This is an optimization exercise on Yosys and OpenROAD, whose aim is small area and a short achievable clock period, not a production implementation. Where RTL was checked, it was by simulation tests only, not by an equivalence proof against the original. Some runs may be left out. An edit can pass the tests and still lose a function that they never use. Function not checked in runs 5 to 7: the RTL went through the layout flow alone. The flow treats the clock pin as an ideal source, which a real chip does not have.

**flow/design.v**
```verilog
module mul_A (CLK, RESETn, a, b, y);
	input CLK;
	input RESETn;
	input [31:0] a, b;
	output [63:0] y;
	reg [31:0] b0;
	reg d0_n0;
	reg d0_o0;
	reg d0_t0;
	reg d0_n1;
	reg d0_o1;
	reg d0_t1;
	reg d0_n2;
	reg d0_o2;
	reg d0_t2;
	reg d0_n3;
	reg d0_o3;
	reg d0_t3;
	reg a0_7;
	reg a0_8;
	reg a0_9;
	reg a0_10;
	reg a0_11;
	reg a0_12;
	reg a0_13;
	reg a0_14;
	reg a0_15;
	reg a0_16;
	reg a0_17;
	reg a0_18;
	reg a0_19;
	reg a0_20;
	reg a0_21;
	reg a0_22;
	reg a0_23;
	reg a0_24;
	reg a0_25;
	reg a0_26;
	reg a0_27;
	reg a0_28;
	reg a0_29;
	reg a0_30;
	reg a0_31;
	reg m1_0_0;
	reg m1_0_1;
	reg m1_1_0;
	reg m1_2_0;
	reg m1_2_1;
	reg m1_3_0;
	reg m1_3_1;
	reg m1_4_0;
	reg m1_4_1;
	reg m1_5_0;
	reg m1_5_1;
	reg m1_6_0;
	reg m1_6_1;
	reg m1_7_0;
	reg m1_7_1;
	reg m1_8_0;
	reg m1_8_1;
	reg m1_9_0;
	reg m1_9_1;
	reg m1_10_0;
	reg m1_10_1;
	reg m1_11_0;
	reg m1_11_1;
	reg m1_12_0;
	reg m1_12_1;
	reg m1_13_0;
	reg m1_13_1;
	reg m1_14_0;
	reg m1_14_1;
	reg m1_15_0;
	reg m1_15_1;
	reg m1_16_0;
	reg m1_16_1;
	reg m1_17_0;
	reg m1_17_1;
	reg m1_18_0;
	reg m1_18_1;
	reg m1_19_0;
	reg m1_19_1;
	reg m1_20_0;
	reg m1_20_1;
	reg m1_21_0;
	reg m1_21_1;
	reg m1_22_0;
	reg m1_22_1;
	reg m1_23_0;
	reg m1_23_1;
	reg m1_24_0;
	reg m1_24_1;
	reg m1_25_0;
	reg m1_25_1;
	reg m1_26_0;
	reg m1_26_1;
	reg m1_27_0;
	reg m1_27_1;
	reg m1_28_0;
	reg m1_28_1;
	reg m1_29_0;
	reg m1_29_1;
	reg m1_30_0;
	reg m1_30_1;
	reg m1_31_0;
	reg m1_31_1;
	reg m1_32_0;
	reg m1_32_1;
	reg m1_33_0;
	reg m1_33_1;
	reg m1_34_0;
	reg m1_34_1;
	reg m1_35_0;
	reg m1_35_1;
	reg m1_36_0;
	reg m1_36_1;
	reg m1_37_0;
	reg m1_37_1;
	reg m1_38_0;
	reg m1_38_1;
	reg m1_39_0;
	reg m1_39_1;
	reg nd1;
	reg [31:0] b1;
	reg d1_n4;
	reg d1_o4;
	reg d1_t4;
	reg d1_n5;
	reg d1_o5;
	reg d1_t5;
	reg a1_11;
	reg a1_12;
	reg a1_13;
	reg a1_14;
	reg a1_15;
	reg a1_16;
	reg a1_17;
	reg a1_18;
	reg a1_19;
	reg a1_20;
	reg a1_21;
	reg a1_22;
	reg a1_23;
	reg a1_24;
	reg a1_25;
	reg a1_26;
	reg a1_27;
	reg a1_28;
	reg a1_29;
	reg a1_30;
	reg a1_31;
	reg l2_0;
	reg l2_1;
	reg l2_2;
	reg l2_3;
	reg l2_4;
	reg l2_5;
	reg l2_6;
	reg l2_7;
	reg m2_8_0;
	reg m2_8_1;
	reg m2_9_0;
	reg m2_9_1;
	reg m2_10_0;
	reg m2_10_1;
	reg m2_11_0;
	reg m2_11_1;
	reg m2_12_0;
	reg m2_12_1;
	reg m2_13_0;
	reg m2_13_1;
	reg m2_14_0;
	reg m2_14_1;
	reg m2_15_0;
	reg m2_15_1;
	reg m2_16_0;
	reg m2_16_1;
	reg m2_17_0;
	reg m2_17_1;
	reg m2_18_0;
	reg m2_18_1;
	reg m2_19_0;
	reg m2_19_1;
	reg m2_20_0;
	reg m2_20_1;
	reg m2_21_0;
	reg m2_21_1;
	reg m2_22_0;
	reg m2_22_1;
	reg m2_23_0;
	reg m2_23_1;
	reg m2_24_0;
	reg m2_24_1;
	reg m2_25_0;
	reg m2_25_1;
	reg m2_26_0;
	reg m2_26_1;
	reg m2_27_0;
	reg m2_27_1;
	reg m2_28_0;
	reg m2_28_1;
	reg m2_29_0;
	reg m2_29_1;
	reg m2_30_0;
	reg m2_30_1;
	reg m2_31_0;
	reg m2_31_1;
	reg m2_32_0;
	reg m2_32_1;
	reg m2_33_0;
	reg m2_33_1;
	reg m2_34_0;
	reg m2_34_1;
	reg m2_35_0;
	reg m2_35_1;
	reg m2_36_0;
	reg m2_36_1;
	reg m2_37_0;
	reg m2_37_1;
	reg m2_38_0;
	reg m2_38_1;
	reg m2_39_0;
	reg m2_39_1;
	reg m2_40_0;
	reg m2_40_1;
	reg m2_41_0;
	reg m2_41_1;
	reg m2_42_0;
	reg m2_42_1;
	reg m2_43_0;
	reg m2_43_1;
	reg nd2;
	reg [31:0] b2;
	reg d2_n6;
	reg d2_o6;
	reg d2_t6;
	reg d2_n7;
	reg d2_o7;
	reg d2_t7;
	reg a2_15;
	reg a2_16;
	reg a2_17;
	reg a2_18;
	reg a2_19;
	reg a2_20;
	reg a2_21;
	reg a2_22;
	reg a2_23;
	reg a2_24;
	reg a2_25;
	reg a2_26;
	reg a2_27;
	reg a2_28;
	reg a2_29;
	reg a2_30;
	reg a2_31;
	reg l3_8;
	reg l3_9;
	reg l3_10;
	reg l3_11;
	reg l3_0;
	reg l3_1;
	reg l3_2;
	reg l3_3;
	reg l3_4;
	reg l3_5;
	reg l3_6;
	reg l3_7;
	reg m3_12_0;
	reg m3_12_1;
	reg m3_13_0;
	reg m3_13_1;
	reg m3_14_0;
	reg m3_14_1;
	reg m3_15_0;
	reg m3_15_1;
	reg m3_16_0;
	reg m3_16_1;
	reg m3_17_0;
	reg m3_17_1;
	reg m3_18_0;
	reg m3_18_1;
	reg m3_19_0;
	reg m3_19_1;
	reg m3_20_0;
	reg m3_20_1;
	reg m3_21_0;
	reg m3_21_1;
	reg m3_22_0;
	reg m3_22_1;
	reg m3_23_0;
	reg m3_23_1;
	reg m3_24_0;
	reg m3_24_1;
	reg m3_25_0;
	reg m3_25_1;
	reg m3_26_0;
	reg m3_26_1;
	reg m3_27_0;
	reg m3_27_1;
	reg m3_28_0;
	reg m3_28_1;
	reg m3_29_0;
	reg m3_29_1;
	reg m3_30_0;
	reg m3_30_1;
	reg m3_31_0;
	reg m3_31_1;
	reg m3_32_0;
	reg m3_32_1;
	reg m3_33_0;
	reg m3_33_1;
	reg m3_34_0;
	reg m3_34_1;
	reg m3_35_0;
	reg m3_35_1;
	reg m3_36_0;
	reg m3_36_1;
	reg m3_37_0;
	reg m3_37_1;
	reg m3_38_0;
	reg m3_38_1;
	reg m3_39_0;
	reg m3_39_1;
	reg m3_40_0;
	reg m3_40_1;
	reg m3_41_0;
	reg m3_41_1;
	reg m3_42_0;
	reg m3_42_1;
	reg m3_43_0;
	reg m3_43_1;
	reg m3_44_0;
	reg m3_44_1;
	reg m3_45_0;
	reg m3_45_1;
	reg m3_46_0;
	reg m3_46_1;
	reg m3_47_0;
	reg m3_47_1;
	reg nd3;
	reg [31:0] b3;
	reg d3_n8;
	reg d3_o8;
	reg d3_t8;
	reg d3_n9;
	reg d3_o9;
	reg d3_t9;
	reg a3_19;
	reg a3_20;
	reg a3_21;
	reg a3_22;
	reg a3_23;
	reg a3_24;
	reg a3_25;
	reg a3_26;
	reg a3_27;
	reg a3_28;
	reg a3_29;
	reg a3_30;
	reg a3_31;
	reg l4_12;
	reg l4_13;
	reg l4_14;
	reg l4_15;
	reg l4_0;
	reg l4_1;
	reg l4_2;
	reg l4_3;
	reg l4_4;
	reg l4_5;
	reg l4_6;
	reg l4_7;
	reg l4_8;
	reg l4_9;
	reg l4_10;
	reg l4_11;
	reg m4_16_0;
	reg m4_16_1;
	reg m4_17_0;
	reg m4_17_1;
	reg m4_18_0;
	reg m4_18_1;
	reg m4_19_0;
	reg m4_19_1;
	reg m4_20_0;
	reg m4_20_1;
	reg m4_21_0;
	reg m4_21_1;
	reg m4_22_0;
	reg m4_22_1;
	reg m4_23_0;
	reg m4_23_1;
	reg m4_24_0;
	reg m4_24_1;
	reg m4_25_0;
	reg m4_25_1;
	reg m4_26_0;
	reg m4_26_1;
	reg m4_27_0;
	reg m4_27_1;
	reg m4_28_0;
	reg m4_28_1;
	reg m4_29_0;
	reg m4_29_1;
	reg m4_30_0;
	reg m4_30_1;
	reg m4_31_0;
	reg m4_31_1;
	reg m4_32_0;
	reg m4_32_1;
	reg m4_33_0;
	reg m4_33_1;
	reg m4_34_0;
	reg m4_34_1;
	reg m4_35_0;
	reg m4_35_1;
	reg m4_36_0;
	reg m4_36_1;
	reg m4_37_0;
	reg m4_37_1;
	reg m4_38_0;
	reg m4_38_1;
	reg m4_39_0;
	reg m4_39_1;
	reg m4_40_0;
	reg m4_40_1;
	reg m4_41_0;
	reg m4_41_1;
	reg m4_42_0;
	reg m4_42_1;
	reg m4_43_0;
	reg m4_43_1;
	reg m4_44_0;
	reg m4_44_1;
	reg m4_45_0;
	reg m4_45_1;
	reg m4_46_0;
	reg m4_46_1;
	reg m4_47_0;
	reg m4_47_1;
	reg m4_48_0;
	reg m4_48_1;
	reg m4_49_0;
	reg m4_49_1;
	reg m4_50_0;
	reg m4_50_1;
	reg m4_51_0;
	reg m4_51_1;
	reg nd4;
	reg [31:0] b4;
	reg d4_n10;
	reg d4_o10;
	reg d4_t10;
	reg d4_n11;
	reg d4_o11;
	reg d4_t11;
	reg a4_23;
	reg a4_24;
	reg a4_25;
	reg a4_26;
	reg a4_27;
	reg a4_28;
	reg a4_29;
	reg a4_30;
	reg a4_31;
	reg l5_16;
	reg l5_17;
	reg l5_18;
	reg l5_19;
	reg l5_0;
	reg l5_1;
	reg l5_2;
	reg l5_3;
	reg l5_4;
	reg l5_5;
	reg l5_6;
	reg l5_7;
	reg l5_8;
	reg l5_9;
	reg l5_10;
	reg l5_11;
	reg l5_12;
	reg l5_13;
	reg l5_14;
	reg l5_15;
	reg m5_20_0;
	reg m5_20_1;
	reg m5_21_0;
	reg m5_21_1;
	reg m5_22_0;
	reg m5_22_1;
	reg m5_23_0;
	reg m5_23_1;
	reg m5_24_0;
	reg m5_24_1;
	reg m5_25_0;
	reg m5_25_1;
	reg m5_26_0;
	reg m5_26_1;
	reg m5_27_0;
	reg m5_27_1;
	reg m5_28_0;
	reg m5_28_1;
	reg m5_29_0;
	reg m5_29_1;
	reg m5_30_0;
	reg m5_30_1;
	reg m5_31_0;
	reg m5_31_1;
	reg m5_32_0;
	reg m5_32_1;
	reg m5_33_0;
	reg m5_33_1;
	reg m5_34_0;
	reg m5_34_1;
	reg m5_35_0;
	reg m5_35_1;
	reg m5_36_0;
	reg m5_36_1;
	reg m5_37_0;
	reg m5_37_1;
	reg m5_38_0;
	reg m5_38_1;
	reg m5_39_0;
	reg m5_39_1;
	reg m5_40_0;
	reg m5_40_1;
	reg m5_41_0;
	reg m5_41_1;
	reg m5_42_0;
	reg m5_42_1;
	reg m5_43_0;
	reg m5_43_1;
	reg m5_44_0;
	reg m5_44_1;
	reg m5_45_0;
	reg m5_45_1;
	reg m5_46_0;
	reg m5_46_1;
	reg m5_47_0;
	reg m5_47_1;
	reg m5_48_0;
	reg m5_48_1;
	reg m5_49_0;
	reg m5_49_1;
	reg m5_50_0;
	reg m5_50_1;
	reg m5_51_0;
	reg m5_51_1;
	reg m5_52_0;
	reg m5_52_1;
	reg m5_53_0;
	reg m5_53_1;
	reg m5_54_0;
	reg m5_54_1;
	reg m5_55_0;
	reg m5_55_1;
	reg nd5;
	reg [31:0] b5;
	reg d5_n12;
	reg d5_o12;
	reg d5_t12;
	reg d5_n13;
	reg d5_o13;
	reg d5_t13;
	reg a5_27;
	reg a5_28;
	reg a5_29;
	reg a5_30;
	reg a5_31;
	reg l6_20;
	reg l6_21;
	reg l6_22;
	reg l6_23;
	reg l6_0;
	reg l6_1;
	reg l6_2;
	reg l6_3;
	reg l6_4;
	reg l6_5;
	reg l6_6;
	reg l6_7;
	reg l6_8;
	reg l6_9;
	reg l6_10;
	reg l6_11;
	reg l6_12;
	reg l6_13;
	reg l6_14;
	reg l6_15;
	reg l6_16;
	reg l6_17;
	reg l6_18;
	reg l6_19;
	reg m6_24_0;
	reg m6_24_1;
	reg m6_25_0;
	reg m6_25_1;
	reg m6_26_0;
	reg m6_26_1;
	reg m6_27_0;
	reg m6_27_1;
	reg m6_28_0;
	reg m6_28_1;
	reg m6_29_0;
	reg m6_29_1;
	reg m6_30_0;
	reg m6_30_1;
	reg m6_31_0;
	reg m6_31_1;
	reg m6_32_0;
	reg m6_32_1;
	reg m6_33_0;
	reg m6_33_1;
	reg m6_34_0;
	reg m6_34_1;
	reg m6_35_0;
	reg m6_35_1;
	reg m6_36_0;
	reg m6_36_1;
	reg m6_37_0;
	reg m6_37_1;
	reg m6_38_0;
	reg m6_38_1;
	reg m6_39_0;
	reg m6_39_1;
	reg m6_40_0;
	reg m6_40_1;
	reg m6_41_0;
	reg m6_41_1;
	reg m6_42_0;
	reg m6_42_1;
	reg m6_43_0;
	reg m6_43_1;
	reg m6_44_0;
	reg m6_44_1;
	reg m6_45_0;
	reg m6_45_1;
	reg m6_46_0;
	reg m6_46_1;
	reg m6_47_0;
	reg m6_47_1;
	reg m6_48_0;
	reg m6_48_1;
	reg m6_49_0;
	reg m6_49_1;
	reg m6_50_0;
	reg m6_50_1;
	reg m6_51_0;
	reg m6_51_1;
	reg m6_52_0;
	reg m6_52_1;
	reg m6_53_0;
	reg m6_53_1;
	reg m6_54_0;
	reg m6_54_1;
	reg m6_55_0;
	reg m6_55_1;
	reg m6_56_0;
	reg m6_56_1;
	reg m6_57_0;
	reg m6_57_1;
	reg m6_58_0;
	reg m6_58_1;
	reg m6_59_0;
	reg m6_59_1;
	reg nd6;
	reg [31:0] b6;
	reg d6_n14;
	reg d6_o14;
	reg d6_t14;
	reg d6_n15;
	reg d6_o15;
	reg d6_t15;
	reg d6_p16;
	reg l7_24;
	reg l7_25;
	reg l7_26;
	reg l7_27;
	reg l7_0;
	reg l7_1;
	reg l7_2;
	reg l7_3;
	reg l7_4;
	reg l7_5;
	reg l7_6;
	reg l7_7;
	reg l7_8;
	reg l7_9;
	reg l7_10;
	reg l7_11;
	reg l7_12;
	reg l7_13;
	reg l7_14;
	reg l7_15;
	reg l7_16;
	reg l7_17;
	reg l7_18;
	reg l7_19;
	reg l7_20;
	reg l7_21;
	reg l7_22;
	reg l7_23;
	reg m7_28_0;
	reg m7_28_1;
	reg m7_29_0;
	reg m7_29_1;
	reg m7_30_0;
	reg m7_30_1;
	reg m7_31_0;
	reg m7_31_1;
	reg m7_32_0;
	reg m7_32_1;
	reg m7_33_0;
	reg m7_33_1;
	reg m7_34_0;
	reg m7_34_1;
	reg m7_35_0;
	reg m7_35_1;
	reg m7_36_0;
	reg m7_36_1;
	reg m7_37_0;
	reg m7_37_1;
	reg m7_38_0;
	reg m7_38_1;
	reg m7_39_0;
	reg m7_39_1;
	reg m7_40_0;
	reg m7_40_1;
	reg m7_41_0;
	reg m7_41_1;
	reg m7_42_0;
	reg m7_42_1;
	reg m7_43_0;
	reg m7_43_1;
	reg m7_44_0;
	reg m7_44_1;
	reg m7_45_0;
	reg m7_45_1;
	reg m7_46_0;
	reg m7_46_1;
	reg m7_47_0;
	reg m7_47_1;
	reg m7_48_0;
	reg m7_48_1;
	reg m7_49_0;
	reg m7_49_1;
	reg m7_50_0;
	reg m7_50_1;
	reg m7_51_0;
	reg m7_51_1;
	reg m7_52_0;
	reg m7_52_1;
	reg m7_53_0;
	reg m7_53_1;
	reg m7_54_0;
	reg m7_54_1;
	reg m7_55_0;
	reg m7_55_1;
	reg m7_56_0;
	reg m7_56_1;
	reg m7_57_0;
	reg m7_57_1;
	reg m7_58_0;
	reg m7_58_1;
	reg m7_59_0;
	reg m7_59_1;
	reg m7_60_0;
	reg m7_60_1;
	reg m7_61_0;
	reg m7_61_1;
	reg m7_62_0;
	reg m7_62_1;
	reg m7_63_0;
	reg m7_63_1;
	reg q8_28;
	reg q8_29;
	reg q8_30;
	reg q8_31;
	reg q8_32;
	reg q8_33;
	reg q8_34;
	reg q8_35;
	reg q8_36;
	reg q8_37;
	reg q8_38;
	reg q8_39;
	reg q8_40;
	reg q8_41;
	reg q8_42;
	reg q8_43;
	reg q8_44;
	reg q8_45;
	reg q8_46;
	reg q8_47;
	reg q8_0;
	reg q8_1;
	reg q8_2;
	reg q8_3;
	reg q8_4;
	reg q8_5;
	reg q8_6;
	reg q8_7;
	reg q8_8;
	reg q8_9;
	reg q8_10;
	reg q8_11;
	reg q8_12;
	reg q8_13;
	reg q8_14;
	reg q8_15;
	reg q8_16;
	reg q8_17;
	reg q8_18;
	reg q8_19;
	reg q8_20;
	reg q8_21;
	reg q8_22;
	reg q8_23;
	reg q8_24;
	reg q8_25;
	reg q8_26;
	reg q8_27;
	reg q8_48_0;
	reg q8_48_1;
	reg q8_49_0;
	reg q8_49_1;
	reg q8_50_0;
	reg q8_50_1;
	reg q8_51_0;
	reg q8_51_1;
	reg q8_52_0;
	reg q8_52_1;
	reg q8_53_0;
	reg q8_53_1;
	reg q8_54_0;
	reg q8_54_1;
	reg q8_55_0;
	reg q8_55_1;
	reg q8_56_0;
	reg q8_56_1;
	reg q8_57_0;
	reg q8_57_1;
	reg q8_58_0;
	reg q8_58_1;
	reg q8_59_0;
	reg q8_59_1;
	reg q8_60_0;
	reg q8_60_1;
	reg q8_61_0;
	reg q8_61_1;
	reg q8_62_0;
	reg q8_62_1;
	reg q8_63_0;
	reg q8_63_1;
	reg q8_ci;
	reg [63:0] p9;
	reg [63:0] p10;
	reg [63:0] p11;
	reg [63:0] p12;
	reg [63:0] p13;
	reg [63:0] p14;
	reg [63:0] p15;
	reg [63:0] p16;
	reg [63:0] p17;
	reg [63:0] p18;
	reg [63:0] p19;
	reg [63:0] p20;
	reg [63:0] p21;
	reg [63:0] p22;
	reg [63:0] p23;
	reg [63:0] p24;
	reg [63:0] p25;
	reg [63:0] p26;
	reg [63:0] p27;
	reg [63:0] p28;
	reg [63:0] p29;
	reg [63:0] p30;
	reg [63:0] p31;
	reg [5:0] cnt;
	reg [63:0] y;
	wire pp1;
	wire pp2;
	wire pp3;
	wire pp4;
	wire pp5;
	wire pp6;
	wire pp7;
	wire pp8;
	wire pp9;
	wire pp10;
	wire pp11;
	wire pp12;
	wire pp13;
	wire pp14;
	wire pp15;
	wire pp16;
	wire pp17;
	wire pp18;
	wire pp19;
	wire pp20;
	wire pp21;
	wire pp22;
	wire pp23;
	wire pp24;
	wire pp25;
	wire pp26;
	wire pp27;
	wire pp28;
	wire pp29;
	wire pp30;
	wire pp31;
	wire pp32;
	wire pp33;
	wire nn34;
	wire pp35;
	wire pp36;
	wire pp37;
	wire pp38;
	wire pp39;
	wire pp40;
	wire pp41;
	wire pp42;
	wire pp43;
	wire pp44;
	wire pp45;
	wire pp46;
	wire pp47;
	wire pp48;
	wire pp49;
	wire pp50;
	wire pp51;
	wire pp52;
	wire pp53;
	wire pp54;
	wire pp55;
	wire pp56;
	wire pp57;
	wire pp58;
	wire pp59;
	wire pp60;
	wire pp61;
	wire pp62;
	wire pp63;
	wire pp64;
	wire pp65;
	wire pp66;
	wire pp67;
	wire nn68;
	wire pp69;
	wire pp70;
	wire pp71;
	wire pp72;
	wire pp73;
	wire pp74;
	wire pp75;
	wire pp76;
	wire pp77;
	wire pp78;
	wire pp79;
	wire pp80;
	wire pp81;
	wire pp82;
	wire pp83;
	wire pp84;
	wire pp85;
	wire pp86;
	wire pp87;
	wire pp88;
	wire pp89;
	wire pp90;
	wire pp91;
	wire pp92;
	wire pp93;
	wire pp94;
	wire pp95;
	wire pp96;
	wire pp97;
	wire pp98;
	wire pp99;
	wire pp100;
	wire pp101;
	wire nn102;
	wire pp103;
	wire pp104;
	wire pp105;
	wire pp106;
	wire pp107;
	wire pp108;
	wire pp109;
	wire pp110;
	wire pp111;
	wire pp112;
	wire pp113;
	wire pp114;
	wire pp115;
	wire pp116;
	wire pp117;
	wire pp118;
	wire pp119;
	wire pp120;
	wire pp121;
	wire pp122;
	wire pp123;
	wire pp124;
	wire pp125;
	wire pp126;
	wire pp127;
	wire pp128;
	wire pp129;
	wire pp130;
	wire pp131;
	wire pp132;
	wire pp133;
	wire pp134;
	wire pp135;
	wire nn136;
	wire s137;
	wire c138;
	wire s139;
	wire c140;
	wire s141;
	wire c142;
	wire s143;
	wire c144;
	wire s145;
	wire c146;
	wire s147;
	wire c148;
	wire s149;
	wire c150;
	wire s151;
	wire c152;
	wire s153;
	wire c154;
	wire s155;
	wire c156;
	wire s157;
	wire c158;
	wire s159;
	wire c160;
	wire s161;
	wire c162;
	wire s163;
	wire c164;
	wire s165;
	wire c166;
	wire s167;
	wire c168;
	wire s169;
	wire c170;
	wire s171;
	wire c172;
	wire s173;
	wire c174;
	wire s175;
	wire c176;
	wire s177;
	wire c178;
	wire s179;
	wire c180;
	wire s181;
	wire c182;
	wire s183;
	wire c184;
	wire s185;
	wire c186;
	wire s187;
	wire c188;
	wire s189;
	wire c190;
	wire s191;
	wire c192;
	wire s193;
	wire c194;
	wire s195;
	wire c196;
	wire s197;
	wire c198;
	wire s199;
	wire c200;
	wire s201;
	wire c202;
	wire s203;
	wire c204;
	wire s205;
	wire c206;
	wire s207;
	wire c208;
	wire s209;
	wire c210;
	wire s211;
	wire c212;
	wire s213;
	wire c214;
	wire s215;
	wire c216;
	wire s217;
	wire c218;
	wire s219;
	wire c220;
	wire s221;
	wire c222;
	wire s223;
	wire c224;
	wire s225;
	wire c226;
	wire s227;
	wire c228;
	wire s229;
	wire c230;
	wire s231;
	wire c232;
	wire s233;
	wire c234;
	wire s235;
	wire c236;
	wire s237;
	wire c238;
	wire s239;
	wire c240;
	wire s241;
	wire c242;
	wire s243;
	wire c244;
	wire s245;
	wire c246;
	wire s247;
	wire c248;
	wire s249;
	wire c250;
	wire s251;
	wire c252;
	wire s253;
	wire c254;
	wire s255;
	wire c256;
	wire s257;
	wire c258;
	wire s259;
	wire c260;
	wire s261;
	wire c262;
	wire s263;
	wire c264;
	wire s265;
	wire c266;
	wire s267;
	wire c268;
	wire s269;
	wire c270;
	wire s271;
	wire c272;
	wire s273;
	wire c274;
	wire s275;
	wire c276;
	wire s277;
	wire c278;
	wire s279;
	wire c280;
	wire pp281;
	wire pp282;
	wire pp283;
	wire pp284;
	wire pp285;
	wire pp286;
	wire pp287;
	wire pp288;
	wire pp289;
	wire pp290;
	wire pp291;
	wire pp292;
	wire pp293;
	wire pp294;
	wire pp295;
	wire pp296;
	wire pp297;
	wire pp298;
	wire pp299;
	wire pp300;
	wire pp301;
	wire pp302;
	wire pp303;
	wire pp304;
	wire pp305;
	wire pp306;
	wire pp307;
	wire pp308;
	wire pp309;
	wire pp310;
	wire pp311;
	wire pp312;
	wire pp313;
	wire nn314;
	wire pp315;
	wire pp316;
	wire pp317;
	wire pp318;
	wire pp319;
	wire pp320;
	wire pp321;
	wire pp322;
	wire pp323;
	wire pp324;
	wire pp325;
	wire pp326;
	wire pp327;
	wire pp328;
	wire pp329;
	wire pp330;
	wire pp331;
	wire pp332;
	wire pp333;
	wire pp334;
	wire pp335;
	wire pp336;
	wire pp337;
	wire pp338;
	wire pp339;
	wire pp340;
	wire pp341;
	wire pp342;
	wire pp343;
	wire pp344;
	wire pp345;
	wire pp346;
	wire pp347;
	wire nn348;
	wire s349;
	wire c350;
	wire s351;
	wire c352;
	wire [8:0] sum353;
	wire s354;
	wire c355;
	wire s356;
	wire c357;
	wire s358;
	wire c359;
	wire s360;
	wire c361;
	wire s362;
	wire c363;
	wire s364;
	wire c365;
	wire s366;
	wire c367;
	wire s368;
	wire c369;
	wire s370;
	wire c371;
	wire s372;
	wire c373;
	wire s374;
	wire c375;
	wire s376;
	wire c377;
	wire s378;
	wire c379;
	wire s380;
	wire c381;
	wire s382;
	wire c383;
	wire s384;
	wire c385;
	wire s386;
	wire c387;
	wire s388;
	wire c389;
	wire s390;
	wire c391;
	wire s392;
	wire c393;
	wire s394;
	wire c395;
	wire s396;
	wire c397;
	wire s398;
	wire c399;
	wire s400;
	wire c401;
	wire s402;
	wire c403;
	wire s404;
	wire c405;
	wire s406;
	wire c407;
	wire s408;
	wire c409;
	wire s410;
	wire c411;
	wire s412;
	wire c413;
	wire s414;
	wire c415;
	wire s416;
	wire c417;
	wire s418;
	wire c419;
	wire s420;
	wire c421;
	wire s422;
	wire c423;
	wire s424;
	wire c425;
	wire s426;
	wire c427;
	wire s428;
	wire c429;
	wire s430;
	wire c431;
	wire s432;
	wire c433;
	wire s434;
	wire c435;
	wire s436;
	wire c437;
	wire s438;
	wire c439;
	wire s440;
	wire c441;
	wire s442;
	wire c443;
	wire s444;
	wire c445;
	wire s446;
	wire c447;
	wire s448;
	wire c449;
	wire s450;
	wire c451;
	wire s452;
	wire c453;
	wire s454;
	wire c455;
	wire s456;
	wire c457;
	wire s458;
	wire c459;
	wire s460;
	wire c461;
	wire s462;
	wire c463;
	wire s464;
	wire c465;
	wire s466;
	wire c467;
	wire s468;
	wire c469;
	wire s470;
	wire c471;
	wire s472;
	wire c473;
	wire s474;
	wire c475;
	wire s476;
	wire c477;
	wire s478;
	wire c479;
	wire s480;
	wire c481;
	wire s482;
	wire c483;
	wire s484;
	wire c485;
	wire s486;
	wire c487;
	wire s488;
	wire c489;
	wire pp490;
	wire pp491;
	wire pp492;
	wire pp493;
	wire pp494;
	wire pp495;
	wire pp496;
	wire pp497;
	wire pp498;
	wire pp499;
	wire pp500;
	wire pp501;
	wire pp502;
	wire pp503;
	wire pp504;
	wire pp505;
	wire pp506;
	wire pp507;
	wire pp508;
	wire pp509;
	wire pp510;
	wire pp511;
	wire pp512;
	wire pp513;
	wire pp514;
	wire pp515;
	wire pp516;
	wire pp517;
	wire pp518;
	wire pp519;
	wire pp520;
	wire pp521;
	wire pp522;
	wire nn523;
	wire pp524;
	wire pp525;
	wire pp526;
	wire pp527;
	wire pp528;
	wire pp529;
	wire pp530;
	wire pp531;
	wire pp532;
	wire pp533;
	wire pp534;
	wire pp535;
	wire pp536;
	wire pp537;
	wire pp538;
	wire pp539;
	wire pp540;
	wire pp541;
	wire pp542;
	wire pp543;
	wire pp544;
	wire pp545;
	wire pp546;
	wire pp547;
	wire pp548;
	wire pp549;
	wire pp550;
	wire pp551;
	wire pp552;
	wire pp553;
	wire pp554;
	wire pp555;
	wire pp556;
	wire nn557;
	wire s558;
	wire c559;
	wire s560;
	wire c561;
	wire [4:0] sum562;
	wire s563;
	wire c564;
	wire s565;
	wire c566;
	wire s567;
	wire c568;
	wire s569;
	wire c570;
	wire s571;
	wire c572;
	wire s573;
	wire c574;
	wire s575;
	wire c576;
	wire s577;
	wire c578;
	wire s579;
	wire c580;
	wire s581;
	wire c582;
	wire s583;
	wire c584;
	wire s585;
	wire c586;
	wire s587;
	wire c588;
	wire s589;
	wire c590;
	wire s591;
	wire c592;
	wire s593;
	wire c594;
	wire s595;
	wire c596;
	wire s597;
	wire c598;
	wire s599;
	wire c600;
	wire s601;
	wire c602;
	wire s603;
	wire c604;
	wire s605;
	wire c606;
	wire s607;
	wire c608;
	wire s609;
	wire c610;
	wire s611;
	wire c612;
	wire s613;
	wire c614;
	wire s615;
	wire c616;
	wire s617;
	wire c618;
	wire s619;
	wire c620;
	wire s621;
	wire c622;
	wire s623;
	wire c624;
	wire s625;
	wire c626;
	wire s627;
	wire c628;
	wire s629;
	wire c630;
	wire s631;
	wire c632;
	wire s633;
	wire c634;
	wire s635;
	wire c636;
	wire s637;
	wire c638;
	wire s639;
	wire c640;
	wire s641;
	wire c642;
	wire s643;
	wire c644;
	wire s645;
	wire c646;
	wire s647;
	wire c648;
	wire s649;
	wire c650;
	wire s651;
	wire c652;
	wire s653;
	wire c654;
	wire s655;
	wire c656;
	wire s657;
	wire c658;
	wire s659;
	wire c660;
	wire s661;
	wire c662;
	wire s663;
	wire c664;
	wire s665;
	wire c666;
	wire s667;
	wire c668;
	wire s669;
	wire c670;
	wire s671;
	wire c672;
	wire s673;
	wire c674;
	wire s675;
	wire c676;
	wire s677;
	wire c678;
	wire s679;
	wire c680;
	wire s681;
	wire c682;
	wire s683;
	wire c684;
	wire s685;
	wire c686;
	wire s687;
	wire c688;
	wire s689;
	wire c690;
	wire s691;
	wire c692;
	wire s693;
	wire c694;
	wire s695;
	wire c696;
	wire s697;
	wire c698;
	wire pp699;
	wire pp700;
	wire pp701;
	wire pp702;
	wire pp703;
	wire pp704;
	wire pp705;
	wire pp706;
	wire pp707;
	wire pp708;
	wire pp709;
	wire pp710;
	wire pp711;
	wire pp712;
	wire pp713;
	wire pp714;
	wire pp715;
	wire pp716;
	wire pp717;
	wire pp718;
	wire pp719;
	wire pp720;
	wire pp721;
	wire pp722;
	wire pp723;
	wire pp724;
	wire pp725;
	wire pp726;
	wire pp727;
	wire pp728;
	wire pp729;
	wire pp730;
	wire pp731;
	wire nn732;
	wire pp733;
	wire pp734;
	wire pp735;
	wire pp736;
	wire pp737;
	wire pp738;
	wire pp739;
	wire pp740;
	wire pp741;
	wire pp742;
	wire pp743;
	wire pp744;
	wire pp745;
	wire pp746;
	wire pp747;
	wire pp748;
	wire pp749;
	wire pp750;
	wire pp751;
	wire pp752;
	wire pp753;
	wire pp754;
	wire pp755;
	wire pp756;
	wire pp757;
	wire pp758;
	wire pp759;
	wire pp760;
	wire pp761;
	wire pp762;
	wire pp763;
	wire pp764;
	wire pp765;
	wire nn766;
	wire s767;
	wire c768;
	wire s769;
	wire c770;
	wire [4:0] sum771;
	wire s772;
	wire c773;
	wire s774;
	wire c775;
	wire s776;
	wire c777;
	wire s778;
	wire c779;
	wire s780;
	wire c781;
	wire s782;
	wire c783;
	wire s784;
	wire c785;
	wire s786;
	wire c787;
	wire s788;
	wire c789;
	wire s790;
	wire c791;
	wire s792;
	wire c793;
	wire s794;
	wire c795;
	wire s796;
	wire c797;
	wire s798;
	wire c799;
	wire s800;
	wire c801;
	wire s802;
	wire c803;
	wire s804;
	wire c805;
	wire s806;
	wire c807;
	wire s808;
	wire c809;
	wire s810;
	wire c811;
	wire s812;
	wire c813;
	wire s814;
	wire c815;
	wire s816;
	wire c817;
	wire s818;
	wire c819;
	wire s820;
	wire c821;
	wire s822;
	wire c823;
	wire s824;
	wire c825;
	wire s826;
	wire c827;
	wire s828;
	wire c829;
	wire s830;
	wire c831;
	wire s832;
	wire c833;
	wire s834;
	wire c835;
	wire s836;
	wire c837;
	wire s838;
	wire c839;
	wire s840;
	wire c841;
	wire s842;
	wire c843;
	wire s844;
	wire c845;
	wire s846;
	wire c847;
	wire s848;
	wire c849;
	wire s850;
	wire c851;
	wire s852;
	wire c853;
	wire s854;
	wire c855;
	wire s856;
	wire c857;
	wire s858;
	wire c859;
	wire s860;
	wire c861;
	wire s862;
	wire c863;
	wire s864;
	wire c865;
	wire s866;
	wire c867;
	wire s868;
	wire c869;
	wire s870;
	wire c871;
	wire s872;
	wire c873;
	wire s874;
	wire c875;
	wire s876;
	wire c877;
	wire s878;
	wire c879;
	wire s880;
	wire c881;
	wire s882;
	wire c883;
	wire s884;
	wire c885;
	wire s886;
	wire c887;
	wire s888;
	wire c889;
	wire s890;
	wire c891;
	wire s892;
	wire c893;
	wire s894;
	wire c895;
	wire s896;
	wire c897;
	wire s898;
	wire c899;
	wire s900;
	wire c901;
	wire s902;
	wire c903;
	wire s904;
	wire c905;
	wire s906;
	wire c907;
	wire pp908;
	wire pp909;
	wire pp910;
	wire pp911;
	wire pp912;
	wire pp913;
	wire pp914;
	wire pp915;
	wire pp916;
	wire pp917;
	wire pp918;
	wire pp919;
	wire pp920;
	wire pp921;
	wire pp922;
	wire pp923;
	wire pp924;
	wire pp925;
	wire pp926;
	wire pp927;
	wire pp928;
	wire pp929;
	wire pp930;
	wire pp931;
	wire pp932;
	wire pp933;
	wire pp934;
	wire pp935;
	wire pp936;
	wire pp937;
	wire pp938;
	wire pp939;
	wire pp940;
	wire nn941;
	wire pp942;
	wire pp943;
	wire pp944;
	wire pp945;
	wire pp946;
	wire pp947;
	wire pp948;
	wire pp949;
	wire pp950;
	wire pp951;
	wire pp952;
	wire pp953;
	wire pp954;
	wire pp955;
	wire pp956;
	wire pp957;
	wire pp958;
	wire pp959;
	wire pp960;
	wire pp961;
	wire pp962;
	wire pp963;
	wire pp964;
	wire pp965;
	wire pp966;
	wire pp967;
	wire pp968;
	wire pp969;
	wire pp970;
	wire pp971;
	wire pp972;
	wire pp973;
	wire pp974;
	wire nn975;
	wire s976;
	wire c977;
	wire s978;
	wire c979;
	wire [4:0] sum980;
	wire s981;
	wire c982;
	wire s983;
	wire c984;
	wire s985;
	wire c986;
	wire s987;
	wire c988;
	wire s989;
	wire c990;
	wire s991;
	wire c992;
	wire s993;
	wire c994;
	wire s995;
	wire c996;
	wire s997;
	wire c998;
	wire s999;
	wire c1000;
	wire s1001;
	wire c1002;
	wire s1003;
	wire c1004;
	wire s1005;
	wire c1006;
	wire s1007;
	wire c1008;
	wire s1009;
	wire c1010;
	wire s1011;
	wire c1012;
	wire s1013;
	wire c1014;
	wire s1015;
	wire c1016;
	wire s1017;
	wire c1018;
	wire s1019;
	wire c1020;
	wire s1021;
	wire c1022;
	wire s1023;
	wire c1024;
	wire s1025;
	wire c1026;
	wire s1027;
	wire c1028;
	wire s1029;
	wire c1030;
	wire s1031;
	wire c1032;
	wire s1033;
	wire c1034;
	wire s1035;
	wire c1036;
	wire s1037;
	wire c1038;
	wire s1039;
	wire c1040;
	wire s1041;
	wire c1042;
	wire s1043;
	wire c1044;
	wire s1045;
	wire c1046;
	wire s1047;
	wire c1048;
	wire s1049;
	wire c1050;
	wire s1051;
	wire c1052;
	wire s1053;
	wire c1054;
	wire s1055;
	wire c1056;
	wire s1057;
	wire c1058;
	wire s1059;
	wire c1060;
	wire s1061;
	wire c1062;
	wire s1063;
	wire c1064;
	wire s1065;
	wire c1066;
	wire s1067;
	wire c1068;
	wire s1069;
	wire c1070;
	wire s1071;
	wire c1072;
	wire s1073;
	wire c1074;
	wire s1075;
	wire c1076;
	wire s1077;
	wire c1078;
	wire s1079;
	wire c1080;
	wire s1081;
	wire c1082;
	wire s1083;
	wire c1084;
	wire s1085;
	wire c1086;
	wire s1087;
	wire c1088;
	wire s1089;
	wire c1090;
	wire s1091;
	wire c1092;
	wire s1093;
	wire c1094;
	wire s1095;
	wire c1096;
	wire s1097;
	wire c1098;
	wire s1099;
	wire c1100;
	wire s1101;
	wire c1102;
	wire s1103;
	wire c1104;
	wire s1105;
	wire c1106;
	wire s1107;
	wire c1108;
	wire s1109;
	wire c1110;
	wire s1111;
	wire c1112;
	wire s1113;
	wire c1114;
	wire s1115;
	wire c1116;
	wire pp1117;
	wire pp1118;
	wire pp1119;
	wire pp1120;
	wire pp1121;
	wire pp1122;
	wire pp1123;
	wire pp1124;
	wire pp1125;
	wire pp1126;
	wire pp1127;
	wire pp1128;
	wire pp1129;
	wire pp1130;
	wire pp1131;
	wire pp1132;
	wire pp1133;
	wire pp1134;
	wire pp1135;
	wire pp1136;
	wire pp1137;
	wire pp1138;
	wire pp1139;
	wire pp1140;
	wire pp1141;
	wire pp1142;
	wire pp1143;
	wire pp1144;
	wire pp1145;
	wire pp1146;
	wire pp1147;
	wire pp1148;
	wire pp1149;
	wire nn1150;
	wire pp1151;
	wire pp1152;
	wire pp1153;
	wire pp1154;
	wire pp1155;
	wire pp1156;
	wire pp1157;
	wire pp1158;
	wire pp1159;
	wire pp1160;
	wire pp1161;
	wire pp1162;
	wire pp1163;
	wire pp1164;
	wire pp1165;
	wire pp1166;
	wire pp1167;
	wire pp1168;
	wire pp1169;
	wire pp1170;
	wire pp1171;
	wire pp1172;
	wire pp1173;
	wire pp1174;
	wire pp1175;
	wire pp1176;
	wire pp1177;
	wire pp1178;
	wire pp1179;
	wire pp1180;
	wire pp1181;
	wire pp1182;
	wire pp1183;
	wire nn1184;
	wire s1185;
	wire c1186;
	wire s1187;
	wire c1188;
	wire [4:0] sum1189;
	wire s1190;
	wire c1191;
	wire s1192;
	wire c1193;
	wire s1194;
	wire c1195;
	wire s1196;
	wire c1197;
	wire s1198;
	wire c1199;
	wire s1200;
	wire c1201;
	wire s1202;
	wire c1203;
	wire s1204;
	wire c1205;
	wire s1206;
	wire c1207;
	wire s1208;
	wire c1209;
	wire s1210;
	wire c1211;
	wire s1212;
	wire c1213;
	wire s1214;
	wire c1215;
	wire s1216;
	wire c1217;
	wire s1218;
	wire c1219;
	wire s1220;
	wire c1221;
	wire s1222;
	wire c1223;
	wire s1224;
	wire c1225;
	wire s1226;
	wire c1227;
	wire s1228;
	wire c1229;
	wire s1230;
	wire c1231;
	wire s1232;
	wire c1233;
	wire s1234;
	wire c1235;
	wire s1236;
	wire c1237;
	wire s1238;
	wire c1239;
	wire s1240;
	wire c1241;
	wire s1242;
	wire c1243;
	wire s1244;
	wire c1245;
	wire s1246;
	wire c1247;
	wire s1248;
	wire c1249;
	wire s1250;
	wire c1251;
	wire s1252;
	wire c1253;
	wire s1254;
	wire c1255;
	wire s1256;
	wire c1257;
	wire s1258;
	wire c1259;
	wire s1260;
	wire c1261;
	wire s1262;
	wire c1263;
	wire s1264;
	wire c1265;
	wire s1266;
	wire c1267;
	wire s1268;
	wire c1269;
	wire s1270;
	wire c1271;
	wire s1272;
	wire c1273;
	wire s1274;
	wire c1275;
	wire s1276;
	wire c1277;
	wire s1278;
	wire c1279;
	wire s1280;
	wire c1281;
	wire s1282;
	wire c1283;
	wire s1284;
	wire c1285;
	wire s1286;
	wire c1287;
	wire s1288;
	wire c1289;
	wire s1290;
	wire c1291;
	wire s1292;
	wire c1293;
	wire s1294;
	wire c1295;
	wire s1296;
	wire c1297;
	wire s1298;
	wire c1299;
	wire s1300;
	wire c1301;
	wire s1302;
	wire c1303;
	wire s1304;
	wire c1305;
	wire s1306;
	wire c1307;
	wire s1308;
	wire c1309;
	wire s1310;
	wire c1311;
	wire s1312;
	wire c1313;
	wire s1314;
	wire c1315;
	wire s1316;
	wire c1317;
	wire s1318;
	wire c1319;
	wire s1320;
	wire c1321;
	wire s1322;
	wire c1323;
	wire s1324;
	wire c1325;
	wire pp1326;
	wire pp1327;
	wire pp1328;
	wire pp1329;
	wire pp1330;
	wire pp1331;
	wire pp1332;
	wire pp1333;
	wire pp1334;
	wire pp1335;
	wire pp1336;
	wire pp1337;
	wire pp1338;
	wire pp1339;
	wire pp1340;
	wire pp1341;
	wire pp1342;
	wire pp1343;
	wire pp1344;
	wire pp1345;
	wire pp1346;
	wire pp1347;
	wire pp1348;
	wire pp1349;
	wire pp1350;
	wire pp1351;
	wire pp1352;
	wire pp1353;
	wire pp1354;
	wire pp1355;
	wire pp1356;
	wire pp1357;
	wire pp1358;
	wire nn1359;
	wire pp1360;
	wire pp1361;
	wire pp1362;
	wire pp1363;
	wire pp1364;
	wire pp1365;
	wire pp1366;
	wire pp1367;
	wire pp1368;
	wire pp1369;
	wire pp1370;
	wire pp1371;
	wire pp1372;
	wire pp1373;
	wire pp1374;
	wire pp1375;
	wire pp1376;
	wire pp1377;
	wire pp1378;
	wire pp1379;
	wire pp1380;
	wire pp1381;
	wire pp1382;
	wire pp1383;
	wire pp1384;
	wire pp1385;
	wire pp1386;
	wire pp1387;
	wire pp1388;
	wire pp1389;
	wire pp1390;
	wire pp1391;
	wire pp1392;
	wire nn1393;
	wire pp1394;
	wire pp1395;
	wire pp1396;
	wire pp1397;
	wire pp1398;
	wire pp1399;
	wire pp1400;
	wire pp1401;
	wire pp1402;
	wire pp1403;
	wire pp1404;
	wire pp1405;
	wire pp1406;
	wire pp1407;
	wire pp1408;
	wire pp1409;
	wire pp1410;
	wire pp1411;
	wire pp1412;
	wire pp1413;
	wire pp1414;
	wire pp1415;
	wire pp1416;
	wire pp1417;
	wire pp1418;
	wire pp1419;
	wire pp1420;
	wire pp1421;
	wire pp1422;
	wire pp1423;
	wire pp1424;
	wire pp1425;
	wire s1426;
	wire c1427;
	wire s1428;
	wire c1429;
	wire [4:0] sum1430;
	wire s1431;
	wire c1432;
	wire s1433;
	wire c1434;
	wire s1435;
	wire c1436;
	wire s1437;
	wire c1438;
	wire s1439;
	wire c1440;
	wire s1441;
	wire c1442;
	wire s1443;
	wire c1444;
	wire s1445;
	wire c1446;
	wire s1447;
	wire c1448;
	wire s1449;
	wire c1450;
	wire s1451;
	wire c1452;
	wire s1453;
	wire c1454;
	wire s1455;
	wire c1456;
	wire s1457;
	wire c1458;
	wire s1459;
	wire c1460;
	wire s1461;
	wire c1462;
	wire s1463;
	wire c1464;
	wire s1465;
	wire c1466;
	wire s1467;
	wire c1468;
	wire s1469;
	wire c1470;
	wire s1471;
	wire c1472;
	wire s1473;
	wire c1474;
	wire s1475;
	wire c1476;
	wire s1477;
	wire c1478;
	wire s1479;
	wire c1480;
	wire s1481;
	wire c1482;
	wire s1483;
	wire c1484;
	wire s1485;
	wire c1486;
	wire s1487;
	wire c1488;
	wire s1489;
	wire c1490;
	wire s1491;
	wire c1492;
	wire s1493;
	wire c1494;
	wire s1495;
	wire c1496;
	wire s1497;
	wire c1498;
	wire s1499;
	wire c1500;
	wire s1501;
	wire c1502;
	wire s1503;
	wire c1504;
	wire s1505;
	wire c1506;
	wire s1507;
	wire c1508;
	wire s1509;
	wire c1510;
	wire s1511;
	wire c1512;
	wire s1513;
	wire c1514;
	wire s1515;
	wire c1516;
	wire s1517;
	wire c1518;
	wire s1519;
	wire c1520;
	wire s1521;
	wire c1522;
	wire s1523;
	wire c1524;
	wire s1525;
	wire c1526;
	wire s1527;
	wire c1528;
	wire s1529;
	wire c1530;
	wire s1531;
	wire c1532;
	wire s1533;
	wire c1534;
	wire s1535;
	wire c1536;
	wire s1537;
	wire c1538;
	wire s1539;
	wire c1540;
	wire s1541;
	wire c1542;
	wire s1543;
	wire c1544;
	wire s1545;
	wire c1546;
	wire s1547;
	wire c1548;
	wire s1549;
	wire c1550;
	wire s1551;
	wire c1552;
	wire s1553;
	wire c1554;
	wire s1555;
	wire c1556;
	wire s1557;
	wire c1558;
	wire s1559;
	wire c1560;
	wire s1561;
	wire c1562;
	wire s1563;
	wire c1564;
	wire s1565;
	wire c1566;
	wire s1567;
	wire c1568;
	wire s1569;
	wire c1570;
	wire s1571;
	wire c1572;
	wire s1573;
	wire c1574;
	wire s1575;
	wire c1576;
	wire s1577;
	wire c1578;
	wire s1579;
	wire c1580;
	wire s1581;
	wire c1582;
	wire s1583;
	wire c1584;
	wire s1585;
	wire c1586;
	wire s1587;
	wire c1588;
	wire s1589;
	wire c1590;
	wire s1591;
	wire c1592;
	wire s1593;
	wire c1594;
	wire s1595;
	wire c1596;
	wire s1597;
	wire c1598;
	wire s1599;
	wire c1600;
	wire s1601;
	wire c1602;
	wire s1603;
	wire c1604;
	wire s1605;
	wire c1606;
	wire s1607;
	wire c1608;
	wire s1609;
	wire c1610;
	wire s1611;
	wire c1612;
	wire s1613;
	wire c1614;
	wire s1615;
	wire c1616;
	wire s1617;
	wire c1618;
	wire s1619;
	wire c1620;
	wire s1621;
	wire c1622;
	wire s1623;
	wire c1624;
	wire s1625;
	wire c1626;
	wire s1627;
	wire c1628;
	wire s1629;
	wire c1630;
	wire s1631;
	wire c1632;
	wire s1633;
	wire c1634;
	wire [20:0] sum1635;
	wire [16:0] sum1636;
	wire [63:0] prod;
	assign pp1 = (d0_o0 & b0[0]) ^ d0_n0;
	assign pp2 = ((d0_o0 & b0[1]) | (d0_t0 & b0[0])) ^ d0_n0;
	assign pp3 = ((d0_o0 & b0[2]) | (d0_t0 & b0[1])) ^ d0_n0;
	assign pp4 = ((d0_o0 & b0[3]) | (d0_t0 & b0[2])) ^ d0_n0;
	assign pp5 = ((d0_o0 & b0[4]) | (d0_t0 & b0[3])) ^ d0_n0;
	assign pp6 = ((d0_o0 & b0[5]) | (d0_t0 & b0[4])) ^ d0_n0;
	assign pp7 = ((d0_o0 & b0[6]) | (d0_t0 & b0[5])) ^ d0_n0;
	assign pp8 = ((d0_o0 & b0[7]) | (d0_t0 & b0[6])) ^ d0_n0;
	assign pp9 = ((d0_o0 & b0[8]) | (d0_t0 & b0[7])) ^ d0_n0;
	assign pp10 = ((d0_o0 & b0[9]) | (d0_t0 & b0[8])) ^ d0_n0;
	assign pp11 = ((d0_o0 & b0[10]) | (d0_t0 & b0[9])) ^ d0_n0;
	assign pp12 = ((d0_o0 & b0[11]) | (d0_t0 & b0[10])) ^ d0_n0;
	assign pp13 = ((d0_o0 & b0[12]) | (d0_t0 & b0[11])) ^ d0_n0;
	assign pp14 = ((d0_o0 & b0[13]) | (d0_t0 & b0[12])) ^ d0_n0;
	assign pp15 = ((d0_o0 & b0[14]) | (d0_t0 & b0[13])) ^ d0_n0;
	assign pp16 = ((d0_o0 & b0[15]) | (d0_t0 & b0[14])) ^ d0_n0;
	assign pp17 = ((d0_o0 & b0[16]) | (d0_t0 & b0[15])) ^ d0_n0;
	assign pp18 = ((d0_o0 & b0[17]) | (d0_t0 & b0[16])) ^ d0_n0;
	assign pp19 = ((d0_o0 & b0[18]) | (d0_t0 & b0[17])) ^ d0_n0;
	assign pp20 = ((d0_o0 & b0[19]) | (d0_t0 & b0[18])) ^ d0_n0;
	assign pp21 = ((d0_o0 & b0[20]) | (d0_t0 & b0[19])) ^ d0_n0;
	assign pp22 = ((d0_o0 & b0[21]) | (d0_t0 & b0[20])) ^ d0_n0;
	assign pp23 = ((d0_o0 & b0[22]) | (d0_t0 & b0[21])) ^ d0_n0;
	assign pp24 = ((d0_o0 & b0[23]) | (d0_t0 & b0[22])) ^ d0_n0;
	assign pp25 = ((d0_o0 & b0[24]) | (d0_t0 & b0[23])) ^ d0_n0;
	assign pp26 = ((d0_o0 & b0[25]) | (d0_t0 & b0[24])) ^ d0_n0;
	assign pp27 = ((d0_o0 & b0[26]) | (d0_t0 & b0[25])) ^ d0_n0;
	assign pp28 = ((d0_o0 & b0[27]) | (d0_t0 & b0[26])) ^ d0_n0;
	assign pp29 = ((d0_o0 & b0[28]) | (d0_t0 & b0[27])) ^ d0_n0;
	assign pp30 = ((d0_o0 & b0[29]) | (d0_t0 & b0[28])) ^ d0_n0;
	assign pp31 = ((d0_o0 & b0[30]) | (d0_t0 & b0[29])) ^ d0_n0;
	assign pp32 = ((d0_o0 & b0[31]) | (d0_t0 & b0[30])) ^ d0_n0;
	assign pp33 = (d0_t0 & b0[31]) ^ d0_n0;
	assign nn34 = ~d0_n0;
	assign pp35 = (d0_o1 & b0[0]) ^ d0_n1;
	assign pp36 = ((d0_o1 & b0[1]) | (d0_t1 & b0[0])) ^ d0_n1;
	assign pp37 = ((d0_o1 & b0[2]) | (d0_t1 & b0[1])) ^ d0_n1;
	assign pp38 = ((d0_o1 & b0[3]) | (d0_t1 & b0[2])) ^ d0_n1;
	assign pp39 = ((d0_o1 & b0[4]) | (d0_t1 & b0[3])) ^ d0_n1;
	assign pp40 = ((d0_o1 & b0[5]) | (d0_t1 & b0[4])) ^ d0_n1;
	assign pp41 = ((d0_o1 & b0[6]) | (d0_t1 & b0[5])) ^ d0_n1;
	assign pp42 = ((d0_o1 & b0[7]) | (d0_t1 & b0[6])) ^ d0_n1;
	assign pp43 = ((d0_o1 & b0[8]) | (d0_t1 & b0[7])) ^ d0_n1;
	assign pp44 = ((d0_o1 & b0[9]) | (d0_t1 & b0[8])) ^ d0_n1;
	assign pp45 = ((d0_o1 & b0[10]) | (d0_t1 & b0[9])) ^ d0_n1;
	assign pp46 = ((d0_o1 & b0[11]) | (d0_t1 & b0[10])) ^ d0_n1;
	assign pp47 = ((d0_o1 & b0[12]) | (d0_t1 & b0[11])) ^ d0_n1;
	assign pp48 = ((d0_o1 & b0[13]) | (d0_t1 & b0[12])) ^ d0_n1;
	assign pp49 = ((d0_o1 & b0[14]) | (d0_t1 & b0[13])) ^ d0_n1;
	assign pp50 = ((d0_o1 & b0[15]) | (d0_t1 & b0[14])) ^ d0_n1;
	assign pp51 = ((d0_o1 & b0[16]) | (d0_t1 & b0[15])) ^ d0_n1;
	assign pp52 = ((d0_o1 & b0[17]) | (d0_t1 & b0[16])) ^ d0_n1;
	assign pp53 = ((d0_o1 & b0[18]) | (d0_t1 & b0[17])) ^ d0_n1;
	assign pp54 = ((d0_o1 & b0[19]) | (d0_t1 & b0[18])) ^ d0_n1;
	assign pp55 = ((d0_o1 & b0[20]) | (d0_t1 & b0[19])) ^ d0_n1;
	assign pp56 = ((d0_o1 & b0[21]) | (d0_t1 & b0[20])) ^ d0_n1;
	assign pp57 = ((d0_o1 & b0[22]) | (d0_t1 & b0[21])) ^ d0_n1;
	assign pp58 = ((d0_o1 & b0[23]) | (d0_t1 & b0[22])) ^ d0_n1;
	assign pp59 = ((d0_o1 & b0[24]) | (d0_t1 & b0[23])) ^ d0_n1;
	assign pp60 = ((d0_o1 & b0[25]) | (d0_t1 & b0[24])) ^ d0_n1;
	assign pp61 = ((d0_o1 & b0[26]) | (d0_t1 & b0[25])) ^ d0_n1;
	assign pp62 = ((d0_o1 & b0[27]) | (d0_t1 & b0[26])) ^ d0_n1;
	assign pp63 = ((d0_o1 & b0[28]) | (d0_t1 & b0[27])) ^ d0_n1;
	assign pp64 = ((d0_o1 & b0[29]) | (d0_t1 & b0[28])) ^ d0_n1;
	assign pp65 = ((d0_o1 & b0[30]) | (d0_t1 & b0[29])) ^ d0_n1;
	assign pp66 = ((d0_o1 & b0[31]) | (d0_t1 & b0[30])) ^ d0_n1;
	assign pp67 = (d0_t1 & b0[31]) ^ d0_n1;
	assign nn68 = ~d0_n1;
	assign pp69 = (d0_o2 & b0[0]) ^ d0_n2;
	assign pp70 = ((d0_o2 & b0[1]) | (d0_t2 & b0[0])) ^ d0_n2;
	assign pp71 = ((d0_o2 & b0[2]) | (d0_t2 & b0[1])) ^ d0_n2;
	assign pp72 = ((d0_o2 & b0[3]) | (d0_t2 & b0[2])) ^ d0_n2;
	assign pp73 = ((d0_o2 & b0[4]) | (d0_t2 & b0[3])) ^ d0_n2;
	assign pp74 = ((d0_o2 & b0[5]) | (d0_t2 & b0[4])) ^ d0_n2;
	assign pp75 = ((d0_o2 & b0[6]) | (d0_t2 & b0[5])) ^ d0_n2;
	assign pp76 = ((d0_o2 & b0[7]) | (d0_t2 & b0[6])) ^ d0_n2;
	assign pp77 = ((d0_o2 & b0[8]) | (d0_t2 & b0[7])) ^ d0_n2;
	assign pp78 = ((d0_o2 & b0[9]) | (d0_t2 & b0[8])) ^ d0_n2;
	assign pp79 = ((d0_o2 & b0[10]) | (d0_t2 & b0[9])) ^ d0_n2;
	assign pp80 = ((d0_o2 & b0[11]) | (d0_t2 & b0[10])) ^ d0_n2;
	assign pp81 = ((d0_o2 & b0[12]) | (d0_t2 & b0[11])) ^ d0_n2;
	assign pp82 = ((d0_o2 & b0[13]) | (d0_t2 & b0[12])) ^ d0_n2;
	assign pp83 = ((d0_o2 & b0[14]) | (d0_t2 & b0[13])) ^ d0_n2;
	assign pp84 = ((d0_o2 & b0[15]) | (d0_t2 & b0[14])) ^ d0_n2;
	assign pp85 = ((d0_o2 & b0[16]) | (d0_t2 & b0[15])) ^ d0_n2;
	assign pp86 = ((d0_o2 & b0[17]) | (d0_t2 & b0[16])) ^ d0_n2;
	assign pp87 = ((d0_o2 & b0[18]) | (d0_t2 & b0[17])) ^ d0_n2;
	assign pp88 = ((d0_o2 & b0[19]) | (d0_t2 & b0[18])) ^ d0_n2;
	assign pp89 = ((d0_o2 & b0[20]) | (d0_t2 & b0[19])) ^ d0_n2;
	assign pp90 = ((d0_o2 & b0[21]) | (d0_t2 & b0[20])) ^ d0_n2;
	assign pp91 = ((d0_o2 & b0[22]) | (d0_t2 & b0[21])) ^ d0_n2;
	assign pp92 = ((d0_o2 & b0[23]) | (d0_t2 & b0[22])) ^ d0_n2;
	assign pp93 = ((d0_o2 & b0[24]) | (d0_t2 & b0[23])) ^ d0_n2;
	assign pp94 = ((d0_o2 & b0[25]) | (d0_t2 & b0[24])) ^ d0_n2;
	assign pp95 = ((d0_o2 & b0[26]) | (d0_t2 & b0[25])) ^ d0_n2;
	assign pp96 = ((d0_o2 & b0[27]) | (d0_t2 & b0[26])) ^ d0_n2;
	assign pp97 = ((d0_o2 & b0[28]) | (d0_t2 & b0[27])) ^ d0_n2;
	assign pp98 = ((d0_o2 & b0[29]) | (d0_t2 & b0[28])) ^ d0_n2;
	assign pp99 = ((d0_o2 & b0[30]) | (d0_t2 & b0[29])) ^ d0_n2;
	assign pp100 = ((d0_o2 & b0[31]) | (d0_t2 & b0[30])) ^ d0_n2;
	assign pp101 = (d0_t2 & b0[31]) ^ d0_n2;
	assign nn102 = ~d0_n2;
	assign pp103 = (d0_o3 & b0[0]) ^ d0_n3;
	assign pp104 = ((d0_o3 & b0[1]) | (d0_t3 & b0[0])) ^ d0_n3;
	assign pp105 = ((d0_o3 & b0[2]) | (d0_t3 & b0[1])) ^ d0_n3;
	assign pp106 = ((d0_o3 & b0[3]) | (d0_t3 & b0[2])) ^ d0_n3;
	assign pp107 = ((d0_o3 & b0[4]) | (d0_t3 & b0[3])) ^ d0_n3;
	assign pp108 = ((d0_o3 & b0[5]) | (d0_t3 & b0[4])) ^ d0_n3;
	assign pp109 = ((d0_o3 & b0[6]) | (d0_t3 & b0[5])) ^ d0_n3;
	assign pp110 = ((d0_o3 & b0[7]) | (d0_t3 & b0[6])) ^ d0_n3;
	assign pp111 = ((d0_o3 & b0[8]) | (d0_t3 & b0[7])) ^ d0_n3;
	assign pp112 = ((d0_o3 & b0[9]) | (d0_t3 & b0[8])) ^ d0_n3;
	assign pp113 = ((d0_o3 & b0[10]) | (d0_t3 & b0[9])) ^ d0_n3;
	assign pp114 = ((d0_o3 & b0[11]) | (d0_t3 & b0[10])) ^ d0_n3;
	assign pp115 = ((d0_o3 & b0[12]) | (d0_t3 & b0[11])) ^ d0_n3;
	assign pp116 = ((d0_o3 & b0[13]) | (d0_t3 & b0[12])) ^ d0_n3;
	assign pp117 = ((d0_o3 & b0[14]) | (d0_t3 & b0[13])) ^ d0_n3;
	assign pp118 = ((d0_o3 & b0[15]) | (d0_t3 & b0[14])) ^ d0_n3;
	assign pp119 = ((d0_o3 & b0[16]) | (d0_t3 & b0[15])) ^ d0_n3;
	assign pp120 = ((d0_o3 & b0[17]) | (d0_t3 & b0[16])) ^ d0_n3;
	assign pp121 = ((d0_o3 & b0[18]) | (d0_t3 & b0[17])) ^ d0_n3;
	assign pp122 = ((d0_o3 & b0[19]) | (d0_t3 & b0[18])) ^ d0_n3;
	assign pp123 = ((d0_o3 & b0[20]) | (d0_t3 & b0[19])) ^ d0_n3;
	assign pp124 = ((d0_o3 & b0[21]) | (d0_t3 & b0[20])) ^ d0_n3;
	assign pp125 = ((d0_o3 & b0[22]) | (d0_t3 & b0[21])) ^ d0_n3;
	assign pp126 = ((d0_o3 & b0[23]) | (d0_t3 & b0[22])) ^ d0_n3;
	assign pp127 = ((d0_o3 & b0[24]) | (d0_t3 & b0[23])) ^ d0_n3;
	assign pp128 = ((d0_o3 & b0[25]) | (d0_t3 & b0[24])) ^ d0_n3;
	assign pp129 = ((d0_o3 & b0[26]) | (d0_t3 & b0[25])) ^ d0_n3;
	assign pp130 = ((d0_o3 & b0[27]) | (d0_t3 & b0[26])) ^ d0_n3;
	assign pp131 = ((d0_o3 & b0[28]) | (d0_t3 & b0[27])) ^ d0_n3;
	assign pp132 = ((d0_o3 & b0[29]) | (d0_t3 & b0[28])) ^ d0_n3;
	assign pp133 = ((d0_o3 & b0[30]) | (d0_t3 & b0[29])) ^ d0_n3;
	assign pp134 = ((d0_o3 & b0[31]) | (d0_t3 & b0[30])) ^ d0_n3;
	assign pp135 = (d0_t3 & b0[31]) ^ d0_n3;
	assign nn136 = ~d0_n3;
	ha us137 (.a(d0_n1), .b(pp3), .s(s137), .co(c138));
	ha us139 (.a(pp4), .b(pp36), .s(s139), .co(c140));
	ha us141 (.a(d0_n2), .b(pp5), .s(s141), .co(c142));
	fa us143 (.a(pp37), .b(pp69), .ci(c140), .s(s143), .co(c144));
	ha us145 (.a(pp6), .b(pp38), .s(s145), .co(c146));
	fa us147 (.a(pp70), .b(c142), .ci(s145), .s(s147), .co(c148));
	fa us149 (.a(pp7), .b(pp39), .ci(pp71), .s(s149), .co(c150));
	fa us151 (.a(pp103), .b(c146), .ci(s149), .s(s151), .co(c152));
	fa us153 (.a(pp8), .b(pp40), .ci(pp72), .s(s153), .co(c154));
	fa us155 (.a(pp104), .b(c150), .ci(s153), .s(s155), .co(c156));
	fa us157 (.a(pp9), .b(pp41), .ci(pp73), .s(s157), .co(c158));
	fa us159 (.a(pp105), .b(c154), .ci(s157), .s(s159), .co(c160));
	fa us161 (.a(pp10), .b(pp42), .ci(pp74), .s(s161), .co(c162));
	fa us163 (.a(pp106), .b(c158), .ci(s161), .s(s163), .co(c164));
	fa us165 (.a(pp11), .b(pp43), .ci(pp75), .s(s165), .co(c166));
	fa us167 (.a(pp107), .b(c162), .ci(s165), .s(s167), .co(c168));
	fa us169 (.a(pp12), .b(pp44), .ci(pp76), .s(s169), .co(c170));
	fa us171 (.a(pp108), .b(c166), .ci(s169), .s(s171), .co(c172));
	fa us173 (.a(pp13), .b(pp45), .ci(pp77), .s(s173), .co(c174));
	fa us175 (.a(pp109), .b(c170), .ci(s173), .s(s175), .co(c176));
	fa us177 (.a(pp14), .b(pp46), .ci(pp78), .s(s177), .co(c178));
	fa us179 (.a(pp110), .b(c174), .ci(s177), .s(s179), .co(c180));
	fa us181 (.a(pp15), .b(pp47), .ci(pp79), .s(s181), .co(c182));
	fa us183 (.a(pp111), .b(c178), .ci(s181), .s(s183), .co(c184));
	fa us185 (.a(pp16), .b(pp48), .ci(pp80), .s(s185), .co(c186));
	fa us187 (.a(pp112), .b(c182), .ci(s185), .s(s187), .co(c188));
	fa us189 (.a(pp17), .b(pp49), .ci(pp81), .s(s189), .co(c190));
	fa us191 (.a(pp113), .b(c186), .ci(s189), .s(s191), .co(c192));
	fa us193 (.a(pp18), .b(pp50), .ci(pp82), .s(s193), .co(c194));
	fa us195 (.a(pp114), .b(c190), .ci(s193), .s(s195), .co(c196));
	fa us197 (.a(pp19), .b(pp51), .ci(pp83), .s(s197), .co(c198));
	fa us199 (.a(pp115), .b(c194), .ci(s197), .s(s199), .co(c200));
	fa us201 (.a(pp20), .b(pp52), .ci(pp84), .s(s201), .co(c202));
	fa us203 (.a(pp116), .b(c198), .ci(s201), .s(s203), .co(c204));
	fa us205 (.a(pp21), .b(pp53), .ci(pp85), .s(s205), .co(c206));
	fa us207 (.a(pp117), .b(c202), .ci(s205), .s(s207), .co(c208));
	fa us209 (.a(pp22), .b(pp54), .ci(pp86), .s(s209), .co(c210));
	fa us211 (.a(pp118), .b(c206), .ci(s209), .s(s211), .co(c212));
	fa us213 (.a(pp23), .b(pp55), .ci(pp87), .s(s213), .co(c214));
	fa us215 (.a(pp119), .b(c210), .ci(s213), .s(s215), .co(c216));
	fa us217 (.a(pp24), .b(pp56), .ci(pp88), .s(s217), .co(c218));
	fa us219 (.a(pp120), .b(c214), .ci(s217), .s(s219), .co(c220));
	fa us221 (.a(pp25), .b(pp57), .ci(pp89), .s(s221), .co(c222));
	fa us223 (.a(pp121), .b(c218), .ci(s221), .s(s223), .co(c224));
	fa us225 (.a(pp26), .b(pp58), .ci(pp90), .s(s225), .co(c226));
	fa us227 (.a(pp122), .b(c222), .ci(s225), .s(s227), .co(c228));
	fa us229 (.a(pp27), .b(pp59), .ci(pp91), .s(s229), .co(c230));
	fa us231 (.a(pp123), .b(c226), .ci(s229), .s(s231), .co(c232));
	fa us233 (.a(pp28), .b(pp60), .ci(pp92), .s(s233), .co(c234));
	fa us235 (.a(pp124), .b(c230), .ci(s233), .s(s235), .co(c236));
	fa us237 (.a(pp29), .b(pp61), .ci(pp93), .s(s237), .co(c238));
	fa us239 (.a(pp125), .b(c234), .ci(s237), .s(s239), .co(c240));
	fa us241 (.a(pp30), .b(pp62), .ci(pp94), .s(s241), .co(c242));
	fa us243 (.a(pp126), .b(c238), .ci(s241), .s(s243), .co(c244));
	fa us245 (.a(pp31), .b(pp63), .ci(pp95), .s(s245), .co(c246));
	fa us247 (.a(pp127), .b(c242), .ci(s245), .s(s247), .co(c248));
	fa us249 (.a(pp32), .b(pp64), .ci(pp96), .s(s249), .co(c250));
	fa us251 (.a(pp128), .b(c246), .ci(s249), .s(s251), .co(c252));
	fa us253 (.a(pp33), .b(pp65), .ci(pp97), .s(s253), .co(c254));
	fa us255 (.a(pp129), .b(c250), .ci(s253), .s(s255), .co(c256));
	assign s257 = ~nn34;
	assign c258 = nn34;
	fa us259 (.a(s257), .b(pp66), .ci(pp98), .s(s259), .co(c260));
	fa us261 (.a(pp130), .b(c254), .ci(s259), .s(s261), .co(c262));
	assign s263 = ~c258;
	assign c264 = c258;
	fa us265 (.a(s263), .b(pp67), .ci(pp99), .s(s265), .co(c266));
	fa us267 (.a(pp131), .b(c260), .ci(s265), .s(s267), .co(c268));
	fa us269 (.a(nn68), .b(c264), .ci(pp100), .s(s269), .co(c270));
	fa us271 (.a(pp132), .b(c266), .ci(s269), .s(s271), .co(c272));
	assign s273 = ~pp101;
	assign c274 = pp101;
	fa us275 (.a(pp133), .b(s273), .ci(c270), .s(s275), .co(c276));
	fa us277 (.a(nn102), .b(pp134), .ci(c274), .s(s277), .co(c278));
	assign s279 = ~pp135;
	assign c280 = pp135;
	assign pp281 = (d1_o4 & b1[0]) ^ d1_n4;
	assign pp282 = ((d1_o4 & b1[1]) | (d1_t4 & b1[0])) ^ d1_n4;
	assign pp283 = ((d1_o4 & b1[2]) | (d1_t4 & b1[1])) ^ d1_n4;
	assign pp284 = ((d1_o4 & b1[3]) | (d1_t4 & b1[2])) ^ d1_n4;
	assign pp285 = ((d1_o4 & b1[4]) | (d1_t4 & b1[3])) ^ d1_n4;
	assign pp286 = ((d1_o4 & b1[5]) | (d1_t4 & b1[4])) ^ d1_n4;
	assign pp287 = ((d1_o4 & b1[6]) | (d1_t4 & b1[5])) ^ d1_n4;
	assign pp288 = ((d1_o4 & b1[7]) | (d1_t4 & b1[6])) ^ d1_n4;
	assign pp289 = ((d1_o4 & b1[8]) | (d1_t4 & b1[7])) ^ d1_n4;
	assign pp290 = ((d1_o4 & b1[9]) | (d1_t4 & b1[8])) ^ d1_n4;
	assign pp291 = ((d1_o4 & b1[10]) | (d1_t4 & b1[9])) ^ d1_n4;
	assign pp292 = ((d1_o4 & b1[11]) | (d1_t4 & b1[10])) ^ d1_n4;
	assign pp293 = ((d1_o4 & b1[12]) | (d1_t4 & b1[11])) ^ d1_n4;
	assign pp294 = ((d1_o4 & b1[13]) | (d1_t4 & b1[12])) ^ d1_n4;
	assign pp295 = ((d1_o4 & b1[14]) | (d1_t4 & b1[13])) ^ d1_n4;
	assign pp296 = ((d1_o4 & b1[15]) | (d1_t4 & b1[14])) ^ d1_n4;
	assign pp297 = ((d1_o4 & b1[16]) | (d1_t4 & b1[15])) ^ d1_n4;
	assign pp298 = ((d1_o4 & b1[17]) | (d1_t4 & b1[16])) ^ d1_n4;
	assign pp299 = ((d1_o4 & b1[18]) | (d1_t4 & b1[17])) ^ d1_n4;
	assign pp300 = ((d1_o4 & b1[19]) | (d1_t4 & b1[18])) ^ d1_n4;
	assign pp301 = ((d1_o4 & b1[20]) | (d1_t4 & b1[19])) ^ d1_n4;
	assign pp302 = ((d1_o4 & b1[21]) | (d1_t4 & b1[20])) ^ d1_n4;
	assign pp303 = ((d1_o4 & b1[22]) | (d1_t4 & b1[21])) ^ d1_n4;
	assign pp304 = ((d1_o4 & b1[23]) | (d1_t4 & b1[22])) ^ d1_n4;
	assign pp305 = ((d1_o4 & b1[24]) | (d1_t4 & b1[23])) ^ d1_n4;
	assign pp306 = ((d1_o4 & b1[25]) | (d1_t4 & b1[24])) ^ d1_n4;
	assign pp307 = ((d1_o4 & b1[26]) | (d1_t4 & b1[25])) ^ d1_n4;
	assign pp308 = ((d1_o4 & b1[27]) | (d1_t4 & b1[26])) ^ d1_n4;
	assign pp309 = ((d1_o4 & b1[28]) | (d1_t4 & b1[27])) ^ d1_n4;
	assign pp310 = ((d1_o4 & b1[29]) | (d1_t4 & b1[28])) ^ d1_n4;
	assign pp311 = ((d1_o4 & b1[30]) | (d1_t4 & b1[29])) ^ d1_n4;
	assign pp312 = ((d1_o4 & b1[31]) | (d1_t4 & b1[30])) ^ d1_n4;
	assign pp313 = (d1_t4 & b1[31]) ^ d1_n4;
	assign nn314 = ~d1_n4;
	assign pp315 = (d1_o5 & b1[0]) ^ d1_n5;
	assign pp316 = ((d1_o5 & b1[1]) | (d1_t5 & b1[0])) ^ d1_n5;
	assign pp317 = ((d1_o5 & b1[2]) | (d1_t5 & b1[1])) ^ d1_n5;
	assign pp318 = ((d1_o5 & b1[3]) | (d1_t5 & b1[2])) ^ d1_n5;
	assign pp319 = ((d1_o5 & b1[4]) | (d1_t5 & b1[3])) ^ d1_n5;
	assign pp320 = ((d1_o5 & b1[5]) | (d1_t5 & b1[4])) ^ d1_n5;
	assign pp321 = ((d1_o5 & b1[6]) | (d1_t5 & b1[5])) ^ d1_n5;
	assign pp322 = ((d1_o5 & b1[7]) | (d1_t5 & b1[6])) ^ d1_n5;
	assign pp323 = ((d1_o5 & b1[8]) | (d1_t5 & b1[7])) ^ d1_n5;
	assign pp324 = ((d1_o5 & b1[9]) | (d1_t5 & b1[8])) ^ d1_n5;
	assign pp325 = ((d1_o5 & b1[10]) | (d1_t5 & b1[9])) ^ d1_n5;
	assign pp326 = ((d1_o5 & b1[11]) | (d1_t5 & b1[10])) ^ d1_n5;
	assign pp327 = ((d1_o5 & b1[12]) | (d1_t5 & b1[11])) ^ d1_n5;
	assign pp328 = ((d1_o5 & b1[13]) | (d1_t5 & b1[12])) ^ d1_n5;
	assign pp329 = ((d1_o5 & b1[14]) | (d1_t5 & b1[13])) ^ d1_n5;
	assign pp330 = ((d1_o5 & b1[15]) | (d1_t5 & b1[14])) ^ d1_n5;
	assign pp331 = ((d1_o5 & b1[16]) | (d1_t5 & b1[15])) ^ d1_n5;
	assign pp332 = ((d1_o5 & b1[17]) | (d1_t5 & b1[16])) ^ d1_n5;
	assign pp333 = ((d1_o5 & b1[18]) | (d1_t5 & b1[17])) ^ d1_n5;
	assign pp334 = ((d1_o5 & b1[19]) | (d1_t5 & b1[18])) ^ d1_n5;
	assign pp335 = ((d1_o5 & b1[20]) | (d1_t5 & b1[19])) ^ d1_n5;
	assign pp336 = ((d1_o5 & b1[21]) | (d1_t5 & b1[20])) ^ d1_n5;
	assign pp337 = ((d1_o5 & b1[22]) | (d1_t5 & b1[21])) ^ d1_n5;
	assign pp338 = ((d1_o5 & b1[23]) | (d1_t5 & b1[22])) ^ d1_n5;
	assign pp339 = ((d1_o5 & b1[24]) | (d1_t5 & b1[23])) ^ d1_n5;
	assign pp340 = ((d1_o5 & b1[25]) | (d1_t5 & b1[24])) ^ d1_n5;
	assign pp341 = ((d1_o5 & b1[26]) | (d1_t5 & b1[25])) ^ d1_n5;
	assign pp342 = ((d1_o5 & b1[27]) | (d1_t5 & b1[26])) ^ d1_n5;
	assign pp343 = ((d1_o5 & b1[28]) | (d1_t5 & b1[27])) ^ d1_n5;
	assign pp344 = ((d1_o5 & b1[29]) | (d1_t5 & b1[28])) ^ d1_n5;
	assign pp345 = ((d1_o5 & b1[30]) | (d1_t5 & b1[29])) ^ d1_n5;
	assign pp346 = ((d1_o5 & b1[31]) | (d1_t5 & b1[30])) ^ d1_n5;
	assign pp347 = (d1_t5 & b1[31]) ^ d1_n5;
	assign nn348 = ~d1_n5;
	ha us349 (.a(m1_6_0), .b(m1_6_1), .s(s349), .co(c350));
	ha us351 (.a(m1_7_0), .b(m1_7_1), .s(s351), .co(c352));
	assign sum353 = {1'b0, {c350, nd1, m1_5_0, m1_4_0, m1_3_0, m1_2_0, m1_1_0, m1_0_0}} + {1'b0, {s351, s349, m1_5_1, m1_4_1, m1_3_1, m1_2_1, 1'b0, m1_0_1}};
	fa us354 (.a(m1_8_0), .b(m1_8_1), .ci(d1_n4), .s(s354), .co(c355));
	fa us356 (.a(c352), .b(s354), .ci(pp281), .s(s356), .co(c357));
	ha us358 (.a(m1_9_0), .b(m1_9_1), .s(s358), .co(c359));
	fa us360 (.a(s358), .b(c355), .ci(pp282), .s(s360), .co(c361));
	fa us362 (.a(m1_10_0), .b(m1_10_1), .ci(c359), .s(s362), .co(c363));
	fa us364 (.a(pp283), .b(pp315), .ci(s362), .s(s364), .co(c365));
	fa us366 (.a(m1_11_0), .b(m1_11_1), .ci(pp284), .s(s366), .co(c367));
	fa us368 (.a(pp316), .b(c363), .ci(s366), .s(s368), .co(c369));
	fa us370 (.a(m1_12_0), .b(m1_12_1), .ci(pp285), .s(s370), .co(c371));
	fa us372 (.a(pp317), .b(c367), .ci(s370), .s(s372), .co(c373));
	fa us374 (.a(m1_13_0), .b(m1_13_1), .ci(pp286), .s(s374), .co(c375));
	fa us376 (.a(pp318), .b(c371), .ci(s374), .s(s376), .co(c377));
	fa us378 (.a(m1_14_0), .b(m1_14_1), .ci(pp287), .s(s378), .co(c379));
	fa us380 (.a(pp319), .b(c375), .ci(s378), .s(s380), .co(c381));
	fa us382 (.a(m1_15_0), .b(m1_15_1), .ci(pp288), .s(s382), .co(c383));
	fa us384 (.a(pp320), .b(c379), .ci(s382), .s(s384), .co(c385));
	fa us386 (.a(m1_16_0), .b(m1_16_1), .ci(pp289), .s(s386), .co(c387));
	fa us388 (.a(pp321), .b(c383), .ci(s386), .s(s388), .co(c389));
	fa us390 (.a(m1_17_0), .b(m1_17_1), .ci(pp290), .s(s390), .co(c391));
	fa us392 (.a(pp322), .b(c387), .ci(s390), .s(s392), .co(c393));
	fa us394 (.a(m1_18_0), .b(m1_18_1), .ci(pp291), .s(s394), .co(c395));
	fa us396 (.a(pp323), .b(c391), .ci(s394), .s(s396), .co(c397));
	fa us398 (.a(m1_19_0), .b(m1_19_1), .ci(pp292), .s(s398), .co(c399));
	fa us400 (.a(pp324), .b(c395), .ci(s398), .s(s400), .co(c401));
	fa us402 (.a(m1_20_0), .b(m1_20_1), .ci(pp293), .s(s402), .co(c403));
	fa us404 (.a(pp325), .b(c399), .ci(s402), .s(s404), .co(c405));
	fa us406 (.a(m1_21_0), .b(m1_21_1), .ci(pp294), .s(s406), .co(c407));
	fa us408 (.a(pp326), .b(c403), .ci(s406), .s(s408), .co(c409));
	fa us410 (.a(m1_22_0), .b(m1_22_1), .ci(pp295), .s(s410), .co(c411));
	fa us412 (.a(pp327), .b(c407), .ci(s410), .s(s412), .co(c413));
	fa us414 (.a(m1_23_0), .b(m1_23_1), .ci(pp296), .s(s414), .co(c415));
	fa us416 (.a(pp328), .b(c411), .ci(s414), .s(s416), .co(c417));
	fa us418 (.a(m1_24_0), .b(m1_24_1), .ci(pp297), .s(s418), .co(c419));
	fa us420 (.a(pp329), .b(c415), .ci(s418), .s(s420), .co(c421));
	fa us422 (.a(m1_25_0), .b(m1_25_1), .ci(pp298), .s(s422), .co(c423));
	fa us424 (.a(pp330), .b(c419), .ci(s422), .s(s424), .co(c425));
	fa us426 (.a(m1_26_0), .b(m1_26_1), .ci(pp299), .s(s426), .co(c427));
	fa us428 (.a(pp331), .b(c423), .ci(s426), .s(s428), .co(c429));
	fa us430 (.a(m1_27_0), .b(m1_27_1), .ci(pp300), .s(s430), .co(c431));
	fa us432 (.a(pp332), .b(c427), .ci(s430), .s(s432), .co(c433));
	fa us434 (.a(m1_28_0), .b(m1_28_1), .ci(pp301), .s(s434), .co(c435));
	fa us436 (.a(pp333), .b(c431), .ci(s434), .s(s436), .co(c437));
	fa us438 (.a(m1_29_0), .b(m1_29_1), .ci(pp302), .s(s438), .co(c439));
	fa us440 (.a(pp334), .b(c435), .ci(s438), .s(s440), .co(c441));
	fa us442 (.a(m1_30_0), .b(m1_30_1), .ci(pp303), .s(s442), .co(c443));
	fa us444 (.a(pp335), .b(c439), .ci(s442), .s(s444), .co(c445));
	fa us446 (.a(m1_31_0), .b(m1_31_1), .ci(pp304), .s(s446), .co(c447));
	fa us448 (.a(pp336), .b(c443), .ci(s446), .s(s448), .co(c449));
	fa us450 (.a(m1_32_0), .b(m1_32_1), .ci(pp305), .s(s450), .co(c451));
	fa us452 (.a(pp337), .b(c447), .ci(s450), .s(s452), .co(c453));
	fa us454 (.a(m1_33_0), .b(m1_33_1), .ci(pp306), .s(s454), .co(c455));
	fa us456 (.a(pp338), .b(c451), .ci(s454), .s(s456), .co(c457));
	fa us458 (.a(m1_34_0), .b(m1_34_1), .ci(pp307), .s(s458), .co(c459));
	fa us460 (.a(pp339), .b(c455), .ci(s458), .s(s460), .co(c461));
	fa us462 (.a(m1_35_0), .b(m1_35_1), .ci(pp308), .s(s462), .co(c463));
	fa us464 (.a(pp340), .b(c459), .ci(s462), .s(s464), .co(c465));
	fa us466 (.a(m1_36_0), .b(m1_36_1), .ci(pp309), .s(s466), .co(c467));
	fa us468 (.a(pp341), .b(c463), .ci(s466), .s(s468), .co(c469));
	fa us470 (.a(m1_37_0), .b(m1_37_1), .ci(pp310), .s(s470), .co(c471));
	fa us472 (.a(pp342), .b(c467), .ci(s470), .s(s472), .co(c473));
	fa us474 (.a(m1_38_0), .b(m1_38_1), .ci(pp311), .s(s474), .co(c475));
	fa us476 (.a(pp343), .b(c471), .ci(s474), .s(s476), .co(c477));
	fa us478 (.a(m1_39_0), .b(m1_39_1), .ci(pp312), .s(s478), .co(c479));
	fa us480 (.a(pp344), .b(c475), .ci(s478), .s(s480), .co(c481));
	assign s482 = ~pp313;
	assign c483 = pp313;
	fa us484 (.a(pp345), .b(s482), .ci(c479), .s(s484), .co(c485));
	fa us486 (.a(nn314), .b(pp346), .ci(c483), .s(s486), .co(c487));
	assign s488 = ~pp347;
	assign c489 = pp347;
	assign pp490 = (d2_o6 & b2[0]) ^ d2_n6;
	assign pp491 = ((d2_o6 & b2[1]) | (d2_t6 & b2[0])) ^ d2_n6;
	assign pp492 = ((d2_o6 & b2[2]) | (d2_t6 & b2[1])) ^ d2_n6;
	assign pp493 = ((d2_o6 & b2[3]) | (d2_t6 & b2[2])) ^ d2_n6;
	assign pp494 = ((d2_o6 & b2[4]) | (d2_t6 & b2[3])) ^ d2_n6;
	assign pp495 = ((d2_o6 & b2[5]) | (d2_t6 & b2[4])) ^ d2_n6;
	assign pp496 = ((d2_o6 & b2[6]) | (d2_t6 & b2[5])) ^ d2_n6;
	assign pp497 = ((d2_o6 & b2[7]) | (d2_t6 & b2[6])) ^ d2_n6;
	assign pp498 = ((d2_o6 & b2[8]) | (d2_t6 & b2[7])) ^ d2_n6;
	assign pp499 = ((d2_o6 & b2[9]) | (d2_t6 & b2[8])) ^ d2_n6;
	assign pp500 = ((d2_o6 & b2[10]) | (d2_t6 & b2[9])) ^ d2_n6;
	assign pp501 = ((d2_o6 & b2[11]) | (d2_t6 & b2[10])) ^ d2_n6;
	assign pp502 = ((d2_o6 & b2[12]) | (d2_t6 & b2[11])) ^ d2_n6;
	assign pp503 = ((d2_o6 & b2[13]) | (d2_t6 & b2[12])) ^ d2_n6;
	assign pp504 = ((d2_o6 & b2[14]) | (d2_t6 & b2[13])) ^ d2_n6;
	assign pp505 = ((d2_o6 & b2[15]) | (d2_t6 & b2[14])) ^ d2_n6;
	assign pp506 = ((d2_o6 & b2[16]) | (d2_t6 & b2[15])) ^ d2_n6;
	assign pp507 = ((d2_o6 & b2[17]) | (d2_t6 & b2[16])) ^ d2_n6;
	assign pp508 = ((d2_o6 & b2[18]) | (d2_t6 & b2[17])) ^ d2_n6;
	assign pp509 = ((d2_o6 & b2[19]) | (d2_t6 & b2[18])) ^ d2_n6;
	assign pp510 = ((d2_o6 & b2[20]) | (d2_t6 & b2[19])) ^ d2_n6;
	assign pp511 = ((d2_o6 & b2[21]) | (d2_t6 & b2[20])) ^ d2_n6;
	assign pp512 = ((d2_o6 & b2[22]) | (d2_t6 & b2[21])) ^ d2_n6;
	assign pp513 = ((d2_o6 & b2[23]) | (d2_t6 & b2[22])) ^ d2_n6;
	assign pp514 = ((d2_o6 & b2[24]) | (d2_t6 & b2[23])) ^ d2_n6;
	assign pp515 = ((d2_o6 & b2[25]) | (d2_t6 & b2[24])) ^ d2_n6;
	assign pp516 = ((d2_o6 & b2[26]) | (d2_t6 & b2[25])) ^ d2_n6;
	assign pp517 = ((d2_o6 & b2[27]) | (d2_t6 & b2[26])) ^ d2_n6;
	assign pp518 = ((d2_o6 & b2[28]) | (d2_t6 & b2[27])) ^ d2_n6;
	assign pp519 = ((d2_o6 & b2[29]) | (d2_t6 & b2[28])) ^ d2_n6;
	assign pp520 = ((d2_o6 & b2[30]) | (d2_t6 & b2[29])) ^ d2_n6;
	assign pp521 = ((d2_o6 & b2[31]) | (d2_t6 & b2[30])) ^ d2_n6;
	assign pp522 = (d2_t6 & b2[31]) ^ d2_n6;
	assign nn523 = ~d2_n6;
	assign pp524 = (d2_o7 & b2[0]) ^ d2_n7;
	assign pp525 = ((d2_o7 & b2[1]) | (d2_t7 & b2[0])) ^ d2_n7;
	assign pp526 = ((d2_o7 & b2[2]) | (d2_t7 & b2[1])) ^ d2_n7;
	assign pp527 = ((d2_o7 & b2[3]) | (d2_t7 & b2[2])) ^ d2_n7;
	assign pp528 = ((d2_o7 & b2[4]) | (d2_t7 & b2[3])) ^ d2_n7;
	assign pp529 = ((d2_o7 & b2[5]) | (d2_t7 & b2[4])) ^ d2_n7;
	assign pp530 = ((d2_o7 & b2[6]) | (d2_t7 & b2[5])) ^ d2_n7;
	assign pp531 = ((d2_o7 & b2[7]) | (d2_t7 & b2[6])) ^ d2_n7;
	assign pp532 = ((d2_o7 & b2[8]) | (d2_t7 & b2[7])) ^ d2_n7;
	assign pp533 = ((d2_o7 & b2[9]) | (d2_t7 & b2[8])) ^ d2_n7;
	assign pp534 = ((d2_o7 & b2[10]) | (d2_t7 & b2[9])) ^ d2_n7;
	assign pp535 = ((d2_o7 & b2[11]) | (d2_t7 & b2[10])) ^ d2_n7;
	assign pp536 = ((d2_o7 & b2[12]) | (d2_t7 & b2[11])) ^ d2_n7;
	assign pp537 = ((d2_o7 & b2[13]) | (d2_t7 & b2[12])) ^ d2_n7;
	assign pp538 = ((d2_o7 & b2[14]) | (d2_t7 & b2[13])) ^ d2_n7;
	assign pp539 = ((d2_o7 & b2[15]) | (d2_t7 & b2[14])) ^ d2_n7;
	assign pp540 = ((d2_o7 & b2[16]) | (d2_t7 & b2[15])) ^ d2_n7;
	assign pp541 = ((d2_o7 & b2[17]) | (d2_t7 & b2[16])) ^ d2_n7;
	assign pp542 = ((d2_o7 & b2[18]) | (d2_t7 & b2[17])) ^ d2_n7;
	assign pp543 = ((d2_o7 & b2[19]) | (d2_t7 & b2[18])) ^ d2_n7;
	assign pp544 = ((d2_o7 & b2[20]) | (d2_t7 & b2[19])) ^ d2_n7;
	assign pp545 = ((d2_o7 & b2[21]) | (d2_t7 & b2[20])) ^ d2_n7;
	assign pp546 = ((d2_o7 & b2[22]) | (d2_t7 & b2[21])) ^ d2_n7;
	assign pp547 = ((d2_o7 & b2[23]) | (d2_t7 & b2[22])) ^ d2_n7;
	assign pp548 = ((d2_o7 & b2[24]) | (d2_t7 & b2[23])) ^ d2_n7;
	assign pp549 = ((d2_o7 & b2[25]) | (d2_t7 & b2[24])) ^ d2_n7;
	assign pp550 = ((d2_o7 & b2[26]) | (d2_t7 & b2[25])) ^ d2_n7;
	assign pp551 = ((d2_o7 & b2[27]) | (d2_t7 & b2[26])) ^ d2_n7;
	assign pp552 = ((d2_o7 & b2[28]) | (d2_t7 & b2[27])) ^ d2_n7;
	assign pp553 = ((d2_o7 & b2[29]) | (d2_t7 & b2[28])) ^ d2_n7;
	assign pp554 = ((d2_o7 & b2[30]) | (d2_t7 & b2[29])) ^ d2_n7;
	assign pp555 = ((d2_o7 & b2[31]) | (d2_t7 & b2[30])) ^ d2_n7;
	assign pp556 = (d2_t7 & b2[31]) ^ d2_n7;
	assign nn557 = ~d2_n7;
	ha us558 (.a(m2_10_0), .b(m2_10_1), .s(s558), .co(c559));
	ha us560 (.a(m2_11_0), .b(m2_11_1), .s(s560), .co(c561));
	assign sum562 = {1'b0, {c559, nd2, m2_9_0, m2_8_0}} + {1'b0, {s560, s558, m2_9_1, m2_8_1}};
	fa us563 (.a(m2_12_0), .b(m2_12_1), .ci(d2_n6), .s(s563), .co(c564));
	fa us565 (.a(c561), .b(s563), .ci(pp490), .s(s565), .co(c566));
	ha us567 (.a(m2_13_0), .b(m2_13_1), .s(s567), .co(c568));
	fa us569 (.a(s567), .b(c564), .ci(pp491), .s(s569), .co(c570));
	fa us571 (.a(m2_14_0), .b(m2_14_1), .ci(c568), .s(s571), .co(c572));
	fa us573 (.a(pp492), .b(pp524), .ci(s571), .s(s573), .co(c574));
	fa us575 (.a(m2_15_0), .b(m2_15_1), .ci(pp493), .s(s575), .co(c576));
	fa us577 (.a(pp525), .b(c572), .ci(s575), .s(s577), .co(c578));
	fa us579 (.a(m2_16_0), .b(m2_16_1), .ci(pp494), .s(s579), .co(c580));
	fa us581 (.a(pp526), .b(c576), .ci(s579), .s(s581), .co(c582));
	fa us583 (.a(m2_17_0), .b(m2_17_1), .ci(pp495), .s(s583), .co(c584));
	fa us585 (.a(pp527), .b(c580), .ci(s583), .s(s585), .co(c586));
	fa us587 (.a(m2_18_0), .b(m2_18_1), .ci(pp496), .s(s587), .co(c588));
	fa us589 (.a(pp528), .b(c584), .ci(s587), .s(s589), .co(c590));
	fa us591 (.a(m2_19_0), .b(m2_19_1), .ci(pp497), .s(s591), .co(c592));
	fa us593 (.a(pp529), .b(c588), .ci(s591), .s(s593), .co(c594));
	fa us595 (.a(m2_20_0), .b(m2_20_1), .ci(pp498), .s(s595), .co(c596));
	fa us597 (.a(pp530), .b(c592), .ci(s595), .s(s597), .co(c598));
	fa us599 (.a(m2_21_0), .b(m2_21_1), .ci(pp499), .s(s599), .co(c600));
	fa us601 (.a(pp531), .b(c596), .ci(s599), .s(s601), .co(c602));
	fa us603 (.a(m2_22_0), .b(m2_22_1), .ci(pp500), .s(s603), .co(c604));
	fa us605 (.a(pp532), .b(c600), .ci(s603), .s(s605), .co(c606));
	fa us607 (.a(m2_23_0), .b(m2_23_1), .ci(pp501), .s(s607), .co(c608));
	fa us609 (.a(pp533), .b(c604), .ci(s607), .s(s609), .co(c610));
	fa us611 (.a(m2_24_0), .b(m2_24_1), .ci(pp502), .s(s611), .co(c612));
	fa us613 (.a(pp534), .b(c608), .ci(s611), .s(s613), .co(c614));
	fa us615 (.a(m2_25_0), .b(m2_25_1), .ci(pp503), .s(s615), .co(c616));
	fa us617 (.a(pp535), .b(c612), .ci(s615), .s(s617), .co(c618));
	fa us619 (.a(m2_26_0), .b(m2_26_1), .ci(pp504), .s(s619), .co(c620));
	fa us621 (.a(pp536), .b(c616), .ci(s619), .s(s621), .co(c622));
	fa us623 (.a(m2_27_0), .b(m2_27_1), .ci(pp505), .s(s623), .co(c624));
	fa us625 (.a(pp537), .b(c620), .ci(s623), .s(s625), .co(c626));
	fa us627 (.a(m2_28_0), .b(m2_28_1), .ci(pp506), .s(s627), .co(c628));
	fa us629 (.a(pp538), .b(c624), .ci(s627), .s(s629), .co(c630));
	fa us631 (.a(m2_29_0), .b(m2_29_1), .ci(pp507), .s(s631), .co(c632));
	fa us633 (.a(pp539), .b(c628), .ci(s631), .s(s633), .co(c634));
	fa us635 (.a(m2_30_0), .b(m2_30_1), .ci(pp508), .s(s635), .co(c636));
	fa us637 (.a(pp540), .b(c632), .ci(s635), .s(s637), .co(c638));
	fa us639 (.a(m2_31_0), .b(m2_31_1), .ci(pp509), .s(s639), .co(c640));
	fa us641 (.a(pp541), .b(c636), .ci(s639), .s(s641), .co(c642));
	fa us643 (.a(m2_32_0), .b(m2_32_1), .ci(pp510), .s(s643), .co(c644));
	fa us645 (.a(pp542), .b(c640), .ci(s643), .s(s645), .co(c646));
	fa us647 (.a(m2_33_0), .b(m2_33_1), .ci(pp511), .s(s647), .co(c648));
	fa us649 (.a(pp543), .b(c644), .ci(s647), .s(s649), .co(c650));
	fa us651 (.a(m2_34_0), .b(m2_34_1), .ci(pp512), .s(s651), .co(c652));
	fa us653 (.a(pp544), .b(c648), .ci(s651), .s(s653), .co(c654));
	fa us655 (.a(m2_35_0), .b(m2_35_1), .ci(pp513), .s(s655), .co(c656));
	fa us657 (.a(pp545), .b(c652), .ci(s655), .s(s657), .co(c658));
	fa us659 (.a(m2_36_0), .b(m2_36_1), .ci(pp514), .s(s659), .co(c660));
	fa us661 (.a(pp546), .b(c656), .ci(s659), .s(s661), .co(c662));
	fa us663 (.a(m2_37_0), .b(m2_37_1), .ci(pp515), .s(s663), .co(c664));
	fa us665 (.a(pp547), .b(c660), .ci(s663), .s(s665), .co(c666));
	fa us667 (.a(m2_38_0), .b(m2_38_1), .ci(pp516), .s(s667), .co(c668));
	fa us669 (.a(pp548), .b(c664), .ci(s667), .s(s669), .co(c670));
	fa us671 (.a(m2_39_0), .b(m2_39_1), .ci(pp517), .s(s671), .co(c672));
	fa us673 (.a(pp549), .b(c668), .ci(s671), .s(s673), .co(c674));
	fa us675 (.a(m2_40_0), .b(m2_40_1), .ci(pp518), .s(s675), .co(c676));
	fa us677 (.a(pp550), .b(c672), .ci(s675), .s(s677), .co(c678));
	fa us679 (.a(m2_41_0), .b(m2_41_1), .ci(pp519), .s(s679), .co(c680));
	fa us681 (.a(pp551), .b(c676), .ci(s679), .s(s681), .co(c682));
	fa us683 (.a(m2_42_0), .b(m2_42_1), .ci(pp520), .s(s683), .co(c684));
	fa us685 (.a(pp552), .b(c680), .ci(s683), .s(s685), .co(c686));
	fa us687 (.a(m2_43_0), .b(m2_43_1), .ci(pp521), .s(s687), .co(c688));
	fa us689 (.a(pp553), .b(c684), .ci(s687), .s(s689), .co(c690));
	assign s691 = ~pp522;
	assign c692 = pp522;
	fa us693 (.a(pp554), .b(s691), .ci(c688), .s(s693), .co(c694));
	fa us695 (.a(nn523), .b(pp555), .ci(c692), .s(s695), .co(c696));
	assign s697 = ~pp556;
	assign c698 = pp556;
	assign pp699 = (d3_o8 & b3[0]) ^ d3_n8;
	assign pp700 = ((d3_o8 & b3[1]) | (d3_t8 & b3[0])) ^ d3_n8;
	assign pp701 = ((d3_o8 & b3[2]) | (d3_t8 & b3[1])) ^ d3_n8;
	assign pp702 = ((d3_o8 & b3[3]) | (d3_t8 & b3[2])) ^ d3_n8;
	assign pp703 = ((d3_o8 & b3[4]) | (d3_t8 & b3[3])) ^ d3_n8;
	assign pp704 = ((d3_o8 & b3[5]) | (d3_t8 & b3[4])) ^ d3_n8;
	assign pp705 = ((d3_o8 & b3[6]) | (d3_t8 & b3[5])) ^ d3_n8;
	assign pp706 = ((d3_o8 & b3[7]) | (d3_t8 & b3[6])) ^ d3_n8;
	assign pp707 = ((d3_o8 & b3[8]) | (d3_t8 & b3[7])) ^ d3_n8;
	assign pp708 = ((d3_o8 & b3[9]) | (d3_t8 & b3[8])) ^ d3_n8;
	assign pp709 = ((d3_o8 & b3[10]) | (d3_t8 & b3[9])) ^ d3_n8;
	assign pp710 = ((d3_o8 & b3[11]) | (d3_t8 & b3[10])) ^ d3_n8;
	assign pp711 = ((d3_o8 & b3[12]) | (d3_t8 & b3[11])) ^ d3_n8;
	assign pp712 = ((d3_o8 & b3[13]) | (d3_t8 & b3[12])) ^ d3_n8;
	assign pp713 = ((d3_o8 & b3[14]) | (d3_t8 & b3[13])) ^ d3_n8;
	assign pp714 = ((d3_o8 & b3[15]) | (d3_t8 & b3[14])) ^ d3_n8;
	assign pp715 = ((d3_o8 & b3[16]) | (d3_t8 & b3[15])) ^ d3_n8;
	assign pp716 = ((d3_o8 & b3[17]) | (d3_t8 & b3[16])) ^ d3_n8;
	assign pp717 = ((d3_o8 & b3[18]) | (d3_t8 & b3[17])) ^ d3_n8;
	assign pp718 = ((d3_o8 & b3[19]) | (d3_t8 & b3[18])) ^ d3_n8;
	assign pp719 = ((d3_o8 & b3[20]) | (d3_t8 & b3[19])) ^ d3_n8;
	assign pp720 = ((d3_o8 & b3[21]) | (d3_t8 & b3[20])) ^ d3_n8;
	assign pp721 = ((d3_o8 & b3[22]) | (d3_t8 & b3[21])) ^ d3_n8;
	assign pp722 = ((d3_o8 & b3[23]) | (d3_t8 & b3[22])) ^ d3_n8;
	assign pp723 = ((d3_o8 & b3[24]) | (d3_t8 & b3[23])) ^ d3_n8;
	assign pp724 = ((d3_o8 & b3[25]) | (d3_t8 & b3[24])) ^ d3_n8;
	assign pp725 = ((d3_o8 & b3[26]) | (d3_t8 & b3[25])) ^ d3_n8;
	assign pp726 = ((d3_o8 & b3[27]) | (d3_t8 & b3[26])) ^ d3_n8;
	assign pp727 = ((d3_o8 & b3[28]) | (d3_t8 & b3[27])) ^ d3_n8;
	assign pp728 = ((d3_o8 & b3[29]) | (d3_t8 & b3[28])) ^ d3_n8;
	assign pp729 = ((d3_o8 & b3[30]) | (d3_t8 & b3[29])) ^ d3_n8;
	assign pp730 = ((d3_o8 & b3[31]) | (d3_t8 & b3[30])) ^ d3_n8;
	assign pp731 = (d3_t8 & b3[31]) ^ d3_n8;
	assign nn732 = ~d3_n8;
	assign pp733 = (d3_o9 & b3[0]) ^ d3_n9;
	assign pp734 = ((d3_o9 & b3[1]) | (d3_t9 & b3[0])) ^ d3_n9;
	assign pp735 = ((d3_o9 & b3[2]) | (d3_t9 & b3[1])) ^ d3_n9;
	assign pp736 = ((d3_o9 & b3[3]) | (d3_t9 & b3[2])) ^ d3_n9;
	assign pp737 = ((d3_o9 & b3[4]) | (d3_t9 & b3[3])) ^ d3_n9;
	assign pp738 = ((d3_o9 & b3[5]) | (d3_t9 & b3[4])) ^ d3_n9;
	assign pp739 = ((d3_o9 & b3[6]) | (d3_t9 & b3[5])) ^ d3_n9;
	assign pp740 = ((d3_o9 & b3[7]) | (d3_t9 & b3[6])) ^ d3_n9;
	assign pp741 = ((d3_o9 & b3[8]) | (d3_t9 & b3[7])) ^ d3_n9;
	assign pp742 = ((d3_o9 & b3[9]) | (d3_t9 & b3[8])) ^ d3_n9;
	assign pp743 = ((d3_o9 & b3[10]) | (d3_t9 & b3[9])) ^ d3_n9;
	assign pp744 = ((d3_o9 & b3[11]) | (d3_t9 & b3[10])) ^ d3_n9;
	assign pp745 = ((d3_o9 & b3[12]) | (d3_t9 & b3[11])) ^ d3_n9;
	assign pp746 = ((d3_o9 & b3[13]) | (d3_t9 & b3[12])) ^ d3_n9;
	assign pp747 = ((d3_o9 & b3[14]) | (d3_t9 & b3[13])) ^ d3_n9;
	assign pp748 = ((d3_o9 & b3[15]) | (d3_t9 & b3[14])) ^ d3_n9;
	assign pp749 = ((d3_o9 & b3[16]) | (d3_t9 & b3[15])) ^ d3_n9;
	assign pp750 = ((d3_o9 & b3[17]) | (d3_t9 & b3[16])) ^ d3_n9;
	assign pp751 = ((d3_o9 & b3[18]) | (d3_t9 & b3[17])) ^ d3_n9;
	assign pp752 = ((d3_o9 & b3[19]) | (d3_t9 & b3[18])) ^ d3_n9;
	assign pp753 = ((d3_o9 & b3[20]) | (d3_t9 & b3[19])) ^ d3_n9;
	assign pp754 = ((d3_o9 & b3[21]) | (d3_t9 & b3[20])) ^ d3_n9;
	assign pp755 = ((d3_o9 & b3[22]) | (d3_t9 & b3[21])) ^ d3_n9;
	assign pp756 = ((d3_o9 & b3[23]) | (d3_t9 & b3[22])) ^ d3_n9;
	assign pp757 = ((d3_o9 & b3[24]) | (d3_t9 & b3[23])) ^ d3_n9;
	assign pp758 = ((d3_o9 & b3[25]) | (d3_t9 & b3[24])) ^ d3_n9;
	assign pp759 = ((d3_o9 & b3[26]) | (d3_t9 & b3[25])) ^ d3_n9;
	assign pp760 = ((d3_o9 & b3[27]) | (d3_t9 & b3[26])) ^ d3_n9;
	assign pp761 = ((d3_o9 & b3[28]) | (d3_t9 & b3[27])) ^ d3_n9;
	assign pp762 = ((d3_o9 & b3[29]) | (d3_t9 & b3[28])) ^ d3_n9;
	assign pp763 = ((d3_o9 & b3[30]) | (d3_t9 & b3[29])) ^ d3_n9;
	assign pp764 = ((d3_o9 & b3[31]) | (d3_t9 & b3[30])) ^ d3_n9;
	assign pp765 = (d3_t9 & b3[31]) ^ d3_n9;
	assign nn766 = ~d3_n9;
	ha us767 (.a(m3_14_0), .b(m3_14_1), .s(s767), .co(c768));
	ha us769 (.a(m3_15_0), .b(m3_15_1), .s(s769), .co(c770));
	assign sum771 = {1'b0, {c768, nd3, m3_13_0, m3_12_0}} + {1'b0, {s769, s767, m3_13_1, m3_12_1}};
	fa us772 (.a(m3_16_0), .b(m3_16_1), .ci(d3_n8), .s(s772), .co(c773));
	fa us774 (.a(c770), .b(s772), .ci(pp699), .s(s774), .co(c775));
	ha us776 (.a(m3_17_0), .b(m3_17_1), .s(s776), .co(c777));
	fa us778 (.a(s776), .b(c773), .ci(pp700), .s(s778), .co(c779));
	fa us780 (.a(m3_18_0), .b(m3_18_1), .ci(c777), .s(s780), .co(c781));
	fa us782 (.a(pp701), .b(pp733), .ci(s780), .s(s782), .co(c783));
	fa us784 (.a(m3_19_0), .b(m3_19_1), .ci(pp702), .s(s784), .co(c785));
	fa us786 (.a(pp734), .b(c781), .ci(s784), .s(s786), .co(c787));
	fa us788 (.a(m3_20_0), .b(m3_20_1), .ci(pp703), .s(s788), .co(c789));
	fa us790 (.a(pp735), .b(c785), .ci(s788), .s(s790), .co(c791));
	fa us792 (.a(m3_21_0), .b(m3_21_1), .ci(pp704), .s(s792), .co(c793));
	fa us794 (.a(pp736), .b(c789), .ci(s792), .s(s794), .co(c795));
	fa us796 (.a(m3_22_0), .b(m3_22_1), .ci(pp705), .s(s796), .co(c797));
	fa us798 (.a(pp737), .b(c793), .ci(s796), .s(s798), .co(c799));
	fa us800 (.a(m3_23_0), .b(m3_23_1), .ci(pp706), .s(s800), .co(c801));
	fa us802 (.a(pp738), .b(c797), .ci(s800), .s(s802), .co(c803));
	fa us804 (.a(m3_24_0), .b(m3_24_1), .ci(pp707), .s(s804), .co(c805));
	fa us806 (.a(pp739), .b(c801), .ci(s804), .s(s806), .co(c807));
	fa us808 (.a(m3_25_0), .b(m3_25_1), .ci(pp708), .s(s808), .co(c809));
	fa us810 (.a(pp740), .b(c805), .ci(s808), .s(s810), .co(c811));
	fa us812 (.a(m3_26_0), .b(m3_26_1), .ci(pp709), .s(s812), .co(c813));
	fa us814 (.a(pp741), .b(c809), .ci(s812), .s(s814), .co(c815));
	fa us816 (.a(m3_27_0), .b(m3_27_1), .ci(pp710), .s(s816), .co(c817));
	fa us818 (.a(pp742), .b(c813), .ci(s816), .s(s818), .co(c819));
	fa us820 (.a(m3_28_0), .b(m3_28_1), .ci(pp711), .s(s820), .co(c821));
	fa us822 (.a(pp743), .b(c817), .ci(s820), .s(s822), .co(c823));
	fa us824 (.a(m3_29_0), .b(m3_29_1), .ci(pp712), .s(s824), .co(c825));
	fa us826 (.a(pp744), .b(c821), .ci(s824), .s(s826), .co(c827));
	fa us828 (.a(m3_30_0), .b(m3_30_1), .ci(pp713), .s(s828), .co(c829));
	fa us830 (.a(pp745), .b(c825), .ci(s828), .s(s830), .co(c831));
	fa us832 (.a(m3_31_0), .b(m3_31_1), .ci(pp714), .s(s832), .co(c833));
	fa us834 (.a(pp746), .b(c829), .ci(s832), .s(s834), .co(c835));
	fa us836 (.a(m3_32_0), .b(m3_32_1), .ci(pp715), .s(s836), .co(c837));
	fa us838 (.a(pp747), .b(c833), .ci(s836), .s(s838), .co(c839));
	fa us840 (.a(m3_33_0), .b(m3_33_1), .ci(pp716), .s(s840), .co(c841));
	fa us842 (.a(pp748), .b(c837), .ci(s840), .s(s842), .co(c843));
	fa us844 (.a(m3_34_0), .b(m3_34_1), .ci(pp717), .s(s844), .co(c845));
	fa us846 (.a(pp749), .b(c841), .ci(s844), .s(s846), .co(c847));
	fa us848 (.a(m3_35_0), .b(m3_35_1), .ci(pp718), .s(s848), .co(c849));
	fa us850 (.a(pp750), .b(c845), .ci(s848), .s(s850), .co(c851));
	fa us852 (.a(m3_36_0), .b(m3_36_1), .ci(pp719), .s(s852), .co(c853));
	fa us854 (.a(pp751), .b(c849), .ci(s852), .s(s854), .co(c855));
	fa us856 (.a(m3_37_0), .b(m3_37_1), .ci(pp720), .s(s856), .co(c857));
	fa us858 (.a(pp752), .b(c853), .ci(s856), .s(s858), .co(c859));
	fa us860 (.a(m3_38_0), .b(m3_38_1), .ci(pp721), .s(s860), .co(c861));
	fa us862 (.a(pp753), .b(c857), .ci(s860), .s(s862), .co(c863));
	fa us864 (.a(m3_39_0), .b(m3_39_1), .ci(pp722), .s(s864), .co(c865));
	fa us866 (.a(pp754), .b(c861), .ci(s864), .s(s866), .co(c867));
	fa us868 (.a(m3_40_0), .b(m3_40_1), .ci(pp723), .s(s868), .co(c869));
	fa us870 (.a(pp755), .b(c865), .ci(s868), .s(s870), .co(c871));
	fa us872 (.a(m3_41_0), .b(m3_41_1), .ci(pp724), .s(s872), .co(c873));
	fa us874 (.a(pp756), .b(c869), .ci(s872), .s(s874), .co(c875));
	fa us876 (.a(m3_42_0), .b(m3_42_1), .ci(pp725), .s(s876), .co(c877));
	fa us878 (.a(pp757), .b(c873), .ci(s876), .s(s878), .co(c879));
	fa us880 (.a(m3_43_0), .b(m3_43_1), .ci(pp726), .s(s880), .co(c881));
	fa us882 (.a(pp758), .b(c877), .ci(s880), .s(s882), .co(c883));
	fa us884 (.a(m3_44_0), .b(m3_44_1), .ci(pp727), .s(s884), .co(c885));
	fa us886 (.a(pp759), .b(c881), .ci(s884), .s(s886), .co(c887));
	fa us888 (.a(m3_45_0), .b(m3_45_1), .ci(pp728), .s(s888), .co(c889));
	fa us890 (.a(pp760), .b(c885), .ci(s888), .s(s890), .co(c891));
	fa us892 (.a(m3_46_0), .b(m3_46_1), .ci(pp729), .s(s892), .co(c893));
	fa us894 (.a(pp761), .b(c889), .ci(s892), .s(s894), .co(c895));
	fa us896 (.a(m3_47_0), .b(m3_47_1), .ci(pp730), .s(s896), .co(c897));
	fa us898 (.a(pp762), .b(c893), .ci(s896), .s(s898), .co(c899));
	assign s900 = ~pp731;
	assign c901 = pp731;
	fa us902 (.a(pp763), .b(s900), .ci(c897), .s(s902), .co(c903));
	fa us904 (.a(nn732), .b(pp764), .ci(c901), .s(s904), .co(c905));
	assign s906 = ~pp765;
	assign c907 = pp765;
	assign pp908 = (d4_o10 & b4[0]) ^ d4_n10;
	assign pp909 = ((d4_o10 & b4[1]) | (d4_t10 & b4[0])) ^ d4_n10;
	assign pp910 = ((d4_o10 & b4[2]) | (d4_t10 & b4[1])) ^ d4_n10;
	assign pp911 = ((d4_o10 & b4[3]) | (d4_t10 & b4[2])) ^ d4_n10;
	assign pp912 = ((d4_o10 & b4[4]) | (d4_t10 & b4[3])) ^ d4_n10;
	assign pp913 = ((d4_o10 & b4[5]) | (d4_t10 & b4[4])) ^ d4_n10;
	assign pp914 = ((d4_o10 & b4[6]) | (d4_t10 & b4[5])) ^ d4_n10;
	assign pp915 = ((d4_o10 & b4[7]) | (d4_t10 & b4[6])) ^ d4_n10;
	assign pp916 = ((d4_o10 & b4[8]) | (d4_t10 & b4[7])) ^ d4_n10;
	assign pp917 = ((d4_o10 & b4[9]) | (d4_t10 & b4[8])) ^ d4_n10;
	assign pp918 = ((d4_o10 & b4[10]) | (d4_t10 & b4[9])) ^ d4_n10;
	assign pp919 = ((d4_o10 & b4[11]) | (d4_t10 & b4[10])) ^ d4_n10;
	assign pp920 = ((d4_o10 & b4[12]) | (d4_t10 & b4[11])) ^ d4_n10;
	assign pp921 = ((d4_o10 & b4[13]) | (d4_t10 & b4[12])) ^ d4_n10;
	assign pp922 = ((d4_o10 & b4[14]) | (d4_t10 & b4[13])) ^ d4_n10;
	assign pp923 = ((d4_o10 & b4[15]) | (d4_t10 & b4[14])) ^ d4_n10;
	assign pp924 = ((d4_o10 & b4[16]) | (d4_t10 & b4[15])) ^ d4_n10;
	assign pp925 = ((d4_o10 & b4[17]) | (d4_t10 & b4[16])) ^ d4_n10;
	assign pp926 = ((d4_o10 & b4[18]) | (d4_t10 & b4[17])) ^ d4_n10;
	assign pp927 = ((d4_o10 & b4[19]) | (d4_t10 & b4[18])) ^ d4_n10;
	assign pp928 = ((d4_o10 & b4[20]) | (d4_t10 & b4[19])) ^ d4_n10;
	assign pp929 = ((d4_o10 & b4[21]) | (d4_t10 & b4[20])) ^ d4_n10;
	assign pp930 = ((d4_o10 & b4[22]) | (d4_t10 & b4[21])) ^ d4_n10;
	assign pp931 = ((d4_o10 & b4[23]) | (d4_t10 & b4[22])) ^ d4_n10;
	assign pp932 = ((d4_o10 & b4[24]) | (d4_t10 & b4[23])) ^ d4_n10;
	assign pp933 = ((d4_o10 & b4[25]) | (d4_t10 & b4[24])) ^ d4_n10;
	assign pp934 = ((d4_o10 & b4[26]) | (d4_t10 & b4[25])) ^ d4_n10;
	assign pp935 = ((d4_o10 & b4[27]) | (d4_t10 & b4[26])) ^ d4_n10;
	assign pp936 = ((d4_o10 & b4[28]) | (d4_t10 & b4[27])) ^ d4_n10;
	assign pp937 = ((d4_o10 & b4[29]) | (d4_t10 & b4[28])) ^ d4_n10;
	assign pp938 = ((d4_o10 & b4[30]) | (d4_t10 & b4[29])) ^ d4_n10;
	assign pp939 = ((d4_o10 & b4[31]) | (d4_t10 & b4[30])) ^ d4_n10;
	assign pp940 = (d4_t10 & b4[31]) ^ d4_n10;
	assign nn941 = ~d4_n10;
	assign pp942 = (d4_o11 & b4[0]) ^ d4_n11;
	assign pp943 = ((d4_o11 & b4[1]) | (d4_t11 & b4[0])) ^ d4_n11;
	assign pp944 = ((d4_o11 & b4[2]) | (d4_t11 & b4[1])) ^ d4_n11;
	assign pp945 = ((d4_o11 & b4[3]) | (d4_t11 & b4[2])) ^ d4_n11;
	assign pp946 = ((d4_o11 & b4[4]) | (d4_t11 & b4[3])) ^ d4_n11;
	assign pp947 = ((d4_o11 & b4[5]) | (d4_t11 & b4[4])) ^ d4_n11;
	assign pp948 = ((d4_o11 & b4[6]) | (d4_t11 & b4[5])) ^ d4_n11;
	assign pp949 = ((d4_o11 & b4[7]) | (d4_t11 & b4[6])) ^ d4_n11;
	assign pp950 = ((d4_o11 & b4[8]) | (d4_t11 & b4[7])) ^ d4_n11;
	assign pp951 = ((d4_o11 & b4[9]) | (d4_t11 & b4[8])) ^ d4_n11;
	assign pp952 = ((d4_o11 & b4[10]) | (d4_t11 & b4[9])) ^ d4_n11;
	assign pp953 = ((d4_o11 & b4[11]) | (d4_t11 & b4[10])) ^ d4_n11;
	assign pp954 = ((d4_o11 & b4[12]) | (d4_t11 & b4[11])) ^ d4_n11;
	assign pp955 = ((d4_o11 & b4[13]) | (d4_t11 & b4[12])) ^ d4_n11;
	assign pp956 = ((d4_o11 & b4[14]) | (d4_t11 & b4[13])) ^ d4_n11;
	assign pp957 = ((d4_o11 & b4[15]) | (d4_t11 & b4[14])) ^ d4_n11;
	assign pp958 = ((d4_o11 & b4[16]) | (d4_t11 & b4[15])) ^ d4_n11;
	assign pp959 = ((d4_o11 & b4[17]) | (d4_t11 & b4[16])) ^ d4_n11;
	assign pp960 = ((d4_o11 & b4[18]) | (d4_t11 & b4[17])) ^ d4_n11;
	assign pp961 = ((d4_o11 & b4[19]) | (d4_t11 & b4[18])) ^ d4_n11;
	assign pp962 = ((d4_o11 & b4[20]) | (d4_t11 & b4[19])) ^ d4_n11;
	assign pp963 = ((d4_o11 & b4[21]) | (d4_t11 & b4[20])) ^ d4_n11;
	assign pp964 = ((d4_o11 & b4[22]) | (d4_t11 & b4[21])) ^ d4_n11;
	assign pp965 = ((d4_o11 & b4[23]) | (d4_t11 & b4[22])) ^ d4_n11;
	assign pp966 = ((d4_o11 & b4[24]) | (d4_t11 & b4[23])) ^ d4_n11;
	assign pp967 = ((d4_o11 & b4[25]) | (d4_t11 & b4[24])) ^ d4_n11;
	assign pp968 = ((d4_o11 & b4[26]) | (d4_t11 & b4[25])) ^ d4_n11;
	assign pp969 = ((d4_o11 & b4[27]) | (d4_t11 & b4[26])) ^ d4_n11;
	assign pp970 = ((d4_o11 & b4[28]) | (d4_t11 & b4[27])) ^ d4_n11;
	assign pp971 = ((d4_o11 & b4[29]) | (d4_t11 & b4[28])) ^ d4_n11;
	assign pp972 = ((d4_o11 & b4[30]) | (d4_t11 & b4[29])) ^ d4_n11;
	assign pp973 = ((d4_o11 & b4[31]) | (d4_t11 & b4[30])) ^ d4_n11;
	assign pp974 = (d4_t11 & b4[31]) ^ d4_n11;
	assign nn975 = ~d4_n11;
	ha us976 (.a(m4_18_0), .b(m4_18_1), .s(s976), .co(c977));
	ha us978 (.a(m4_19_0), .b(m4_19_1), .s(s978), .co(c979));
	assign sum980 = {1'b0, {c977, nd4, m4_17_0, m4_16_0}} + {1'b0, {s978, s976, m4_17_1, m4_16_1}};
	fa us981 (.a(m4_20_0), .b(m4_20_1), .ci(d4_n10), .s(s981), .co(c982));
	fa us983 (.a(c979), .b(s981), .ci(pp908), .s(s983), .co(c984));
	ha us985 (.a(m4_21_0), .b(m4_21_1), .s(s985), .co(c986));
	fa us987 (.a(s985), .b(c982), .ci(pp909), .s(s987), .co(c988));
	fa us989 (.a(m4_22_0), .b(m4_22_1), .ci(c986), .s(s989), .co(c990));
	fa us991 (.a(pp910), .b(pp942), .ci(s989), .s(s991), .co(c992));
	fa us993 (.a(m4_23_0), .b(m4_23_1), .ci(pp911), .s(s993), .co(c994));
	fa us995 (.a(pp943), .b(c990), .ci(s993), .s(s995), .co(c996));
	fa us997 (.a(m4_24_0), .b(m4_24_1), .ci(pp912), .s(s997), .co(c998));
	fa us999 (.a(pp944), .b(c994), .ci(s997), .s(s999), .co(c1000));
	fa us1001 (.a(m4_25_0), .b(m4_25_1), .ci(pp913), .s(s1001), .co(c1002));
	fa us1003 (.a(pp945), .b(c998), .ci(s1001), .s(s1003), .co(c1004));
	fa us1005 (.a(m4_26_0), .b(m4_26_1), .ci(pp914), .s(s1005), .co(c1006));
	fa us1007 (.a(pp946), .b(c1002), .ci(s1005), .s(s1007), .co(c1008));
	fa us1009 (.a(m4_27_0), .b(m4_27_1), .ci(pp915), .s(s1009), .co(c1010));
	fa us1011 (.a(pp947), .b(c1006), .ci(s1009), .s(s1011), .co(c1012));
	fa us1013 (.a(m4_28_0), .b(m4_28_1), .ci(pp916), .s(s1013), .co(c1014));
	fa us1015 (.a(pp948), .b(c1010), .ci(s1013), .s(s1015), .co(c1016));
	fa us1017 (.a(m4_29_0), .b(m4_29_1), .ci(pp917), .s(s1017), .co(c1018));
	fa us1019 (.a(pp949), .b(c1014), .ci(s1017), .s(s1019), .co(c1020));
	fa us1021 (.a(m4_30_0), .b(m4_30_1), .ci(pp918), .s(s1021), .co(c1022));
	fa us1023 (.a(pp950), .b(c1018), .ci(s1021), .s(s1023), .co(c1024));
	fa us1025 (.a(m4_31_0), .b(m4_31_1), .ci(pp919), .s(s1025), .co(c1026));
	fa us1027 (.a(pp951), .b(c1022), .ci(s1025), .s(s1027), .co(c1028));
	fa us1029 (.a(m4_32_0), .b(m4_32_1), .ci(pp920), .s(s1029), .co(c1030));
	fa us1031 (.a(pp952), .b(c1026), .ci(s1029), .s(s1031), .co(c1032));
	fa us1033 (.a(m4_33_0), .b(m4_33_1), .ci(pp921), .s(s1033), .co(c1034));
	fa us1035 (.a(pp953), .b(c1030), .ci(s1033), .s(s1035), .co(c1036));
	fa us1037 (.a(m4_34_0), .b(m4_34_1), .ci(pp922), .s(s1037), .co(c1038));
	fa us1039 (.a(pp954), .b(c1034), .ci(s1037), .s(s1039), .co(c1040));
	fa us1041 (.a(m4_35_0), .b(m4_35_1), .ci(pp923), .s(s1041), .co(c1042));
	fa us1043 (.a(pp955), .b(c1038), .ci(s1041), .s(s1043), .co(c1044));
	fa us1045 (.a(m4_36_0), .b(m4_36_1), .ci(pp924), .s(s1045), .co(c1046));
	fa us1047 (.a(pp956), .b(c1042), .ci(s1045), .s(s1047), .co(c1048));
	fa us1049 (.a(m4_37_0), .b(m4_37_1), .ci(pp925), .s(s1049), .co(c1050));
	fa us1051 (.a(pp957), .b(c1046), .ci(s1049), .s(s1051), .co(c1052));
	fa us1053 (.a(m4_38_0), .b(m4_38_1), .ci(pp926), .s(s1053), .co(c1054));
	fa us1055 (.a(pp958), .b(c1050), .ci(s1053), .s(s1055), .co(c1056));
	fa us1057 (.a(m4_39_0), .b(m4_39_1), .ci(pp927), .s(s1057), .co(c1058));
	fa us1059 (.a(pp959), .b(c1054), .ci(s1057), .s(s1059), .co(c1060));
	fa us1061 (.a(m4_40_0), .b(m4_40_1), .ci(pp928), .s(s1061), .co(c1062));
	fa us1063 (.a(pp960), .b(c1058), .ci(s1061), .s(s1063), .co(c1064));
	fa us1065 (.a(m4_41_0), .b(m4_41_1), .ci(pp929), .s(s1065), .co(c1066));
	fa us1067 (.a(pp961), .b(c1062), .ci(s1065), .s(s1067), .co(c1068));
	fa us1069 (.a(m4_42_0), .b(m4_42_1), .ci(pp930), .s(s1069), .co(c1070));
	fa us1071 (.a(pp962), .b(c1066), .ci(s1069), .s(s1071), .co(c1072));
	fa us1073 (.a(m4_43_0), .b(m4_43_1), .ci(pp931), .s(s1073), .co(c1074));
	fa us1075 (.a(pp963), .b(c1070), .ci(s1073), .s(s1075), .co(c1076));
	fa us1077 (.a(m4_44_0), .b(m4_44_1), .ci(pp932), .s(s1077), .co(c1078));
	fa us1079 (.a(pp964), .b(c1074), .ci(s1077), .s(s1079), .co(c1080));
	fa us1081 (.a(m4_45_0), .b(m4_45_1), .ci(pp933), .s(s1081), .co(c1082));
	fa us1083 (.a(pp965), .b(c1078), .ci(s1081), .s(s1083), .co(c1084));
	fa us1085 (.a(m4_46_0), .b(m4_46_1), .ci(pp934), .s(s1085), .co(c1086));
	fa us1087 (.a(pp966), .b(c1082), .ci(s1085), .s(s1087), .co(c1088));
	fa us1089 (.a(m4_47_0), .b(m4_47_1), .ci(pp935), .s(s1089), .co(c1090));
	fa us1091 (.a(pp967), .b(c1086), .ci(s1089), .s(s1091), .co(c1092));
	fa us1093 (.a(m4_48_0), .b(m4_48_1), .ci(pp936), .s(s1093), .co(c1094));
	fa us1095 (.a(pp968), .b(c1090), .ci(s1093), .s(s1095), .co(c1096));
	fa us1097 (.a(m4_49_0), .b(m4_49_1), .ci(pp937), .s(s1097), .co(c1098));
	fa us1099 (.a(pp969), .b(c1094), .ci(s1097), .s(s1099), .co(c1100));
	fa us1101 (.a(m4_50_0), .b(m4_50_1), .ci(pp938), .s(s1101), .co(c1102));
	fa us1103 (.a(pp970), .b(c1098), .ci(s1101), .s(s1103), .co(c1104));
	fa us1105 (.a(m4_51_0), .b(m4_51_1), .ci(pp939), .s(s1105), .co(c1106));
	fa us1107 (.a(pp971), .b(c1102), .ci(s1105), .s(s1107), .co(c1108));
	assign s1109 = ~pp940;
	assign c1110 = pp940;
	fa us1111 (.a(pp972), .b(s1109), .ci(c1106), .s(s1111), .co(c1112));
	fa us1113 (.a(nn941), .b(pp973), .ci(c1110), .s(s1113), .co(c1114));
	assign s1115 = ~pp974;
	assign c1116 = pp974;
	assign pp1117 = (d5_o12 & b5[0]) ^ d5_n12;
	assign pp1118 = ((d5_o12 & b5[1]) | (d5_t12 & b5[0])) ^ d5_n12;
	assign pp1119 = ((d5_o12 & b5[2]) | (d5_t12 & b5[1])) ^ d5_n12;
	assign pp1120 = ((d5_o12 & b5[3]) | (d5_t12 & b5[2])) ^ d5_n12;
	assign pp1121 = ((d5_o12 & b5[4]) | (d5_t12 & b5[3])) ^ d5_n12;
	assign pp1122 = ((d5_o12 & b5[5]) | (d5_t12 & b5[4])) ^ d5_n12;
	assign pp1123 = ((d5_o12 & b5[6]) | (d5_t12 & b5[5])) ^ d5_n12;
	assign pp1124 = ((d5_o12 & b5[7]) | (d5_t12 & b5[6])) ^ d5_n12;
	assign pp1125 = ((d5_o12 & b5[8]) | (d5_t12 & b5[7])) ^ d5_n12;
	assign pp1126 = ((d5_o12 & b5[9]) | (d5_t12 & b5[8])) ^ d5_n12;
	assign pp1127 = ((d5_o12 & b5[10]) | (d5_t12 & b5[9])) ^ d5_n12;
	assign pp1128 = ((d5_o12 & b5[11]) | (d5_t12 & b5[10])) ^ d5_n12;
	assign pp1129 = ((d5_o12 & b5[12]) | (d5_t12 & b5[11])) ^ d5_n12;
	assign pp1130 = ((d5_o12 & b5[13]) | (d5_t12 & b5[12])) ^ d5_n12;
	assign pp1131 = ((d5_o12 & b5[14]) | (d5_t12 & b5[13])) ^ d5_n12;
	assign pp1132 = ((d5_o12 & b5[15]) | (d5_t12 & b5[14])) ^ d5_n12;
	assign pp1133 = ((d5_o12 & b5[16]) | (d5_t12 & b5[15])) ^ d5_n12;
	assign pp1134 = ((d5_o12 & b5[17]) | (d5_t12 & b5[16])) ^ d5_n12;
	assign pp1135 = ((d5_o12 & b5[18]) | (d5_t12 & b5[17])) ^ d5_n12;
	assign pp1136 = ((d5_o12 & b5[19]) | (d5_t12 & b5[18])) ^ d5_n12;
	assign pp1137 = ((d5_o12 & b5[20]) | (d5_t12 & b5[19])) ^ d5_n12;
	assign pp1138 = ((d5_o12 & b5[21]) | (d5_t12 & b5[20])) ^ d5_n12;
	assign pp1139 = ((d5_o12 & b5[22]) | (d5_t12 & b5[21])) ^ d5_n12;
	assign pp1140 = ((d5_o12 & b5[23]) | (d5_t12 & b5[22])) ^ d5_n12;
	assign pp1141 = ((d5_o12 & b5[24]) | (d5_t12 & b5[23])) ^ d5_n12;
	assign pp1142 = ((d5_o12 & b5[25]) | (d5_t12 & b5[24])) ^ d5_n12;
	assign pp1143 = ((d5_o12 & b5[26]) | (d5_t12 & b5[25])) ^ d5_n12;
	assign pp1144 = ((d5_o12 & b5[27]) | (d5_t12 & b5[26])) ^ d5_n12;
	assign pp1145 = ((d5_o12 & b5[28]) | (d5_t12 & b5[27])) ^ d5_n12;
	assign pp1146 = ((d5_o12 & b5[29]) | (d5_t12 & b5[28])) ^ d5_n12;
	assign pp1147 = ((d5_o12 & b5[30]) | (d5_t12 & b5[29])) ^ d5_n12;
	assign pp1148 = ((d5_o12 & b5[31]) | (d5_t12 & b5[30])) ^ d5_n12;
	assign pp1149 = (d5_t12 & b5[31]) ^ d5_n12;
	assign nn1150 = ~d5_n12;
	assign pp1151 = (d5_o13 & b5[0]) ^ d5_n13;
	assign pp1152 = ((d5_o13 & b5[1]) | (d5_t13 & b5[0])) ^ d5_n13;
	assign pp1153 = ((d5_o13 & b5[2]) | (d5_t13 & b5[1])) ^ d5_n13;
	assign pp1154 = ((d5_o13 & b5[3]) | (d5_t13 & b5[2])) ^ d5_n13;
	assign pp1155 = ((d5_o13 & b5[4]) | (d5_t13 & b5[3])) ^ d5_n13;
	assign pp1156 = ((d5_o13 & b5[5]) | (d5_t13 & b5[4])) ^ d5_n13;
	assign pp1157 = ((d5_o13 & b5[6]) | (d5_t13 & b5[5])) ^ d5_n13;
	assign pp1158 = ((d5_o13 & b5[7]) | (d5_t13 & b5[6])) ^ d5_n13;
	assign pp1159 = ((d5_o13 & b5[8]) | (d5_t13 & b5[7])) ^ d5_n13;
	assign pp1160 = ((d5_o13 & b5[9]) | (d5_t13 & b5[8])) ^ d5_n13;
	assign pp1161 = ((d5_o13 & b5[10]) | (d5_t13 & b5[9])) ^ d5_n13;
	assign pp1162 = ((d5_o13 & b5[11]) | (d5_t13 & b5[10])) ^ d5_n13;
	assign pp1163 = ((d5_o13 & b5[12]) | (d5_t13 & b5[11])) ^ d5_n13;
	assign pp1164 = ((d5_o13 & b5[13]) | (d5_t13 & b5[12])) ^ d5_n13;
	assign pp1165 = ((d5_o13 & b5[14]) | (d5_t13 & b5[13])) ^ d5_n13;
	assign pp1166 = ((d5_o13 & b5[15]) | (d5_t13 & b5[14])) ^ d5_n13;
	assign pp1167 = ((d5_o13 & b5[16]) | (d5_t13 & b5[15])) ^ d5_n13;
	assign pp1168 = ((d5_o13 & b5[17]) | (d5_t13 & b5[16])) ^ d5_n13;
	assign pp1169 = ((d5_o13 & b5[18]) | (d5_t13 & b5[17])) ^ d5_n13;
	assign pp1170 = ((d5_o13 & b5[19]) | (d5_t13 & b5[18])) ^ d5_n13;
	assign pp1171 = ((d5_o13 & b5[20]) | (d5_t13 & b5[19])) ^ d5_n13;
	assign pp1172 = ((d5_o13 & b5[21]) | (d5_t13 & b5[20])) ^ d5_n13;
	assign pp1173 = ((d5_o13 & b5[22]) | (d5_t13 & b5[21])) ^ d5_n13;
	assign pp1174 = ((d5_o13 & b5[23]) | (d5_t13 & b5[22])) ^ d5_n13;
	assign pp1175 = ((d5_o13 & b5[24]) | (d5_t13 & b5[23])) ^ d5_n13;
	assign pp1176 = ((d5_o13 & b5[25]) | (d5_t13 & b5[24])) ^ d5_n13;
	assign pp1177 = ((d5_o13 & b5[26]) | (d5_t13 & b5[25])) ^ d5_n13;
	assign pp1178 = ((d5_o13 & b5[27]) | (d5_t13 & b5[26])) ^ d5_n13;
	assign pp1179 = ((d5_o13 & b5[28]) | (d5_t13 & b5[27])) ^ d5_n13;
	assign pp1180 = ((d5_o13 & b5[29]) | (d5_t13 & b5[28])) ^ d5_n13;
	assign pp1181 = ((d5_o13 & b5[30]) | (d5_t13 & b5[29])) ^ d5_n13;
	assign pp1182 = ((d5_o13 & b5[31]) | (d5_t13 & b5[30])) ^ d5_n13;
	assign pp1183 = (d5_t13 & b5[31]) ^ d5_n13;
	assign nn1184 = ~d5_n13;
	ha us1185 (.a(m5_22_0), .b(m5_22_1), .s(s1185), .co(c1186));
	ha us1187 (.a(m5_23_0), .b(m5_23_1), .s(s1187), .co(c1188));
	assign sum1189 = {1'b0, {c1186, nd5, m5_21_0, m5_20_0}} + {1'b0, {s1187, s1185, m5_21_1, m5_20_1}};
	fa us1190 (.a(m5_24_0), .b(m5_24_1), .ci(d5_n12), .s(s1190), .co(c1191));
	fa us1192 (.a(c1188), .b(s1190), .ci(pp1117), .s(s1192), .co(c1193));
	ha us1194 (.a(m5_25_0), .b(m5_25_1), .s(s1194), .co(c1195));
	fa us1196 (.a(s1194), .b(c1191), .ci(pp1118), .s(s1196), .co(c1197));
	fa us1198 (.a(m5_26_0), .b(m5_26_1), .ci(c1195), .s(s1198), .co(c1199));
	fa us1200 (.a(pp1119), .b(pp1151), .ci(s1198), .s(s1200), .co(c1201));
	fa us1202 (.a(m5_27_0), .b(m5_27_1), .ci(pp1120), .s(s1202), .co(c1203));
	fa us1204 (.a(pp1152), .b(c1199), .ci(s1202), .s(s1204), .co(c1205));
	fa us1206 (.a(m5_28_0), .b(m5_28_1), .ci(pp1121), .s(s1206), .co(c1207));
	fa us1208 (.a(pp1153), .b(c1203), .ci(s1206), .s(s1208), .co(c1209));
	fa us1210 (.a(m5_29_0), .b(m5_29_1), .ci(pp1122), .s(s1210), .co(c1211));
	fa us1212 (.a(pp1154), .b(c1207), .ci(s1210), .s(s1212), .co(c1213));
	fa us1214 (.a(m5_30_0), .b(m5_30_1), .ci(pp1123), .s(s1214), .co(c1215));
	fa us1216 (.a(pp1155), .b(c1211), .ci(s1214), .s(s1216), .co(c1217));
	fa us1218 (.a(m5_31_0), .b(m5_31_1), .ci(pp1124), .s(s1218), .co(c1219));
	fa us1220 (.a(pp1156), .b(c1215), .ci(s1218), .s(s1220), .co(c1221));
	fa us1222 (.a(m5_32_0), .b(m5_32_1), .ci(pp1125), .s(s1222), .co(c1223));
	fa us1224 (.a(pp1157), .b(c1219), .ci(s1222), .s(s1224), .co(c1225));
	fa us1226 (.a(m5_33_0), .b(m5_33_1), .ci(pp1126), .s(s1226), .co(c1227));
	fa us1228 (.a(pp1158), .b(c1223), .ci(s1226), .s(s1228), .co(c1229));
	fa us1230 (.a(m5_34_0), .b(m5_34_1), .ci(pp1127), .s(s1230), .co(c1231));
	fa us1232 (.a(pp1159), .b(c1227), .ci(s1230), .s(s1232), .co(c1233));
	fa us1234 (.a(m5_35_0), .b(m5_35_1), .ci(pp1128), .s(s1234), .co(c1235));
	fa us1236 (.a(pp1160), .b(c1231), .ci(s1234), .s(s1236), .co(c1237));
	fa us1238 (.a(m5_36_0), .b(m5_36_1), .ci(pp1129), .s(s1238), .co(c1239));
	fa us1240 (.a(pp1161), .b(c1235), .ci(s1238), .s(s1240), .co(c1241));
	fa us1242 (.a(m5_37_0), .b(m5_37_1), .ci(pp1130), .s(s1242), .co(c1243));
	fa us1244 (.a(pp1162), .b(c1239), .ci(s1242), .s(s1244), .co(c1245));
	fa us1246 (.a(m5_38_0), .b(m5_38_1), .ci(pp1131), .s(s1246), .co(c1247));
	fa us1248 (.a(pp1163), .b(c1243), .ci(s1246), .s(s1248), .co(c1249));
	fa us1250 (.a(m5_39_0), .b(m5_39_1), .ci(pp1132), .s(s1250), .co(c1251));
	fa us1252 (.a(pp1164), .b(c1247), .ci(s1250), .s(s1252), .co(c1253));
	fa us1254 (.a(m5_40_0), .b(m5_40_1), .ci(pp1133), .s(s1254), .co(c1255));
	fa us1256 (.a(pp1165), .b(c1251), .ci(s1254), .s(s1256), .co(c1257));
	fa us1258 (.a(m5_41_0), .b(m5_41_1), .ci(pp1134), .s(s1258), .co(c1259));
	fa us1260 (.a(pp1166), .b(c1255), .ci(s1258), .s(s1260), .co(c1261));
	fa us1262 (.a(m5_42_0), .b(m5_42_1), .ci(pp1135), .s(s1262), .co(c1263));
	fa us1264 (.a(pp1167), .b(c1259), .ci(s1262), .s(s1264), .co(c1265));
	fa us1266 (.a(m5_43_0), .b(m5_43_1), .ci(pp1136), .s(s1266), .co(c1267));
	fa us1268 (.a(pp1168), .b(c1263), .ci(s1266), .s(s1268), .co(c1269));
	fa us1270 (.a(m5_44_0), .b(m5_44_1), .ci(pp1137), .s(s1270), .co(c1271));
	fa us1272 (.a(pp1169), .b(c1267), .ci(s1270), .s(s1272), .co(c1273));
	fa us1274 (.a(m5_45_0), .b(m5_45_1), .ci(pp1138), .s(s1274), .co(c1275));
	fa us1276 (.a(pp1170), .b(c1271), .ci(s1274), .s(s1276), .co(c1277));
	fa us1278 (.a(m5_46_0), .b(m5_46_1), .ci(pp1139), .s(s1278), .co(c1279));
	fa us1280 (.a(pp1171), .b(c1275), .ci(s1278), .s(s1280), .co(c1281));
	fa us1282 (.a(m5_47_0), .b(m5_47_1), .ci(pp1140), .s(s1282), .co(c1283));
	fa us1284 (.a(pp1172), .b(c1279), .ci(s1282), .s(s1284), .co(c1285));
	fa us1286 (.a(m5_48_0), .b(m5_48_1), .ci(pp1141), .s(s1286), .co(c1287));
	fa us1288 (.a(pp1173), .b(c1283), .ci(s1286), .s(s1288), .co(c1289));
	fa us1290 (.a(m5_49_0), .b(m5_49_1), .ci(pp1142), .s(s1290), .co(c1291));
	fa us1292 (.a(pp1174), .b(c1287), .ci(s1290), .s(s1292), .co(c1293));
	fa us1294 (.a(m5_50_0), .b(m5_50_1), .ci(pp1143), .s(s1294), .co(c1295));
	fa us1296 (.a(pp1175), .b(c1291), .ci(s1294), .s(s1296), .co(c1297));
	fa us1298 (.a(m5_51_0), .b(m5_51_1), .ci(pp1144), .s(s1298), .co(c1299));
	fa us1300 (.a(pp1176), .b(c1295), .ci(s1298), .s(s1300), .co(c1301));
	fa us1302 (.a(m5_52_0), .b(m5_52_1), .ci(pp1145), .s(s1302), .co(c1303));
	fa us1304 (.a(pp1177), .b(c1299), .ci(s1302), .s(s1304), .co(c1305));
	fa us1306 (.a(m5_53_0), .b(m5_53_1), .ci(pp1146), .s(s1306), .co(c1307));
	fa us1308 (.a(pp1178), .b(c1303), .ci(s1306), .s(s1308), .co(c1309));
	fa us1310 (.a(m5_54_0), .b(m5_54_1), .ci(pp1147), .s(s1310), .co(c1311));
	fa us1312 (.a(pp1179), .b(c1307), .ci(s1310), .s(s1312), .co(c1313));
	fa us1314 (.a(m5_55_0), .b(m5_55_1), .ci(pp1148), .s(s1314), .co(c1315));
	fa us1316 (.a(pp1180), .b(c1311), .ci(s1314), .s(s1316), .co(c1317));
	assign s1318 = ~pp1149;
	assign c1319 = pp1149;
	fa us1320 (.a(pp1181), .b(s1318), .ci(c1315), .s(s1320), .co(c1321));
	fa us1322 (.a(nn1150), .b(pp1182), .ci(c1319), .s(s1322), .co(c1323));
	assign s1324 = ~pp1183;
	assign c1325 = pp1183;
	assign pp1326 = (d6_o14 & b6[0]) ^ d6_n14;
	assign pp1327 = ((d6_o14 & b6[1]) | (d6_t14 & b6[0])) ^ d6_n14;
	assign pp1328 = ((d6_o14 & b6[2]) | (d6_t14 & b6[1])) ^ d6_n14;
	assign pp1329 = ((d6_o14 & b6[3]) | (d6_t14 & b6[2])) ^ d6_n14;
	assign pp1330 = ((d6_o14 & b6[4]) | (d6_t14 & b6[3])) ^ d6_n14;
	assign pp1331 = ((d6_o14 & b6[5]) | (d6_t14 & b6[4])) ^ d6_n14;
	assign pp1332 = ((d6_o14 & b6[6]) | (d6_t14 & b6[5])) ^ d6_n14;
	assign pp1333 = ((d6_o14 & b6[7]) | (d6_t14 & b6[6])) ^ d6_n14;
	assign pp1334 = ((d6_o14 & b6[8]) | (d6_t14 & b6[7])) ^ d6_n14;
	assign pp1335 = ((d6_o14 & b6[9]) | (d6_t14 & b6[8])) ^ d6_n14;
	assign pp1336 = ((d6_o14 & b6[10]) | (d6_t14 & b6[9])) ^ d6_n14;
	assign pp1337 = ((d6_o14 & b6[11]) | (d6_t14 & b6[10])) ^ d6_n14;
	assign pp1338 = ((d6_o14 & b6[12]) | (d6_t14 & b6[11])) ^ d6_n14;
	assign pp1339 = ((d6_o14 & b6[13]) | (d6_t14 & b6[12])) ^ d6_n14;
	assign pp1340 = ((d6_o14 & b6[14]) | (d6_t14 & b6[13])) ^ d6_n14;
	assign pp1341 = ((d6_o14 & b6[15]) | (d6_t14 & b6[14])) ^ d6_n14;
	assign pp1342 = ((d6_o14 & b6[16]) | (d6_t14 & b6[15])) ^ d6_n14;
	assign pp1343 = ((d6_o14 & b6[17]) | (d6_t14 & b6[16])) ^ d6_n14;
	assign pp1344 = ((d6_o14 & b6[18]) | (d6_t14 & b6[17])) ^ d6_n14;
	assign pp1345 = ((d6_o14 & b6[19]) | (d6_t14 & b6[18])) ^ d6_n14;
	assign pp1346 = ((d6_o14 & b6[20]) | (d6_t14 & b6[19])) ^ d6_n14;
	assign pp1347 = ((d6_o14 & b6[21]) | (d6_t14 & b6[20])) ^ d6_n14;
	assign pp1348 = ((d6_o14 & b6[22]) | (d6_t14 & b6[21])) ^ d6_n14;
	assign pp1349 = ((d6_o14 & b6[23]) | (d6_t14 & b6[22])) ^ d6_n14;
	assign pp1350 = ((d6_o14 & b6[24]) | (d6_t14 & b6[23])) ^ d6_n14;
	assign pp1351 = ((d6_o14 & b6[25]) | (d6_t14 & b6[24])) ^ d6_n14;
	assign pp1352 = ((d6_o14 & b6[26]) | (d6_t14 & b6[25])) ^ d6_n14;
	assign pp1353 = ((d6_o14 & b6[27]) | (d6_t14 & b6[26])) ^ d6_n14;
	assign pp1354 = ((d6_o14 & b6[28]) | (d6_t14 & b6[27])) ^ d6_n14;
	assign pp1355 = ((d6_o14 & b6[29]) | (d6_t14 & b6[28])) ^ d6_n14;
	assign pp1356 = ((d6_o14 & b6[30]) | (d6_t14 & b6[29])) ^ d6_n14;
	assign pp1357 = ((d6_o14 & b6[31]) | (d6_t14 & b6[30])) ^ d6_n14;
	assign pp1358 = (d6_t14 & b6[31]) ^ d6_n14;
	assign nn1359 = ~d6_n14;
	assign pp1360 = (d6_o15 & b6[0]) ^ d6_n15;
	assign pp1361 = ((d6_o15 & b6[1]) | (d6_t15 & b6[0])) ^ d6_n15;
	assign pp1362 = ((d6_o15 & b6[2]) | (d6_t15 & b6[1])) ^ d6_n15;
	assign pp1363 = ((d6_o15 & b6[3]) | (d6_t15 & b6[2])) ^ d6_n15;
	assign pp1364 = ((d6_o15 & b6[4]) | (d6_t15 & b6[3])) ^ d6_n15;
	assign pp1365 = ((d6_o15 & b6[5]) | (d6_t15 & b6[4])) ^ d6_n15;
	assign pp1366 = ((d6_o15 & b6[6]) | (d6_t15 & b6[5])) ^ d6_n15;
	assign pp1367 = ((d6_o15 & b6[7]) | (d6_t15 & b6[6])) ^ d6_n15;
	assign pp1368 = ((d6_o15 & b6[8]) | (d6_t15 & b6[7])) ^ d6_n15;
	assign pp1369 = ((d6_o15 & b6[9]) | (d6_t15 & b6[8])) ^ d6_n15;
	assign pp1370 = ((d6_o15 & b6[10]) | (d6_t15 & b6[9])) ^ d6_n15;
	assign pp1371 = ((d6_o15 & b6[11]) | (d6_t15 & b6[10])) ^ d6_n15;
	assign pp1372 = ((d6_o15 & b6[12]) | (d6_t15 & b6[11])) ^ d6_n15;
	assign pp1373 = ((d6_o15 & b6[13]) | (d6_t15 & b6[12])) ^ d6_n15;
	assign pp1374 = ((d6_o15 & b6[14]) | (d6_t15 & b6[13])) ^ d6_n15;
	assign pp1375 = ((d6_o15 & b6[15]) | (d6_t15 & b6[14])) ^ d6_n15;
	assign pp1376 = ((d6_o15 & b6[16]) | (d6_t15 & b6[15])) ^ d6_n15;
	assign pp1377 = ((d6_o15 & b6[17]) | (d6_t15 & b6[16])) ^ d6_n15;
	assign pp1378 = ((d6_o15 & b6[18]) | (d6_t15 & b6[17])) ^ d6_n15;
	assign pp1379 = ((d6_o15 & b6[19]) | (d6_t15 & b6[18])) ^ d6_n15;
	assign pp1380 = ((d6_o15 & b6[20]) | (d6_t15 & b6[19])) ^ d6_n15;
	assign pp1381 = ((d6_o15 & b6[21]) | (d6_t15 & b6[20])) ^ d6_n15;
	assign pp1382 = ((d6_o15 & b6[22]) | (d6_t15 & b6[21])) ^ d6_n15;
	assign pp1383 = ((d6_o15 & b6[23]) | (d6_t15 & b6[22])) ^ d6_n15;
	assign pp1384 = ((d6_o15 & b6[24]) | (d6_t15 & b6[23])) ^ d6_n15;
	assign pp1385 = ((d6_o15 & b6[25]) | (d6_t15 & b6[24])) ^ d6_n15;
	assign pp1386 = ((d6_o15 & b6[26]) | (d6_t15 & b6[25])) ^ d6_n15;
	assign pp1387 = ((d6_o15 & b6[27]) | (d6_t15 & b6[26])) ^ d6_n15;
	assign pp1388 = ((d6_o15 & b6[28]) | (d6_t15 & b6[27])) ^ d6_n15;
	assign pp1389 = ((d6_o15 & b6[29]) | (d6_t15 & b6[28])) ^ d6_n15;
	assign pp1390 = ((d6_o15 & b6[30]) | (d6_t15 & b6[29])) ^ d6_n15;
	assign pp1391 = ((d6_o15 & b6[31]) | (d6_t15 & b6[30])) ^ d6_n15;
	assign pp1392 = (d6_t15 & b6[31]) ^ d6_n15;
	assign nn1393 = ~d6_n15;
	assign pp1394 = d6_p16 & b6[0];
	assign pp1395 = d6_p16 & b6[1];
	assign pp1396 = d6_p16 & b6[2];
	assign pp1397 = d6_p16 & b6[3];
	assign pp1398 = d6_p16 & b6[4];
	assign pp1399 = d6_p16 & b6[5];
	assign pp1400 = d6_p16 & b6[6];
	assign pp1401 = d6_p16 & b6[7];
	assign pp1402 = d6_p16 & b6[8];
	assign pp1403 = d6_p16 & b6[9];
	assign pp1404 = d6_p16 & b6[10];
	assign pp1405 = d6_p16 & b6[11];
	assign pp1406 = d6_p16 & b6[12];
	assign pp1407 = d6_p16 & b6[13];
	assign pp1408 = d6_p16 & b6[14];
	assign pp1409 = d6_p16 & b6[15];
	assign pp1410 = d6_p16 & b6[16];
	assign pp1411 = d6_p16 & b6[17];
	assign pp1412 = d6_p16 & b6[18];
	assign pp1413 = d6_p16 & b6[19];
	assign pp1414 = d6_p16 & b6[20];
	assign pp1415 = d6_p16 & b6[21];
	assign pp1416 = d6_p16 & b6[22];
	assign pp1417 = d6_p16 & b6[23];
	assign pp1418 = d6_p16 & b6[24];
	assign pp1419 = d6_p16 & b6[25];
	assign pp1420 = d6_p16 & b6[26];
	assign pp1421 = d6_p16 & b6[27];
	assign pp1422 = d6_p16 & b6[28];
	assign pp1423 = d6_p16 & b6[29];
	assign pp1424 = d6_p16 & b6[30];
	assign pp1425 = d6_p16 & b6[31];
	ha us1426 (.a(m6_26_0), .b(m6_26_1), .s(s1426), .co(c1427));
	ha us1428 (.a(m6_27_0), .b(m6_27_1), .s(s1428), .co(c1429));
	assign sum1430 = {1'b0, {c1427, nd6, m6_25_0, m6_24_0}} + {1'b0, {s1428, s1426, m6_25_1, m6_24_1}};
	fa us1431 (.a(m6_28_0), .b(m6_28_1), .ci(d6_n14), .s(s1431), .co(c1432));
	fa us1433 (.a(c1429), .b(s1431), .ci(pp1326), .s(s1433), .co(c1434));
	ha us1435 (.a(m6_29_0), .b(m6_29_1), .s(s1435), .co(c1436));
	fa us1437 (.a(s1435), .b(c1432), .ci(pp1327), .s(s1437), .co(c1438));
	ha us1439 (.a(m6_30_0), .b(m6_30_1), .s(s1439), .co(c1440));
	fa us1441 (.a(d6_n15), .b(c1436), .ci(s1439), .s(s1441), .co(c1442));
	fa us1443 (.a(pp1328), .b(pp1360), .ci(s1441), .s(s1443), .co(c1444));
	ha us1445 (.a(m6_31_0), .b(m6_31_1), .s(s1445), .co(c1446));
	fa us1447 (.a(c1440), .b(s1445), .ci(pp1329), .s(s1447), .co(c1448));
	fa us1449 (.a(pp1361), .b(c1442), .ci(s1447), .s(s1449), .co(c1450));
	fa us1451 (.a(m6_32_0), .b(m6_32_1), .ci(c1446), .s(s1451), .co(c1452));
	fa us1453 (.a(pp1394), .b(pp1330), .ci(pp1362), .s(s1453), .co(c1454));
	fa us1455 (.a(s1451), .b(c1448), .ci(s1453), .s(s1455), .co(c1456));
	fa us1457 (.a(m6_33_0), .b(m6_33_1), .ci(pp1395), .s(s1457), .co(c1458));
	fa us1459 (.a(pp1331), .b(pp1363), .ci(c1452), .s(s1459), .co(c1460));
	fa us1461 (.a(s1457), .b(c1454), .ci(s1459), .s(s1461), .co(c1462));
	fa us1463 (.a(m6_34_0), .b(m6_34_1), .ci(pp1396), .s(s1463), .co(c1464));
	fa us1465 (.a(pp1332), .b(pp1364), .ci(c1458), .s(s1465), .co(c1466));
	fa us1467 (.a(s1463), .b(c1460), .ci(s1465), .s(s1467), .co(c1468));
	fa us1469 (.a(m6_35_0), .b(m6_35_1), .ci(pp1397), .s(s1469), .co(c1470));
	fa us1471 (.a(pp1333), .b(pp1365), .ci(c1464), .s(s1471), .co(c1472));
	fa us1473 (.a(s1469), .b(c1466), .ci(s1471), .s(s1473), .co(c1474));
	fa us1475 (.a(m6_36_0), .b(m6_36_1), .ci(pp1398), .s(s1475), .co(c1476));
	fa us1477 (.a(pp1334), .b(pp1366), .ci(c1470), .s(s1477), .co(c1478));
	fa us1479 (.a(s1475), .b(c1472), .ci(s1477), .s(s1479), .co(c1480));
	fa us1481 (.a(m6_37_0), .b(m6_37_1), .ci(pp1399), .s(s1481), .co(c1482));
	fa us1483 (.a(pp1335), .b(pp1367), .ci(c1476), .s(s1483), .co(c1484));
	fa us1485 (.a(s1481), .b(c1478), .ci(s1483), .s(s1485), .co(c1486));
	fa us1487 (.a(m6_38_0), .b(m6_38_1), .ci(pp1400), .s(s1487), .co(c1488));
	fa us1489 (.a(pp1336), .b(pp1368), .ci(c1482), .s(s1489), .co(c1490));
	fa us1491 (.a(s1487), .b(c1484), .ci(s1489), .s(s1491), .co(c1492));
	fa us1493 (.a(m6_39_0), .b(m6_39_1), .ci(pp1401), .s(s1493), .co(c1494));
	fa us1495 (.a(pp1337), .b(pp1369), .ci(c1488), .s(s1495), .co(c1496));
	fa us1497 (.a(s1493), .b(c1490), .ci(s1495), .s(s1497), .co(c1498));
	fa us1499 (.a(m6_40_0), .b(m6_40_1), .ci(pp1402), .s(s1499), .co(c1500));
	fa us1501 (.a(pp1338), .b(pp1370), .ci(c1494), .s(s1501), .co(c1502));
	fa us1503 (.a(s1499), .b(c1496), .ci(s1501), .s(s1503), .co(c1504));
	fa us1505 (.a(m6_41_0), .b(m6_41_1), .ci(pp1403), .s(s1505), .co(c1506));
	fa us1507 (.a(pp1339), .b(pp1371), .ci(c1500), .s(s1507), .co(c1508));
	fa us1509 (.a(s1505), .b(c1502), .ci(s1507), .s(s1509), .co(c1510));
	fa us1511 (.a(m6_42_0), .b(m6_42_1), .ci(pp1404), .s(s1511), .co(c1512));
	fa us1513 (.a(pp1340), .b(pp1372), .ci(c1506), .s(s1513), .co(c1514));
	fa us1515 (.a(s1511), .b(c1508), .ci(s1513), .s(s1515), .co(c1516));
	fa us1517 (.a(m6_43_0), .b(m6_43_1), .ci(pp1405), .s(s1517), .co(c1518));
	fa us1519 (.a(pp1341), .b(pp1373), .ci(c1512), .s(s1519), .co(c1520));
	fa us1521 (.a(s1517), .b(c1514), .ci(s1519), .s(s1521), .co(c1522));
	fa us1523 (.a(m6_44_0), .b(m6_44_1), .ci(pp1406), .s(s1523), .co(c1524));
	fa us1525 (.a(pp1342), .b(pp1374), .ci(c1518), .s(s1525), .co(c1526));
	fa us1527 (.a(s1523), .b(c1520), .ci(s1525), .s(s1527), .co(c1528));
	fa us1529 (.a(m6_45_0), .b(m6_45_1), .ci(pp1407), .s(s1529), .co(c1530));
	fa us1531 (.a(pp1343), .b(pp1375), .ci(c1524), .s(s1531), .co(c1532));
	fa us1533 (.a(s1529), .b(c1526), .ci(s1531), .s(s1533), .co(c1534));
	fa us1535 (.a(m6_46_0), .b(m6_46_1), .ci(pp1408), .s(s1535), .co(c1536));
	fa us1537 (.a(pp1344), .b(pp1376), .ci(c1530), .s(s1537), .co(c1538));
	fa us1539 (.a(s1535), .b(c1532), .ci(s1537), .s(s1539), .co(c1540));
	fa us1541 (.a(m6_47_0), .b(m6_47_1), .ci(pp1409), .s(s1541), .co(c1542));
	fa us1543 (.a(pp1345), .b(pp1377), .ci(c1536), .s(s1543), .co(c1544));
	fa us1545 (.a(s1541), .b(c1538), .ci(s1543), .s(s1545), .co(c1546));
	fa us1547 (.a(m6_48_0), .b(m6_48_1), .ci(pp1410), .s(s1547), .co(c1548));
	fa us1549 (.a(pp1346), .b(pp1378), .ci(c1542), .s(s1549), .co(c1550));
	fa us1551 (.a(s1547), .b(c1544), .ci(s1549), .s(s1551), .co(c1552));
	fa us1553 (.a(m6_49_0), .b(m6_49_1), .ci(pp1411), .s(s1553), .co(c1554));
	fa us1555 (.a(pp1347), .b(pp1379), .ci(c1548), .s(s1555), .co(c1556));
	fa us1557 (.a(s1553), .b(c1550), .ci(s1555), .s(s1557), .co(c1558));
	fa us1559 (.a(m6_50_0), .b(m6_50_1), .ci(pp1412), .s(s1559), .co(c1560));
	fa us1561 (.a(pp1348), .b(pp1380), .ci(c1554), .s(s1561), .co(c1562));
	fa us1563 (.a(s1559), .b(c1556), .ci(s1561), .s(s1563), .co(c1564));
	fa us1565 (.a(m6_51_0), .b(m6_51_1), .ci(pp1413), .s(s1565), .co(c1566));
	fa us1567 (.a(pp1349), .b(pp1381), .ci(c1560), .s(s1567), .co(c1568));
	fa us1569 (.a(s1565), .b(c1562), .ci(s1567), .s(s1569), .co(c1570));
	fa us1571 (.a(m6_52_0), .b(m6_52_1), .ci(pp1414), .s(s1571), .co(c1572));
	fa us1573 (.a(pp1350), .b(pp1382), .ci(c1566), .s(s1573), .co(c1574));
	fa us1575 (.a(s1571), .b(c1568), .ci(s1573), .s(s1575), .co(c1576));
	fa us1577 (.a(m6_53_0), .b(m6_53_1), .ci(pp1415), .s(s1577), .co(c1578));
	fa us1579 (.a(pp1351), .b(pp1383), .ci(c1572), .s(s1579), .co(c1580));
	fa us1581 (.a(s1577), .b(c1574), .ci(s1579), .s(s1581), .co(c1582));
	fa us1583 (.a(m6_54_0), .b(m6_54_1), .ci(pp1416), .s(s1583), .co(c1584));
	fa us1585 (.a(pp1352), .b(pp1384), .ci(c1578), .s(s1585), .co(c1586));
	fa us1587 (.a(s1583), .b(c1580), .ci(s1585), .s(s1587), .co(c1588));
	fa us1589 (.a(m6_55_0), .b(m6_55_1), .ci(pp1417), .s(s1589), .co(c1590));
	fa us1591 (.a(pp1353), .b(pp1385), .ci(c1584), .s(s1591), .co(c1592));
	fa us1593 (.a(s1589), .b(c1586), .ci(s1591), .s(s1593), .co(c1594));
	fa us1595 (.a(m6_56_0), .b(m6_56_1), .ci(pp1418), .s(s1595), .co(c1596));
	fa us1597 (.a(pp1354), .b(pp1386), .ci(c1590), .s(s1597), .co(c1598));
	fa us1599 (.a(s1595), .b(c1592), .ci(s1597), .s(s1599), .co(c1600));
	fa us1601 (.a(m6_57_0), .b(m6_57_1), .ci(pp1419), .s(s1601), .co(c1602));
	fa us1603 (.a(pp1355), .b(pp1387), .ci(c1596), .s(s1603), .co(c1604));
	fa us1605 (.a(s1601), .b(c1598), .ci(s1603), .s(s1605), .co(c1606));
	fa us1607 (.a(m6_58_0), .b(m6_58_1), .ci(pp1420), .s(s1607), .co(c1608));
	fa us1609 (.a(pp1356), .b(pp1388), .ci(c1602), .s(s1609), .co(c1610));
	fa us1611 (.a(s1607), .b(c1604), .ci(s1609), .s(s1611), .co(c1612));
	fa us1613 (.a(m6_59_0), .b(m6_59_1), .ci(pp1421), .s(s1613), .co(c1614));
	fa us1615 (.a(pp1357), .b(pp1389), .ci(c1608), .s(s1615), .co(c1616));
	fa us1617 (.a(s1613), .b(c1610), .ci(s1615), .s(s1617), .co(c1618));
	assign s1619 = ~pp1422;
	assign c1620 = pp1422;
	fa us1621 (.a(s1619), .b(pp1358), .ci(pp1390), .s(s1621), .co(c1622));
	fa us1623 (.a(c1614), .b(s1621), .ci(c1616), .s(s1623), .co(c1624));
	fa us1625 (.a(nn1359), .b(pp1423), .ci(c1620), .s(s1625), .co(c1626));
	fa us1627 (.a(pp1391), .b(s1625), .ci(c1622), .s(s1627), .co(c1628));
	assign s1629 = ~pp1424;
	assign c1630 = pp1424;
	fa us1631 (.a(s1629), .b(pp1392), .ci(c1626), .s(s1631), .co(c1632));
	fa us1633 (.a(nn1393), .b(pp1425), .ci(c1630), .s(s1633), .co(c1634));
	assign sum1635 = {1'b0, {m7_47_0, m7_46_0, m7_45_0, m7_44_0, m7_43_0, m7_42_0, m7_41_0, m7_40_0, m7_39_0, m7_38_0, m7_37_0, m7_36_0, m7_35_0, m7_34_0, m7_33_0, m7_32_0, m7_31_0, m7_30_0, m7_29_0, m7_28_0}} + {1'b0, {m7_47_1, m7_46_1, m7_45_1, m7_44_1, m7_43_1, m7_42_1, m7_41_1, m7_40_1, m7_39_1, m7_38_1, m7_37_1, m7_36_1, m7_35_1, m7_34_1, m7_33_1, m7_32_1, m7_31_1, m7_30_1, m7_29_1, m7_28_1}};
	assign sum1636 = {{q8_63_0, q8_62_0, q8_61_0, q8_60_0, q8_59_0, q8_58_0, q8_57_0, q8_56_0, q8_55_0, q8_54_0, q8_53_0, q8_52_0, q8_51_0, q8_50_0, q8_49_0, q8_48_0}, 1'b1} + {{q8_63_1, q8_62_1, q8_61_1, q8_60_1, q8_59_1, q8_58_1, q8_57_1, q8_56_1, q8_55_1, q8_54_1, q8_53_1, q8_52_1, q8_51_1, q8_50_1, q8_49_1, q8_48_1}, q8_ci};
	assign prod = {sum1636[16], sum1636[15], sum1636[14], sum1636[13], sum1636[12], sum1636[11], sum1636[10], sum1636[9], sum1636[8], sum1636[7], sum1636[6], sum1636[5], sum1636[4], sum1636[3], sum1636[2], sum1636[1], q8_47, q8_46, q8_45, q8_44, q8_43, q8_42, q8_41, q8_40, q8_39, q8_38, q8_37, q8_36, q8_35, q8_34, q8_33, q8_32, q8_31, q8_30, q8_29, q8_28, q8_27, q8_26, q8_25, q8_24, q8_23, q8_22, q8_21, q8_20, q8_19, q8_18, q8_17, q8_16, q8_15, q8_14, q8_13, q8_12, q8_11, q8_10, q8_9, q8_8, q8_7, q8_6, q8_5, q8_4, q8_3, q8_2, q8_1, q8_0};
	always @(posedge CLK) begin
		b0 <= b;
		d0_n0 <= a[1];
		d0_o0 <= a[0] ^ 1'b0;
		d0_t0 <= (a[1] & ~a[0] & ~1'b0) | (~a[1] & a[0] & 1'b0);
		d0_n1 <= a[3];
		d0_o1 <= a[2] ^ a[1];
		d0_t1 <= (a[3] & ~a[2] & ~a[1]) | (~a[3] & a[2] & a[1]);
		d0_n2 <= a[5];
		d0_o2 <= a[4] ^ a[3];
		d0_t2 <= (a[5] & ~a[4] & ~a[3]) | (~a[5] & a[4] & a[3]);
		d0_n3 <= a[7];
		d0_o3 <= a[6] ^ a[5];
		d0_t3 <= (a[7] & ~a[6] & ~a[5]) | (~a[7] & a[6] & a[5]);
		a0_7 <= a[7];
		a0_8 <= a[8];
		a0_9 <= a[9];
		a0_10 <= a[10];
		a0_11 <= a[11];
		a0_12 <= a[12];
		a0_13 <= a[13];
		a0_14 <= a[14];
		a0_15 <= a[15];
		a0_16 <= a[16];
		a0_17 <= a[17];
		a0_18 <= a[18];
		a0_19 <= a[19];
		a0_20 <= a[20];
		a0_21 <= a[21];
		a0_22 <= a[22];
		a0_23 <= a[23];
		a0_24 <= a[24];
		a0_25 <= a[25];
		a0_26 <= a[26];
		a0_27 <= a[27];
		a0_28 <= a[28];
		a0_29 <= a[29];
		a0_30 <= a[30];
		a0_31 <= a[31];
		m1_0_0 <= pp1;
		m1_0_1 <= d0_n0;
		m1_1_0 <= pp2;
		m1_2_0 <= pp35;
		m1_2_1 <= s137;
		m1_3_0 <= c138;
		m1_3_1 <= s139;
		m1_4_0 <= s141;
		m1_4_1 <= s143;
		m1_5_0 <= c144;
		m1_5_1 <= s147;
		m1_6_0 <= c148;
		m1_6_1 <= s151;
		m1_7_0 <= c152;
		m1_7_1 <= s155;
		m1_8_0 <= c156;
		m1_8_1 <= s159;
		m1_9_0 <= c160;
		m1_9_1 <= s163;
		m1_10_0 <= c164;
		m1_10_1 <= s167;
		m1_11_0 <= c168;
		m1_11_1 <= s171;
		m1_12_0 <= c172;
		m1_12_1 <= s175;
		m1_13_0 <= c176;
		m1_13_1 <= s179;
		m1_14_0 <= c180;
		m1_14_1 <= s183;
		m1_15_0 <= c184;
		m1_15_1 <= s187;
		m1_16_0 <= c188;
		m1_16_1 <= s191;
		m1_17_0 <= c192;
		m1_17_1 <= s195;
		m1_18_0 <= c196;
		m1_18_1 <= s199;
		m1_19_0 <= c200;
		m1_19_1 <= s203;
		m1_20_0 <= c204;
		m1_20_1 <= s207;
		m1_21_0 <= c208;
		m1_21_1 <= s211;
		m1_22_0 <= c212;
		m1_22_1 <= s215;
		m1_23_0 <= c216;
		m1_23_1 <= s219;
		m1_24_0 <= c220;
		m1_24_1 <= s223;
		m1_25_0 <= c224;
		m1_25_1 <= s227;
		m1_26_0 <= c228;
		m1_26_1 <= s231;
		m1_27_0 <= c232;
		m1_27_1 <= s235;
		m1_28_0 <= c236;
		m1_28_1 <= s239;
		m1_29_0 <= c240;
		m1_29_1 <= s243;
		m1_30_0 <= c244;
		m1_30_1 <= s247;
		m1_31_0 <= c248;
		m1_31_1 <= s251;
		m1_32_0 <= c252;
		m1_32_1 <= s255;
		m1_33_0 <= c256;
		m1_33_1 <= s261;
		m1_34_0 <= c262;
		m1_34_1 <= s267;
		m1_35_0 <= c268;
		m1_35_1 <= s271;
		m1_36_0 <= c272;
		m1_36_1 <= s275;
		m1_37_0 <= c276;
		m1_37_1 <= s277;
		m1_38_0 <= c278;
		m1_38_1 <= s279;
		m1_39_0 <= nn136;
		m1_39_1 <= c280;
		nd1 <= d0_n3;
		b1 <= b0;
		d1_n4 <= a0_9;
		d1_o4 <= a0_8 ^ a0_7;
		d1_t4 <= (a0_9 & ~a0_8 & ~a0_7) | (~a0_9 & a0_8 & a0_7);
		d1_n5 <= a0_11;
		d1_o5 <= a0_10 ^ a0_9;
		d1_t5 <= (a0_11 & ~a0_10 & ~a0_9) | (~a0_11 & a0_10 & a0_9);
		a1_11 <= a0_11;
		a1_12 <= a0_12;
		a1_13 <= a0_13;
		a1_14 <= a0_14;
		a1_15 <= a0_15;
		a1_16 <= a0_16;
		a1_17 <= a0_17;
		a1_18 <= a0_18;
		a1_19 <= a0_19;
		a1_20 <= a0_20;
		a1_21 <= a0_21;
		a1_22 <= a0_22;
		a1_23 <= a0_23;
		a1_24 <= a0_24;
		a1_25 <= a0_25;
		a1_26 <= a0_26;
		a1_27 <= a0_27;
		a1_28 <= a0_28;
		a1_29 <= a0_29;
		a1_30 <= a0_30;
		a1_31 <= a0_31;
		l2_0 <= sum353[0];
		l2_1 <= sum353[1];
		l2_2 <= sum353[2];
		l2_3 <= sum353[3];
		l2_4 <= sum353[4];
		l2_5 <= sum353[5];
		l2_6 <= sum353[6];
		l2_7 <= sum353[7];
		m2_8_0 <= sum353[8];
		m2_8_1 <= s356;
		m2_9_0 <= c357;
		m2_9_1 <= s360;
		m2_10_0 <= c361;
		m2_10_1 <= s364;
		m2_11_0 <= c365;
		m2_11_1 <= s368;
		m2_12_0 <= c369;
		m2_12_1 <= s372;
		m2_13_0 <= c373;
		m2_13_1 <= s376;
		m2_14_0 <= c377;
		m2_14_1 <= s380;
		m2_15_0 <= c381;
		m2_15_1 <= s384;
		m2_16_0 <= c385;
		m2_16_1 <= s388;
		m2_17_0 <= c389;
		m2_17_1 <= s392;
		m2_18_0 <= c393;
		m2_18_1 <= s396;
		m2_19_0 <= c397;
		m2_19_1 <= s400;
		m2_20_0 <= c401;
		m2_20_1 <= s404;
		m2_21_0 <= c405;
		m2_21_1 <= s408;
		m2_22_0 <= c409;
		m2_22_1 <= s412;
		m2_23_0 <= c413;
		m2_23_1 <= s416;
		m2_24_0 <= c417;
		m2_24_1 <= s420;
		m2_25_0 <= c421;
		m2_25_1 <= s424;
		m2_26_0 <= c425;
		m2_26_1 <= s428;
		m2_27_0 <= c429;
		m2_27_1 <= s432;
		m2_28_0 <= c433;
		m2_28_1 <= s436;
		m2_29_0 <= c437;
		m2_29_1 <= s440;
		m2_30_0 <= c441;
		m2_30_1 <= s444;
		m2_31_0 <= c445;
		m2_31_1 <= s448;
		m2_32_0 <= c449;
		m2_32_1 <= s452;
		m2_33_0 <= c453;
		m2_33_1 <= s456;
		m2_34_0 <= c457;
		m2_34_1 <= s460;
		m2_35_0 <= c461;
		m2_35_1 <= s464;
		m2_36_0 <= c465;
		m2_36_1 <= s468;
		m2_37_0 <= c469;
		m2_37_1 <= s472;
		m2_38_0 <= c473;
		m2_38_1 <= s476;
		m2_39_0 <= c477;
		m2_39_1 <= s480;
		m2_40_0 <= c481;
		m2_40_1 <= s484;
		m2_41_0 <= c485;
		m2_41_1 <= s486;
		m2_42_0 <= c487;
		m2_42_1 <= s488;
		m2_43_0 <= nn348;
		m2_43_1 <= c489;
		nd2 <= d1_n5;
		b2 <= b1;
		d2_n6 <= a1_13;
		d2_o6 <= a1_12 ^ a1_11;
		d2_t6 <= (a1_13 & ~a1_12 & ~a1_11) | (~a1_13 & a1_12 & a1_11);
		d2_n7 <= a1_15;
		d2_o7 <= a1_14 ^ a1_13;
		d2_t7 <= (a1_15 & ~a1_14 & ~a1_13) | (~a1_15 & a1_14 & a1_13);
		a2_15 <= a1_15;
		a2_16 <= a1_16;
		a2_17 <= a1_17;
		a2_18 <= a1_18;
		a2_19 <= a1_19;
		a2_20 <= a1_20;
		a2_21 <= a1_21;
		a2_22 <= a1_22;
		a2_23 <= a1_23;
		a2_24 <= a1_24;
		a2_25 <= a1_25;
		a2_26 <= a1_26;
		a2_27 <= a1_27;
		a2_28 <= a1_28;
		a2_29 <= a1_29;
		a2_30 <= a1_30;
		a2_31 <= a1_31;
		l3_8 <= sum562[0];
		l3_9 <= sum562[1];
		l3_10 <= sum562[2];
		l3_11 <= sum562[3];
		l3_0 <= l2_0;
		l3_1 <= l2_1;
		l3_2 <= l2_2;
		l3_3 <= l2_3;
		l3_4 <= l2_4;
		l3_5 <= l2_5;
		l3_6 <= l2_6;
		l3_7 <= l2_7;
		m3_12_0 <= sum562[4];
		m3_12_1 <= s565;
		m3_13_0 <= c566;
		m3_13_1 <= s569;
		m3_14_0 <= c570;
		m3_14_1 <= s573;
		m3_15_0 <= c574;
		m3_15_1 <= s577;
		m3_16_0 <= c578;
		m3_16_1 <= s581;
		m3_17_0 <= c582;
		m3_17_1 <= s585;
		m3_18_0 <= c586;
		m3_18_1 <= s589;
		m3_19_0 <= c590;
		m3_19_1 <= s593;
		m3_20_0 <= c594;
		m3_20_1 <= s597;
		m3_21_0 <= c598;
		m3_21_1 <= s601;
		m3_22_0 <= c602;
		m3_22_1 <= s605;
		m3_23_0 <= c606;
		m3_23_1 <= s609;
		m3_24_0 <= c610;
		m3_24_1 <= s613;
		m3_25_0 <= c614;
		m3_25_1 <= s617;
		m3_26_0 <= c618;
		m3_26_1 <= s621;
		m3_27_0 <= c622;
		m3_27_1 <= s625;
		m3_28_0 <= c626;
		m3_28_1 <= s629;
		m3_29_0 <= c630;
		m3_29_1 <= s633;
		m3_30_0 <= c634;
		m3_30_1 <= s637;
		m3_31_0 <= c638;
		m3_31_1 <= s641;
		m3_32_0 <= c642;
		m3_32_1 <= s645;
		m3_33_0 <= c646;
		m3_33_1 <= s649;
		m3_34_0 <= c650;
		m3_34_1 <= s653;
		m3_35_0 <= c654;
		m3_35_1 <= s657;
		m3_36_0 <= c658;
		m3_36_1 <= s661;
		m3_37_0 <= c662;
		m3_37_1 <= s665;
		m3_38_0 <= c666;
		m3_38_1 <= s669;
		m3_39_0 <= c670;
		m3_39_1 <= s673;
		m3_40_0 <= c674;
		m3_40_1 <= s677;
		m3_41_0 <= c678;
		m3_41_1 <= s681;
		m3_42_0 <= c682;
		m3_42_1 <= s685;
		m3_43_0 <= c686;
		m3_43_1 <= s689;
		m3_44_0 <= c690;
		m3_44_1 <= s693;
		m3_45_0 <= c694;
		m3_45_1 <= s695;
		m3_46_0 <= c696;
		m3_46_1 <= s697;
		m3_47_0 <= nn557;
		m3_47_1 <= c698;
		nd3 <= d2_n7;
		b3 <= b2;
		d3_n8 <= a2_17;
		d3_o8 <= a2_16 ^ a2_15;
		d3_t8 <= (a2_17 & ~a2_16 & ~a2_15) | (~a2_17 & a2_16 & a2_15);
		d3_n9 <= a2_19;
		d3_o9 <= a2_18 ^ a2_17;
		d3_t9 <= (a2_19 & ~a2_18 & ~a2_17) | (~a2_19 & a2_18 & a2_17);
		a3_19 <= a2_19;
		a3_20 <= a2_20;
		a3_21 <= a2_21;
		a3_22 <= a2_22;
		a3_23 <= a2_23;
		a3_24 <= a2_24;
		a3_25 <= a2_25;
		a3_26 <= a2_26;
		a3_27 <= a2_27;
		a3_28 <= a2_28;
		a3_29 <= a2_29;
		a3_30 <= a2_30;
		a3_31 <= a2_31;
		l4_12 <= sum771[0];
		l4_13 <= sum771[1];
		l4_14 <= sum771[2];
		l4_15 <= sum771[3];
		l4_0 <= l3_0;
		l4_1 <= l3_1;
		l4_2 <= l3_2;
		l4_3 <= l3_3;
		l4_4 <= l3_4;
		l4_5 <= l3_5;
		l4_6 <= l3_6;
		l4_7 <= l3_7;
		l4_8 <= l3_8;
		l4_9 <= l3_9;
		l4_10 <= l3_10;
		l4_11 <= l3_11;
		m4_16_0 <= sum771[4];
		m4_16_1 <= s774;
		m4_17_0 <= c775;
		m4_17_1 <= s778;
		m4_18_0 <= c779;
		m4_18_1 <= s782;
		m4_19_0 <= c783;
		m4_19_1 <= s786;
		m4_20_0 <= c787;
		m4_20_1 <= s790;
		m4_21_0 <= c791;
		m4_21_1 <= s794;
		m4_22_0 <= c795;
		m4_22_1 <= s798;
		m4_23_0 <= c799;
		m4_23_1 <= s802;
		m4_24_0 <= c803;
		m4_24_1 <= s806;
		m4_25_0 <= c807;
		m4_25_1 <= s810;
		m4_26_0 <= c811;
		m4_26_1 <= s814;
		m4_27_0 <= c815;
		m4_27_1 <= s818;
		m4_28_0 <= c819;
		m4_28_1 <= s822;
		m4_29_0 <= c823;
		m4_29_1 <= s826;
		m4_30_0 <= c827;
		m4_30_1 <= s830;
		m4_31_0 <= c831;
		m4_31_1 <= s834;
		m4_32_0 <= c835;
		m4_32_1 <= s838;
		m4_33_0 <= c839;
		m4_33_1 <= s842;
		m4_34_0 <= c843;
		m4_34_1 <= s846;
		m4_35_0 <= c847;
		m4_35_1 <= s850;
		m4_36_0 <= c851;
		m4_36_1 <= s854;
		m4_37_0 <= c855;
		m4_37_1 <= s858;
		m4_38_0 <= c859;
		m4_38_1 <= s862;
		m4_39_0 <= c863;
		m4_39_1 <= s866;
		m4_40_0 <= c867;
		m4_40_1 <= s870;
		m4_41_0 <= c871;
		m4_41_1 <= s874;
		m4_42_0 <= c875;
		m4_42_1 <= s878;
		m4_43_0 <= c879;
		m4_43_1 <= s882;
		m4_44_0 <= c883;
		m4_44_1 <= s886;
		m4_45_0 <= c887;
		m4_45_1 <= s890;
		m4_46_0 <= c891;
		m4_46_1 <= s894;
		m4_47_0 <= c895;
		m4_47_1 <= s898;
		m4_48_0 <= c899;
		m4_48_1 <= s902;
		m4_49_0 <= c903;
		m4_49_1 <= s904;
		m4_50_0 <= c905;
		m4_50_1 <= s906;
		m4_51_0 <= nn766;
		m4_51_1 <= c907;
		nd4 <= d3_n9;
		b4 <= b3;
		d4_n10 <= a3_21;
		d4_o10 <= a3_20 ^ a3_19;
		d4_t10 <= (a3_21 & ~a3_20 & ~a3_19) | (~a3_21 & a3_20 & a3_19);
		d4_n11 <= a3_23;
		d4_o11 <= a3_22 ^ a3_21;
		d4_t11 <= (a3_23 & ~a3_22 & ~a3_21) | (~a3_23 & a3_22 & a3_21);
		a4_23 <= a3_23;
		a4_24 <= a3_24;
		a4_25 <= a3_25;
		a4_26 <= a3_26;
		a4_27 <= a3_27;
		a4_28 <= a3_28;
		a4_29 <= a3_29;
		a4_30 <= a3_30;
		a4_31 <= a3_31;
		l5_16 <= sum980[0];
		l5_17 <= sum980[1];
		l5_18 <= sum980[2];
		l5_19 <= sum980[3];
		l5_0 <= l4_0;
		l5_1 <= l4_1;
		l5_2 <= l4_2;
		l5_3 <= l4_3;
		l5_4 <= l4_4;
		l5_5 <= l4_5;
		l5_6 <= l4_6;
		l5_7 <= l4_7;
		l5_8 <= l4_8;
		l5_9 <= l4_9;
		l5_10 <= l4_10;
		l5_11 <= l4_11;
		l5_12 <= l4_12;
		l5_13 <= l4_13;
		l5_14 <= l4_14;
		l5_15 <= l4_15;
		m5_20_0 <= sum980[4];
		m5_20_1 <= s983;
		m5_21_0 <= c984;
		m5_21_1 <= s987;
		m5_22_0 <= c988;
		m5_22_1 <= s991;
		m5_23_0 <= c992;
		m5_23_1 <= s995;
		m5_24_0 <= c996;
		m5_24_1 <= s999;
		m5_25_0 <= c1000;
		m5_25_1 <= s1003;
		m5_26_0 <= c1004;
		m5_26_1 <= s1007;
		m5_27_0 <= c1008;
		m5_27_1 <= s1011;
		m5_28_0 <= c1012;
		m5_28_1 <= s1015;
		m5_29_0 <= c1016;
		m5_29_1 <= s1019;
		m5_30_0 <= c1020;
		m5_30_1 <= s1023;
		m5_31_0 <= c1024;
		m5_31_1 <= s1027;
		m5_32_0 <= c1028;
		m5_32_1 <= s1031;
		m5_33_0 <= c1032;
		m5_33_1 <= s1035;
		m5_34_0 <= c1036;
		m5_34_1 <= s1039;
		m5_35_0 <= c1040;
		m5_35_1 <= s1043;
		m5_36_0 <= c1044;
		m5_36_1 <= s1047;
		m5_37_0 <= c1048;
		m5_37_1 <= s1051;
		m5_38_0 <= c1052;
		m5_38_1 <= s1055;
		m5_39_0 <= c1056;
		m5_39_1 <= s1059;
		m5_40_0 <= c1060;
		m5_40_1 <= s1063;
		m5_41_0 <= c1064;
		m5_41_1 <= s1067;
		m5_42_0 <= c1068;
		m5_42_1 <= s1071;
		m5_43_0 <= c1072;
		m5_43_1 <= s1075;
		m5_44_0 <= c1076;
		m5_44_1 <= s1079;
		m5_45_0 <= c1080;
		m5_45_1 <= s1083;
		m5_46_0 <= c1084;
		m5_46_1 <= s1087;
		m5_47_0 <= c1088;
		m5_47_1 <= s1091;
		m5_48_0 <= c1092;
		m5_48_1 <= s1095;
		m5_49_0 <= c1096;
		m5_49_1 <= s1099;
		m5_50_0 <= c1100;
		m5_50_1 <= s1103;
		m5_51_0 <= c1104;
		m5_51_1 <= s1107;
		m5_52_0 <= c1108;
		m5_52_1 <= s1111;
		m5_53_0 <= c1112;
		m5_53_1 <= s1113;
		m5_54_0 <= c1114;
		m5_54_1 <= s1115;
		m5_55_0 <= nn975;
		m5_55_1 <= c1116;
		nd5 <= d4_n11;
		b5 <= b4;
		d5_n12 <= a4_25;
		d5_o12 <= a4_24 ^ a4_23;
		d5_t12 <= (a4_25 & ~a4_24 & ~a4_23) | (~a4_25 & a4_24 & a4_23);
		d5_n13 <= a4_27;
		d5_o13 <= a4_26 ^ a4_25;
		d5_t13 <= (a4_27 & ~a4_26 & ~a4_25) | (~a4_27 & a4_26 & a4_25);
		a5_27 <= a4_27;
		a5_28 <= a4_28;
		a5_29 <= a4_29;
		a5_30 <= a4_30;
		a5_31 <= a4_31;
		l6_20 <= sum1189[0];
		l6_21 <= sum1189[1];
		l6_22 <= sum1189[2];
		l6_23 <= sum1189[3];
		l6_0 <= l5_0;
		l6_1 <= l5_1;
		l6_2 <= l5_2;
		l6_3 <= l5_3;
		l6_4 <= l5_4;
		l6_5 <= l5_5;
		l6_6 <= l5_6;
		l6_7 <= l5_7;
		l6_8 <= l5_8;
		l6_9 <= l5_9;
		l6_10 <= l5_10;
		l6_11 <= l5_11;
		l6_12 <= l5_12;
		l6_13 <= l5_13;
		l6_14 <= l5_14;
		l6_15 <= l5_15;
		l6_16 <= l5_16;
		l6_17 <= l5_17;
		l6_18 <= l5_18;
		l6_19 <= l5_19;
		m6_24_0 <= sum1189[4];
		m6_24_1 <= s1192;
		m6_25_0 <= c1193;
		m6_25_1 <= s1196;
		m6_26_0 <= c1197;
		m6_26_1 <= s1200;
		m6_27_0 <= c1201;
		m6_27_1 <= s1204;
		m6_28_0 <= c1205;
		m6_28_1 <= s1208;
		m6_29_0 <= c1209;
		m6_29_1 <= s1212;
		m6_30_0 <= c1213;
		m6_30_1 <= s1216;
		m6_31_0 <= c1217;
		m6_31_1 <= s1220;
		m6_32_0 <= c1221;
		m6_32_1 <= s1224;
		m6_33_0 <= c1225;
		m6_33_1 <= s1228;
		m6_34_0 <= c1229;
		m6_34_1 <= s1232;
		m6_35_0 <= c1233;
		m6_35_1 <= s1236;
		m6_36_0 <= c1237;
		m6_36_1 <= s1240;
		m6_37_0 <= c1241;
		m6_37_1 <= s1244;
		m6_38_0 <= c1245;
		m6_38_1 <= s1248;
		m6_39_0 <= c1249;
		m6_39_1 <= s1252;
		m6_40_0 <= c1253;
		m6_40_1 <= s1256;
		m6_41_0 <= c1257;
		m6_41_1 <= s1260;
		m6_42_0 <= c1261;
		m6_42_1 <= s1264;
		m6_43_0 <= c1265;
		m6_43_1 <= s1268;
		m6_44_0 <= c1269;
		m6_44_1 <= s1272;
		m6_45_0 <= c1273;
		m6_45_1 <= s1276;
		m6_46_0 <= c1277;
		m6_46_1 <= s1280;
		m6_47_0 <= c1281;
		m6_47_1 <= s1284;
		m6_48_0 <= c1285;
		m6_48_1 <= s1288;
		m6_49_0 <= c1289;
		m6_49_1 <= s1292;
		m6_50_0 <= c1293;
		m6_50_1 <= s1296;
		m6_51_0 <= c1297;
		m6_51_1 <= s1300;
		m6_52_0 <= c1301;
		m6_52_1 <= s1304;
		m6_53_0 <= c1305;
		m6_53_1 <= s1308;
		m6_54_0 <= c1309;
		m6_54_1 <= s1312;
		m6_55_0 <= c1313;
		m6_55_1 <= s1316;
		m6_56_0 <= c1317;
		m6_56_1 <= s1320;
		m6_57_0 <= c1321;
		m6_57_1 <= s1322;
		m6_58_0 <= c1323;
		m6_58_1 <= s1324;
		m6_59_0 <= nn1184;
		m6_59_1 <= c1325;
		nd6 <= d5_n13;
		b6 <= b5;
		d6_n14 <= a5_29;
		d6_o14 <= a5_28 ^ a5_27;
		d6_t14 <= (a5_29 & ~a5_28 & ~a5_27) | (~a5_29 & a5_28 & a5_27);
		d6_n15 <= a5_31;
		d6_o15 <= a5_30 ^ a5_29;
		d6_t15 <= (a5_31 & ~a5_30 & ~a5_29) | (~a5_31 & a5_30 & a5_29);
		d6_p16 <= a5_31;
		l7_24 <= sum1430[0];
		l7_25 <= sum1430[1];
		l7_26 <= sum1430[2];
		l7_27 <= sum1430[3];
		l7_0 <= l6_0;
		l7_1 <= l6_1;
		l7_2 <= l6_2;
		l7_3 <= l6_3;
		l7_4 <= l6_4;
		l7_5 <= l6_5;
		l7_6 <= l6_6;
		l7_7 <= l6_7;
		l7_8 <= l6_8;
		l7_9 <= l6_9;
		l7_10 <= l6_10;
		l7_11 <= l6_11;
		l7_12 <= l6_12;
		l7_13 <= l6_13;
		l7_14 <= l6_14;
		l7_15 <= l6_15;
		l7_16 <= l6_16;
		l7_17 <= l6_17;
		l7_18 <= l6_18;
		l7_19 <= l6_19;
		l7_20 <= l6_20;
		l7_21 <= l6_21;
		l7_22 <= l6_22;
		l7_23 <= l6_23;
		m7_28_0 <= sum1430[4];
		m7_28_1 <= s1433;
		m7_29_0 <= c1434;
		m7_29_1 <= s1437;
		m7_30_0 <= c1438;
		m7_30_1 <= s1443;
		m7_31_0 <= c1444;
		m7_31_1 <= s1449;
		m7_32_0 <= c1450;
		m7_32_1 <= s1455;
		m7_33_0 <= c1456;
		m7_33_1 <= s1461;
		m7_34_0 <= c1462;
		m7_34_1 <= s1467;
		m7_35_0 <= c1468;
		m7_35_1 <= s1473;
		m7_36_0 <= c1474;
		m7_36_1 <= s1479;
		m7_37_0 <= c1480;
		m7_37_1 <= s1485;
		m7_38_0 <= c1486;
		m7_38_1 <= s1491;
		m7_39_0 <= c1492;
		m7_39_1 <= s1497;
		m7_40_0 <= c1498;
		m7_40_1 <= s1503;
		m7_41_0 <= c1504;
		m7_41_1 <= s1509;
		m7_42_0 <= c1510;
		m7_42_1 <= s1515;
		m7_43_0 <= c1516;
		m7_43_1 <= s1521;
		m7_44_0 <= c1522;
		m7_44_1 <= s1527;
		m7_45_0 <= c1528;
		m7_45_1 <= s1533;
		m7_46_0 <= c1534;
		m7_46_1 <= s1539;
		m7_47_0 <= c1540;
		m7_47_1 <= s1545;
		m7_48_0 <= c1546;
		m7_48_1 <= s1551;
		m7_49_0 <= c1552;
		m7_49_1 <= s1557;
		m7_50_0 <= c1558;
		m7_50_1 <= s1563;
		m7_51_0 <= c1564;
		m7_51_1 <= s1569;
		m7_52_0 <= c1570;
		m7_52_1 <= s1575;
		m7_53_0 <= c1576;
		m7_53_1 <= s1581;
		m7_54_0 <= c1582;
		m7_54_1 <= s1587;
		m7_55_0 <= c1588;
		m7_55_1 <= s1593;
		m7_56_0 <= c1594;
		m7_56_1 <= s1599;
		m7_57_0 <= c1600;
		m7_57_1 <= s1605;
		m7_58_0 <= c1606;
		m7_58_1 <= s1611;
		m7_59_0 <= c1612;
		m7_59_1 <= s1617;
		m7_60_0 <= c1618;
		m7_60_1 <= s1623;
		m7_61_0 <= c1624;
		m7_61_1 <= s1627;
		m7_62_0 <= c1628;
		m7_62_1 <= s1631;
		m7_63_0 <= c1632;
		m7_63_1 <= s1633;
		q8_28 <= sum1635[0];
		q8_29 <= sum1635[1];
		q8_30 <= sum1635[2];
		q8_31 <= sum1635[3];
		q8_32 <= sum1635[4];
		q8_33 <= sum1635[5];
		q8_34 <= sum1635[6];
		q8_35 <= sum1635[7];
		q8_36 <= sum1635[8];
		q8_37 <= sum1635[9];
		q8_38 <= sum1635[10];
		q8_39 <= sum1635[11];
		q8_40 <= sum1635[12];
		q8_41 <= sum1635[13];
		q8_42 <= sum1635[14];
		q8_43 <= sum1635[15];
		q8_44 <= sum1635[16];
		q8_45 <= sum1635[17];
		q8_46 <= sum1635[18];
		q8_47 <= sum1635[19];
		q8_0 <= l7_0;
		q8_1 <= l7_1;
		q8_2 <= l7_2;
		q8_3 <= l7_3;
		q8_4 <= l7_4;
		q8_5 <= l7_5;
		q8_6 <= l7_6;
		q8_7 <= l7_7;
		q8_8 <= l7_8;
		q8_9 <= l7_9;
		q8_10 <= l7_10;
		q8_11 <= l7_11;
		q8_12 <= l7_12;
		q8_13 <= l7_13;
		q8_14 <= l7_14;
		q8_15 <= l7_15;
		q8_16 <= l7_16;
		q8_17 <= l7_17;
		q8_18 <= l7_18;
		q8_19 <= l7_19;
		q8_20 <= l7_20;
		q8_21 <= l7_21;
		q8_22 <= l7_22;
		q8_23 <= l7_23;
		q8_24 <= l7_24;
		q8_25 <= l7_25;
		q8_26 <= l7_26;
		q8_27 <= l7_27;
		q8_48_0 <= m7_48_0;
		q8_48_1 <= m7_48_1;
		q8_49_0 <= m7_49_0;
		q8_49_1 <= m7_49_1;
		q8_50_0 <= m7_50_0;
		q8_50_1 <= m7_50_1;
		q8_51_0 <= m7_51_0;
		q8_51_1 <= m7_51_1;
		q8_52_0 <= m7_52_0;
		q8_52_1 <= m7_52_1;
		q8_53_0 <= m7_53_0;
		q8_53_1 <= m7_53_1;
		q8_54_0 <= m7_54_0;
		q8_54_1 <= m7_54_1;
		q8_55_0 <= m7_55_0;
		q8_55_1 <= m7_55_1;
		q8_56_0 <= m7_56_0;
		q8_56_1 <= m7_56_1;
		q8_57_0 <= m7_57_0;
		q8_57_1 <= m7_57_1;
		q8_58_0 <= m7_58_0;
		q8_58_1 <= m7_58_1;
		q8_59_0 <= m7_59_0;
		q8_59_1 <= m7_59_1;
		q8_60_0 <= m7_60_0;
		q8_60_1 <= m7_60_1;
		q8_61_0 <= m7_61_0;
		q8_61_1 <= m7_61_1;
		q8_62_0 <= m7_62_0;
		q8_62_1 <= m7_62_1;
		q8_63_0 <= m7_63_0;
		q8_63_1 <= m7_63_1;
		q8_ci <= sum1635[20];
		p9 <= prod;
		p10 <= p9;
		p11 <= p10;
		p12 <= p11;
		p13 <= p12;
		p14 <= p13;
		p15 <= p14;
		p16 <= p15;
		p17 <= p16;
		p18 <= p17;
		p19 <= p18;
		p20 <= p19;
		p21 <= p20;
		p22 <= p21;
		p23 <= p22;
		p24 <= p23;
		p25 <= p24;
		p26 <= p25;
		p27 <= p26;
		p28 <= p27;
		p29 <= p28;
		p30 <= p29;
		p31 <= p30;
	end
	always @(posedge CLK) begin
		if (!RESETn) cnt <= 6'd0;
		else if (!cnt[5]) cnt <= cnt + 6'd1;
		y <= {64{RESETn & cnt[5]}} & p31;
	end
endmodule
module fa (a, b, ci, s, co);
	input a, b, ci;
	output s, co;
	assign s = a ^ b ^ ci;
	assign co = (a & b) | (a & ci) | (b & ci);
endmodule
module ha (a, b, s, co);
	input a, b;
	output s, co;
	assign s = a ^ b;
	assign co = a & b;
endmodule
```
**flow/run.sh**
```bash
#!/bin/bash
# synth_recipe.tcl (not shown) runs the flow's synth.tcl, then flattens the netlist and writes it again
# the make line also repeats each setting of config.mk as NAME=value (left out here)
make -C /OpenROAD-flow-scripts/flow DESIGN_CONFIG=/design/flow/config.mk WORK_HOME=/design/flow/orfs CLKGATE_MAP_FILE= SYNTH_SCRIPT=/design/flow/synth_recipe.tcl finish
```
**flow/config.mk**
```make
export PLATFORM = sky130hd
export DESIGN_NAME = mul_A
export DESIGN_NICKNAME = mul_A
export VERILOG_FILES = /design/flow/design.v
export SDC_FILE = /design/flow/constraint.sdc
export NUM_CORES = 4
export LEC_CHECK = 0
export CAP_MARGIN = 20
export CORE_MARGIN = 2
export CORE_UTILIZATION = 55
export CTS_CLUSTER_DIAMETER = 120
export CTS_CLUSTER_SIZE = 32
export SETUP_SLACK_MARGIN = 2.75
export SLEW_MARGIN = 20
export SYNTH_HIERARCHICAL = 1
export SYNTH_MINIMUM_KEEP_SIZE = 0
```
**flow/constraint.sdc**
```tcl
create_clock -name core_clock -period 5.0 [get_ports {CLK}]
set_input_delay 1.0000 -clock core_clock [delete_from_list [all_inputs] [get_ports {CLK}]]
set_output_delay 1.0000 -clock core_clock [all_outputs]
set_load 0.01 [all_outputs]
```
==> results_dict.tcl, run 1 <==
set metrics [dict create \
    synth_most_common_cell "dfxtp_1" \
    worst_path_dominant_cell_family "compound AO/OA/AOI/OAI gates" \
    grt_pass1_vias 34810 \
    nFlopsAndLatches 2604 \
    timing.hold.ws_ns 0.3167 \
    n_antenna_cell 0 \
    slowest_stage "fa_2" \
    finalWirelength_um 113700 \
    status "no timing/DRC/antenna violations" \
    drtAntennaViolNets 0 \
    final-nonclk-buf-share_pct 1.890 \
    wl_met2_um 57430 \
    stdcell_count 6768 \
    report.final.slew_viol_count 0 \
    gp_congestion 0.7807 \
    synth-main-ff-cell "dfxtp_1" \
    required_ns 5.61 \
    min_to "p26[12]" \
    fill_cells 10639 \
    ys_top_cells_by_count "2604 x dfxtp_1, 567 x xnor2_1, 496 x a22oi_1" \
    synth_xor_area_share_pct 6.902 \
    worst_r2r_endpoint "q8_44" \
    grt_usage_pct 16.37 \
    path_clk_slew_ns 0.12 \
    post-cts-setup-buffers 6 \
    clockBufferDepth 3 \
    synth_nets 5562 \
    io_buffers 129 \
    layout_commonest_cell "dfxtp_1" \
    grt_antenna_before_repair 0 \
    cp_num_buf_inv 0 \
    fin_crit_sh_pct 44.64 \
    final_area_mm2 0.08085 \
    post_dp_cell_area_mm2 0.07836 \
    drt_iter0_markers 1660 \
    rr_worst_depth 8 \
    num_io_pins 130 \
    buffers_excl_clock 182 \
    path_depth 8 \
    syn_avg_cell_area_um2 15.34 \
    grt-ovfl-total 0 \
    ys_warn_count 7 \
    dpl.cell_count 6657 \
    wirelength_met1_um 49820 \
    crit_end "q8_44" \
    multi_input_area_share_pct 27.47 \
    max_freq_mhz 448.1 \
    cp_cell_sequence "ha_4, fa_2, a211oi_4, o21ai_2, o2111ai_2, a21boi_4, a2111oi_4, nor3_1" \
    min_path_cells 0 \
    largest_cell_class "flip-flops and latches" \
    synth_mux_area_share_pct 0.01328 \
    cts_tree "done" \
    die_w_um 374.2 \
    nMultiInputCombCells 2043 \
    hold_class "reg2reg" \
    synth_top_family_by_area "adder cells" \
    busiest_layer "met2" \
    synthDominantCellAreaShare_pct 69.16 \
    r2r_setup_slack_ns 2.77 \
    fin_nets 5625 \
    wl_met3_um 3364 \
    async_reset_ff_share_pct 0 \
    setup_viol 0 \
    dr.pass1.iters 5 \
    clkbuf_count 96 \
    ys_seq_area_share_pct 69.16 \
    cts-root-buf "clkbuf_16" \
    via_per_inst 4.882 \
    grt_use_met1_pct 20.34 \
    rows 135 \
    top_layer "met4" \
    place_worst_setup_slack_ns 2.091 \
    period_needed_ns 2.232 \
    fin_tns_setup_ns 0 \
    max_stage_delay_ns 0.39 \
]
Fig. 1: run 1, met1 routing
The bar under the picture is 100 µm long. Supply wires on this layer in gray. Cells faint in the background.
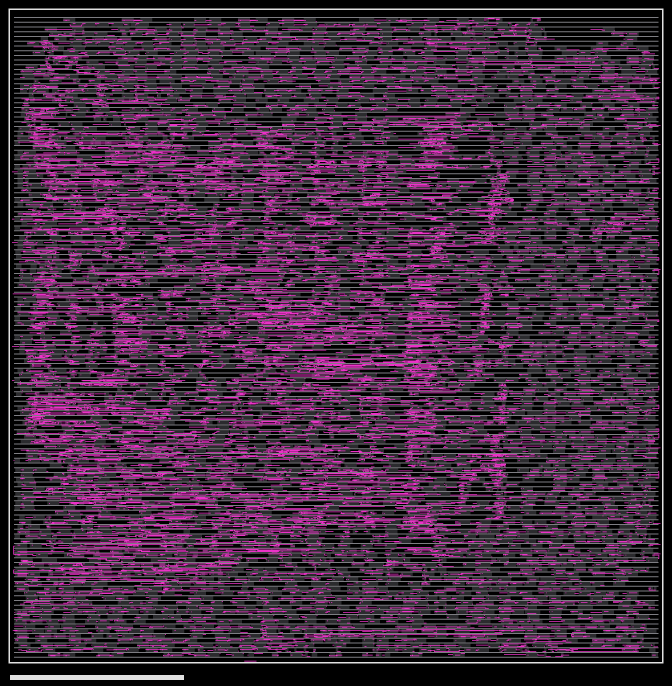
main direction	horizontal
longest straight run	73.1 µm

Fig. 2: run 1, placement density heat map
The die is cut into 37 by 37 equal tiles; dark purple is low, yellow is high, 0 to 100% covered.
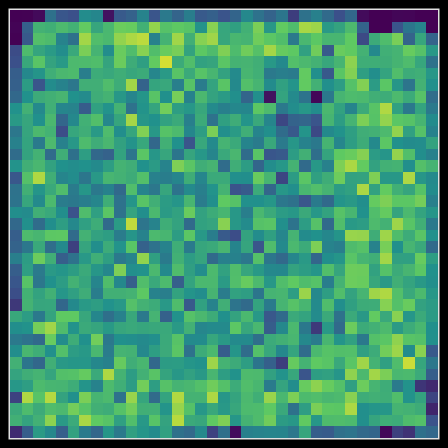
nearly empty tiles	0.90%
fullest tile	94%
mean over tiles	56%
tiles over 75% full	10%
Core Region: 0.1358 mm²
Initial Util: 55.50%
final core occ: 59.53%

Fig. 3: run 1, routed clock nets over the placement
The bar under the picture is 100 µm long.
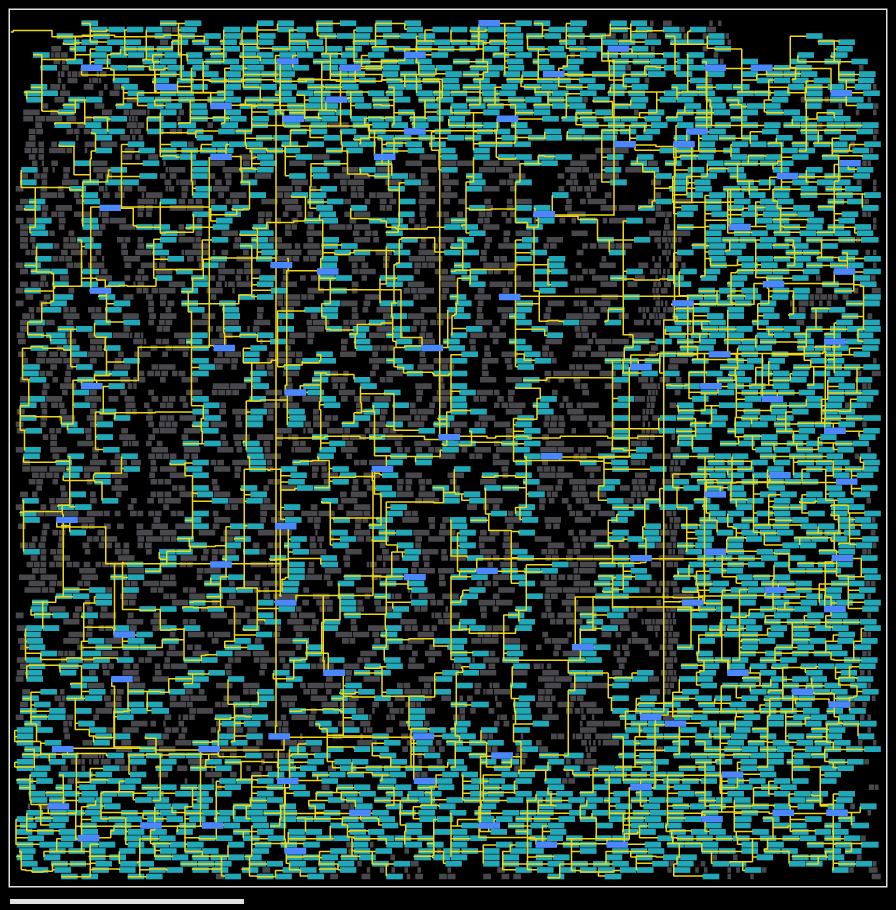
[cyan] flip-flops | count: 2604
[blue] clock drivers | count: 91
[yellow] clock wires | length: 22.3 mm
flops lie	widely spread
clk_skew: 0.04435 ns
latest clock arrival within the worst-skew pair: 0.75 ns

==> inputs of run 2 (changes only) <==
--- a/flow/config.mk
+++ b/flow/config.mk
@@ -9,8 +9,8 @@
 export CORE_MARGIN = 2
 export CORE_UTILIZATION = 55
 export CTS_CLUSTER_DIAMETER = 120
-export CTS_CLUSTER_SIZE = 32
-export SETUP_SLACK_MARGIN = 2.75
+export CTS_CLUSTER_SIZE = 30
+export SETUP_SLACK_MARGIN = 2.95
 export SLEW_MARGIN = 20
 export SYNTH_HIERARCHICAL = 1
 export SYNTH_MINIMUM_KEEP_SIZE = 0
Fig. 4: run 2, cell classes on the final placement
Fill, decap, tap and diode cells in gray.
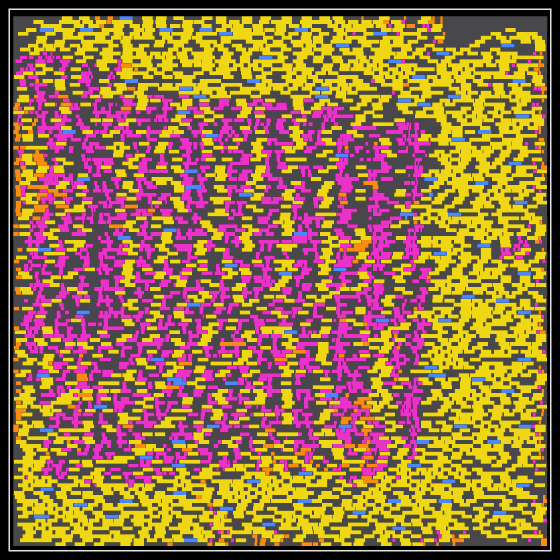
color	class	cells
blue	clock drivers and dummy loads	106
magenta	combinational and other logic	2099
yellow	sequential cells	2604
orange	remaining buffers and delay cells	241
row count: 135
final core occ: 60.99%
final instance area: 0.08282 mm²

Fig. 5: run 2, routed clock nets over the placement
The bar under the picture is 100 µm long.
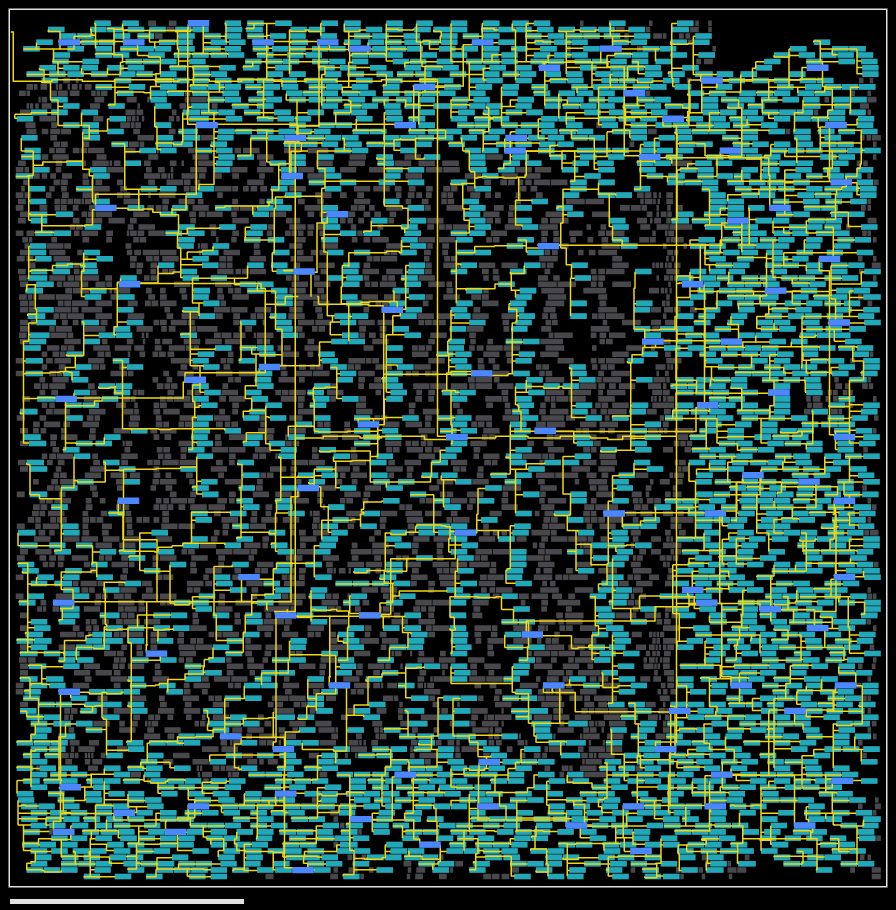
[yellow] clock wires | length: 22.3 mm
[blue] clock drivers | count: 96
[cyan] flip-flops | count: 2604
routed clock nets	97

Fig. 6: run 2, placement density heat map
The die is cut into 37 by 37 equal tiles; dark purple is low, yellow is high, 0 to 100% covered.
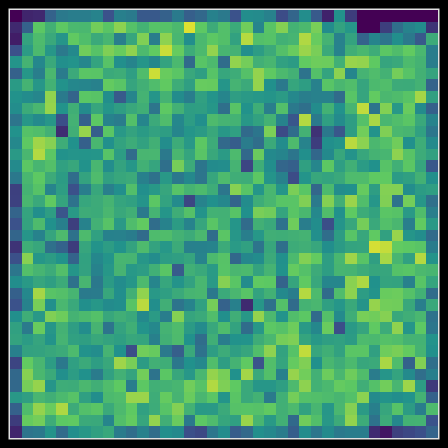
mean over tiles	58%
tiles over 75% full	13%
nearly empty tiles	0.70%
fullest tile	95%

Fig. 7: run 2, met1 routing
The bar under the picture is 100 µm long. Supply wires on this layer in gray. Cells faint in the background.
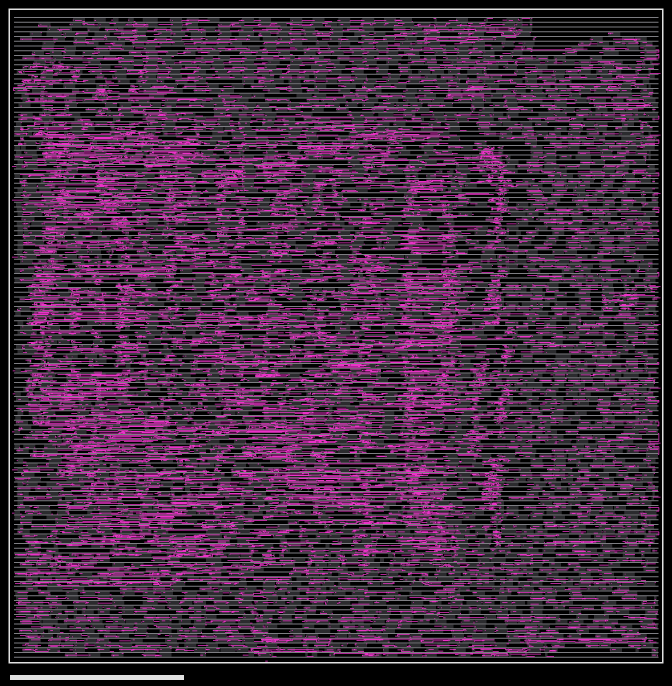
longest straight run	103 µm
nets with wire on the layer	5284
share of all routed wire	43%
main direction	horizontal
Routed WL: 120900 µm
met1 usage: 20.63%
via count: 33622

==> results_dict.tcl, run 2 <==
set metrics [dict create \
    drt_iter0_markers 1568 \
    tightest_slew_ns 0.8366 \
    clockBufferDepth 3 \
    setup_viol 0 \
    path_clk_slew_ns 0.11 \
    nFlopsAndLatches 2604 \
    die_w_um 374.2 \
    busiest_layer "met2" \
    multi_input_area_share_pct 27.52 \
    path_depth 6 \
    slowest_stage "fa_2" \
    nMultiInputCombCells 2043 \
    clkbuf_count 100 \
    rsz0062_at_grt "yes" \
    n_antenna_cell 0 \
    post_dp_cell_area_mm2 0.07835 \
    num_io_pins 130 \
    skew_ns 0.02972 \
    stdcell_count 6831 \
    timing.hold.ws_ns 0.3119 \
    grt.met2_usage_pct 30.52 \
    coreArea_mm2 0.1358 \
    grt_usage_pct 16.91 \
    synth_top_family_by_area "adder cells" \
    worst_r2r_endpoint "m7_42_1" \
    crit_end "m7_42_1" \
    grt_pass1_wl_um 190300 \
    grt_antenna_before_repair 0 \
    drtAntennaViolNets 0 \
    cts-root-buf "clkbuf_16" \
    grt-ovfl-total 0 \
    wl_met2_um 62220 \
    synthDominantCellAreaShare_pct 69.16 \
    ys_seq_area_share_pct 69.16 \
    layout_commonest_cell "dfxtp_1" \
    cp_num_buf_inv 2 \
    via_per_inst 4.922 \
    report.final.slew_viol_count 0 \
    wirelength_met1_um 51710 \
    fin_crit_sh_pct 45.15 \
    fin_nets 5689 \
    final-nonclk-buf-share_pct 3.295 \
    io_buffers 129 \
    status "no timing/DRC/antenna violations" \
    hold_class "reg2reg" \
    dr.pass1.iters 5 \
    required_ns 5.63 \
    reg2reg_from "d6_p16" \
    min_to "q8_25" \
    fill_cells 10427 \
    synth_most_common_cell "dfxtp_1" \
    ys_top_cells_by_area "dfxtp_1 69%, fa_1 13%, xnor2_1 6.6%" \
    post-cts-setup-buffers 46 \
    period_needed_ns 2.258 \
    ys_warn_count 7 \
    place_worst_setup_slack_ns 2.242 \
    synth-main-ff-cell "dfxtp_1" \
    largest_cell_class "flip-flops and latches" \
    buffers_excl_clock 241 \
    syn_avg_cell_area_um2 15.34 \
    insertion_delay_ns 0.75 \
    synth_nets 5562 \
    rr_worst_depth 6 \
    async_reset_ff_share_pct 0 \
    min_path_cells 0 \
    cts_tree "done" \
    max_stage_delay_ns 0.53 \
    r2r_setup_slack_ns 2.74 \
    gp_congestion 0.7882 \
    dpl.cell_count 6651 \
    cp_cell_sequence "buf_12, buf_16, and2_4, fa_2, fa_2, fa_2" \
    fin_tns_setup_ns 0 \
    ys_top_cells_by_count "2604 x dfxtp_1, 567 x xnor2_1, 496 x a22oi_1" \
    grt_pass1_vias 35186 \
    max_freq_mhz 443.0 \
    synth_mux_area_share_pct 0.01328 \
    worst_path_dominant_cell_family "adder cells" \
    wl_met3_um 3627 \
]
==> inputs of run 3 (changes only) <==
--- a/flow/config.mk
+++ b/flow/config.mk
@@ -7,10 +7,11 @@
 export LEC_CHECK = 0
 export CAP_MARGIN = 20
 export CORE_MARGIN = 2
-export CORE_UTILIZATION = 55
+export CORE_UTILIZATION = 60
 export CTS_CLUSTER_DIAMETER = 120
 export CTS_CLUSTER_SIZE = 30
-export SETUP_SLACK_MARGIN = 2.95
+export PLACE_DENSITY = 0.7
+export SETUP_SLACK_MARGIN = 2.85
 export SLEW_MARGIN = 20
 export SYNTH_HIERARCHICAL = 1
 export SYNTH_MINIMUM_KEEP_SIZE = 0
Fig. 8: run 3, cell classes on the final placement
Fill, decap, tap and diode cells in gray.
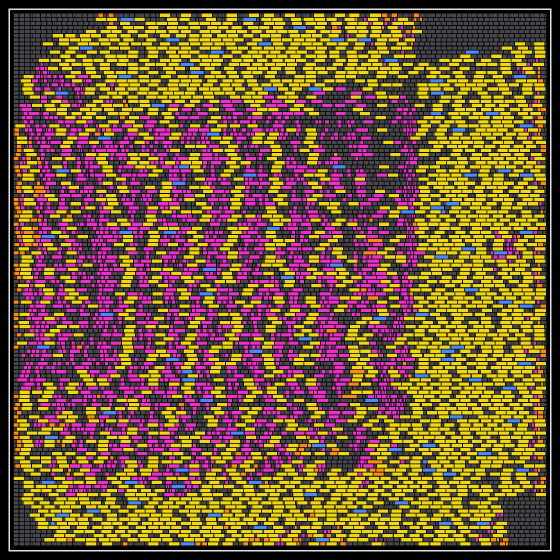
color	class	cells
magenta	combinational and other logic	2099
yellow	sequential cells	2604
orange	remaining buffers and delay cells	197
blue	clock drivers and dummy loads	103

Fig. 9: run 3, met1 routing
The bar under the picture is 100 µm long. Supply wires on this layer in gray. Cells faint in the background.
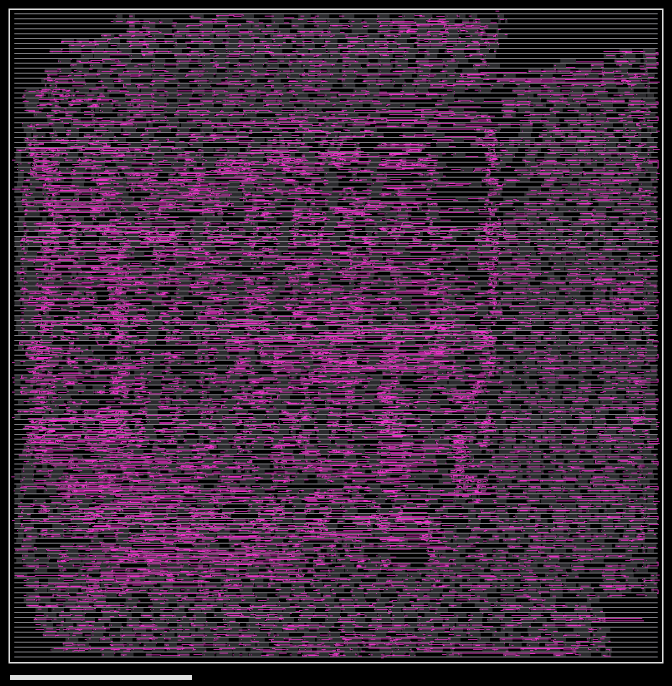
main direction	horizontal
longest straight run	80.5 µm
share of all routed wire	43%
nets with wire on the layer	5241

Fig. 10: run 3, placement density heat map
The die is cut into 36 by 36 equal tiles; dark purple is low, yellow is high, 0 to 100% covered.
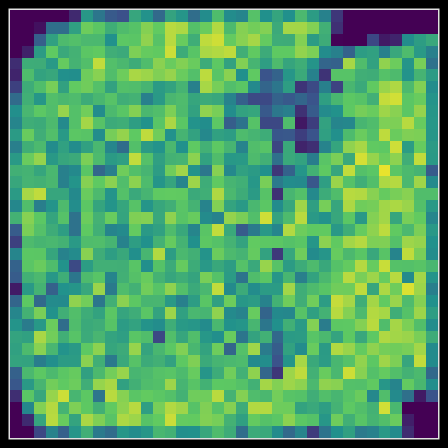
mean over tiles	62%
fullest tile	97%
tiles over 75% full	27%
nearly empty tiles	3.1%
densest ninth of the die	right middle
emptiest ninth of the die	top right

Fig. 11: run 3, cell outlines without signal wires
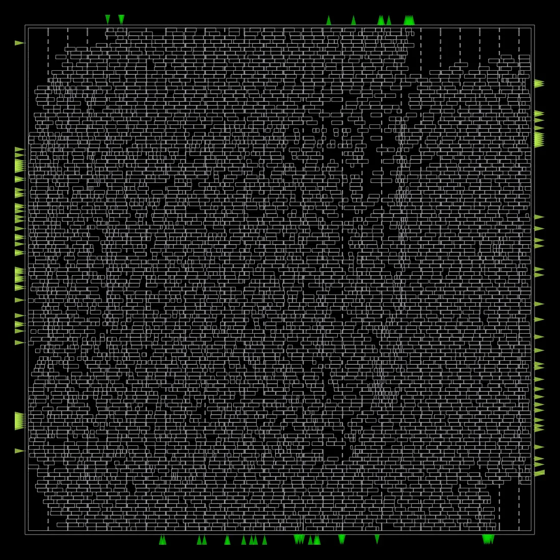
final core occ: 65.02%
Core Region: 0.1251 mm²
row count: 130
Fill cells: 8905
Seq/total area: 64.22%

==> results_dict.tcl, run 3 <==
set metrics [dict create \
    final-nonclk-buf-share_pct 2.445 \
    post_dp_cell_area_mm2 0.07820 \
    finalWirelength_um 112500 \
    grt_antenna_before_repair 0 \
    cp_cell_sequence "ha_4, fa_2, a211oi_4, o21ai_2, o2111ai_2, a21boi_4, a311oi_2, xnor2_1" \
    rr_worst_depth 8 \
    max_freq_mhz 444.0 \
    period_needed_ns 2.252 \
    slowest_stage "fa_2" \
    grt_usage_pct 17.71 \
    ys_top_cells_by_area "dfxtp_1 69%, fa_1 13%, xnor2_1 6.6%" \
    min_to "p9[0]" \
    layout_commonest_cell "dfxtp_1" \
    wl_met3_um 3505 \
    die_w_um 358.4 \
    busiest_layer "met2" \
    ys_warn_count 7 \
    dr.pass1.iters 5 \
    largest_cell_class "flip-flops and latches" \
    nFlopsAndLatches 2604 \
    clockBufferDepth 3 \
    status "no timing/DRC/antenna violations" \
    stdcell_count 6655 \
    drt_iter0_markers 1653 \
    rsz0062_at_grt "yes" \
    dpl.cell_count 6528 \
    grt_pass1_wl_um 182800 \
    ys_top_cells_by_count "2604 x dfxtp_1, 567 x xnor2_1, 496 x a22oi_1" \
    buffers_excl_clock 197 \
    ys_seq_area_share_pct 69.16 \
    synth_top_family_by_area "adder cells" \
    r2r_setup_slack_ns 2.75 \
    via_per_inst 5.006 \
    async_reset_ff_share_pct 0 \
    synth_mux_area_share_pct 0.01328 \
    synth-main-ff-cell "dfxtp_1" \
    grt.met2_usage_pct 32.47 \
    num_io_pins 130 \
    multi_input_area_share_pct 27.44 \
    grt-ovfl-total 0 \
    insertion_delay_ns 0.74 \
]
==> inputs of run 4 (changes only) <==
--- a/flow/config.mk
+++ b/flow/config.mk
@@ -7,10 +7,9 @@
 export LEC_CHECK = 0
 export CAP_MARGIN = 20
 export CORE_MARGIN = 2
-export CORE_UTILIZATION = 60
-export CTS_CLUSTER_DIAMETER = 120
-export CTS_CLUSTER_SIZE = 30
-export PLACE_DENSITY = 0.7
+export CORE_UTILIZATION = 55
+export CTS_CLUSTER_DIAMETER = 70
+export CTS_CLUSTER_SIZE = 32
 export SETUP_SLACK_MARGIN = 2.85
 export SLEW_MARGIN = 20
 export SYNTH_HIERARCHICAL = 1
Fig. 12: run 4, cell outlines without signal wires
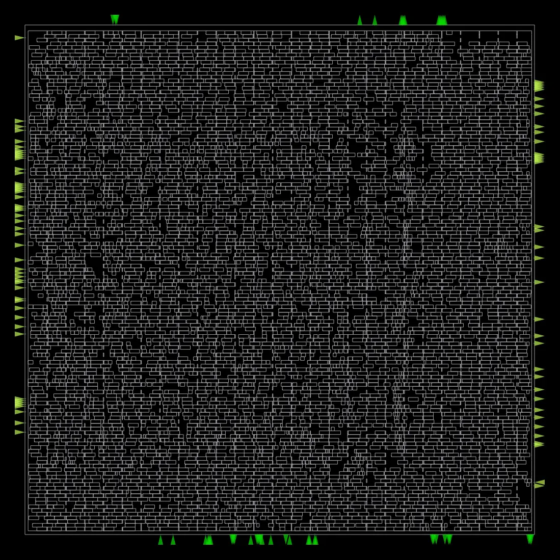
Seq/total area: 62.62%
Post-Layout Cell Count: 6894
Fill cells: 10502
flip-flop and latch count: 2604
row count: 135

Fig. 13: run 4, placement density heat map
The die is cut into 37 by 37 equal tiles; dark purple is low, yellow is high, 0 to 100% covered.
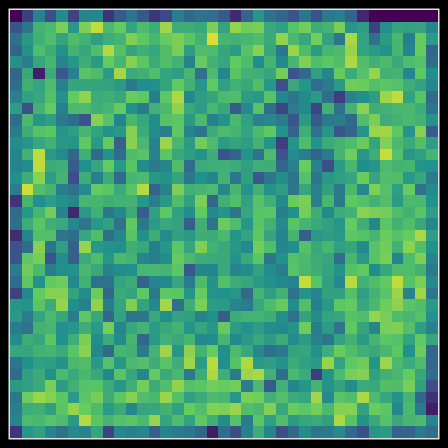
fullest tile	94%
nearly empty tiles	0.50%
mean over tiles	58%
tiles over 75% full	14%

Fig. 14: run 4, met1 routing
The bar under the picture is 100 µm long. Supply wires on this layer in gray. Cells faint in the background.
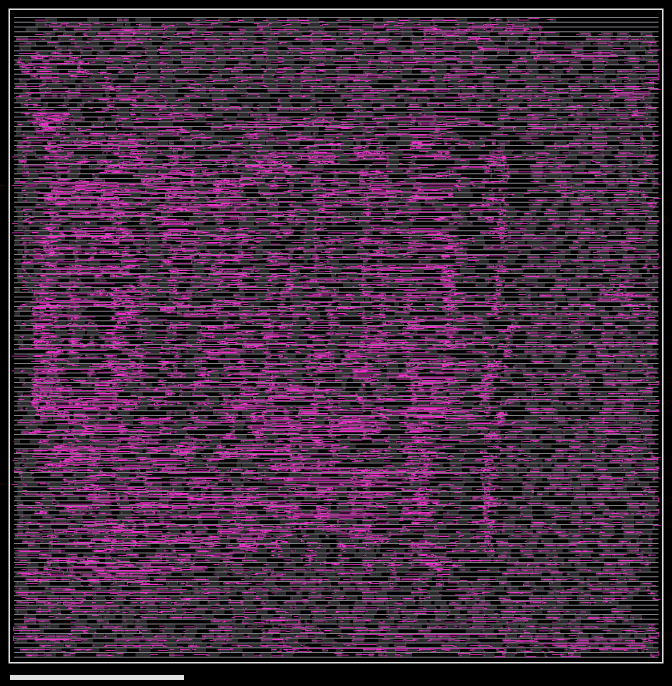
share of all routed wire	44%
longest straight run	121 µm
via count: 33555
met1 usage: 20.81%

Fig. 15: run 4, cell classes on the final placement
Fill, decap, tap and diode cells in gray.
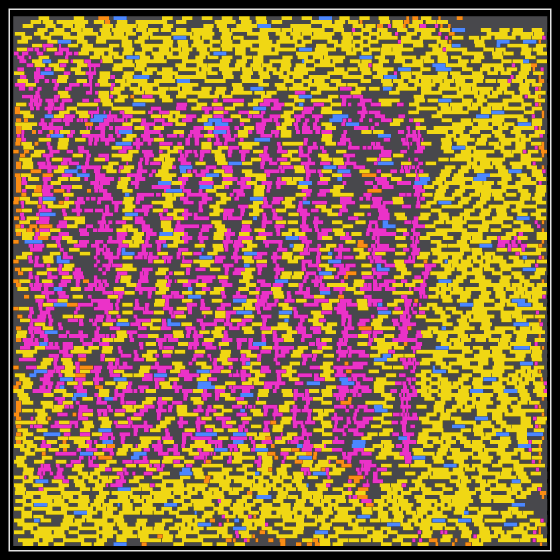
color	class	cells
magenta	combinational and other logic	2099
blue	clock drivers and dummy loads	212
orange	remaining buffers and delay cells	198
yellow	sequential cells	2604
Core Region: 0.1358 mm²
final core occ: 61.41%

==> results_dict.tcl, run 4 <==
set metrics [dict create \
    ff_latch_area_mm2 0.05223 \
    synth_top_family_by_area "adder cells" \
    async_reset_ff_share_pct 0 \
    drc 0 \
    dieArea_mm2 0.1400 \
    synth_compound_area_share_pct 6.211 \
    clockBufferDepth 3 \
    skew_ns 0.04103 \
    dpl.cell_count 6657 \
    io_buffers 129 \
    grt_antenna_before_repair 1 \
    layout_commonest_cell "dfxtp_1" \
    cts_hold_buf 0 \
    drt_iter0_markers 1541 \
    cts_resized 353 \
    rsz0062_at_grt "yes" \
    grt-ovfl-total 0 \
    finalWirelength_um 117600 \
    crit_start "d6_p16" \
    slowest_stage "fa_2" \
    period_needed_ns 2.226 \
    min_to "p12[40]" \
    taps 1781 \
    busiest_layer "met2" \
    cts_buffers 131 \
    num_io_pins 130 \
    post-cts-setup-buffers 14 \
    synthAdderAreaFrac_pct 14.55 \
    insertion_delay_ns 0.78 \
    status "no timing/DRC/antenna violations" \
    dr.pass1.iters 5 \
    grt.met2_usage_pct 30.10 \
    required_ns 5.62 \
    max_stage_delay_ns 0.55 \
    multi_input_area_share_pct 26.75 \
    path_depth 5 \
    cts_tree "done" \
    worst_r2r_endpoint "m7_47_1" \
    via_per_inst 4.867 \
    r2r_setup_slack_ns 2.77 \
    synth-main-ff-cell "dfxtp_1" \
    synth.distinct_cells 52 \
    post-synth-top-area-cell "dfxtp_1" \
    cp_cell_sequence "buf_12, and2_1, fa_2, fa_2, fa_1" \
    syn_avg_cell_area_um2 15.34 \
    ys_top_cells_by_area "dfxtp_1 69%, fa_1 13%, xnor2_1 6.6%" \
    crit_top_cell "fa_2" \
    cts-root-buf "clkbuf_16" \
    die_w_um 374.2 \
    final-nonclk-buf-share_pct 2.349 \
    setup_viol 0 \
    max_freq_mhz 449.3 \
    buffers_excl_clock 198 \
    ys_warn_count 7 \
    post_dp_cell_area_mm2 0.07839 \
    crit_end "m7_47_1" \
    syn_to_final_growth_pct 10.64 \
    wl_met3_um 3494 \
    synth_xor_area_share_pct 6.902 \
    place_worst_setup_slack_ns 2.328 \
    ys_seq_area_share_pct 69.16 \
    synthDominantCellAreaShare_pct 69.16 \
    fin_tns_setup_ns 0 \
    grt_pass1_wl_um 190900 \
    rr_worst_depth 5 \
    largest_cell_class "flip-flops and latches" \
    grt_usage_pct 16.95 \
    synth_mux_area_share_pct 0.01328 \
    final_area_mm2 0.08340 \
    crit_arrival_ns 2.84 \
    h-tree-depth 4 \
    wire_per_inst_um 17.05 \
    synthCells 4915 \
    maxCapViolCount 0 \
    worst_path_dominant_cell_family "adder cells" \
    path_class "reg2reg" \
    ys_top_cells_by_count "2604 x dfxtp_1, 567 x xnor2_1, 496 x a22oi_1" \
]
==> inputs of run 5 (changes only) <==
--- a/flow/design.v
+++ b/flow/design.v
@@ -774,26 +774,6 @@
 	reg m7_62_1;
 	reg m7_63_0;
 	reg m7_63_1;
-	reg q8_28;
-	reg q8_29;
-	reg q8_30;
-	reg q8_31;
-	reg q8_32;
-	reg q8_33;
-	reg q8_34;
-	reg q8_35;
-	reg q8_36;
-	reg q8_37;
-	reg q8_38;
-	reg q8_39;
-	reg q8_40;
-	reg q8_41;
-	reg q8_42;
-	reg q8_43;
-	reg q8_44;
-	reg q8_45;
-	reg q8_46;
-	reg q8_47;
 	reg q8_0;
 	reg q8_1;
 	reg q8_2;
@@ -822,6 +802,35 @@
 	reg q8_25;
 	reg q8_26;
 	reg q8_27;
+	reg q8_28;
+	reg q8_29;
+	reg q8_30;
+	reg q8_31;
+	reg q8_32;
+	reg q8_33;
+	reg q8_34;
+	reg q8_35;
+	reg q8_36;
+	reg q8_37;
+	reg q8_38;
+	reg q8_39;
+	reg q8_ci;
+	reg q8_40_0;
+	reg q8_40_1;
+	reg q8_41_0;
+	reg q8_41_1;
+	reg q8_42_0;
+	reg q8_42_1;
+	reg q8_43_0;
+	reg q8_43_1;
+	reg q8_44_0;
+	reg q8_44_1;
+	reg q8_45_0;
+	reg q8_45_1;
+	reg q8_46_0;
+	reg q8_46_1;
+	reg q8_47_0;
+	reg q8_47_1;
 	reg q8_48_0;
 	reg q8_48_1;
 	reg q8_49_0;
@@ -854,8 +863,83 @@
 	reg q8_62_1;
 	reg q8_63_0;
 	reg q8_63_1;
-	reg q8_ci;
-	reg [63:0] p9;
+	reg q9_0;
+	reg q9_1;
+	reg q9_2;
+	reg q9_3;
+	reg q9_4;
+	reg q9_5;
+	reg q9_6;
+	reg q9_7;
+	reg q9_8;
+	reg q9_9;
+	reg q9_10;
+	reg q9_11;
+	reg q9_12;
+	reg q9_13;
+	reg q9_14;
+	reg q9_15;
+	reg q9_16;
+	reg q9_17;
+	reg q9_18;
+	reg q9_19;
+	reg q9_20;
+	reg q9_21;
+	reg q9_22;
+	reg q9_23;
+	reg q9_24;
+	reg q9_25;
+	reg q9_26;
+	reg q9_27;
+	reg q9_28;
+	reg q9_29;
+	reg q9_30;
+	reg q9_31;
+	reg q9_32;
+	reg q9_33;
+	reg q9_34;
+	reg q9_35;
+	reg q9_36;
+	reg q9_37;
+	reg q9_38;
+	reg q9_39;
+	reg q9_40;
+	reg q9_41;
+	reg q9_42;
+	reg q9_43;
+	reg q9_44;
+	reg q9_45;
+	reg q9_46;
+	reg q9_47;
+	reg q9_48;
+	reg q9_49;
+	reg q9_50;
+	reg q9_51;
+	reg q9_ci;
+	reg q9_52_0;
+	reg q9_52_1;
+	reg q9_53_0;
+	reg q9_53_1;
+	reg q9_54_0;
+	reg q9_54_1;
+	reg q9_55_0;
+	reg q9_55_1;
+	reg q9_56_0;
+	reg q9_56_1;
+	reg q9_57_0;
+	reg q9_57_1;
+	reg q9_58_0;
+	reg q9_58_1;
+	reg q9_59_0;
+	reg q9_59_1;
+	reg q9_60_0;
+	reg q9_60_1;
+	reg q9_61_0;
+	reg q9_61_1;
+	reg q9_62_0;
+	reg q9_62_1;
+	reg q9_63_0;
+	reg q9_63_1;
 	reg [63:0] p10;
 	reg [63:0] p11;
 	reg [63:0] p12;
@@ -2514,8 +2598,9 @@
 	wire c1632;
 	wire s1633;
 	wire c1634;
-	wire [20:0] sum1635;
-	wire [16:0] sum1636;
+	wire [13:0] sum1635;
+	wire [13:0] sum1636;
+	wire [13:0] sum1637;
 	wire [63:0] prod;
 	assign pp1 = (d0_o0 & b0[0]) ^ d0_n0;
 	assign pp2 = ((d0_o0 & b0[1]) | (d0_t0 & b0[0])) ^ d0_n0;
@@ -3641,9 +3726,10 @@
 	assign c1630 = pp1424;
 	fa us1631 (.a(s1629), .b(pp1392), .ci(c1626), .s(s1631), .co(c1632));
 	fa us1633 (.a(nn1393), .b(pp1425), .ci(c1630), .s(s1633), .co(c1634));
-	assign sum1635 = {1'b0, {m7_47_0, m7_46_0, m7_45_0, m7_44_0, m7_43_0, m7_42_0, m7_41_0, m7_40_0, m7_39_0, m7_38_0, m7_37_0, m7_36_0, m7_35_0, m7_34_0, m7_33_0, m7_32_0, m7_31_0, m7_30_0, m7_29_0, m7_28_0}} + {1'b0, {m7_47_1, m7_46_1, m7_45_1, m7_44_1, m7_43_1, m7_42_1, m7_41_1, m7_40_1, m7_39_1, m7_38_1, m7_37_1, m7_36_1, m7_35_1, m7_34_1, m7_33_1, m7_32_1, m7_31_1, m7_30_1, m7_29_1, m7_28_1}};
-	assign sum1636 = {{q8_63_0, q8_62_0, q8_61_0, q8_60_0, q8_59_0, q8_58_0, q8_57_0, q8_56_0, q8_55_0, q8_54_0, q8_53_0, q8_52_0, q8_51_0, q8_50_0, q8_49_0, q8_48_0}, 1'b1} + {{q8_63_1, q8_62_1, q8_61_1, q8_60_1, q8_59_1, q8_58_1, q8_57_1, q8_56_1, q8_55_1, q8_54_1, q8_53_1, q8_52_1, q8_51_1, q8_50_1, q8_49_1, q8_48_1}, q8_ci};
-	assign prod = {sum1636[16], sum1636[15], sum1636[14], sum1636[13], sum1636[12], sum1636[11], sum1636[10], sum1636[9], sum1636[8], sum1636[7], sum1636[6], sum1636[5], sum1636[4], sum1636[3], sum1636[2], sum1636[1], q8_47, q8_46, q8_45, q8_44, q8_43, q8_42, q8_41, q8_40, q8_39, q8_38, q8_37, q8_36, q8_35, q8_34, q8_33, q8_32, q8_31, q8_30, q8_29, q8_28, q8_27, q8_26, q8_25, q8_24, q8_23, q8_22, q8_21, q8_20, q8_19, q8_18, q8_17, q8_16, q8_15, q8_14, q8_13, q8_12, q8_11, q8_10, q8_9, q8_8, q8_7, q8_6, q8_5, q8_4, q8_3, q8_2, q8_1, q8_0};
+	assign sum1635 = {1'b0, {m7_39_0, m7_38_0, m7_37_0, m7_36_0, m7_35_0, m7_34_0, m7_33_0, m7_32_0, m7_31_0, m7_30_0, m7_29_0, m7_28_0}, 1'b1} + {1'b0, {m7_39_1, m7_38_1, m7_37_1, m7_36_1, m7_35_1, m7_34_1, m7_33_1, m7_32_1, m7_31_1, m7_30_1, m7_29_1, m7_28_1}, 1'b0};
+	assign sum1636 = {1'b0, {q8_51_0, q8_50_0, q8_49_0, q8_48_0, q8_47_0, q8_46_0, q8_45_0, q8_44_0, q8_43_0, q8_42_0, q8_41_0, q8_40_0}, 1'b1} + {1'b0, {q8_51_1, q8_50_1, q8_49_1, q8_48_1, q8_47_1, q8_46_1, q8_45_1, q8_44_1, q8_43_1, q8_42_1, q8_41_1, q8_40_1}, q8_ci};
+	assign sum1637 = {1'b0, {q9_63_0, q9_62_0, q9_61_0, q9_60_0, q9_59_0, q9_58_0, q9_57_0, q9_56_0, q9_55_0, q9_54_0, q9_53_0, q9_52_0}, 1'b1} + {1'b0, {q9_63_1, q9_62_1, q9_61_1, q9_60_1, q9_59_1, q9_58_1, q9_57_1, q9_56_1, q9_55_1, q9_54_1, q9_53_1, q9_52_1}, q9_ci};
+	assign prod = {sum1637[12], sum1637[11], sum1637[10], sum1637[9], sum1637[8], sum1637[7], sum1637[6], sum1637[5], sum1637[4], sum1637[3], sum1637[2], sum1637[1], q9_51, q9_50, q9_49, q9_48, q9_47, q9_46, q9_45, q9_44, q9_43, q9_42, q9_41, q9_40, q9_39, q9_38, q9_37, q9_36, q9_35, q9_34, q9_33, q9_32, q9_31, q9_30, q9_29, q9_28, q9_27, q9_26, q9_25, q9_24, q9_23, q9_22, q9_21, q9_20, q9_19, q9_18, q9_17, q9_16, q9_15, q9_14, q9_13, q9_12, q9_11, q9_10, q9_9, q9_8, q9_7, q9_6, q9_5, q9_4, q9_3, q9_2, q9_1, q9_0};
 	always @(posedge CLK) begin
 		b0 <= b;
 		d0_n0 <= a[1];
@@ -4416,26 +4502,6 @@
 		m7_62_1 <= s1631;
 		m7_63_0 <= c1632;
 		m7_63_1 <= s1633;
-		q8_28 <= sum1635[0];
-		q8_29 <= sum1635[1];
-		q8_30 <= sum1635[2];
-		q8_31 <= sum1635[3];
-		q8_32 <= sum1635[4];
-		q8_33 <= sum1635[5];
-		q8_34 <= sum1635[6];
-		q8_35 <= sum1635[7];
-		q8_36 <= sum1635[8];
-		q8_37 <= sum1635[9];
-		q8_38 <= sum1635[10];
-		q8_39 <= sum1635[11];
-		q8_40 <= sum1635[12];
-		q8_41 <= sum1635[13];
-		q8_42 <= sum1635[14];
-		q8_43 <= sum1635[15];
-		q8_44 <= sum1635[16];
-		q8_45 <= sum1635[17];
-		q8_46 <= sum1635[18];
-		q8_47 <= sum1635[19];
 		q8_0 <= l7_0;
 		q8_1 <= l7_1;
 		q8_2 <= l7_2;
@@ -4464,6 +4530,35 @@
 		q8_25 <= l7_25;
 		q8_26 <= l7_26;
 		q8_27 <= l7_27;
+		q8_28 <= sum1635[1];
+		q8_29 <= sum1635[2];
+		q8_30 <= sum1635[3];
+		q8_31 <= sum1635[4];
+		q8_32 <= sum1635[5];
+		q8_33 <= sum1635[6];
+		q8_34 <= sum1635[7];
+		q8_35 <= sum1635[8];
+		q8_36 <= sum1635[9];
+		q8_37 <= sum1635[10];
+		q8_38 <= sum1635[11];
+		q8_39 <= sum1635[12];
+		q8_ci <= sum1635[13];
+		q8_40_0 <= m7_40_0;
+		q8_40_1 <= m7_40_1;
+		q8_41_0 <= m7_41_0;
+		q8_41_1 <= m7_41_1;
+		q8_42_0 <= m7_42_0;
+		q8_42_1 <= m7_42_1;
+		q8_43_0 <= m7_43_0;
+		q8_43_1 <= m7_43_1;
+		q8_44_0 <= m7_44_0;
+		q8_44_1 <= m7_44_1;
+		q8_45_0 <= m7_45_0;
+		q8_45_1 <= m7_45_1;
+		q8_46_0 <= m7_46_0;
+		q8_46_1 <= m7_46_1;
+		q8_47_0 <= m7_47_0;
+		q8_47_1 <= m7_47_1;
 		q8_48_0 <= m7_48_0;
 		q8_48_1 <= m7_48_1;
 		q8_49_0 <= m7_49_0;
@@ -4496,9 +4591,84 @@
 		q8_62_1 <= m7_62_1;
 		q8_63_0 <= m7_63_0;
 		q8_63_1 <= m7_63_1;
-		q8_ci <= sum1635[20];
-		p9 <= prod;
-		p10 <= p9;
+		q9_0 <= q8_0;
+		q9_1 <= q8_1;
+		q9_2 <= q8_2;
+		q9_3 <= q8_3;
+		q9_4 <= q8_4;
+		q9_5 <= q8_5;
+		q9_6 <= q8_6;
+		q9_7 <= q8_7;
+		q9_8 <= q8_8;
+		q9_9 <= q8_9;
+		q9_10 <= q8_10;
+		q9_11 <= q8_11;
+		q9_12 <= q8_12;
+		q9_13 <= q8_13;
+		q9_14 <= q8_14;
+		q9_15 <= q8_15;
+		q9_16 <= q8_16;
+		q9_17 <= q8_17;
+		q9_18 <= q8_18;
+		q9_19 <= q8_19;
+		q9_20 <= q8_20;
+		q9_21 <= q8_21;
+		q9_22 <= q8_22;
+		q9_23 <= q8_23;
+		q9_24 <= q8_24;
+		q9_25 <= q8_25;
+		q9_26 <= q8_26;
+		q9_27 <= q8_27;
+		q9_28 <= q8_28;
+		q9_29 <= q8_29;
+		q9_30 <= q8_30;
+		q9_31 <= q8_31;
+		q9_32 <= q8_32;
+		q9_33 <= q8_33;
+		q9_34 <= q8_34;
+		q9_35 <= q8_35;
+		q9_36 <= q8_36;
+		q9_37 <= q8_37;
+		q9_38 <= q8_38;
+		q9_39 <= q8_39;
+		q9_40 <= sum1636[1];
+		q9_41 <= sum1636[2];
+		q9_42 <= sum1636[3];
+		q9_43 <= sum1636[4];
+		q9_44 <= sum1636[5];
+		q9_45 <= sum1636[6];
+		q9_46 <= sum1636[7];
+		q9_47 <= sum1636[8];
+		q9_48 <= sum1636[9];
+		q9_49 <= sum1636[10];
+		q9_50 <= sum1636[11];
+		q9_51 <= sum1636[12];
+		q9_ci <= sum1636[13];
+		q9_52_0 <= q8_52_0;
+		q9_52_1 <= q8_52_1;
+		q9_53_0 <= q8_53_0;
+		q9_53_1 <= q8_53_1;
+		q9_54_0 <= q8_54_0;
+		q9_54_1 <= q8_54_1;
+		q9_55_0 <= q8_55_0;
+		q9_55_1 <= q8_55_1;
+		q9_56_0 <= q8_56_0;
+		q9_56_1 <= q8_56_1;
+		q9_57_0 <= q8_57_0;
+		q9_57_1 <= q8_57_1;
+		q9_58_0 <= q8_58_0;
+		q9_58_1 <= q8_58_1;
+		q9_59_0 <= q8_59_0;
+		q9_59_1 <= q8_59_1;
+		q9_60_0 <= q8_60_0;
+		q9_60_1 <= q8_60_1;
+		q9_61_0 <= q8_61_0;
+		q9_61_1 <= q8_61_1;
+		q9_62_0 <= q8_62_0;
+		q9_62_1 <= q8_62_1;
+		q9_63_0 <= q8_63_0;
+		q9_63_1 <= q8_63_1;
+		p10 <= prod;
 		p11 <= p10;
 		p12 <= p11;
 		p13 <= p12;
--- a/flow/config.mk
+++ b/flow/config.mk
@@ -8,7 +8,7 @@
 export CAP_MARGIN = 20
 export CORE_MARGIN = 2
 export CORE_UTILIZATION = 55
-export CTS_CLUSTER_DIAMETER = 70
+export CTS_CLUSTER_DIAMETER = 120
 export CTS_CLUSTER_SIZE = 32
 export SETUP_SLACK_MARGIN = 2.85
 export SLEW_MARGIN = 20
Fig. 16: run 5, cell outlines without signal wires
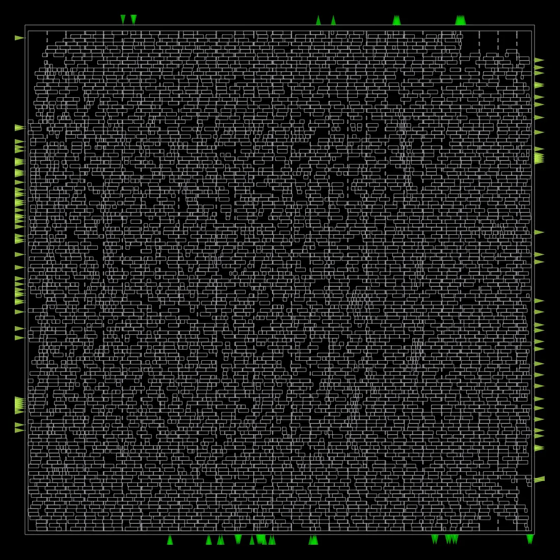
Fill cells: 10580
Post-Layout Cell Count: 6760
Tap Cells: 1781
flip-flop and latch count: 2625
Seq/total area: 64.63%

Fig. 17: run 5, routed clock nets over the placement
The bar under the picture is 100 µm long.
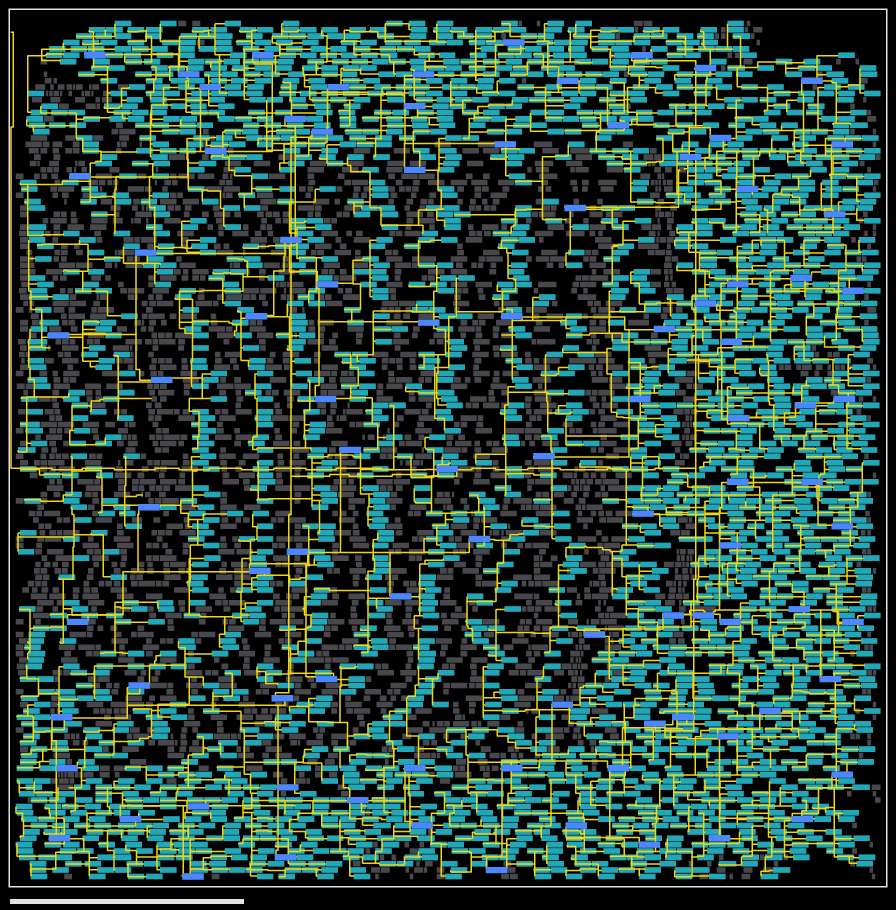
[yellow] clock wires | length: 22.6 mm
[blue] clock drivers | count: 92
[cyan] flip-flops | count: 2625
flops lie	widely spread

Fig. 18: run 5, cell classes on the final placement
Fill, decap, tap and diode cells in gray.
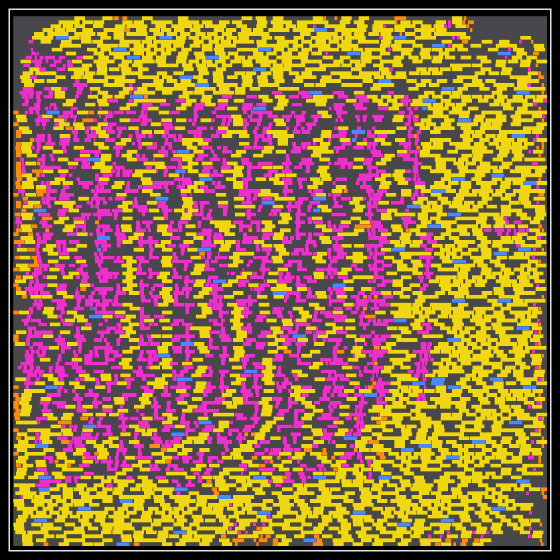
color	class	cells
magenta	combinational and other logic	2051
blue	clock drivers and dummy loads	103
orange	remaining buffers and delay cells	200
yellow	sequential cells	2625

Fig. 19: run 5, met1 routing
The bar under the picture is 100 µm long. Supply wires on this layer in gray. Cells faint in the background.
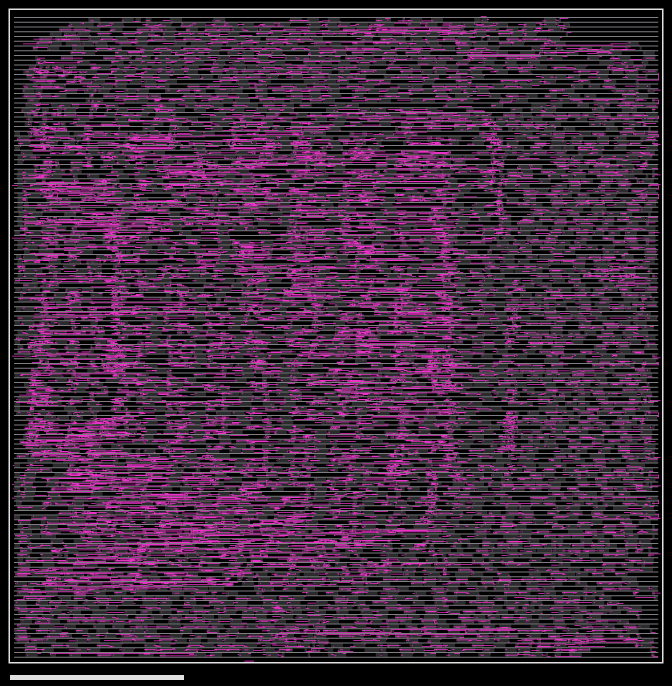
longest straight run	82.3 µm
main direction	horizontal
wire length on this layer	49.1 mm
met1 usage: 19.83%
via count: 32945
Routed WL: 110500 µm

==> results_dict.tcl, run 5 <==
set metrics [dict create \
    end_kind "flip-flop" \
    rows 135 \
    clockBufferDepth 3 \
    coreArea_mm2 0.1358 \
    post-cts-setup-buffers 11 \
    fin_tns_setup_ns 0 \
    synth_compound_area_share_pct 5.948 \
    synth_mux_area_share_pct 0.01327 \
    cts_hold_buf 0 \
    io_buffers 129 \
    rr_worst_depth 7 \
    ys_top_cells_by_count "2625 x dfxtp_1, 564 x xnor2_1, 497 x a22oi_1" \
    setup_viol 0 \
    post-synth-top-area-cell "dfxtp_1" \
    cp_num_buf_inv 0 \
    slowest_stage "a221o_2" \
    dieArea_mm2 0.1401 \
    grt.met2_usage_pct 27.97 \
    post_dp_cell_area_mm2 0.07851 \
    maxCapViolCount 0 \
    dpl.cell_count 6632 \
    place_worst_setup_slack_ns 2.238 \
    grt_pass1_wl_um 179900 \
    synth.distinct_cells 40 \
    status "no timing/DRC/antenna violations" \
    min_path_cells 0 \
    synthCells 4885 \
    h-tree-depth 3 \
    top_layer "met4" \
    cts_tree "done" \
    wl_met3_um 3386 \
    die_w_um 374.3 \
    wl_met2_um 55150 \
    synth_nets 5533 \
    min_to "p22[4]" \
    fin_ws_ns 2.828 \
    final_util_pct 59.98 \
    synthAdderAreaFrac_pct 14.57 \
    via_per_inst 4.874 \
    rsz0062_at_grt "yes" \
    cp_cell_sequence "ha_4, a21oi_2, nor2b_2, a311o_2, a221o_2, a221o_1, a21o_1" \
    path_class "reg2reg" \
    max_freq_mhz 460.3 \
    tightest_slew_ns 0.8175 \
    skew_ns 0.02431 \
    crit_end "q9_ci" \
    ff_latch_area_mm2 0.05265 \
    drc 0 \
    syn_avg_cell_area_um2 15.44 \
    max_stage_delay_ns 0.39 \
    async_reset_ff_share_pct 0 \
    r2r_setup_slack_ns 2.83 \
    drt_iter0_markers 1646 \
    synth_xor_area_share_pct 6.899 \
    hold_class "reg2reg" \
    crit_start "q8_40_0" \
    gp_congestion 0.7923 \
    multi_input_area_share_pct 27.11 \
    insertion_delay_ns 0.72 \
    grt-ovfl-total 0 \
    largest_cell_class "flip-flops and latches" \
    grt_antenna_before_repair 1 \
    wire_per_inst_um 16.34 \
    worst_r2r_endpoint "q9_ci" \
    die_h_um 374.3 \
    final_area_mm2 0.08146 \
    buffers_excl_clock 200 \
    final_cell_mix "2575 x dfxtp_1, 555 x xnor2_1, 497 x a22oi_1" \
    worst_path_dominant_cell_family "compound AO/OA/AOI/OAI gates" \
    cts_buffers 92 \
    syn_to_final_growth_pct 8.012 \
    grt_pass1_vias 34074 \
    relSlewSlack_pct 45.50 \
    path_depth 7 \
    nMultiInputCombCells 2003 \
    grt_usage_pct 15.75 \
    final-nonclk-buf-share_pct 2.275 \
    crit_arrival_ns 2.78 \
    synth_top_family_by_area "adder cells" \
    cts-root-buf "clkbuf_16" \
    period_needed_ns 2.172 \
    fin_nets 5618 \
    num_io_pins 130 \
    ys_top_cells_by_area "dfxtp_1 70%, fa_1 13%, xnor2_1 6.6%" \
    synth-main-ff-cell "dfxtp_1" \
    dr.pass1.iters 5 \
    ys_seq_area_share_pct 69.68 \
    required_ns 5.61 \
    drive_gt1_share_pct 6.889 \
    busiest_layer "met2" \
    reg2reg_from "q8_40_0" \
    cts_resized 325 \
    synthDominantCellAreaShare_pct 69.68 \
    ys_warn_count 7 \
    initial_core_util_pct 55.53 \
    layout_commonest_cell "dfxtp_1" \
]
==> run 6: a larger rewrite; changed files in full <==
==> flow/design.v <==
module mul_A (CLK, RESETn, a, b, y);
	parameter bw = 32;
	input [bw-1:0] a, b;
	input CLK;
	input RESETn;
	output [2*bw-1:0] y;
	reg [bw-1:0] a_pipe [bw-1:0];
	reg [bw-1:0] b_pipe [bw-1:0];
	reg [2*bw-1:0] partials [bw-1:0];
	genvar i, j;
	for(i=0; i<bw; i=i+1) begin : gen1
		always@(posedge CLK) begin
			if(!RESETn) begin
				a_pipe[i] <= 0;
				b_pipe[i] <= 0;
				partials[i] <= 0;
			end
			else begin
				if(i==0) begin
					a_pipe[i] <= a;
					b_pipe[i] <= b;
					partials[i] <=(a_pipe[i][i] ? b_pipe[i] << i : 0);
				end
				else begin
					a_pipe[i] <= a_pipe[i-1];
					b_pipe[i] <= b_pipe[i-1];
					partials[i] <=(a_pipe[i][i] ? b_pipe[i] << i : 0) + partials[i-1];
				end				
			end
		end
	end
	assign y = partials[bw-1];
endmodule
==> flow/config.mk <==
export PLATFORM = sky130hd
export DESIGN_NAME = mul_A
export DESIGN_NICKNAME = mul_A
export VERILOG_FILES = /design/flow/design.v
export SDC_FILE = /design/flow/constraint.sdc
export NUM_CORES = 4
export LEC_CHECK = 0
export CAP_MARGIN = 20
export CORE_MARGIN = 2
export CORE_UTILIZATION = 40
export SLEW_MARGIN = 20
Fig. 20: run 6, routed clock nets over the placement
The bar under the picture is 200 µm long.
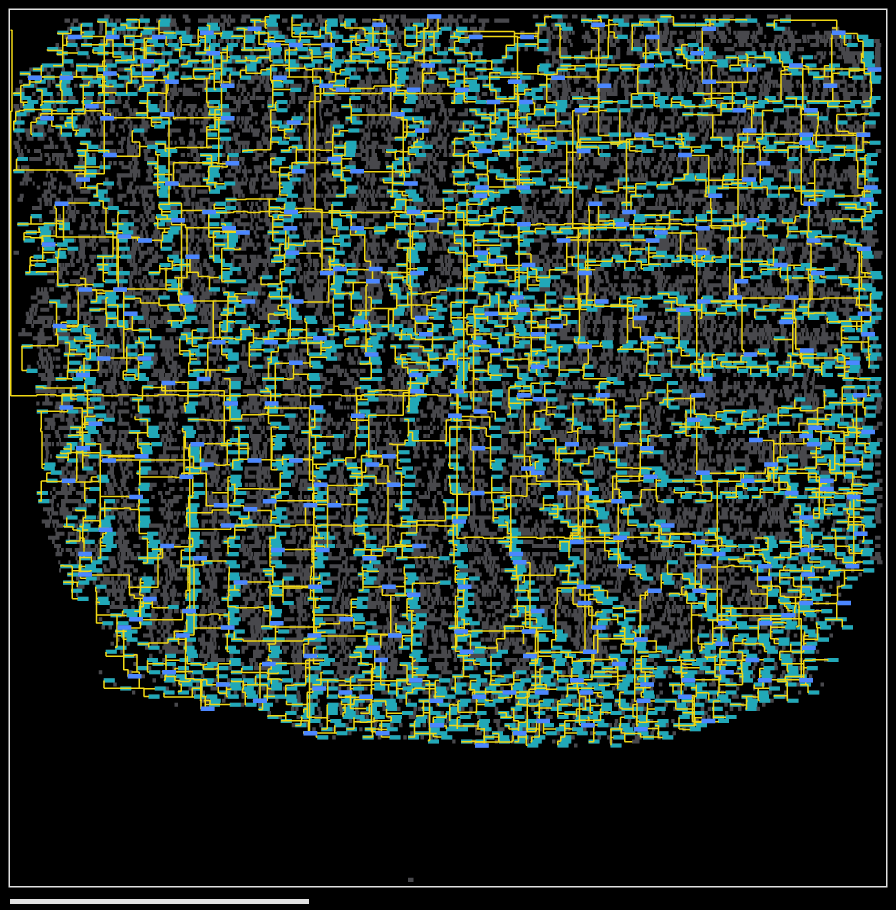
[cyan] flip-flops | count: 3103
[blue] clock drivers | count: 324
[yellow] clock wires | length: 37.0 mm
routed clock nets	325
flops lie	widely spread
clk_skew: 0.05756 ns
latest clock arrival within the worst-skew pair: 0.87 ns

Fig. 21: run 6, cell classes on the final placement
Fill, decap, tap and diode cells in gray.
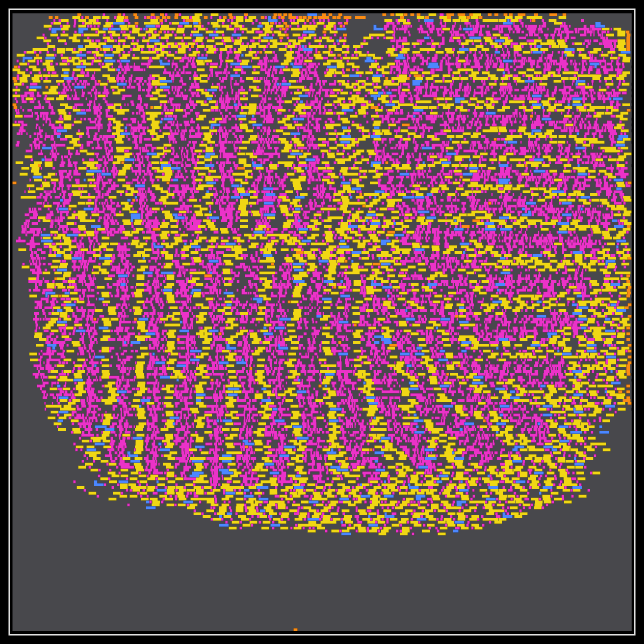
color	class	cells
yellow	sequential cells	3103
magenta	combinational and other logic	10619
blue	clock drivers and dummy loads	580
orange	remaining buffers and delay cells	196

Fig. 22: run 6, placement density heat map
The die is cut into 29 by 29 equal tiles; dark purple is low, yellow is high, 0 to 100% covered.
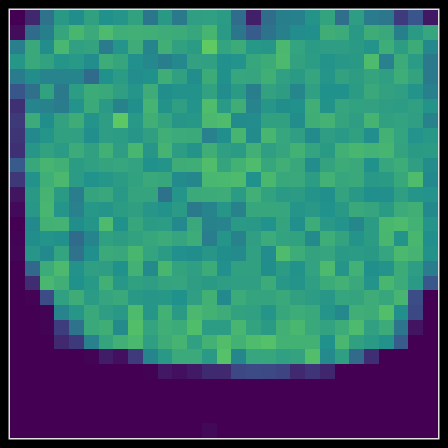
emptiest ninth of the die	bottom left
fullest tile	75%
mean over tiles	43%
tiles over 75% full	0.10%
nearly empty tiles	20%

Fig. 23: run 6, cell outlines without signal wires
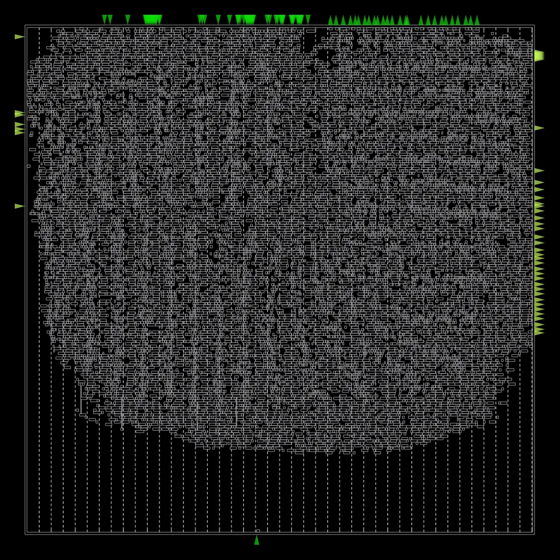
Post-Layout Cell Count: 19064
Fill cells: 32664
Seq/total area: 40.92%
row count: 213

==> results_dict.tcl, run 6 <==
set metrics [dict create \
    cp_cell_sequence "and2_1, ha_1, fa_1, a21o_1, a22oi_1, a211oi_1, o311ai_2, o21ai_0, a31o_2, a31oi_1, xor2_1, nor2_1" \
    gp_congestion 0.8663 \
    cts-root-buf "clkbuf_16" \
    end_kind "flip-flop" \
    grt_pass1_wl_um 478500 \
    synthAdderAreaFrac_pct 9.640 \
    syn_to_final_growth_pct 12.41 \
    path_clk_slew_ns 0.06 \
    wl_met2_um 133700 \
    fin_ws_ns 0.8862 \
    setup_viol 0 \
    final_cell_mix "3231 x and2_1, 3103 x dfxtp_1, 1093 x nor2_1" \
    ys_warn_count 4 \
    synthDominantCellAreaShare_pct 45.99 \
    grt_antenna_before_repair 10 \
    async_reset_ff_share_pct 0 \
    synth_nets 15360 \
    post_dp_cell_area_mm2 0.1406 \
    grt_use_met1_pct 22.49 \
    ys_seq_area_share_pct 45.99 \
    worst_path_dominant_cell_family "compound AO/OA/AOI/OAI gates" \
    min_path_cells 1 \
    final-nonclk-buf-share_pct 1.300 \
    buffers_excl_clock 196 \
    hold_class "reg2reg" \
    slowest_stage "dfxtp_1" \
    cp_num_buf_inv 0 \
    dr.pass1.iters 6 \
    taps 4515 \
    grt_pass1_vias 90561 \
    synth_compound_area_share_pct 13.13 \
    tightest_slew_ns 1.030 \
    num_vias 92240 \
    clockBufferDepth 4 \
    finalWirelength_um 294000 \
    ys_top_cells_by_area "dfxtp_1 46%, and2_1 15%, ha_1 9.2%" \
    h-tree-depth 5 \
    grt_usage_pct 16.86 \
    fin_nets 15332 \
    drc 0 \
    r2r_setup_slack_ns 0.89 \
    coreArea_mm2 0.3363 \
    final_util_pct 45.14 \
    status "no timing/DRC/antenna violations" \
    synth.distinct_cells 98 \
    crit_arrival_ns 4.85 \
    dpl.cell_count 18433 \
    crit_start "a_pipe[26][26]" \
    crit_end "partials[26][56]" \
    min_from "partials[11][6]" \
    initial_core_util_pct 40.16 \
    synth-main-ff-cell "dfxtp_1" \
    wire_per_inst_um 15.42 \
    cts_buffers 324 \
    place_worst_setup_slack_ns 1.009 \
    worst_r2r_endpoint "partials[26][56]" \
    grt-ovfl-total 0 \
    ys_top_cells_by_count "3231 x and2_1, 3103 x dfxtp_1, 1093 x nor2_1" \
    drt_iter0_markers 4965 \
    reg2reg_from "a_pipe[26][26]" \
    busiest_layer "met2" \
    final_area_mm2 0.1518 \
    grt.met2_usage_pct 28.09 \
    maxCapViolCount 0 \
    fin_tns_setup_ns 0 \
    rsz0062_at_grt "no" \
    nFlopsAndLatches 3103 \
    synth_mux_area_share_pct 0.3418 \
    cts_resized 0 \
    path_depth 12 \
    syn_avg_cell_area_um2 9.464 \
    period_needed_ns 4.114 \
    post-synth-top-area-cell "dfxtp_1" \
    max_stage_delay_ns 0.58 \
    synth_top_family_by_area "simple AND/OR/NAND/NOR gates" \
    min_to "partials[12][6]" \
    drive_gt1_share_pct 4.766 \
    nMultiInputCombCells 10394 \
    path_class "reg2reg" \
    cts_tree "done" \
    wl_met3_um 8406 \
    num_io_pins 130 \
    layout_commonest_cell "and2_1" \
    rr_worst_depth 12 \
    required_ns 5.73 \
    via_per_inst 4.838 \
    multi_input_area_share_pct 46.12 \
    die_w_um 585.1 \
    max_freq_mhz 243.1 \
    dieArea_mm2 0.3423 \
    cts_hold_buf 0 \
    largest_cell_class "multi-input gates" \
    relSlewSlack_pct 31.36 \
]
==> run 7: too many edits to list; what changed since run 6 <==
flow/design.v: 33 -> 4573 lines; modules unchanged: 0
  mul_A: edited, 33 -> 4561 lines
  fa: new, 6 lines
  ha: new, 6 lines
==> module ha as of run 7 <==
module ha (a, b, s, co);
	input a, b;
	output s, co;
	assign s = a ^ b;
	assign co = a & b;
endmodule
==> module fa as of run 7 <==
module fa (a, b, ci, s, co);
	input a, b, ci;
	output s, co;
	assign s = a ^ b ^ ci;
	assign co = (a & b) | (a & ci) | (b & ci);
endmodule
--- a/flow/config.mk
+++ b/flow/config.mk
@@ -8,4 +8,9 @@
 export CAP_MARGIN = 20
 export CORE_MARGIN = 2
-export CORE_UTILIZATION = 40
+export CORE_UTILIZATION = 55
+export CTS_CLUSTER_DIAMETER = 120
+export CTS_CLUSTER_SIZE = 32
+export SETUP_SLACK_MARGIN = 2.85
 export SLEW_MARGIN = 20
+export SYNTH_HIERARCHICAL = 1
+export SYNTH_MINIMUM_KEEP_SIZE = 0
Fig. 24: run 7, placement density heat map
The die is cut into 37 by 37 equal tiles; dark purple is low, yellow is high, 0 to 100% covered.
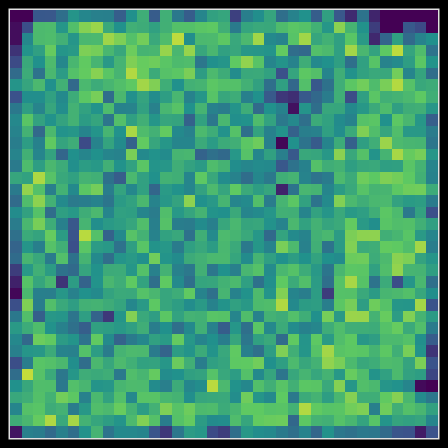
mean over tiles	56%
fullest tile	91%
nearly empty tiles	0.90%
tiles over 75% full	9.9%
Core Region: 0.1370 mm²
final core occ: 59.51%

Fig. 25: run 7, cell classes on the final placement
Fill, decap, tap and diode cells in gray.
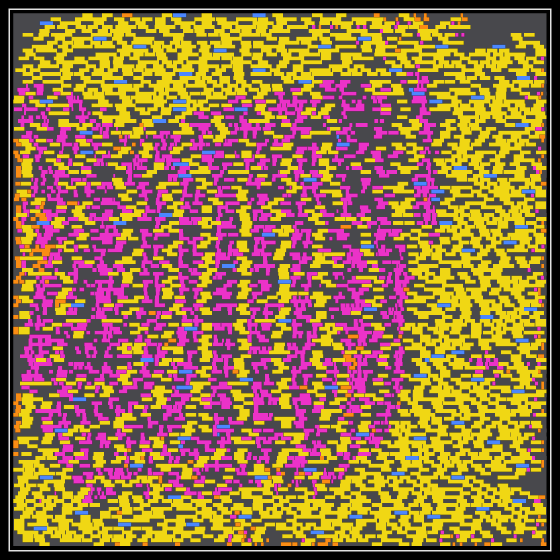
color	class	cells
magenta	combinational and other logic	2115
blue	clock drivers and dummy loads	100
yellow	sequential cells	2620
orange	remaining buffers and delay cells	192
Seq/total area: 64.47%
row count: 136
final instance area: 0.08152 mm²

Fig. 26: run 7, met1 routing
The bar under the picture is 100 µm long. Supply wires on this layer in gray. Cells faint in the background.
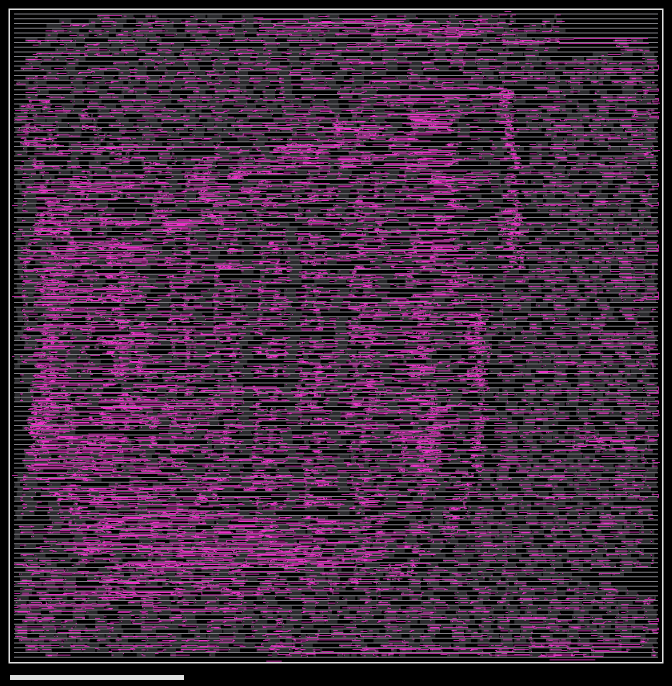
wire length on this layer	51.7 mm
main direction	horizontal
nets with wire on the layer	5314
longest straight run	108 µm
share of all routed wire	46%

Fig. 27: run 7, cell outlines without signal wires
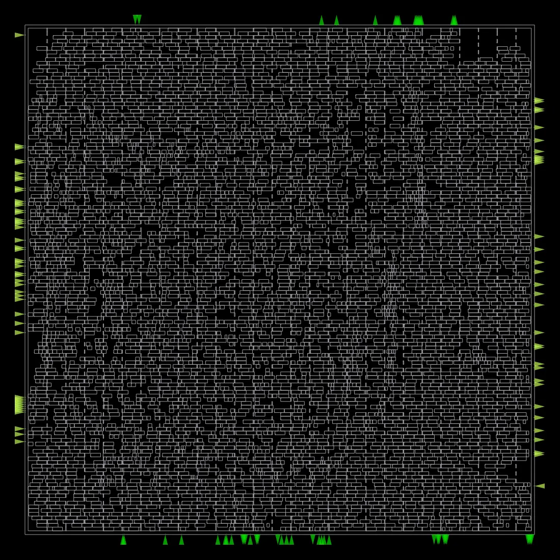
Fill cells: 10626
Tap Cells: 1794
flip-flop and latch count: 2620
Post-Layout Cell Count: 6822

==> results_dict.tcl, run 7 <==
set metrics [dict create \
    status "no timing/DRC/antenna violations" \
    fin_tns_setup_ns 0 \
    synth_mux_area_share_pct 0.01322 \
    finalWirelength_um 113000 \
    final_cell_mix "2561 x dfxtp_1, 490 x a22oi_1, 473 x fa_1" \
    wl_met3_um 3300 \
    async_reset_ff_share_pct 0 \
    buffers_excl_clock 192 \
    cp_num_buf_inv 1 \
    synthDominantCellAreaShare_pct 69.30 \
    worst_path_dominant_cell_family "flip-flops" \
    maxCapViolCount 0 \
    period_needed_ns 2.180 \
    min_from "p22[34]" \
    largest_cell_class "flip-flops and latches" \
    relSlewSlack_pct 26.34 \
    r2r_setup_slack_ns 2.85 \
    gp_congestion 0.8149 \
    nMultiInputCombCells 2043 \
    path_depth 1 \
    synthAdderAreaFrac_pct 14.49 \
    drive_gt1_share_pct 6.724 \
    clockBufferDepth 3 \
    cts_tree "done" \
    rr_worst_depth 9 \
    dieArea_mm2 0.1406 \
    fin_nets 5667 \
    synth_nets 5594 \
    syn_avg_cell_area_um2 15.30 \
    post_dp_cell_area_mm2 0.07864 \
    grt_pass1_vias 34374 \
    min_path_cells 0 \
    ys_top_cells_by_count "2620 x dfxtp_1, 496 x a22oi_1, 493 x fa_1" \
    path_clk_slew_ns 0.11 \
    cts_resized 328 \
    end_kind "primary output" \
    place_worst_setup_slack_ns 2.363 \
    synth_top_family_by_area "adder cells" \
    drc 0 \
    hold_class "reg2reg" \
    min_to "p23[34]" \
    tightest_slew_ns 1.103 \
    cts_buffers 91 \
    dpl.cell_count 6694 \
    synth-main-ff-cell "dfxtp_1" \
    cp_cell_sequence "buf_2" \
    crit_arrival_ns 1.18 \
    skew_ns 0.03815 \
    final-nonclk-buf-share_pct 2.173 \
]

## Gallery

Routed clock nets over the placement.
The bar under the picture is 100 µm long.
(a)
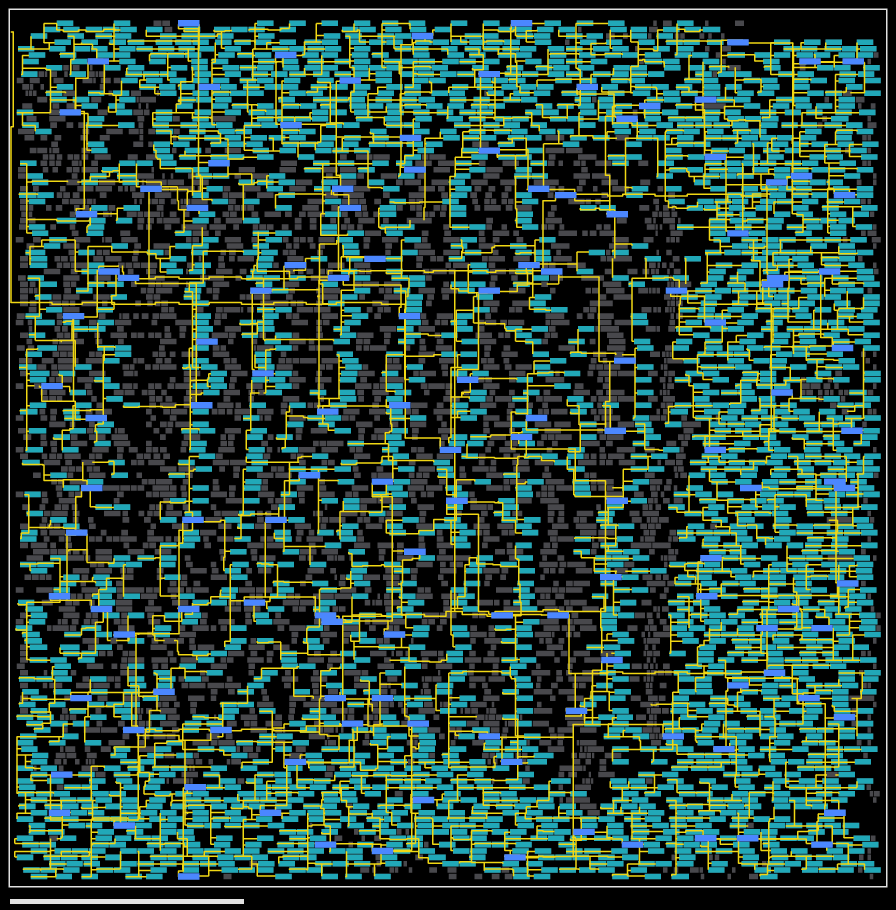
(b)
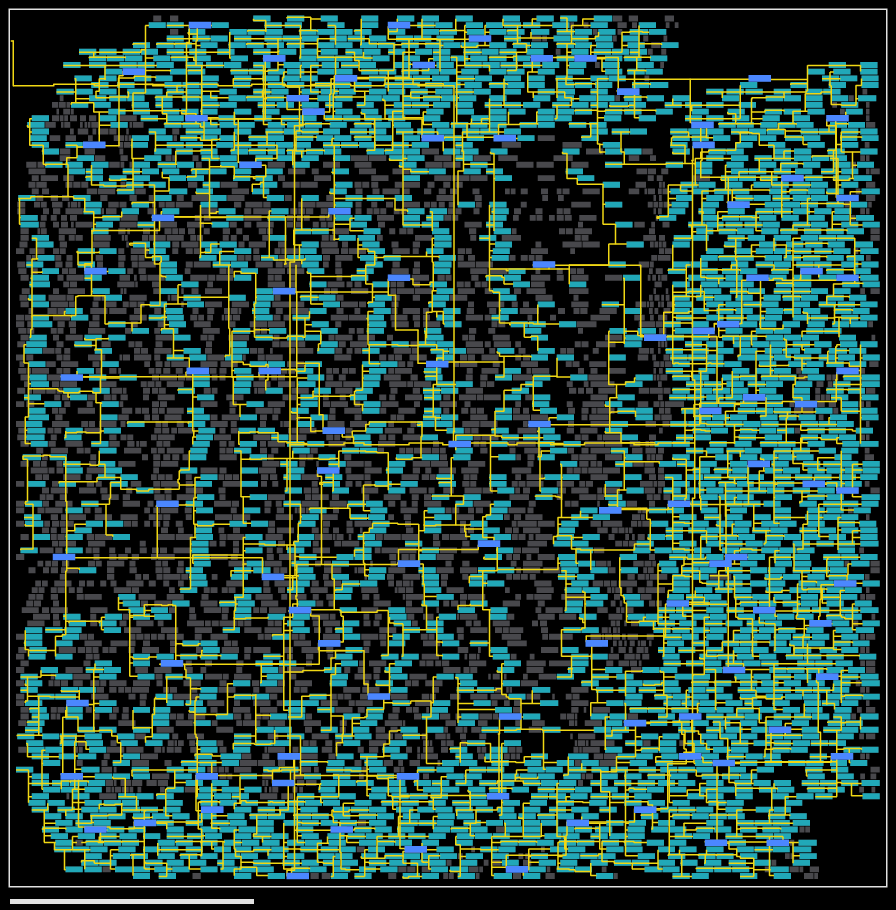
Run 3 is (b).
Run 4 is (a).

-- what the ideal ports hide --
How much do the figures lean on ideal ports? The routed layouts below were timed once more, with nothing changed but the port constraints.
Step 1, drivers: a clkbuf_16 drives CLK and a buf_2 each remaining input, both assumed.
Step 2 also shifts input and output timing later by t, the mid clock arrival at the registers, as if the neighbouring blocks saw the same clock.
a / b / c = no drivers / after step 1 / after step 2; a / b = the first two.
| run | shift t [ns] | slack for setup (ns) | worst hold slack (ns) |
|---|---|---|---|
| run 1 | 0.808 | 2.768 / 2.749 / 2.768 | 0.317 / 0.317 / 0.317 |
| run 2 | 0.810 | 2.742 / 2.742 / 2.742 | 0.312 / 0.312 / 0.312 |
| run 3 | 0.795 | 2.748 / 2.748 / 2.748 | 0.313 / 0.313 / 0.313 |
| run 4 | 0.834 | 2.774 / 2.701 / 2.774 | 0.319 / 0.319 / 0.319 |
| run 5 | 0.782 | 2.828 / 2.761 / 2.828 | 0.324 / 0.324 / 0.324 |
| run 6 | 0.953 | 0.886 / 0.886 / 0.886 | 0.391 / 0.391 / 0.391 |
| run 7 | 0.794 | 2.820 / 2.743 / 2.847 | 0.325 / 0.325 / 0.325 |
After both steps setup and hold are still met in every run listed.
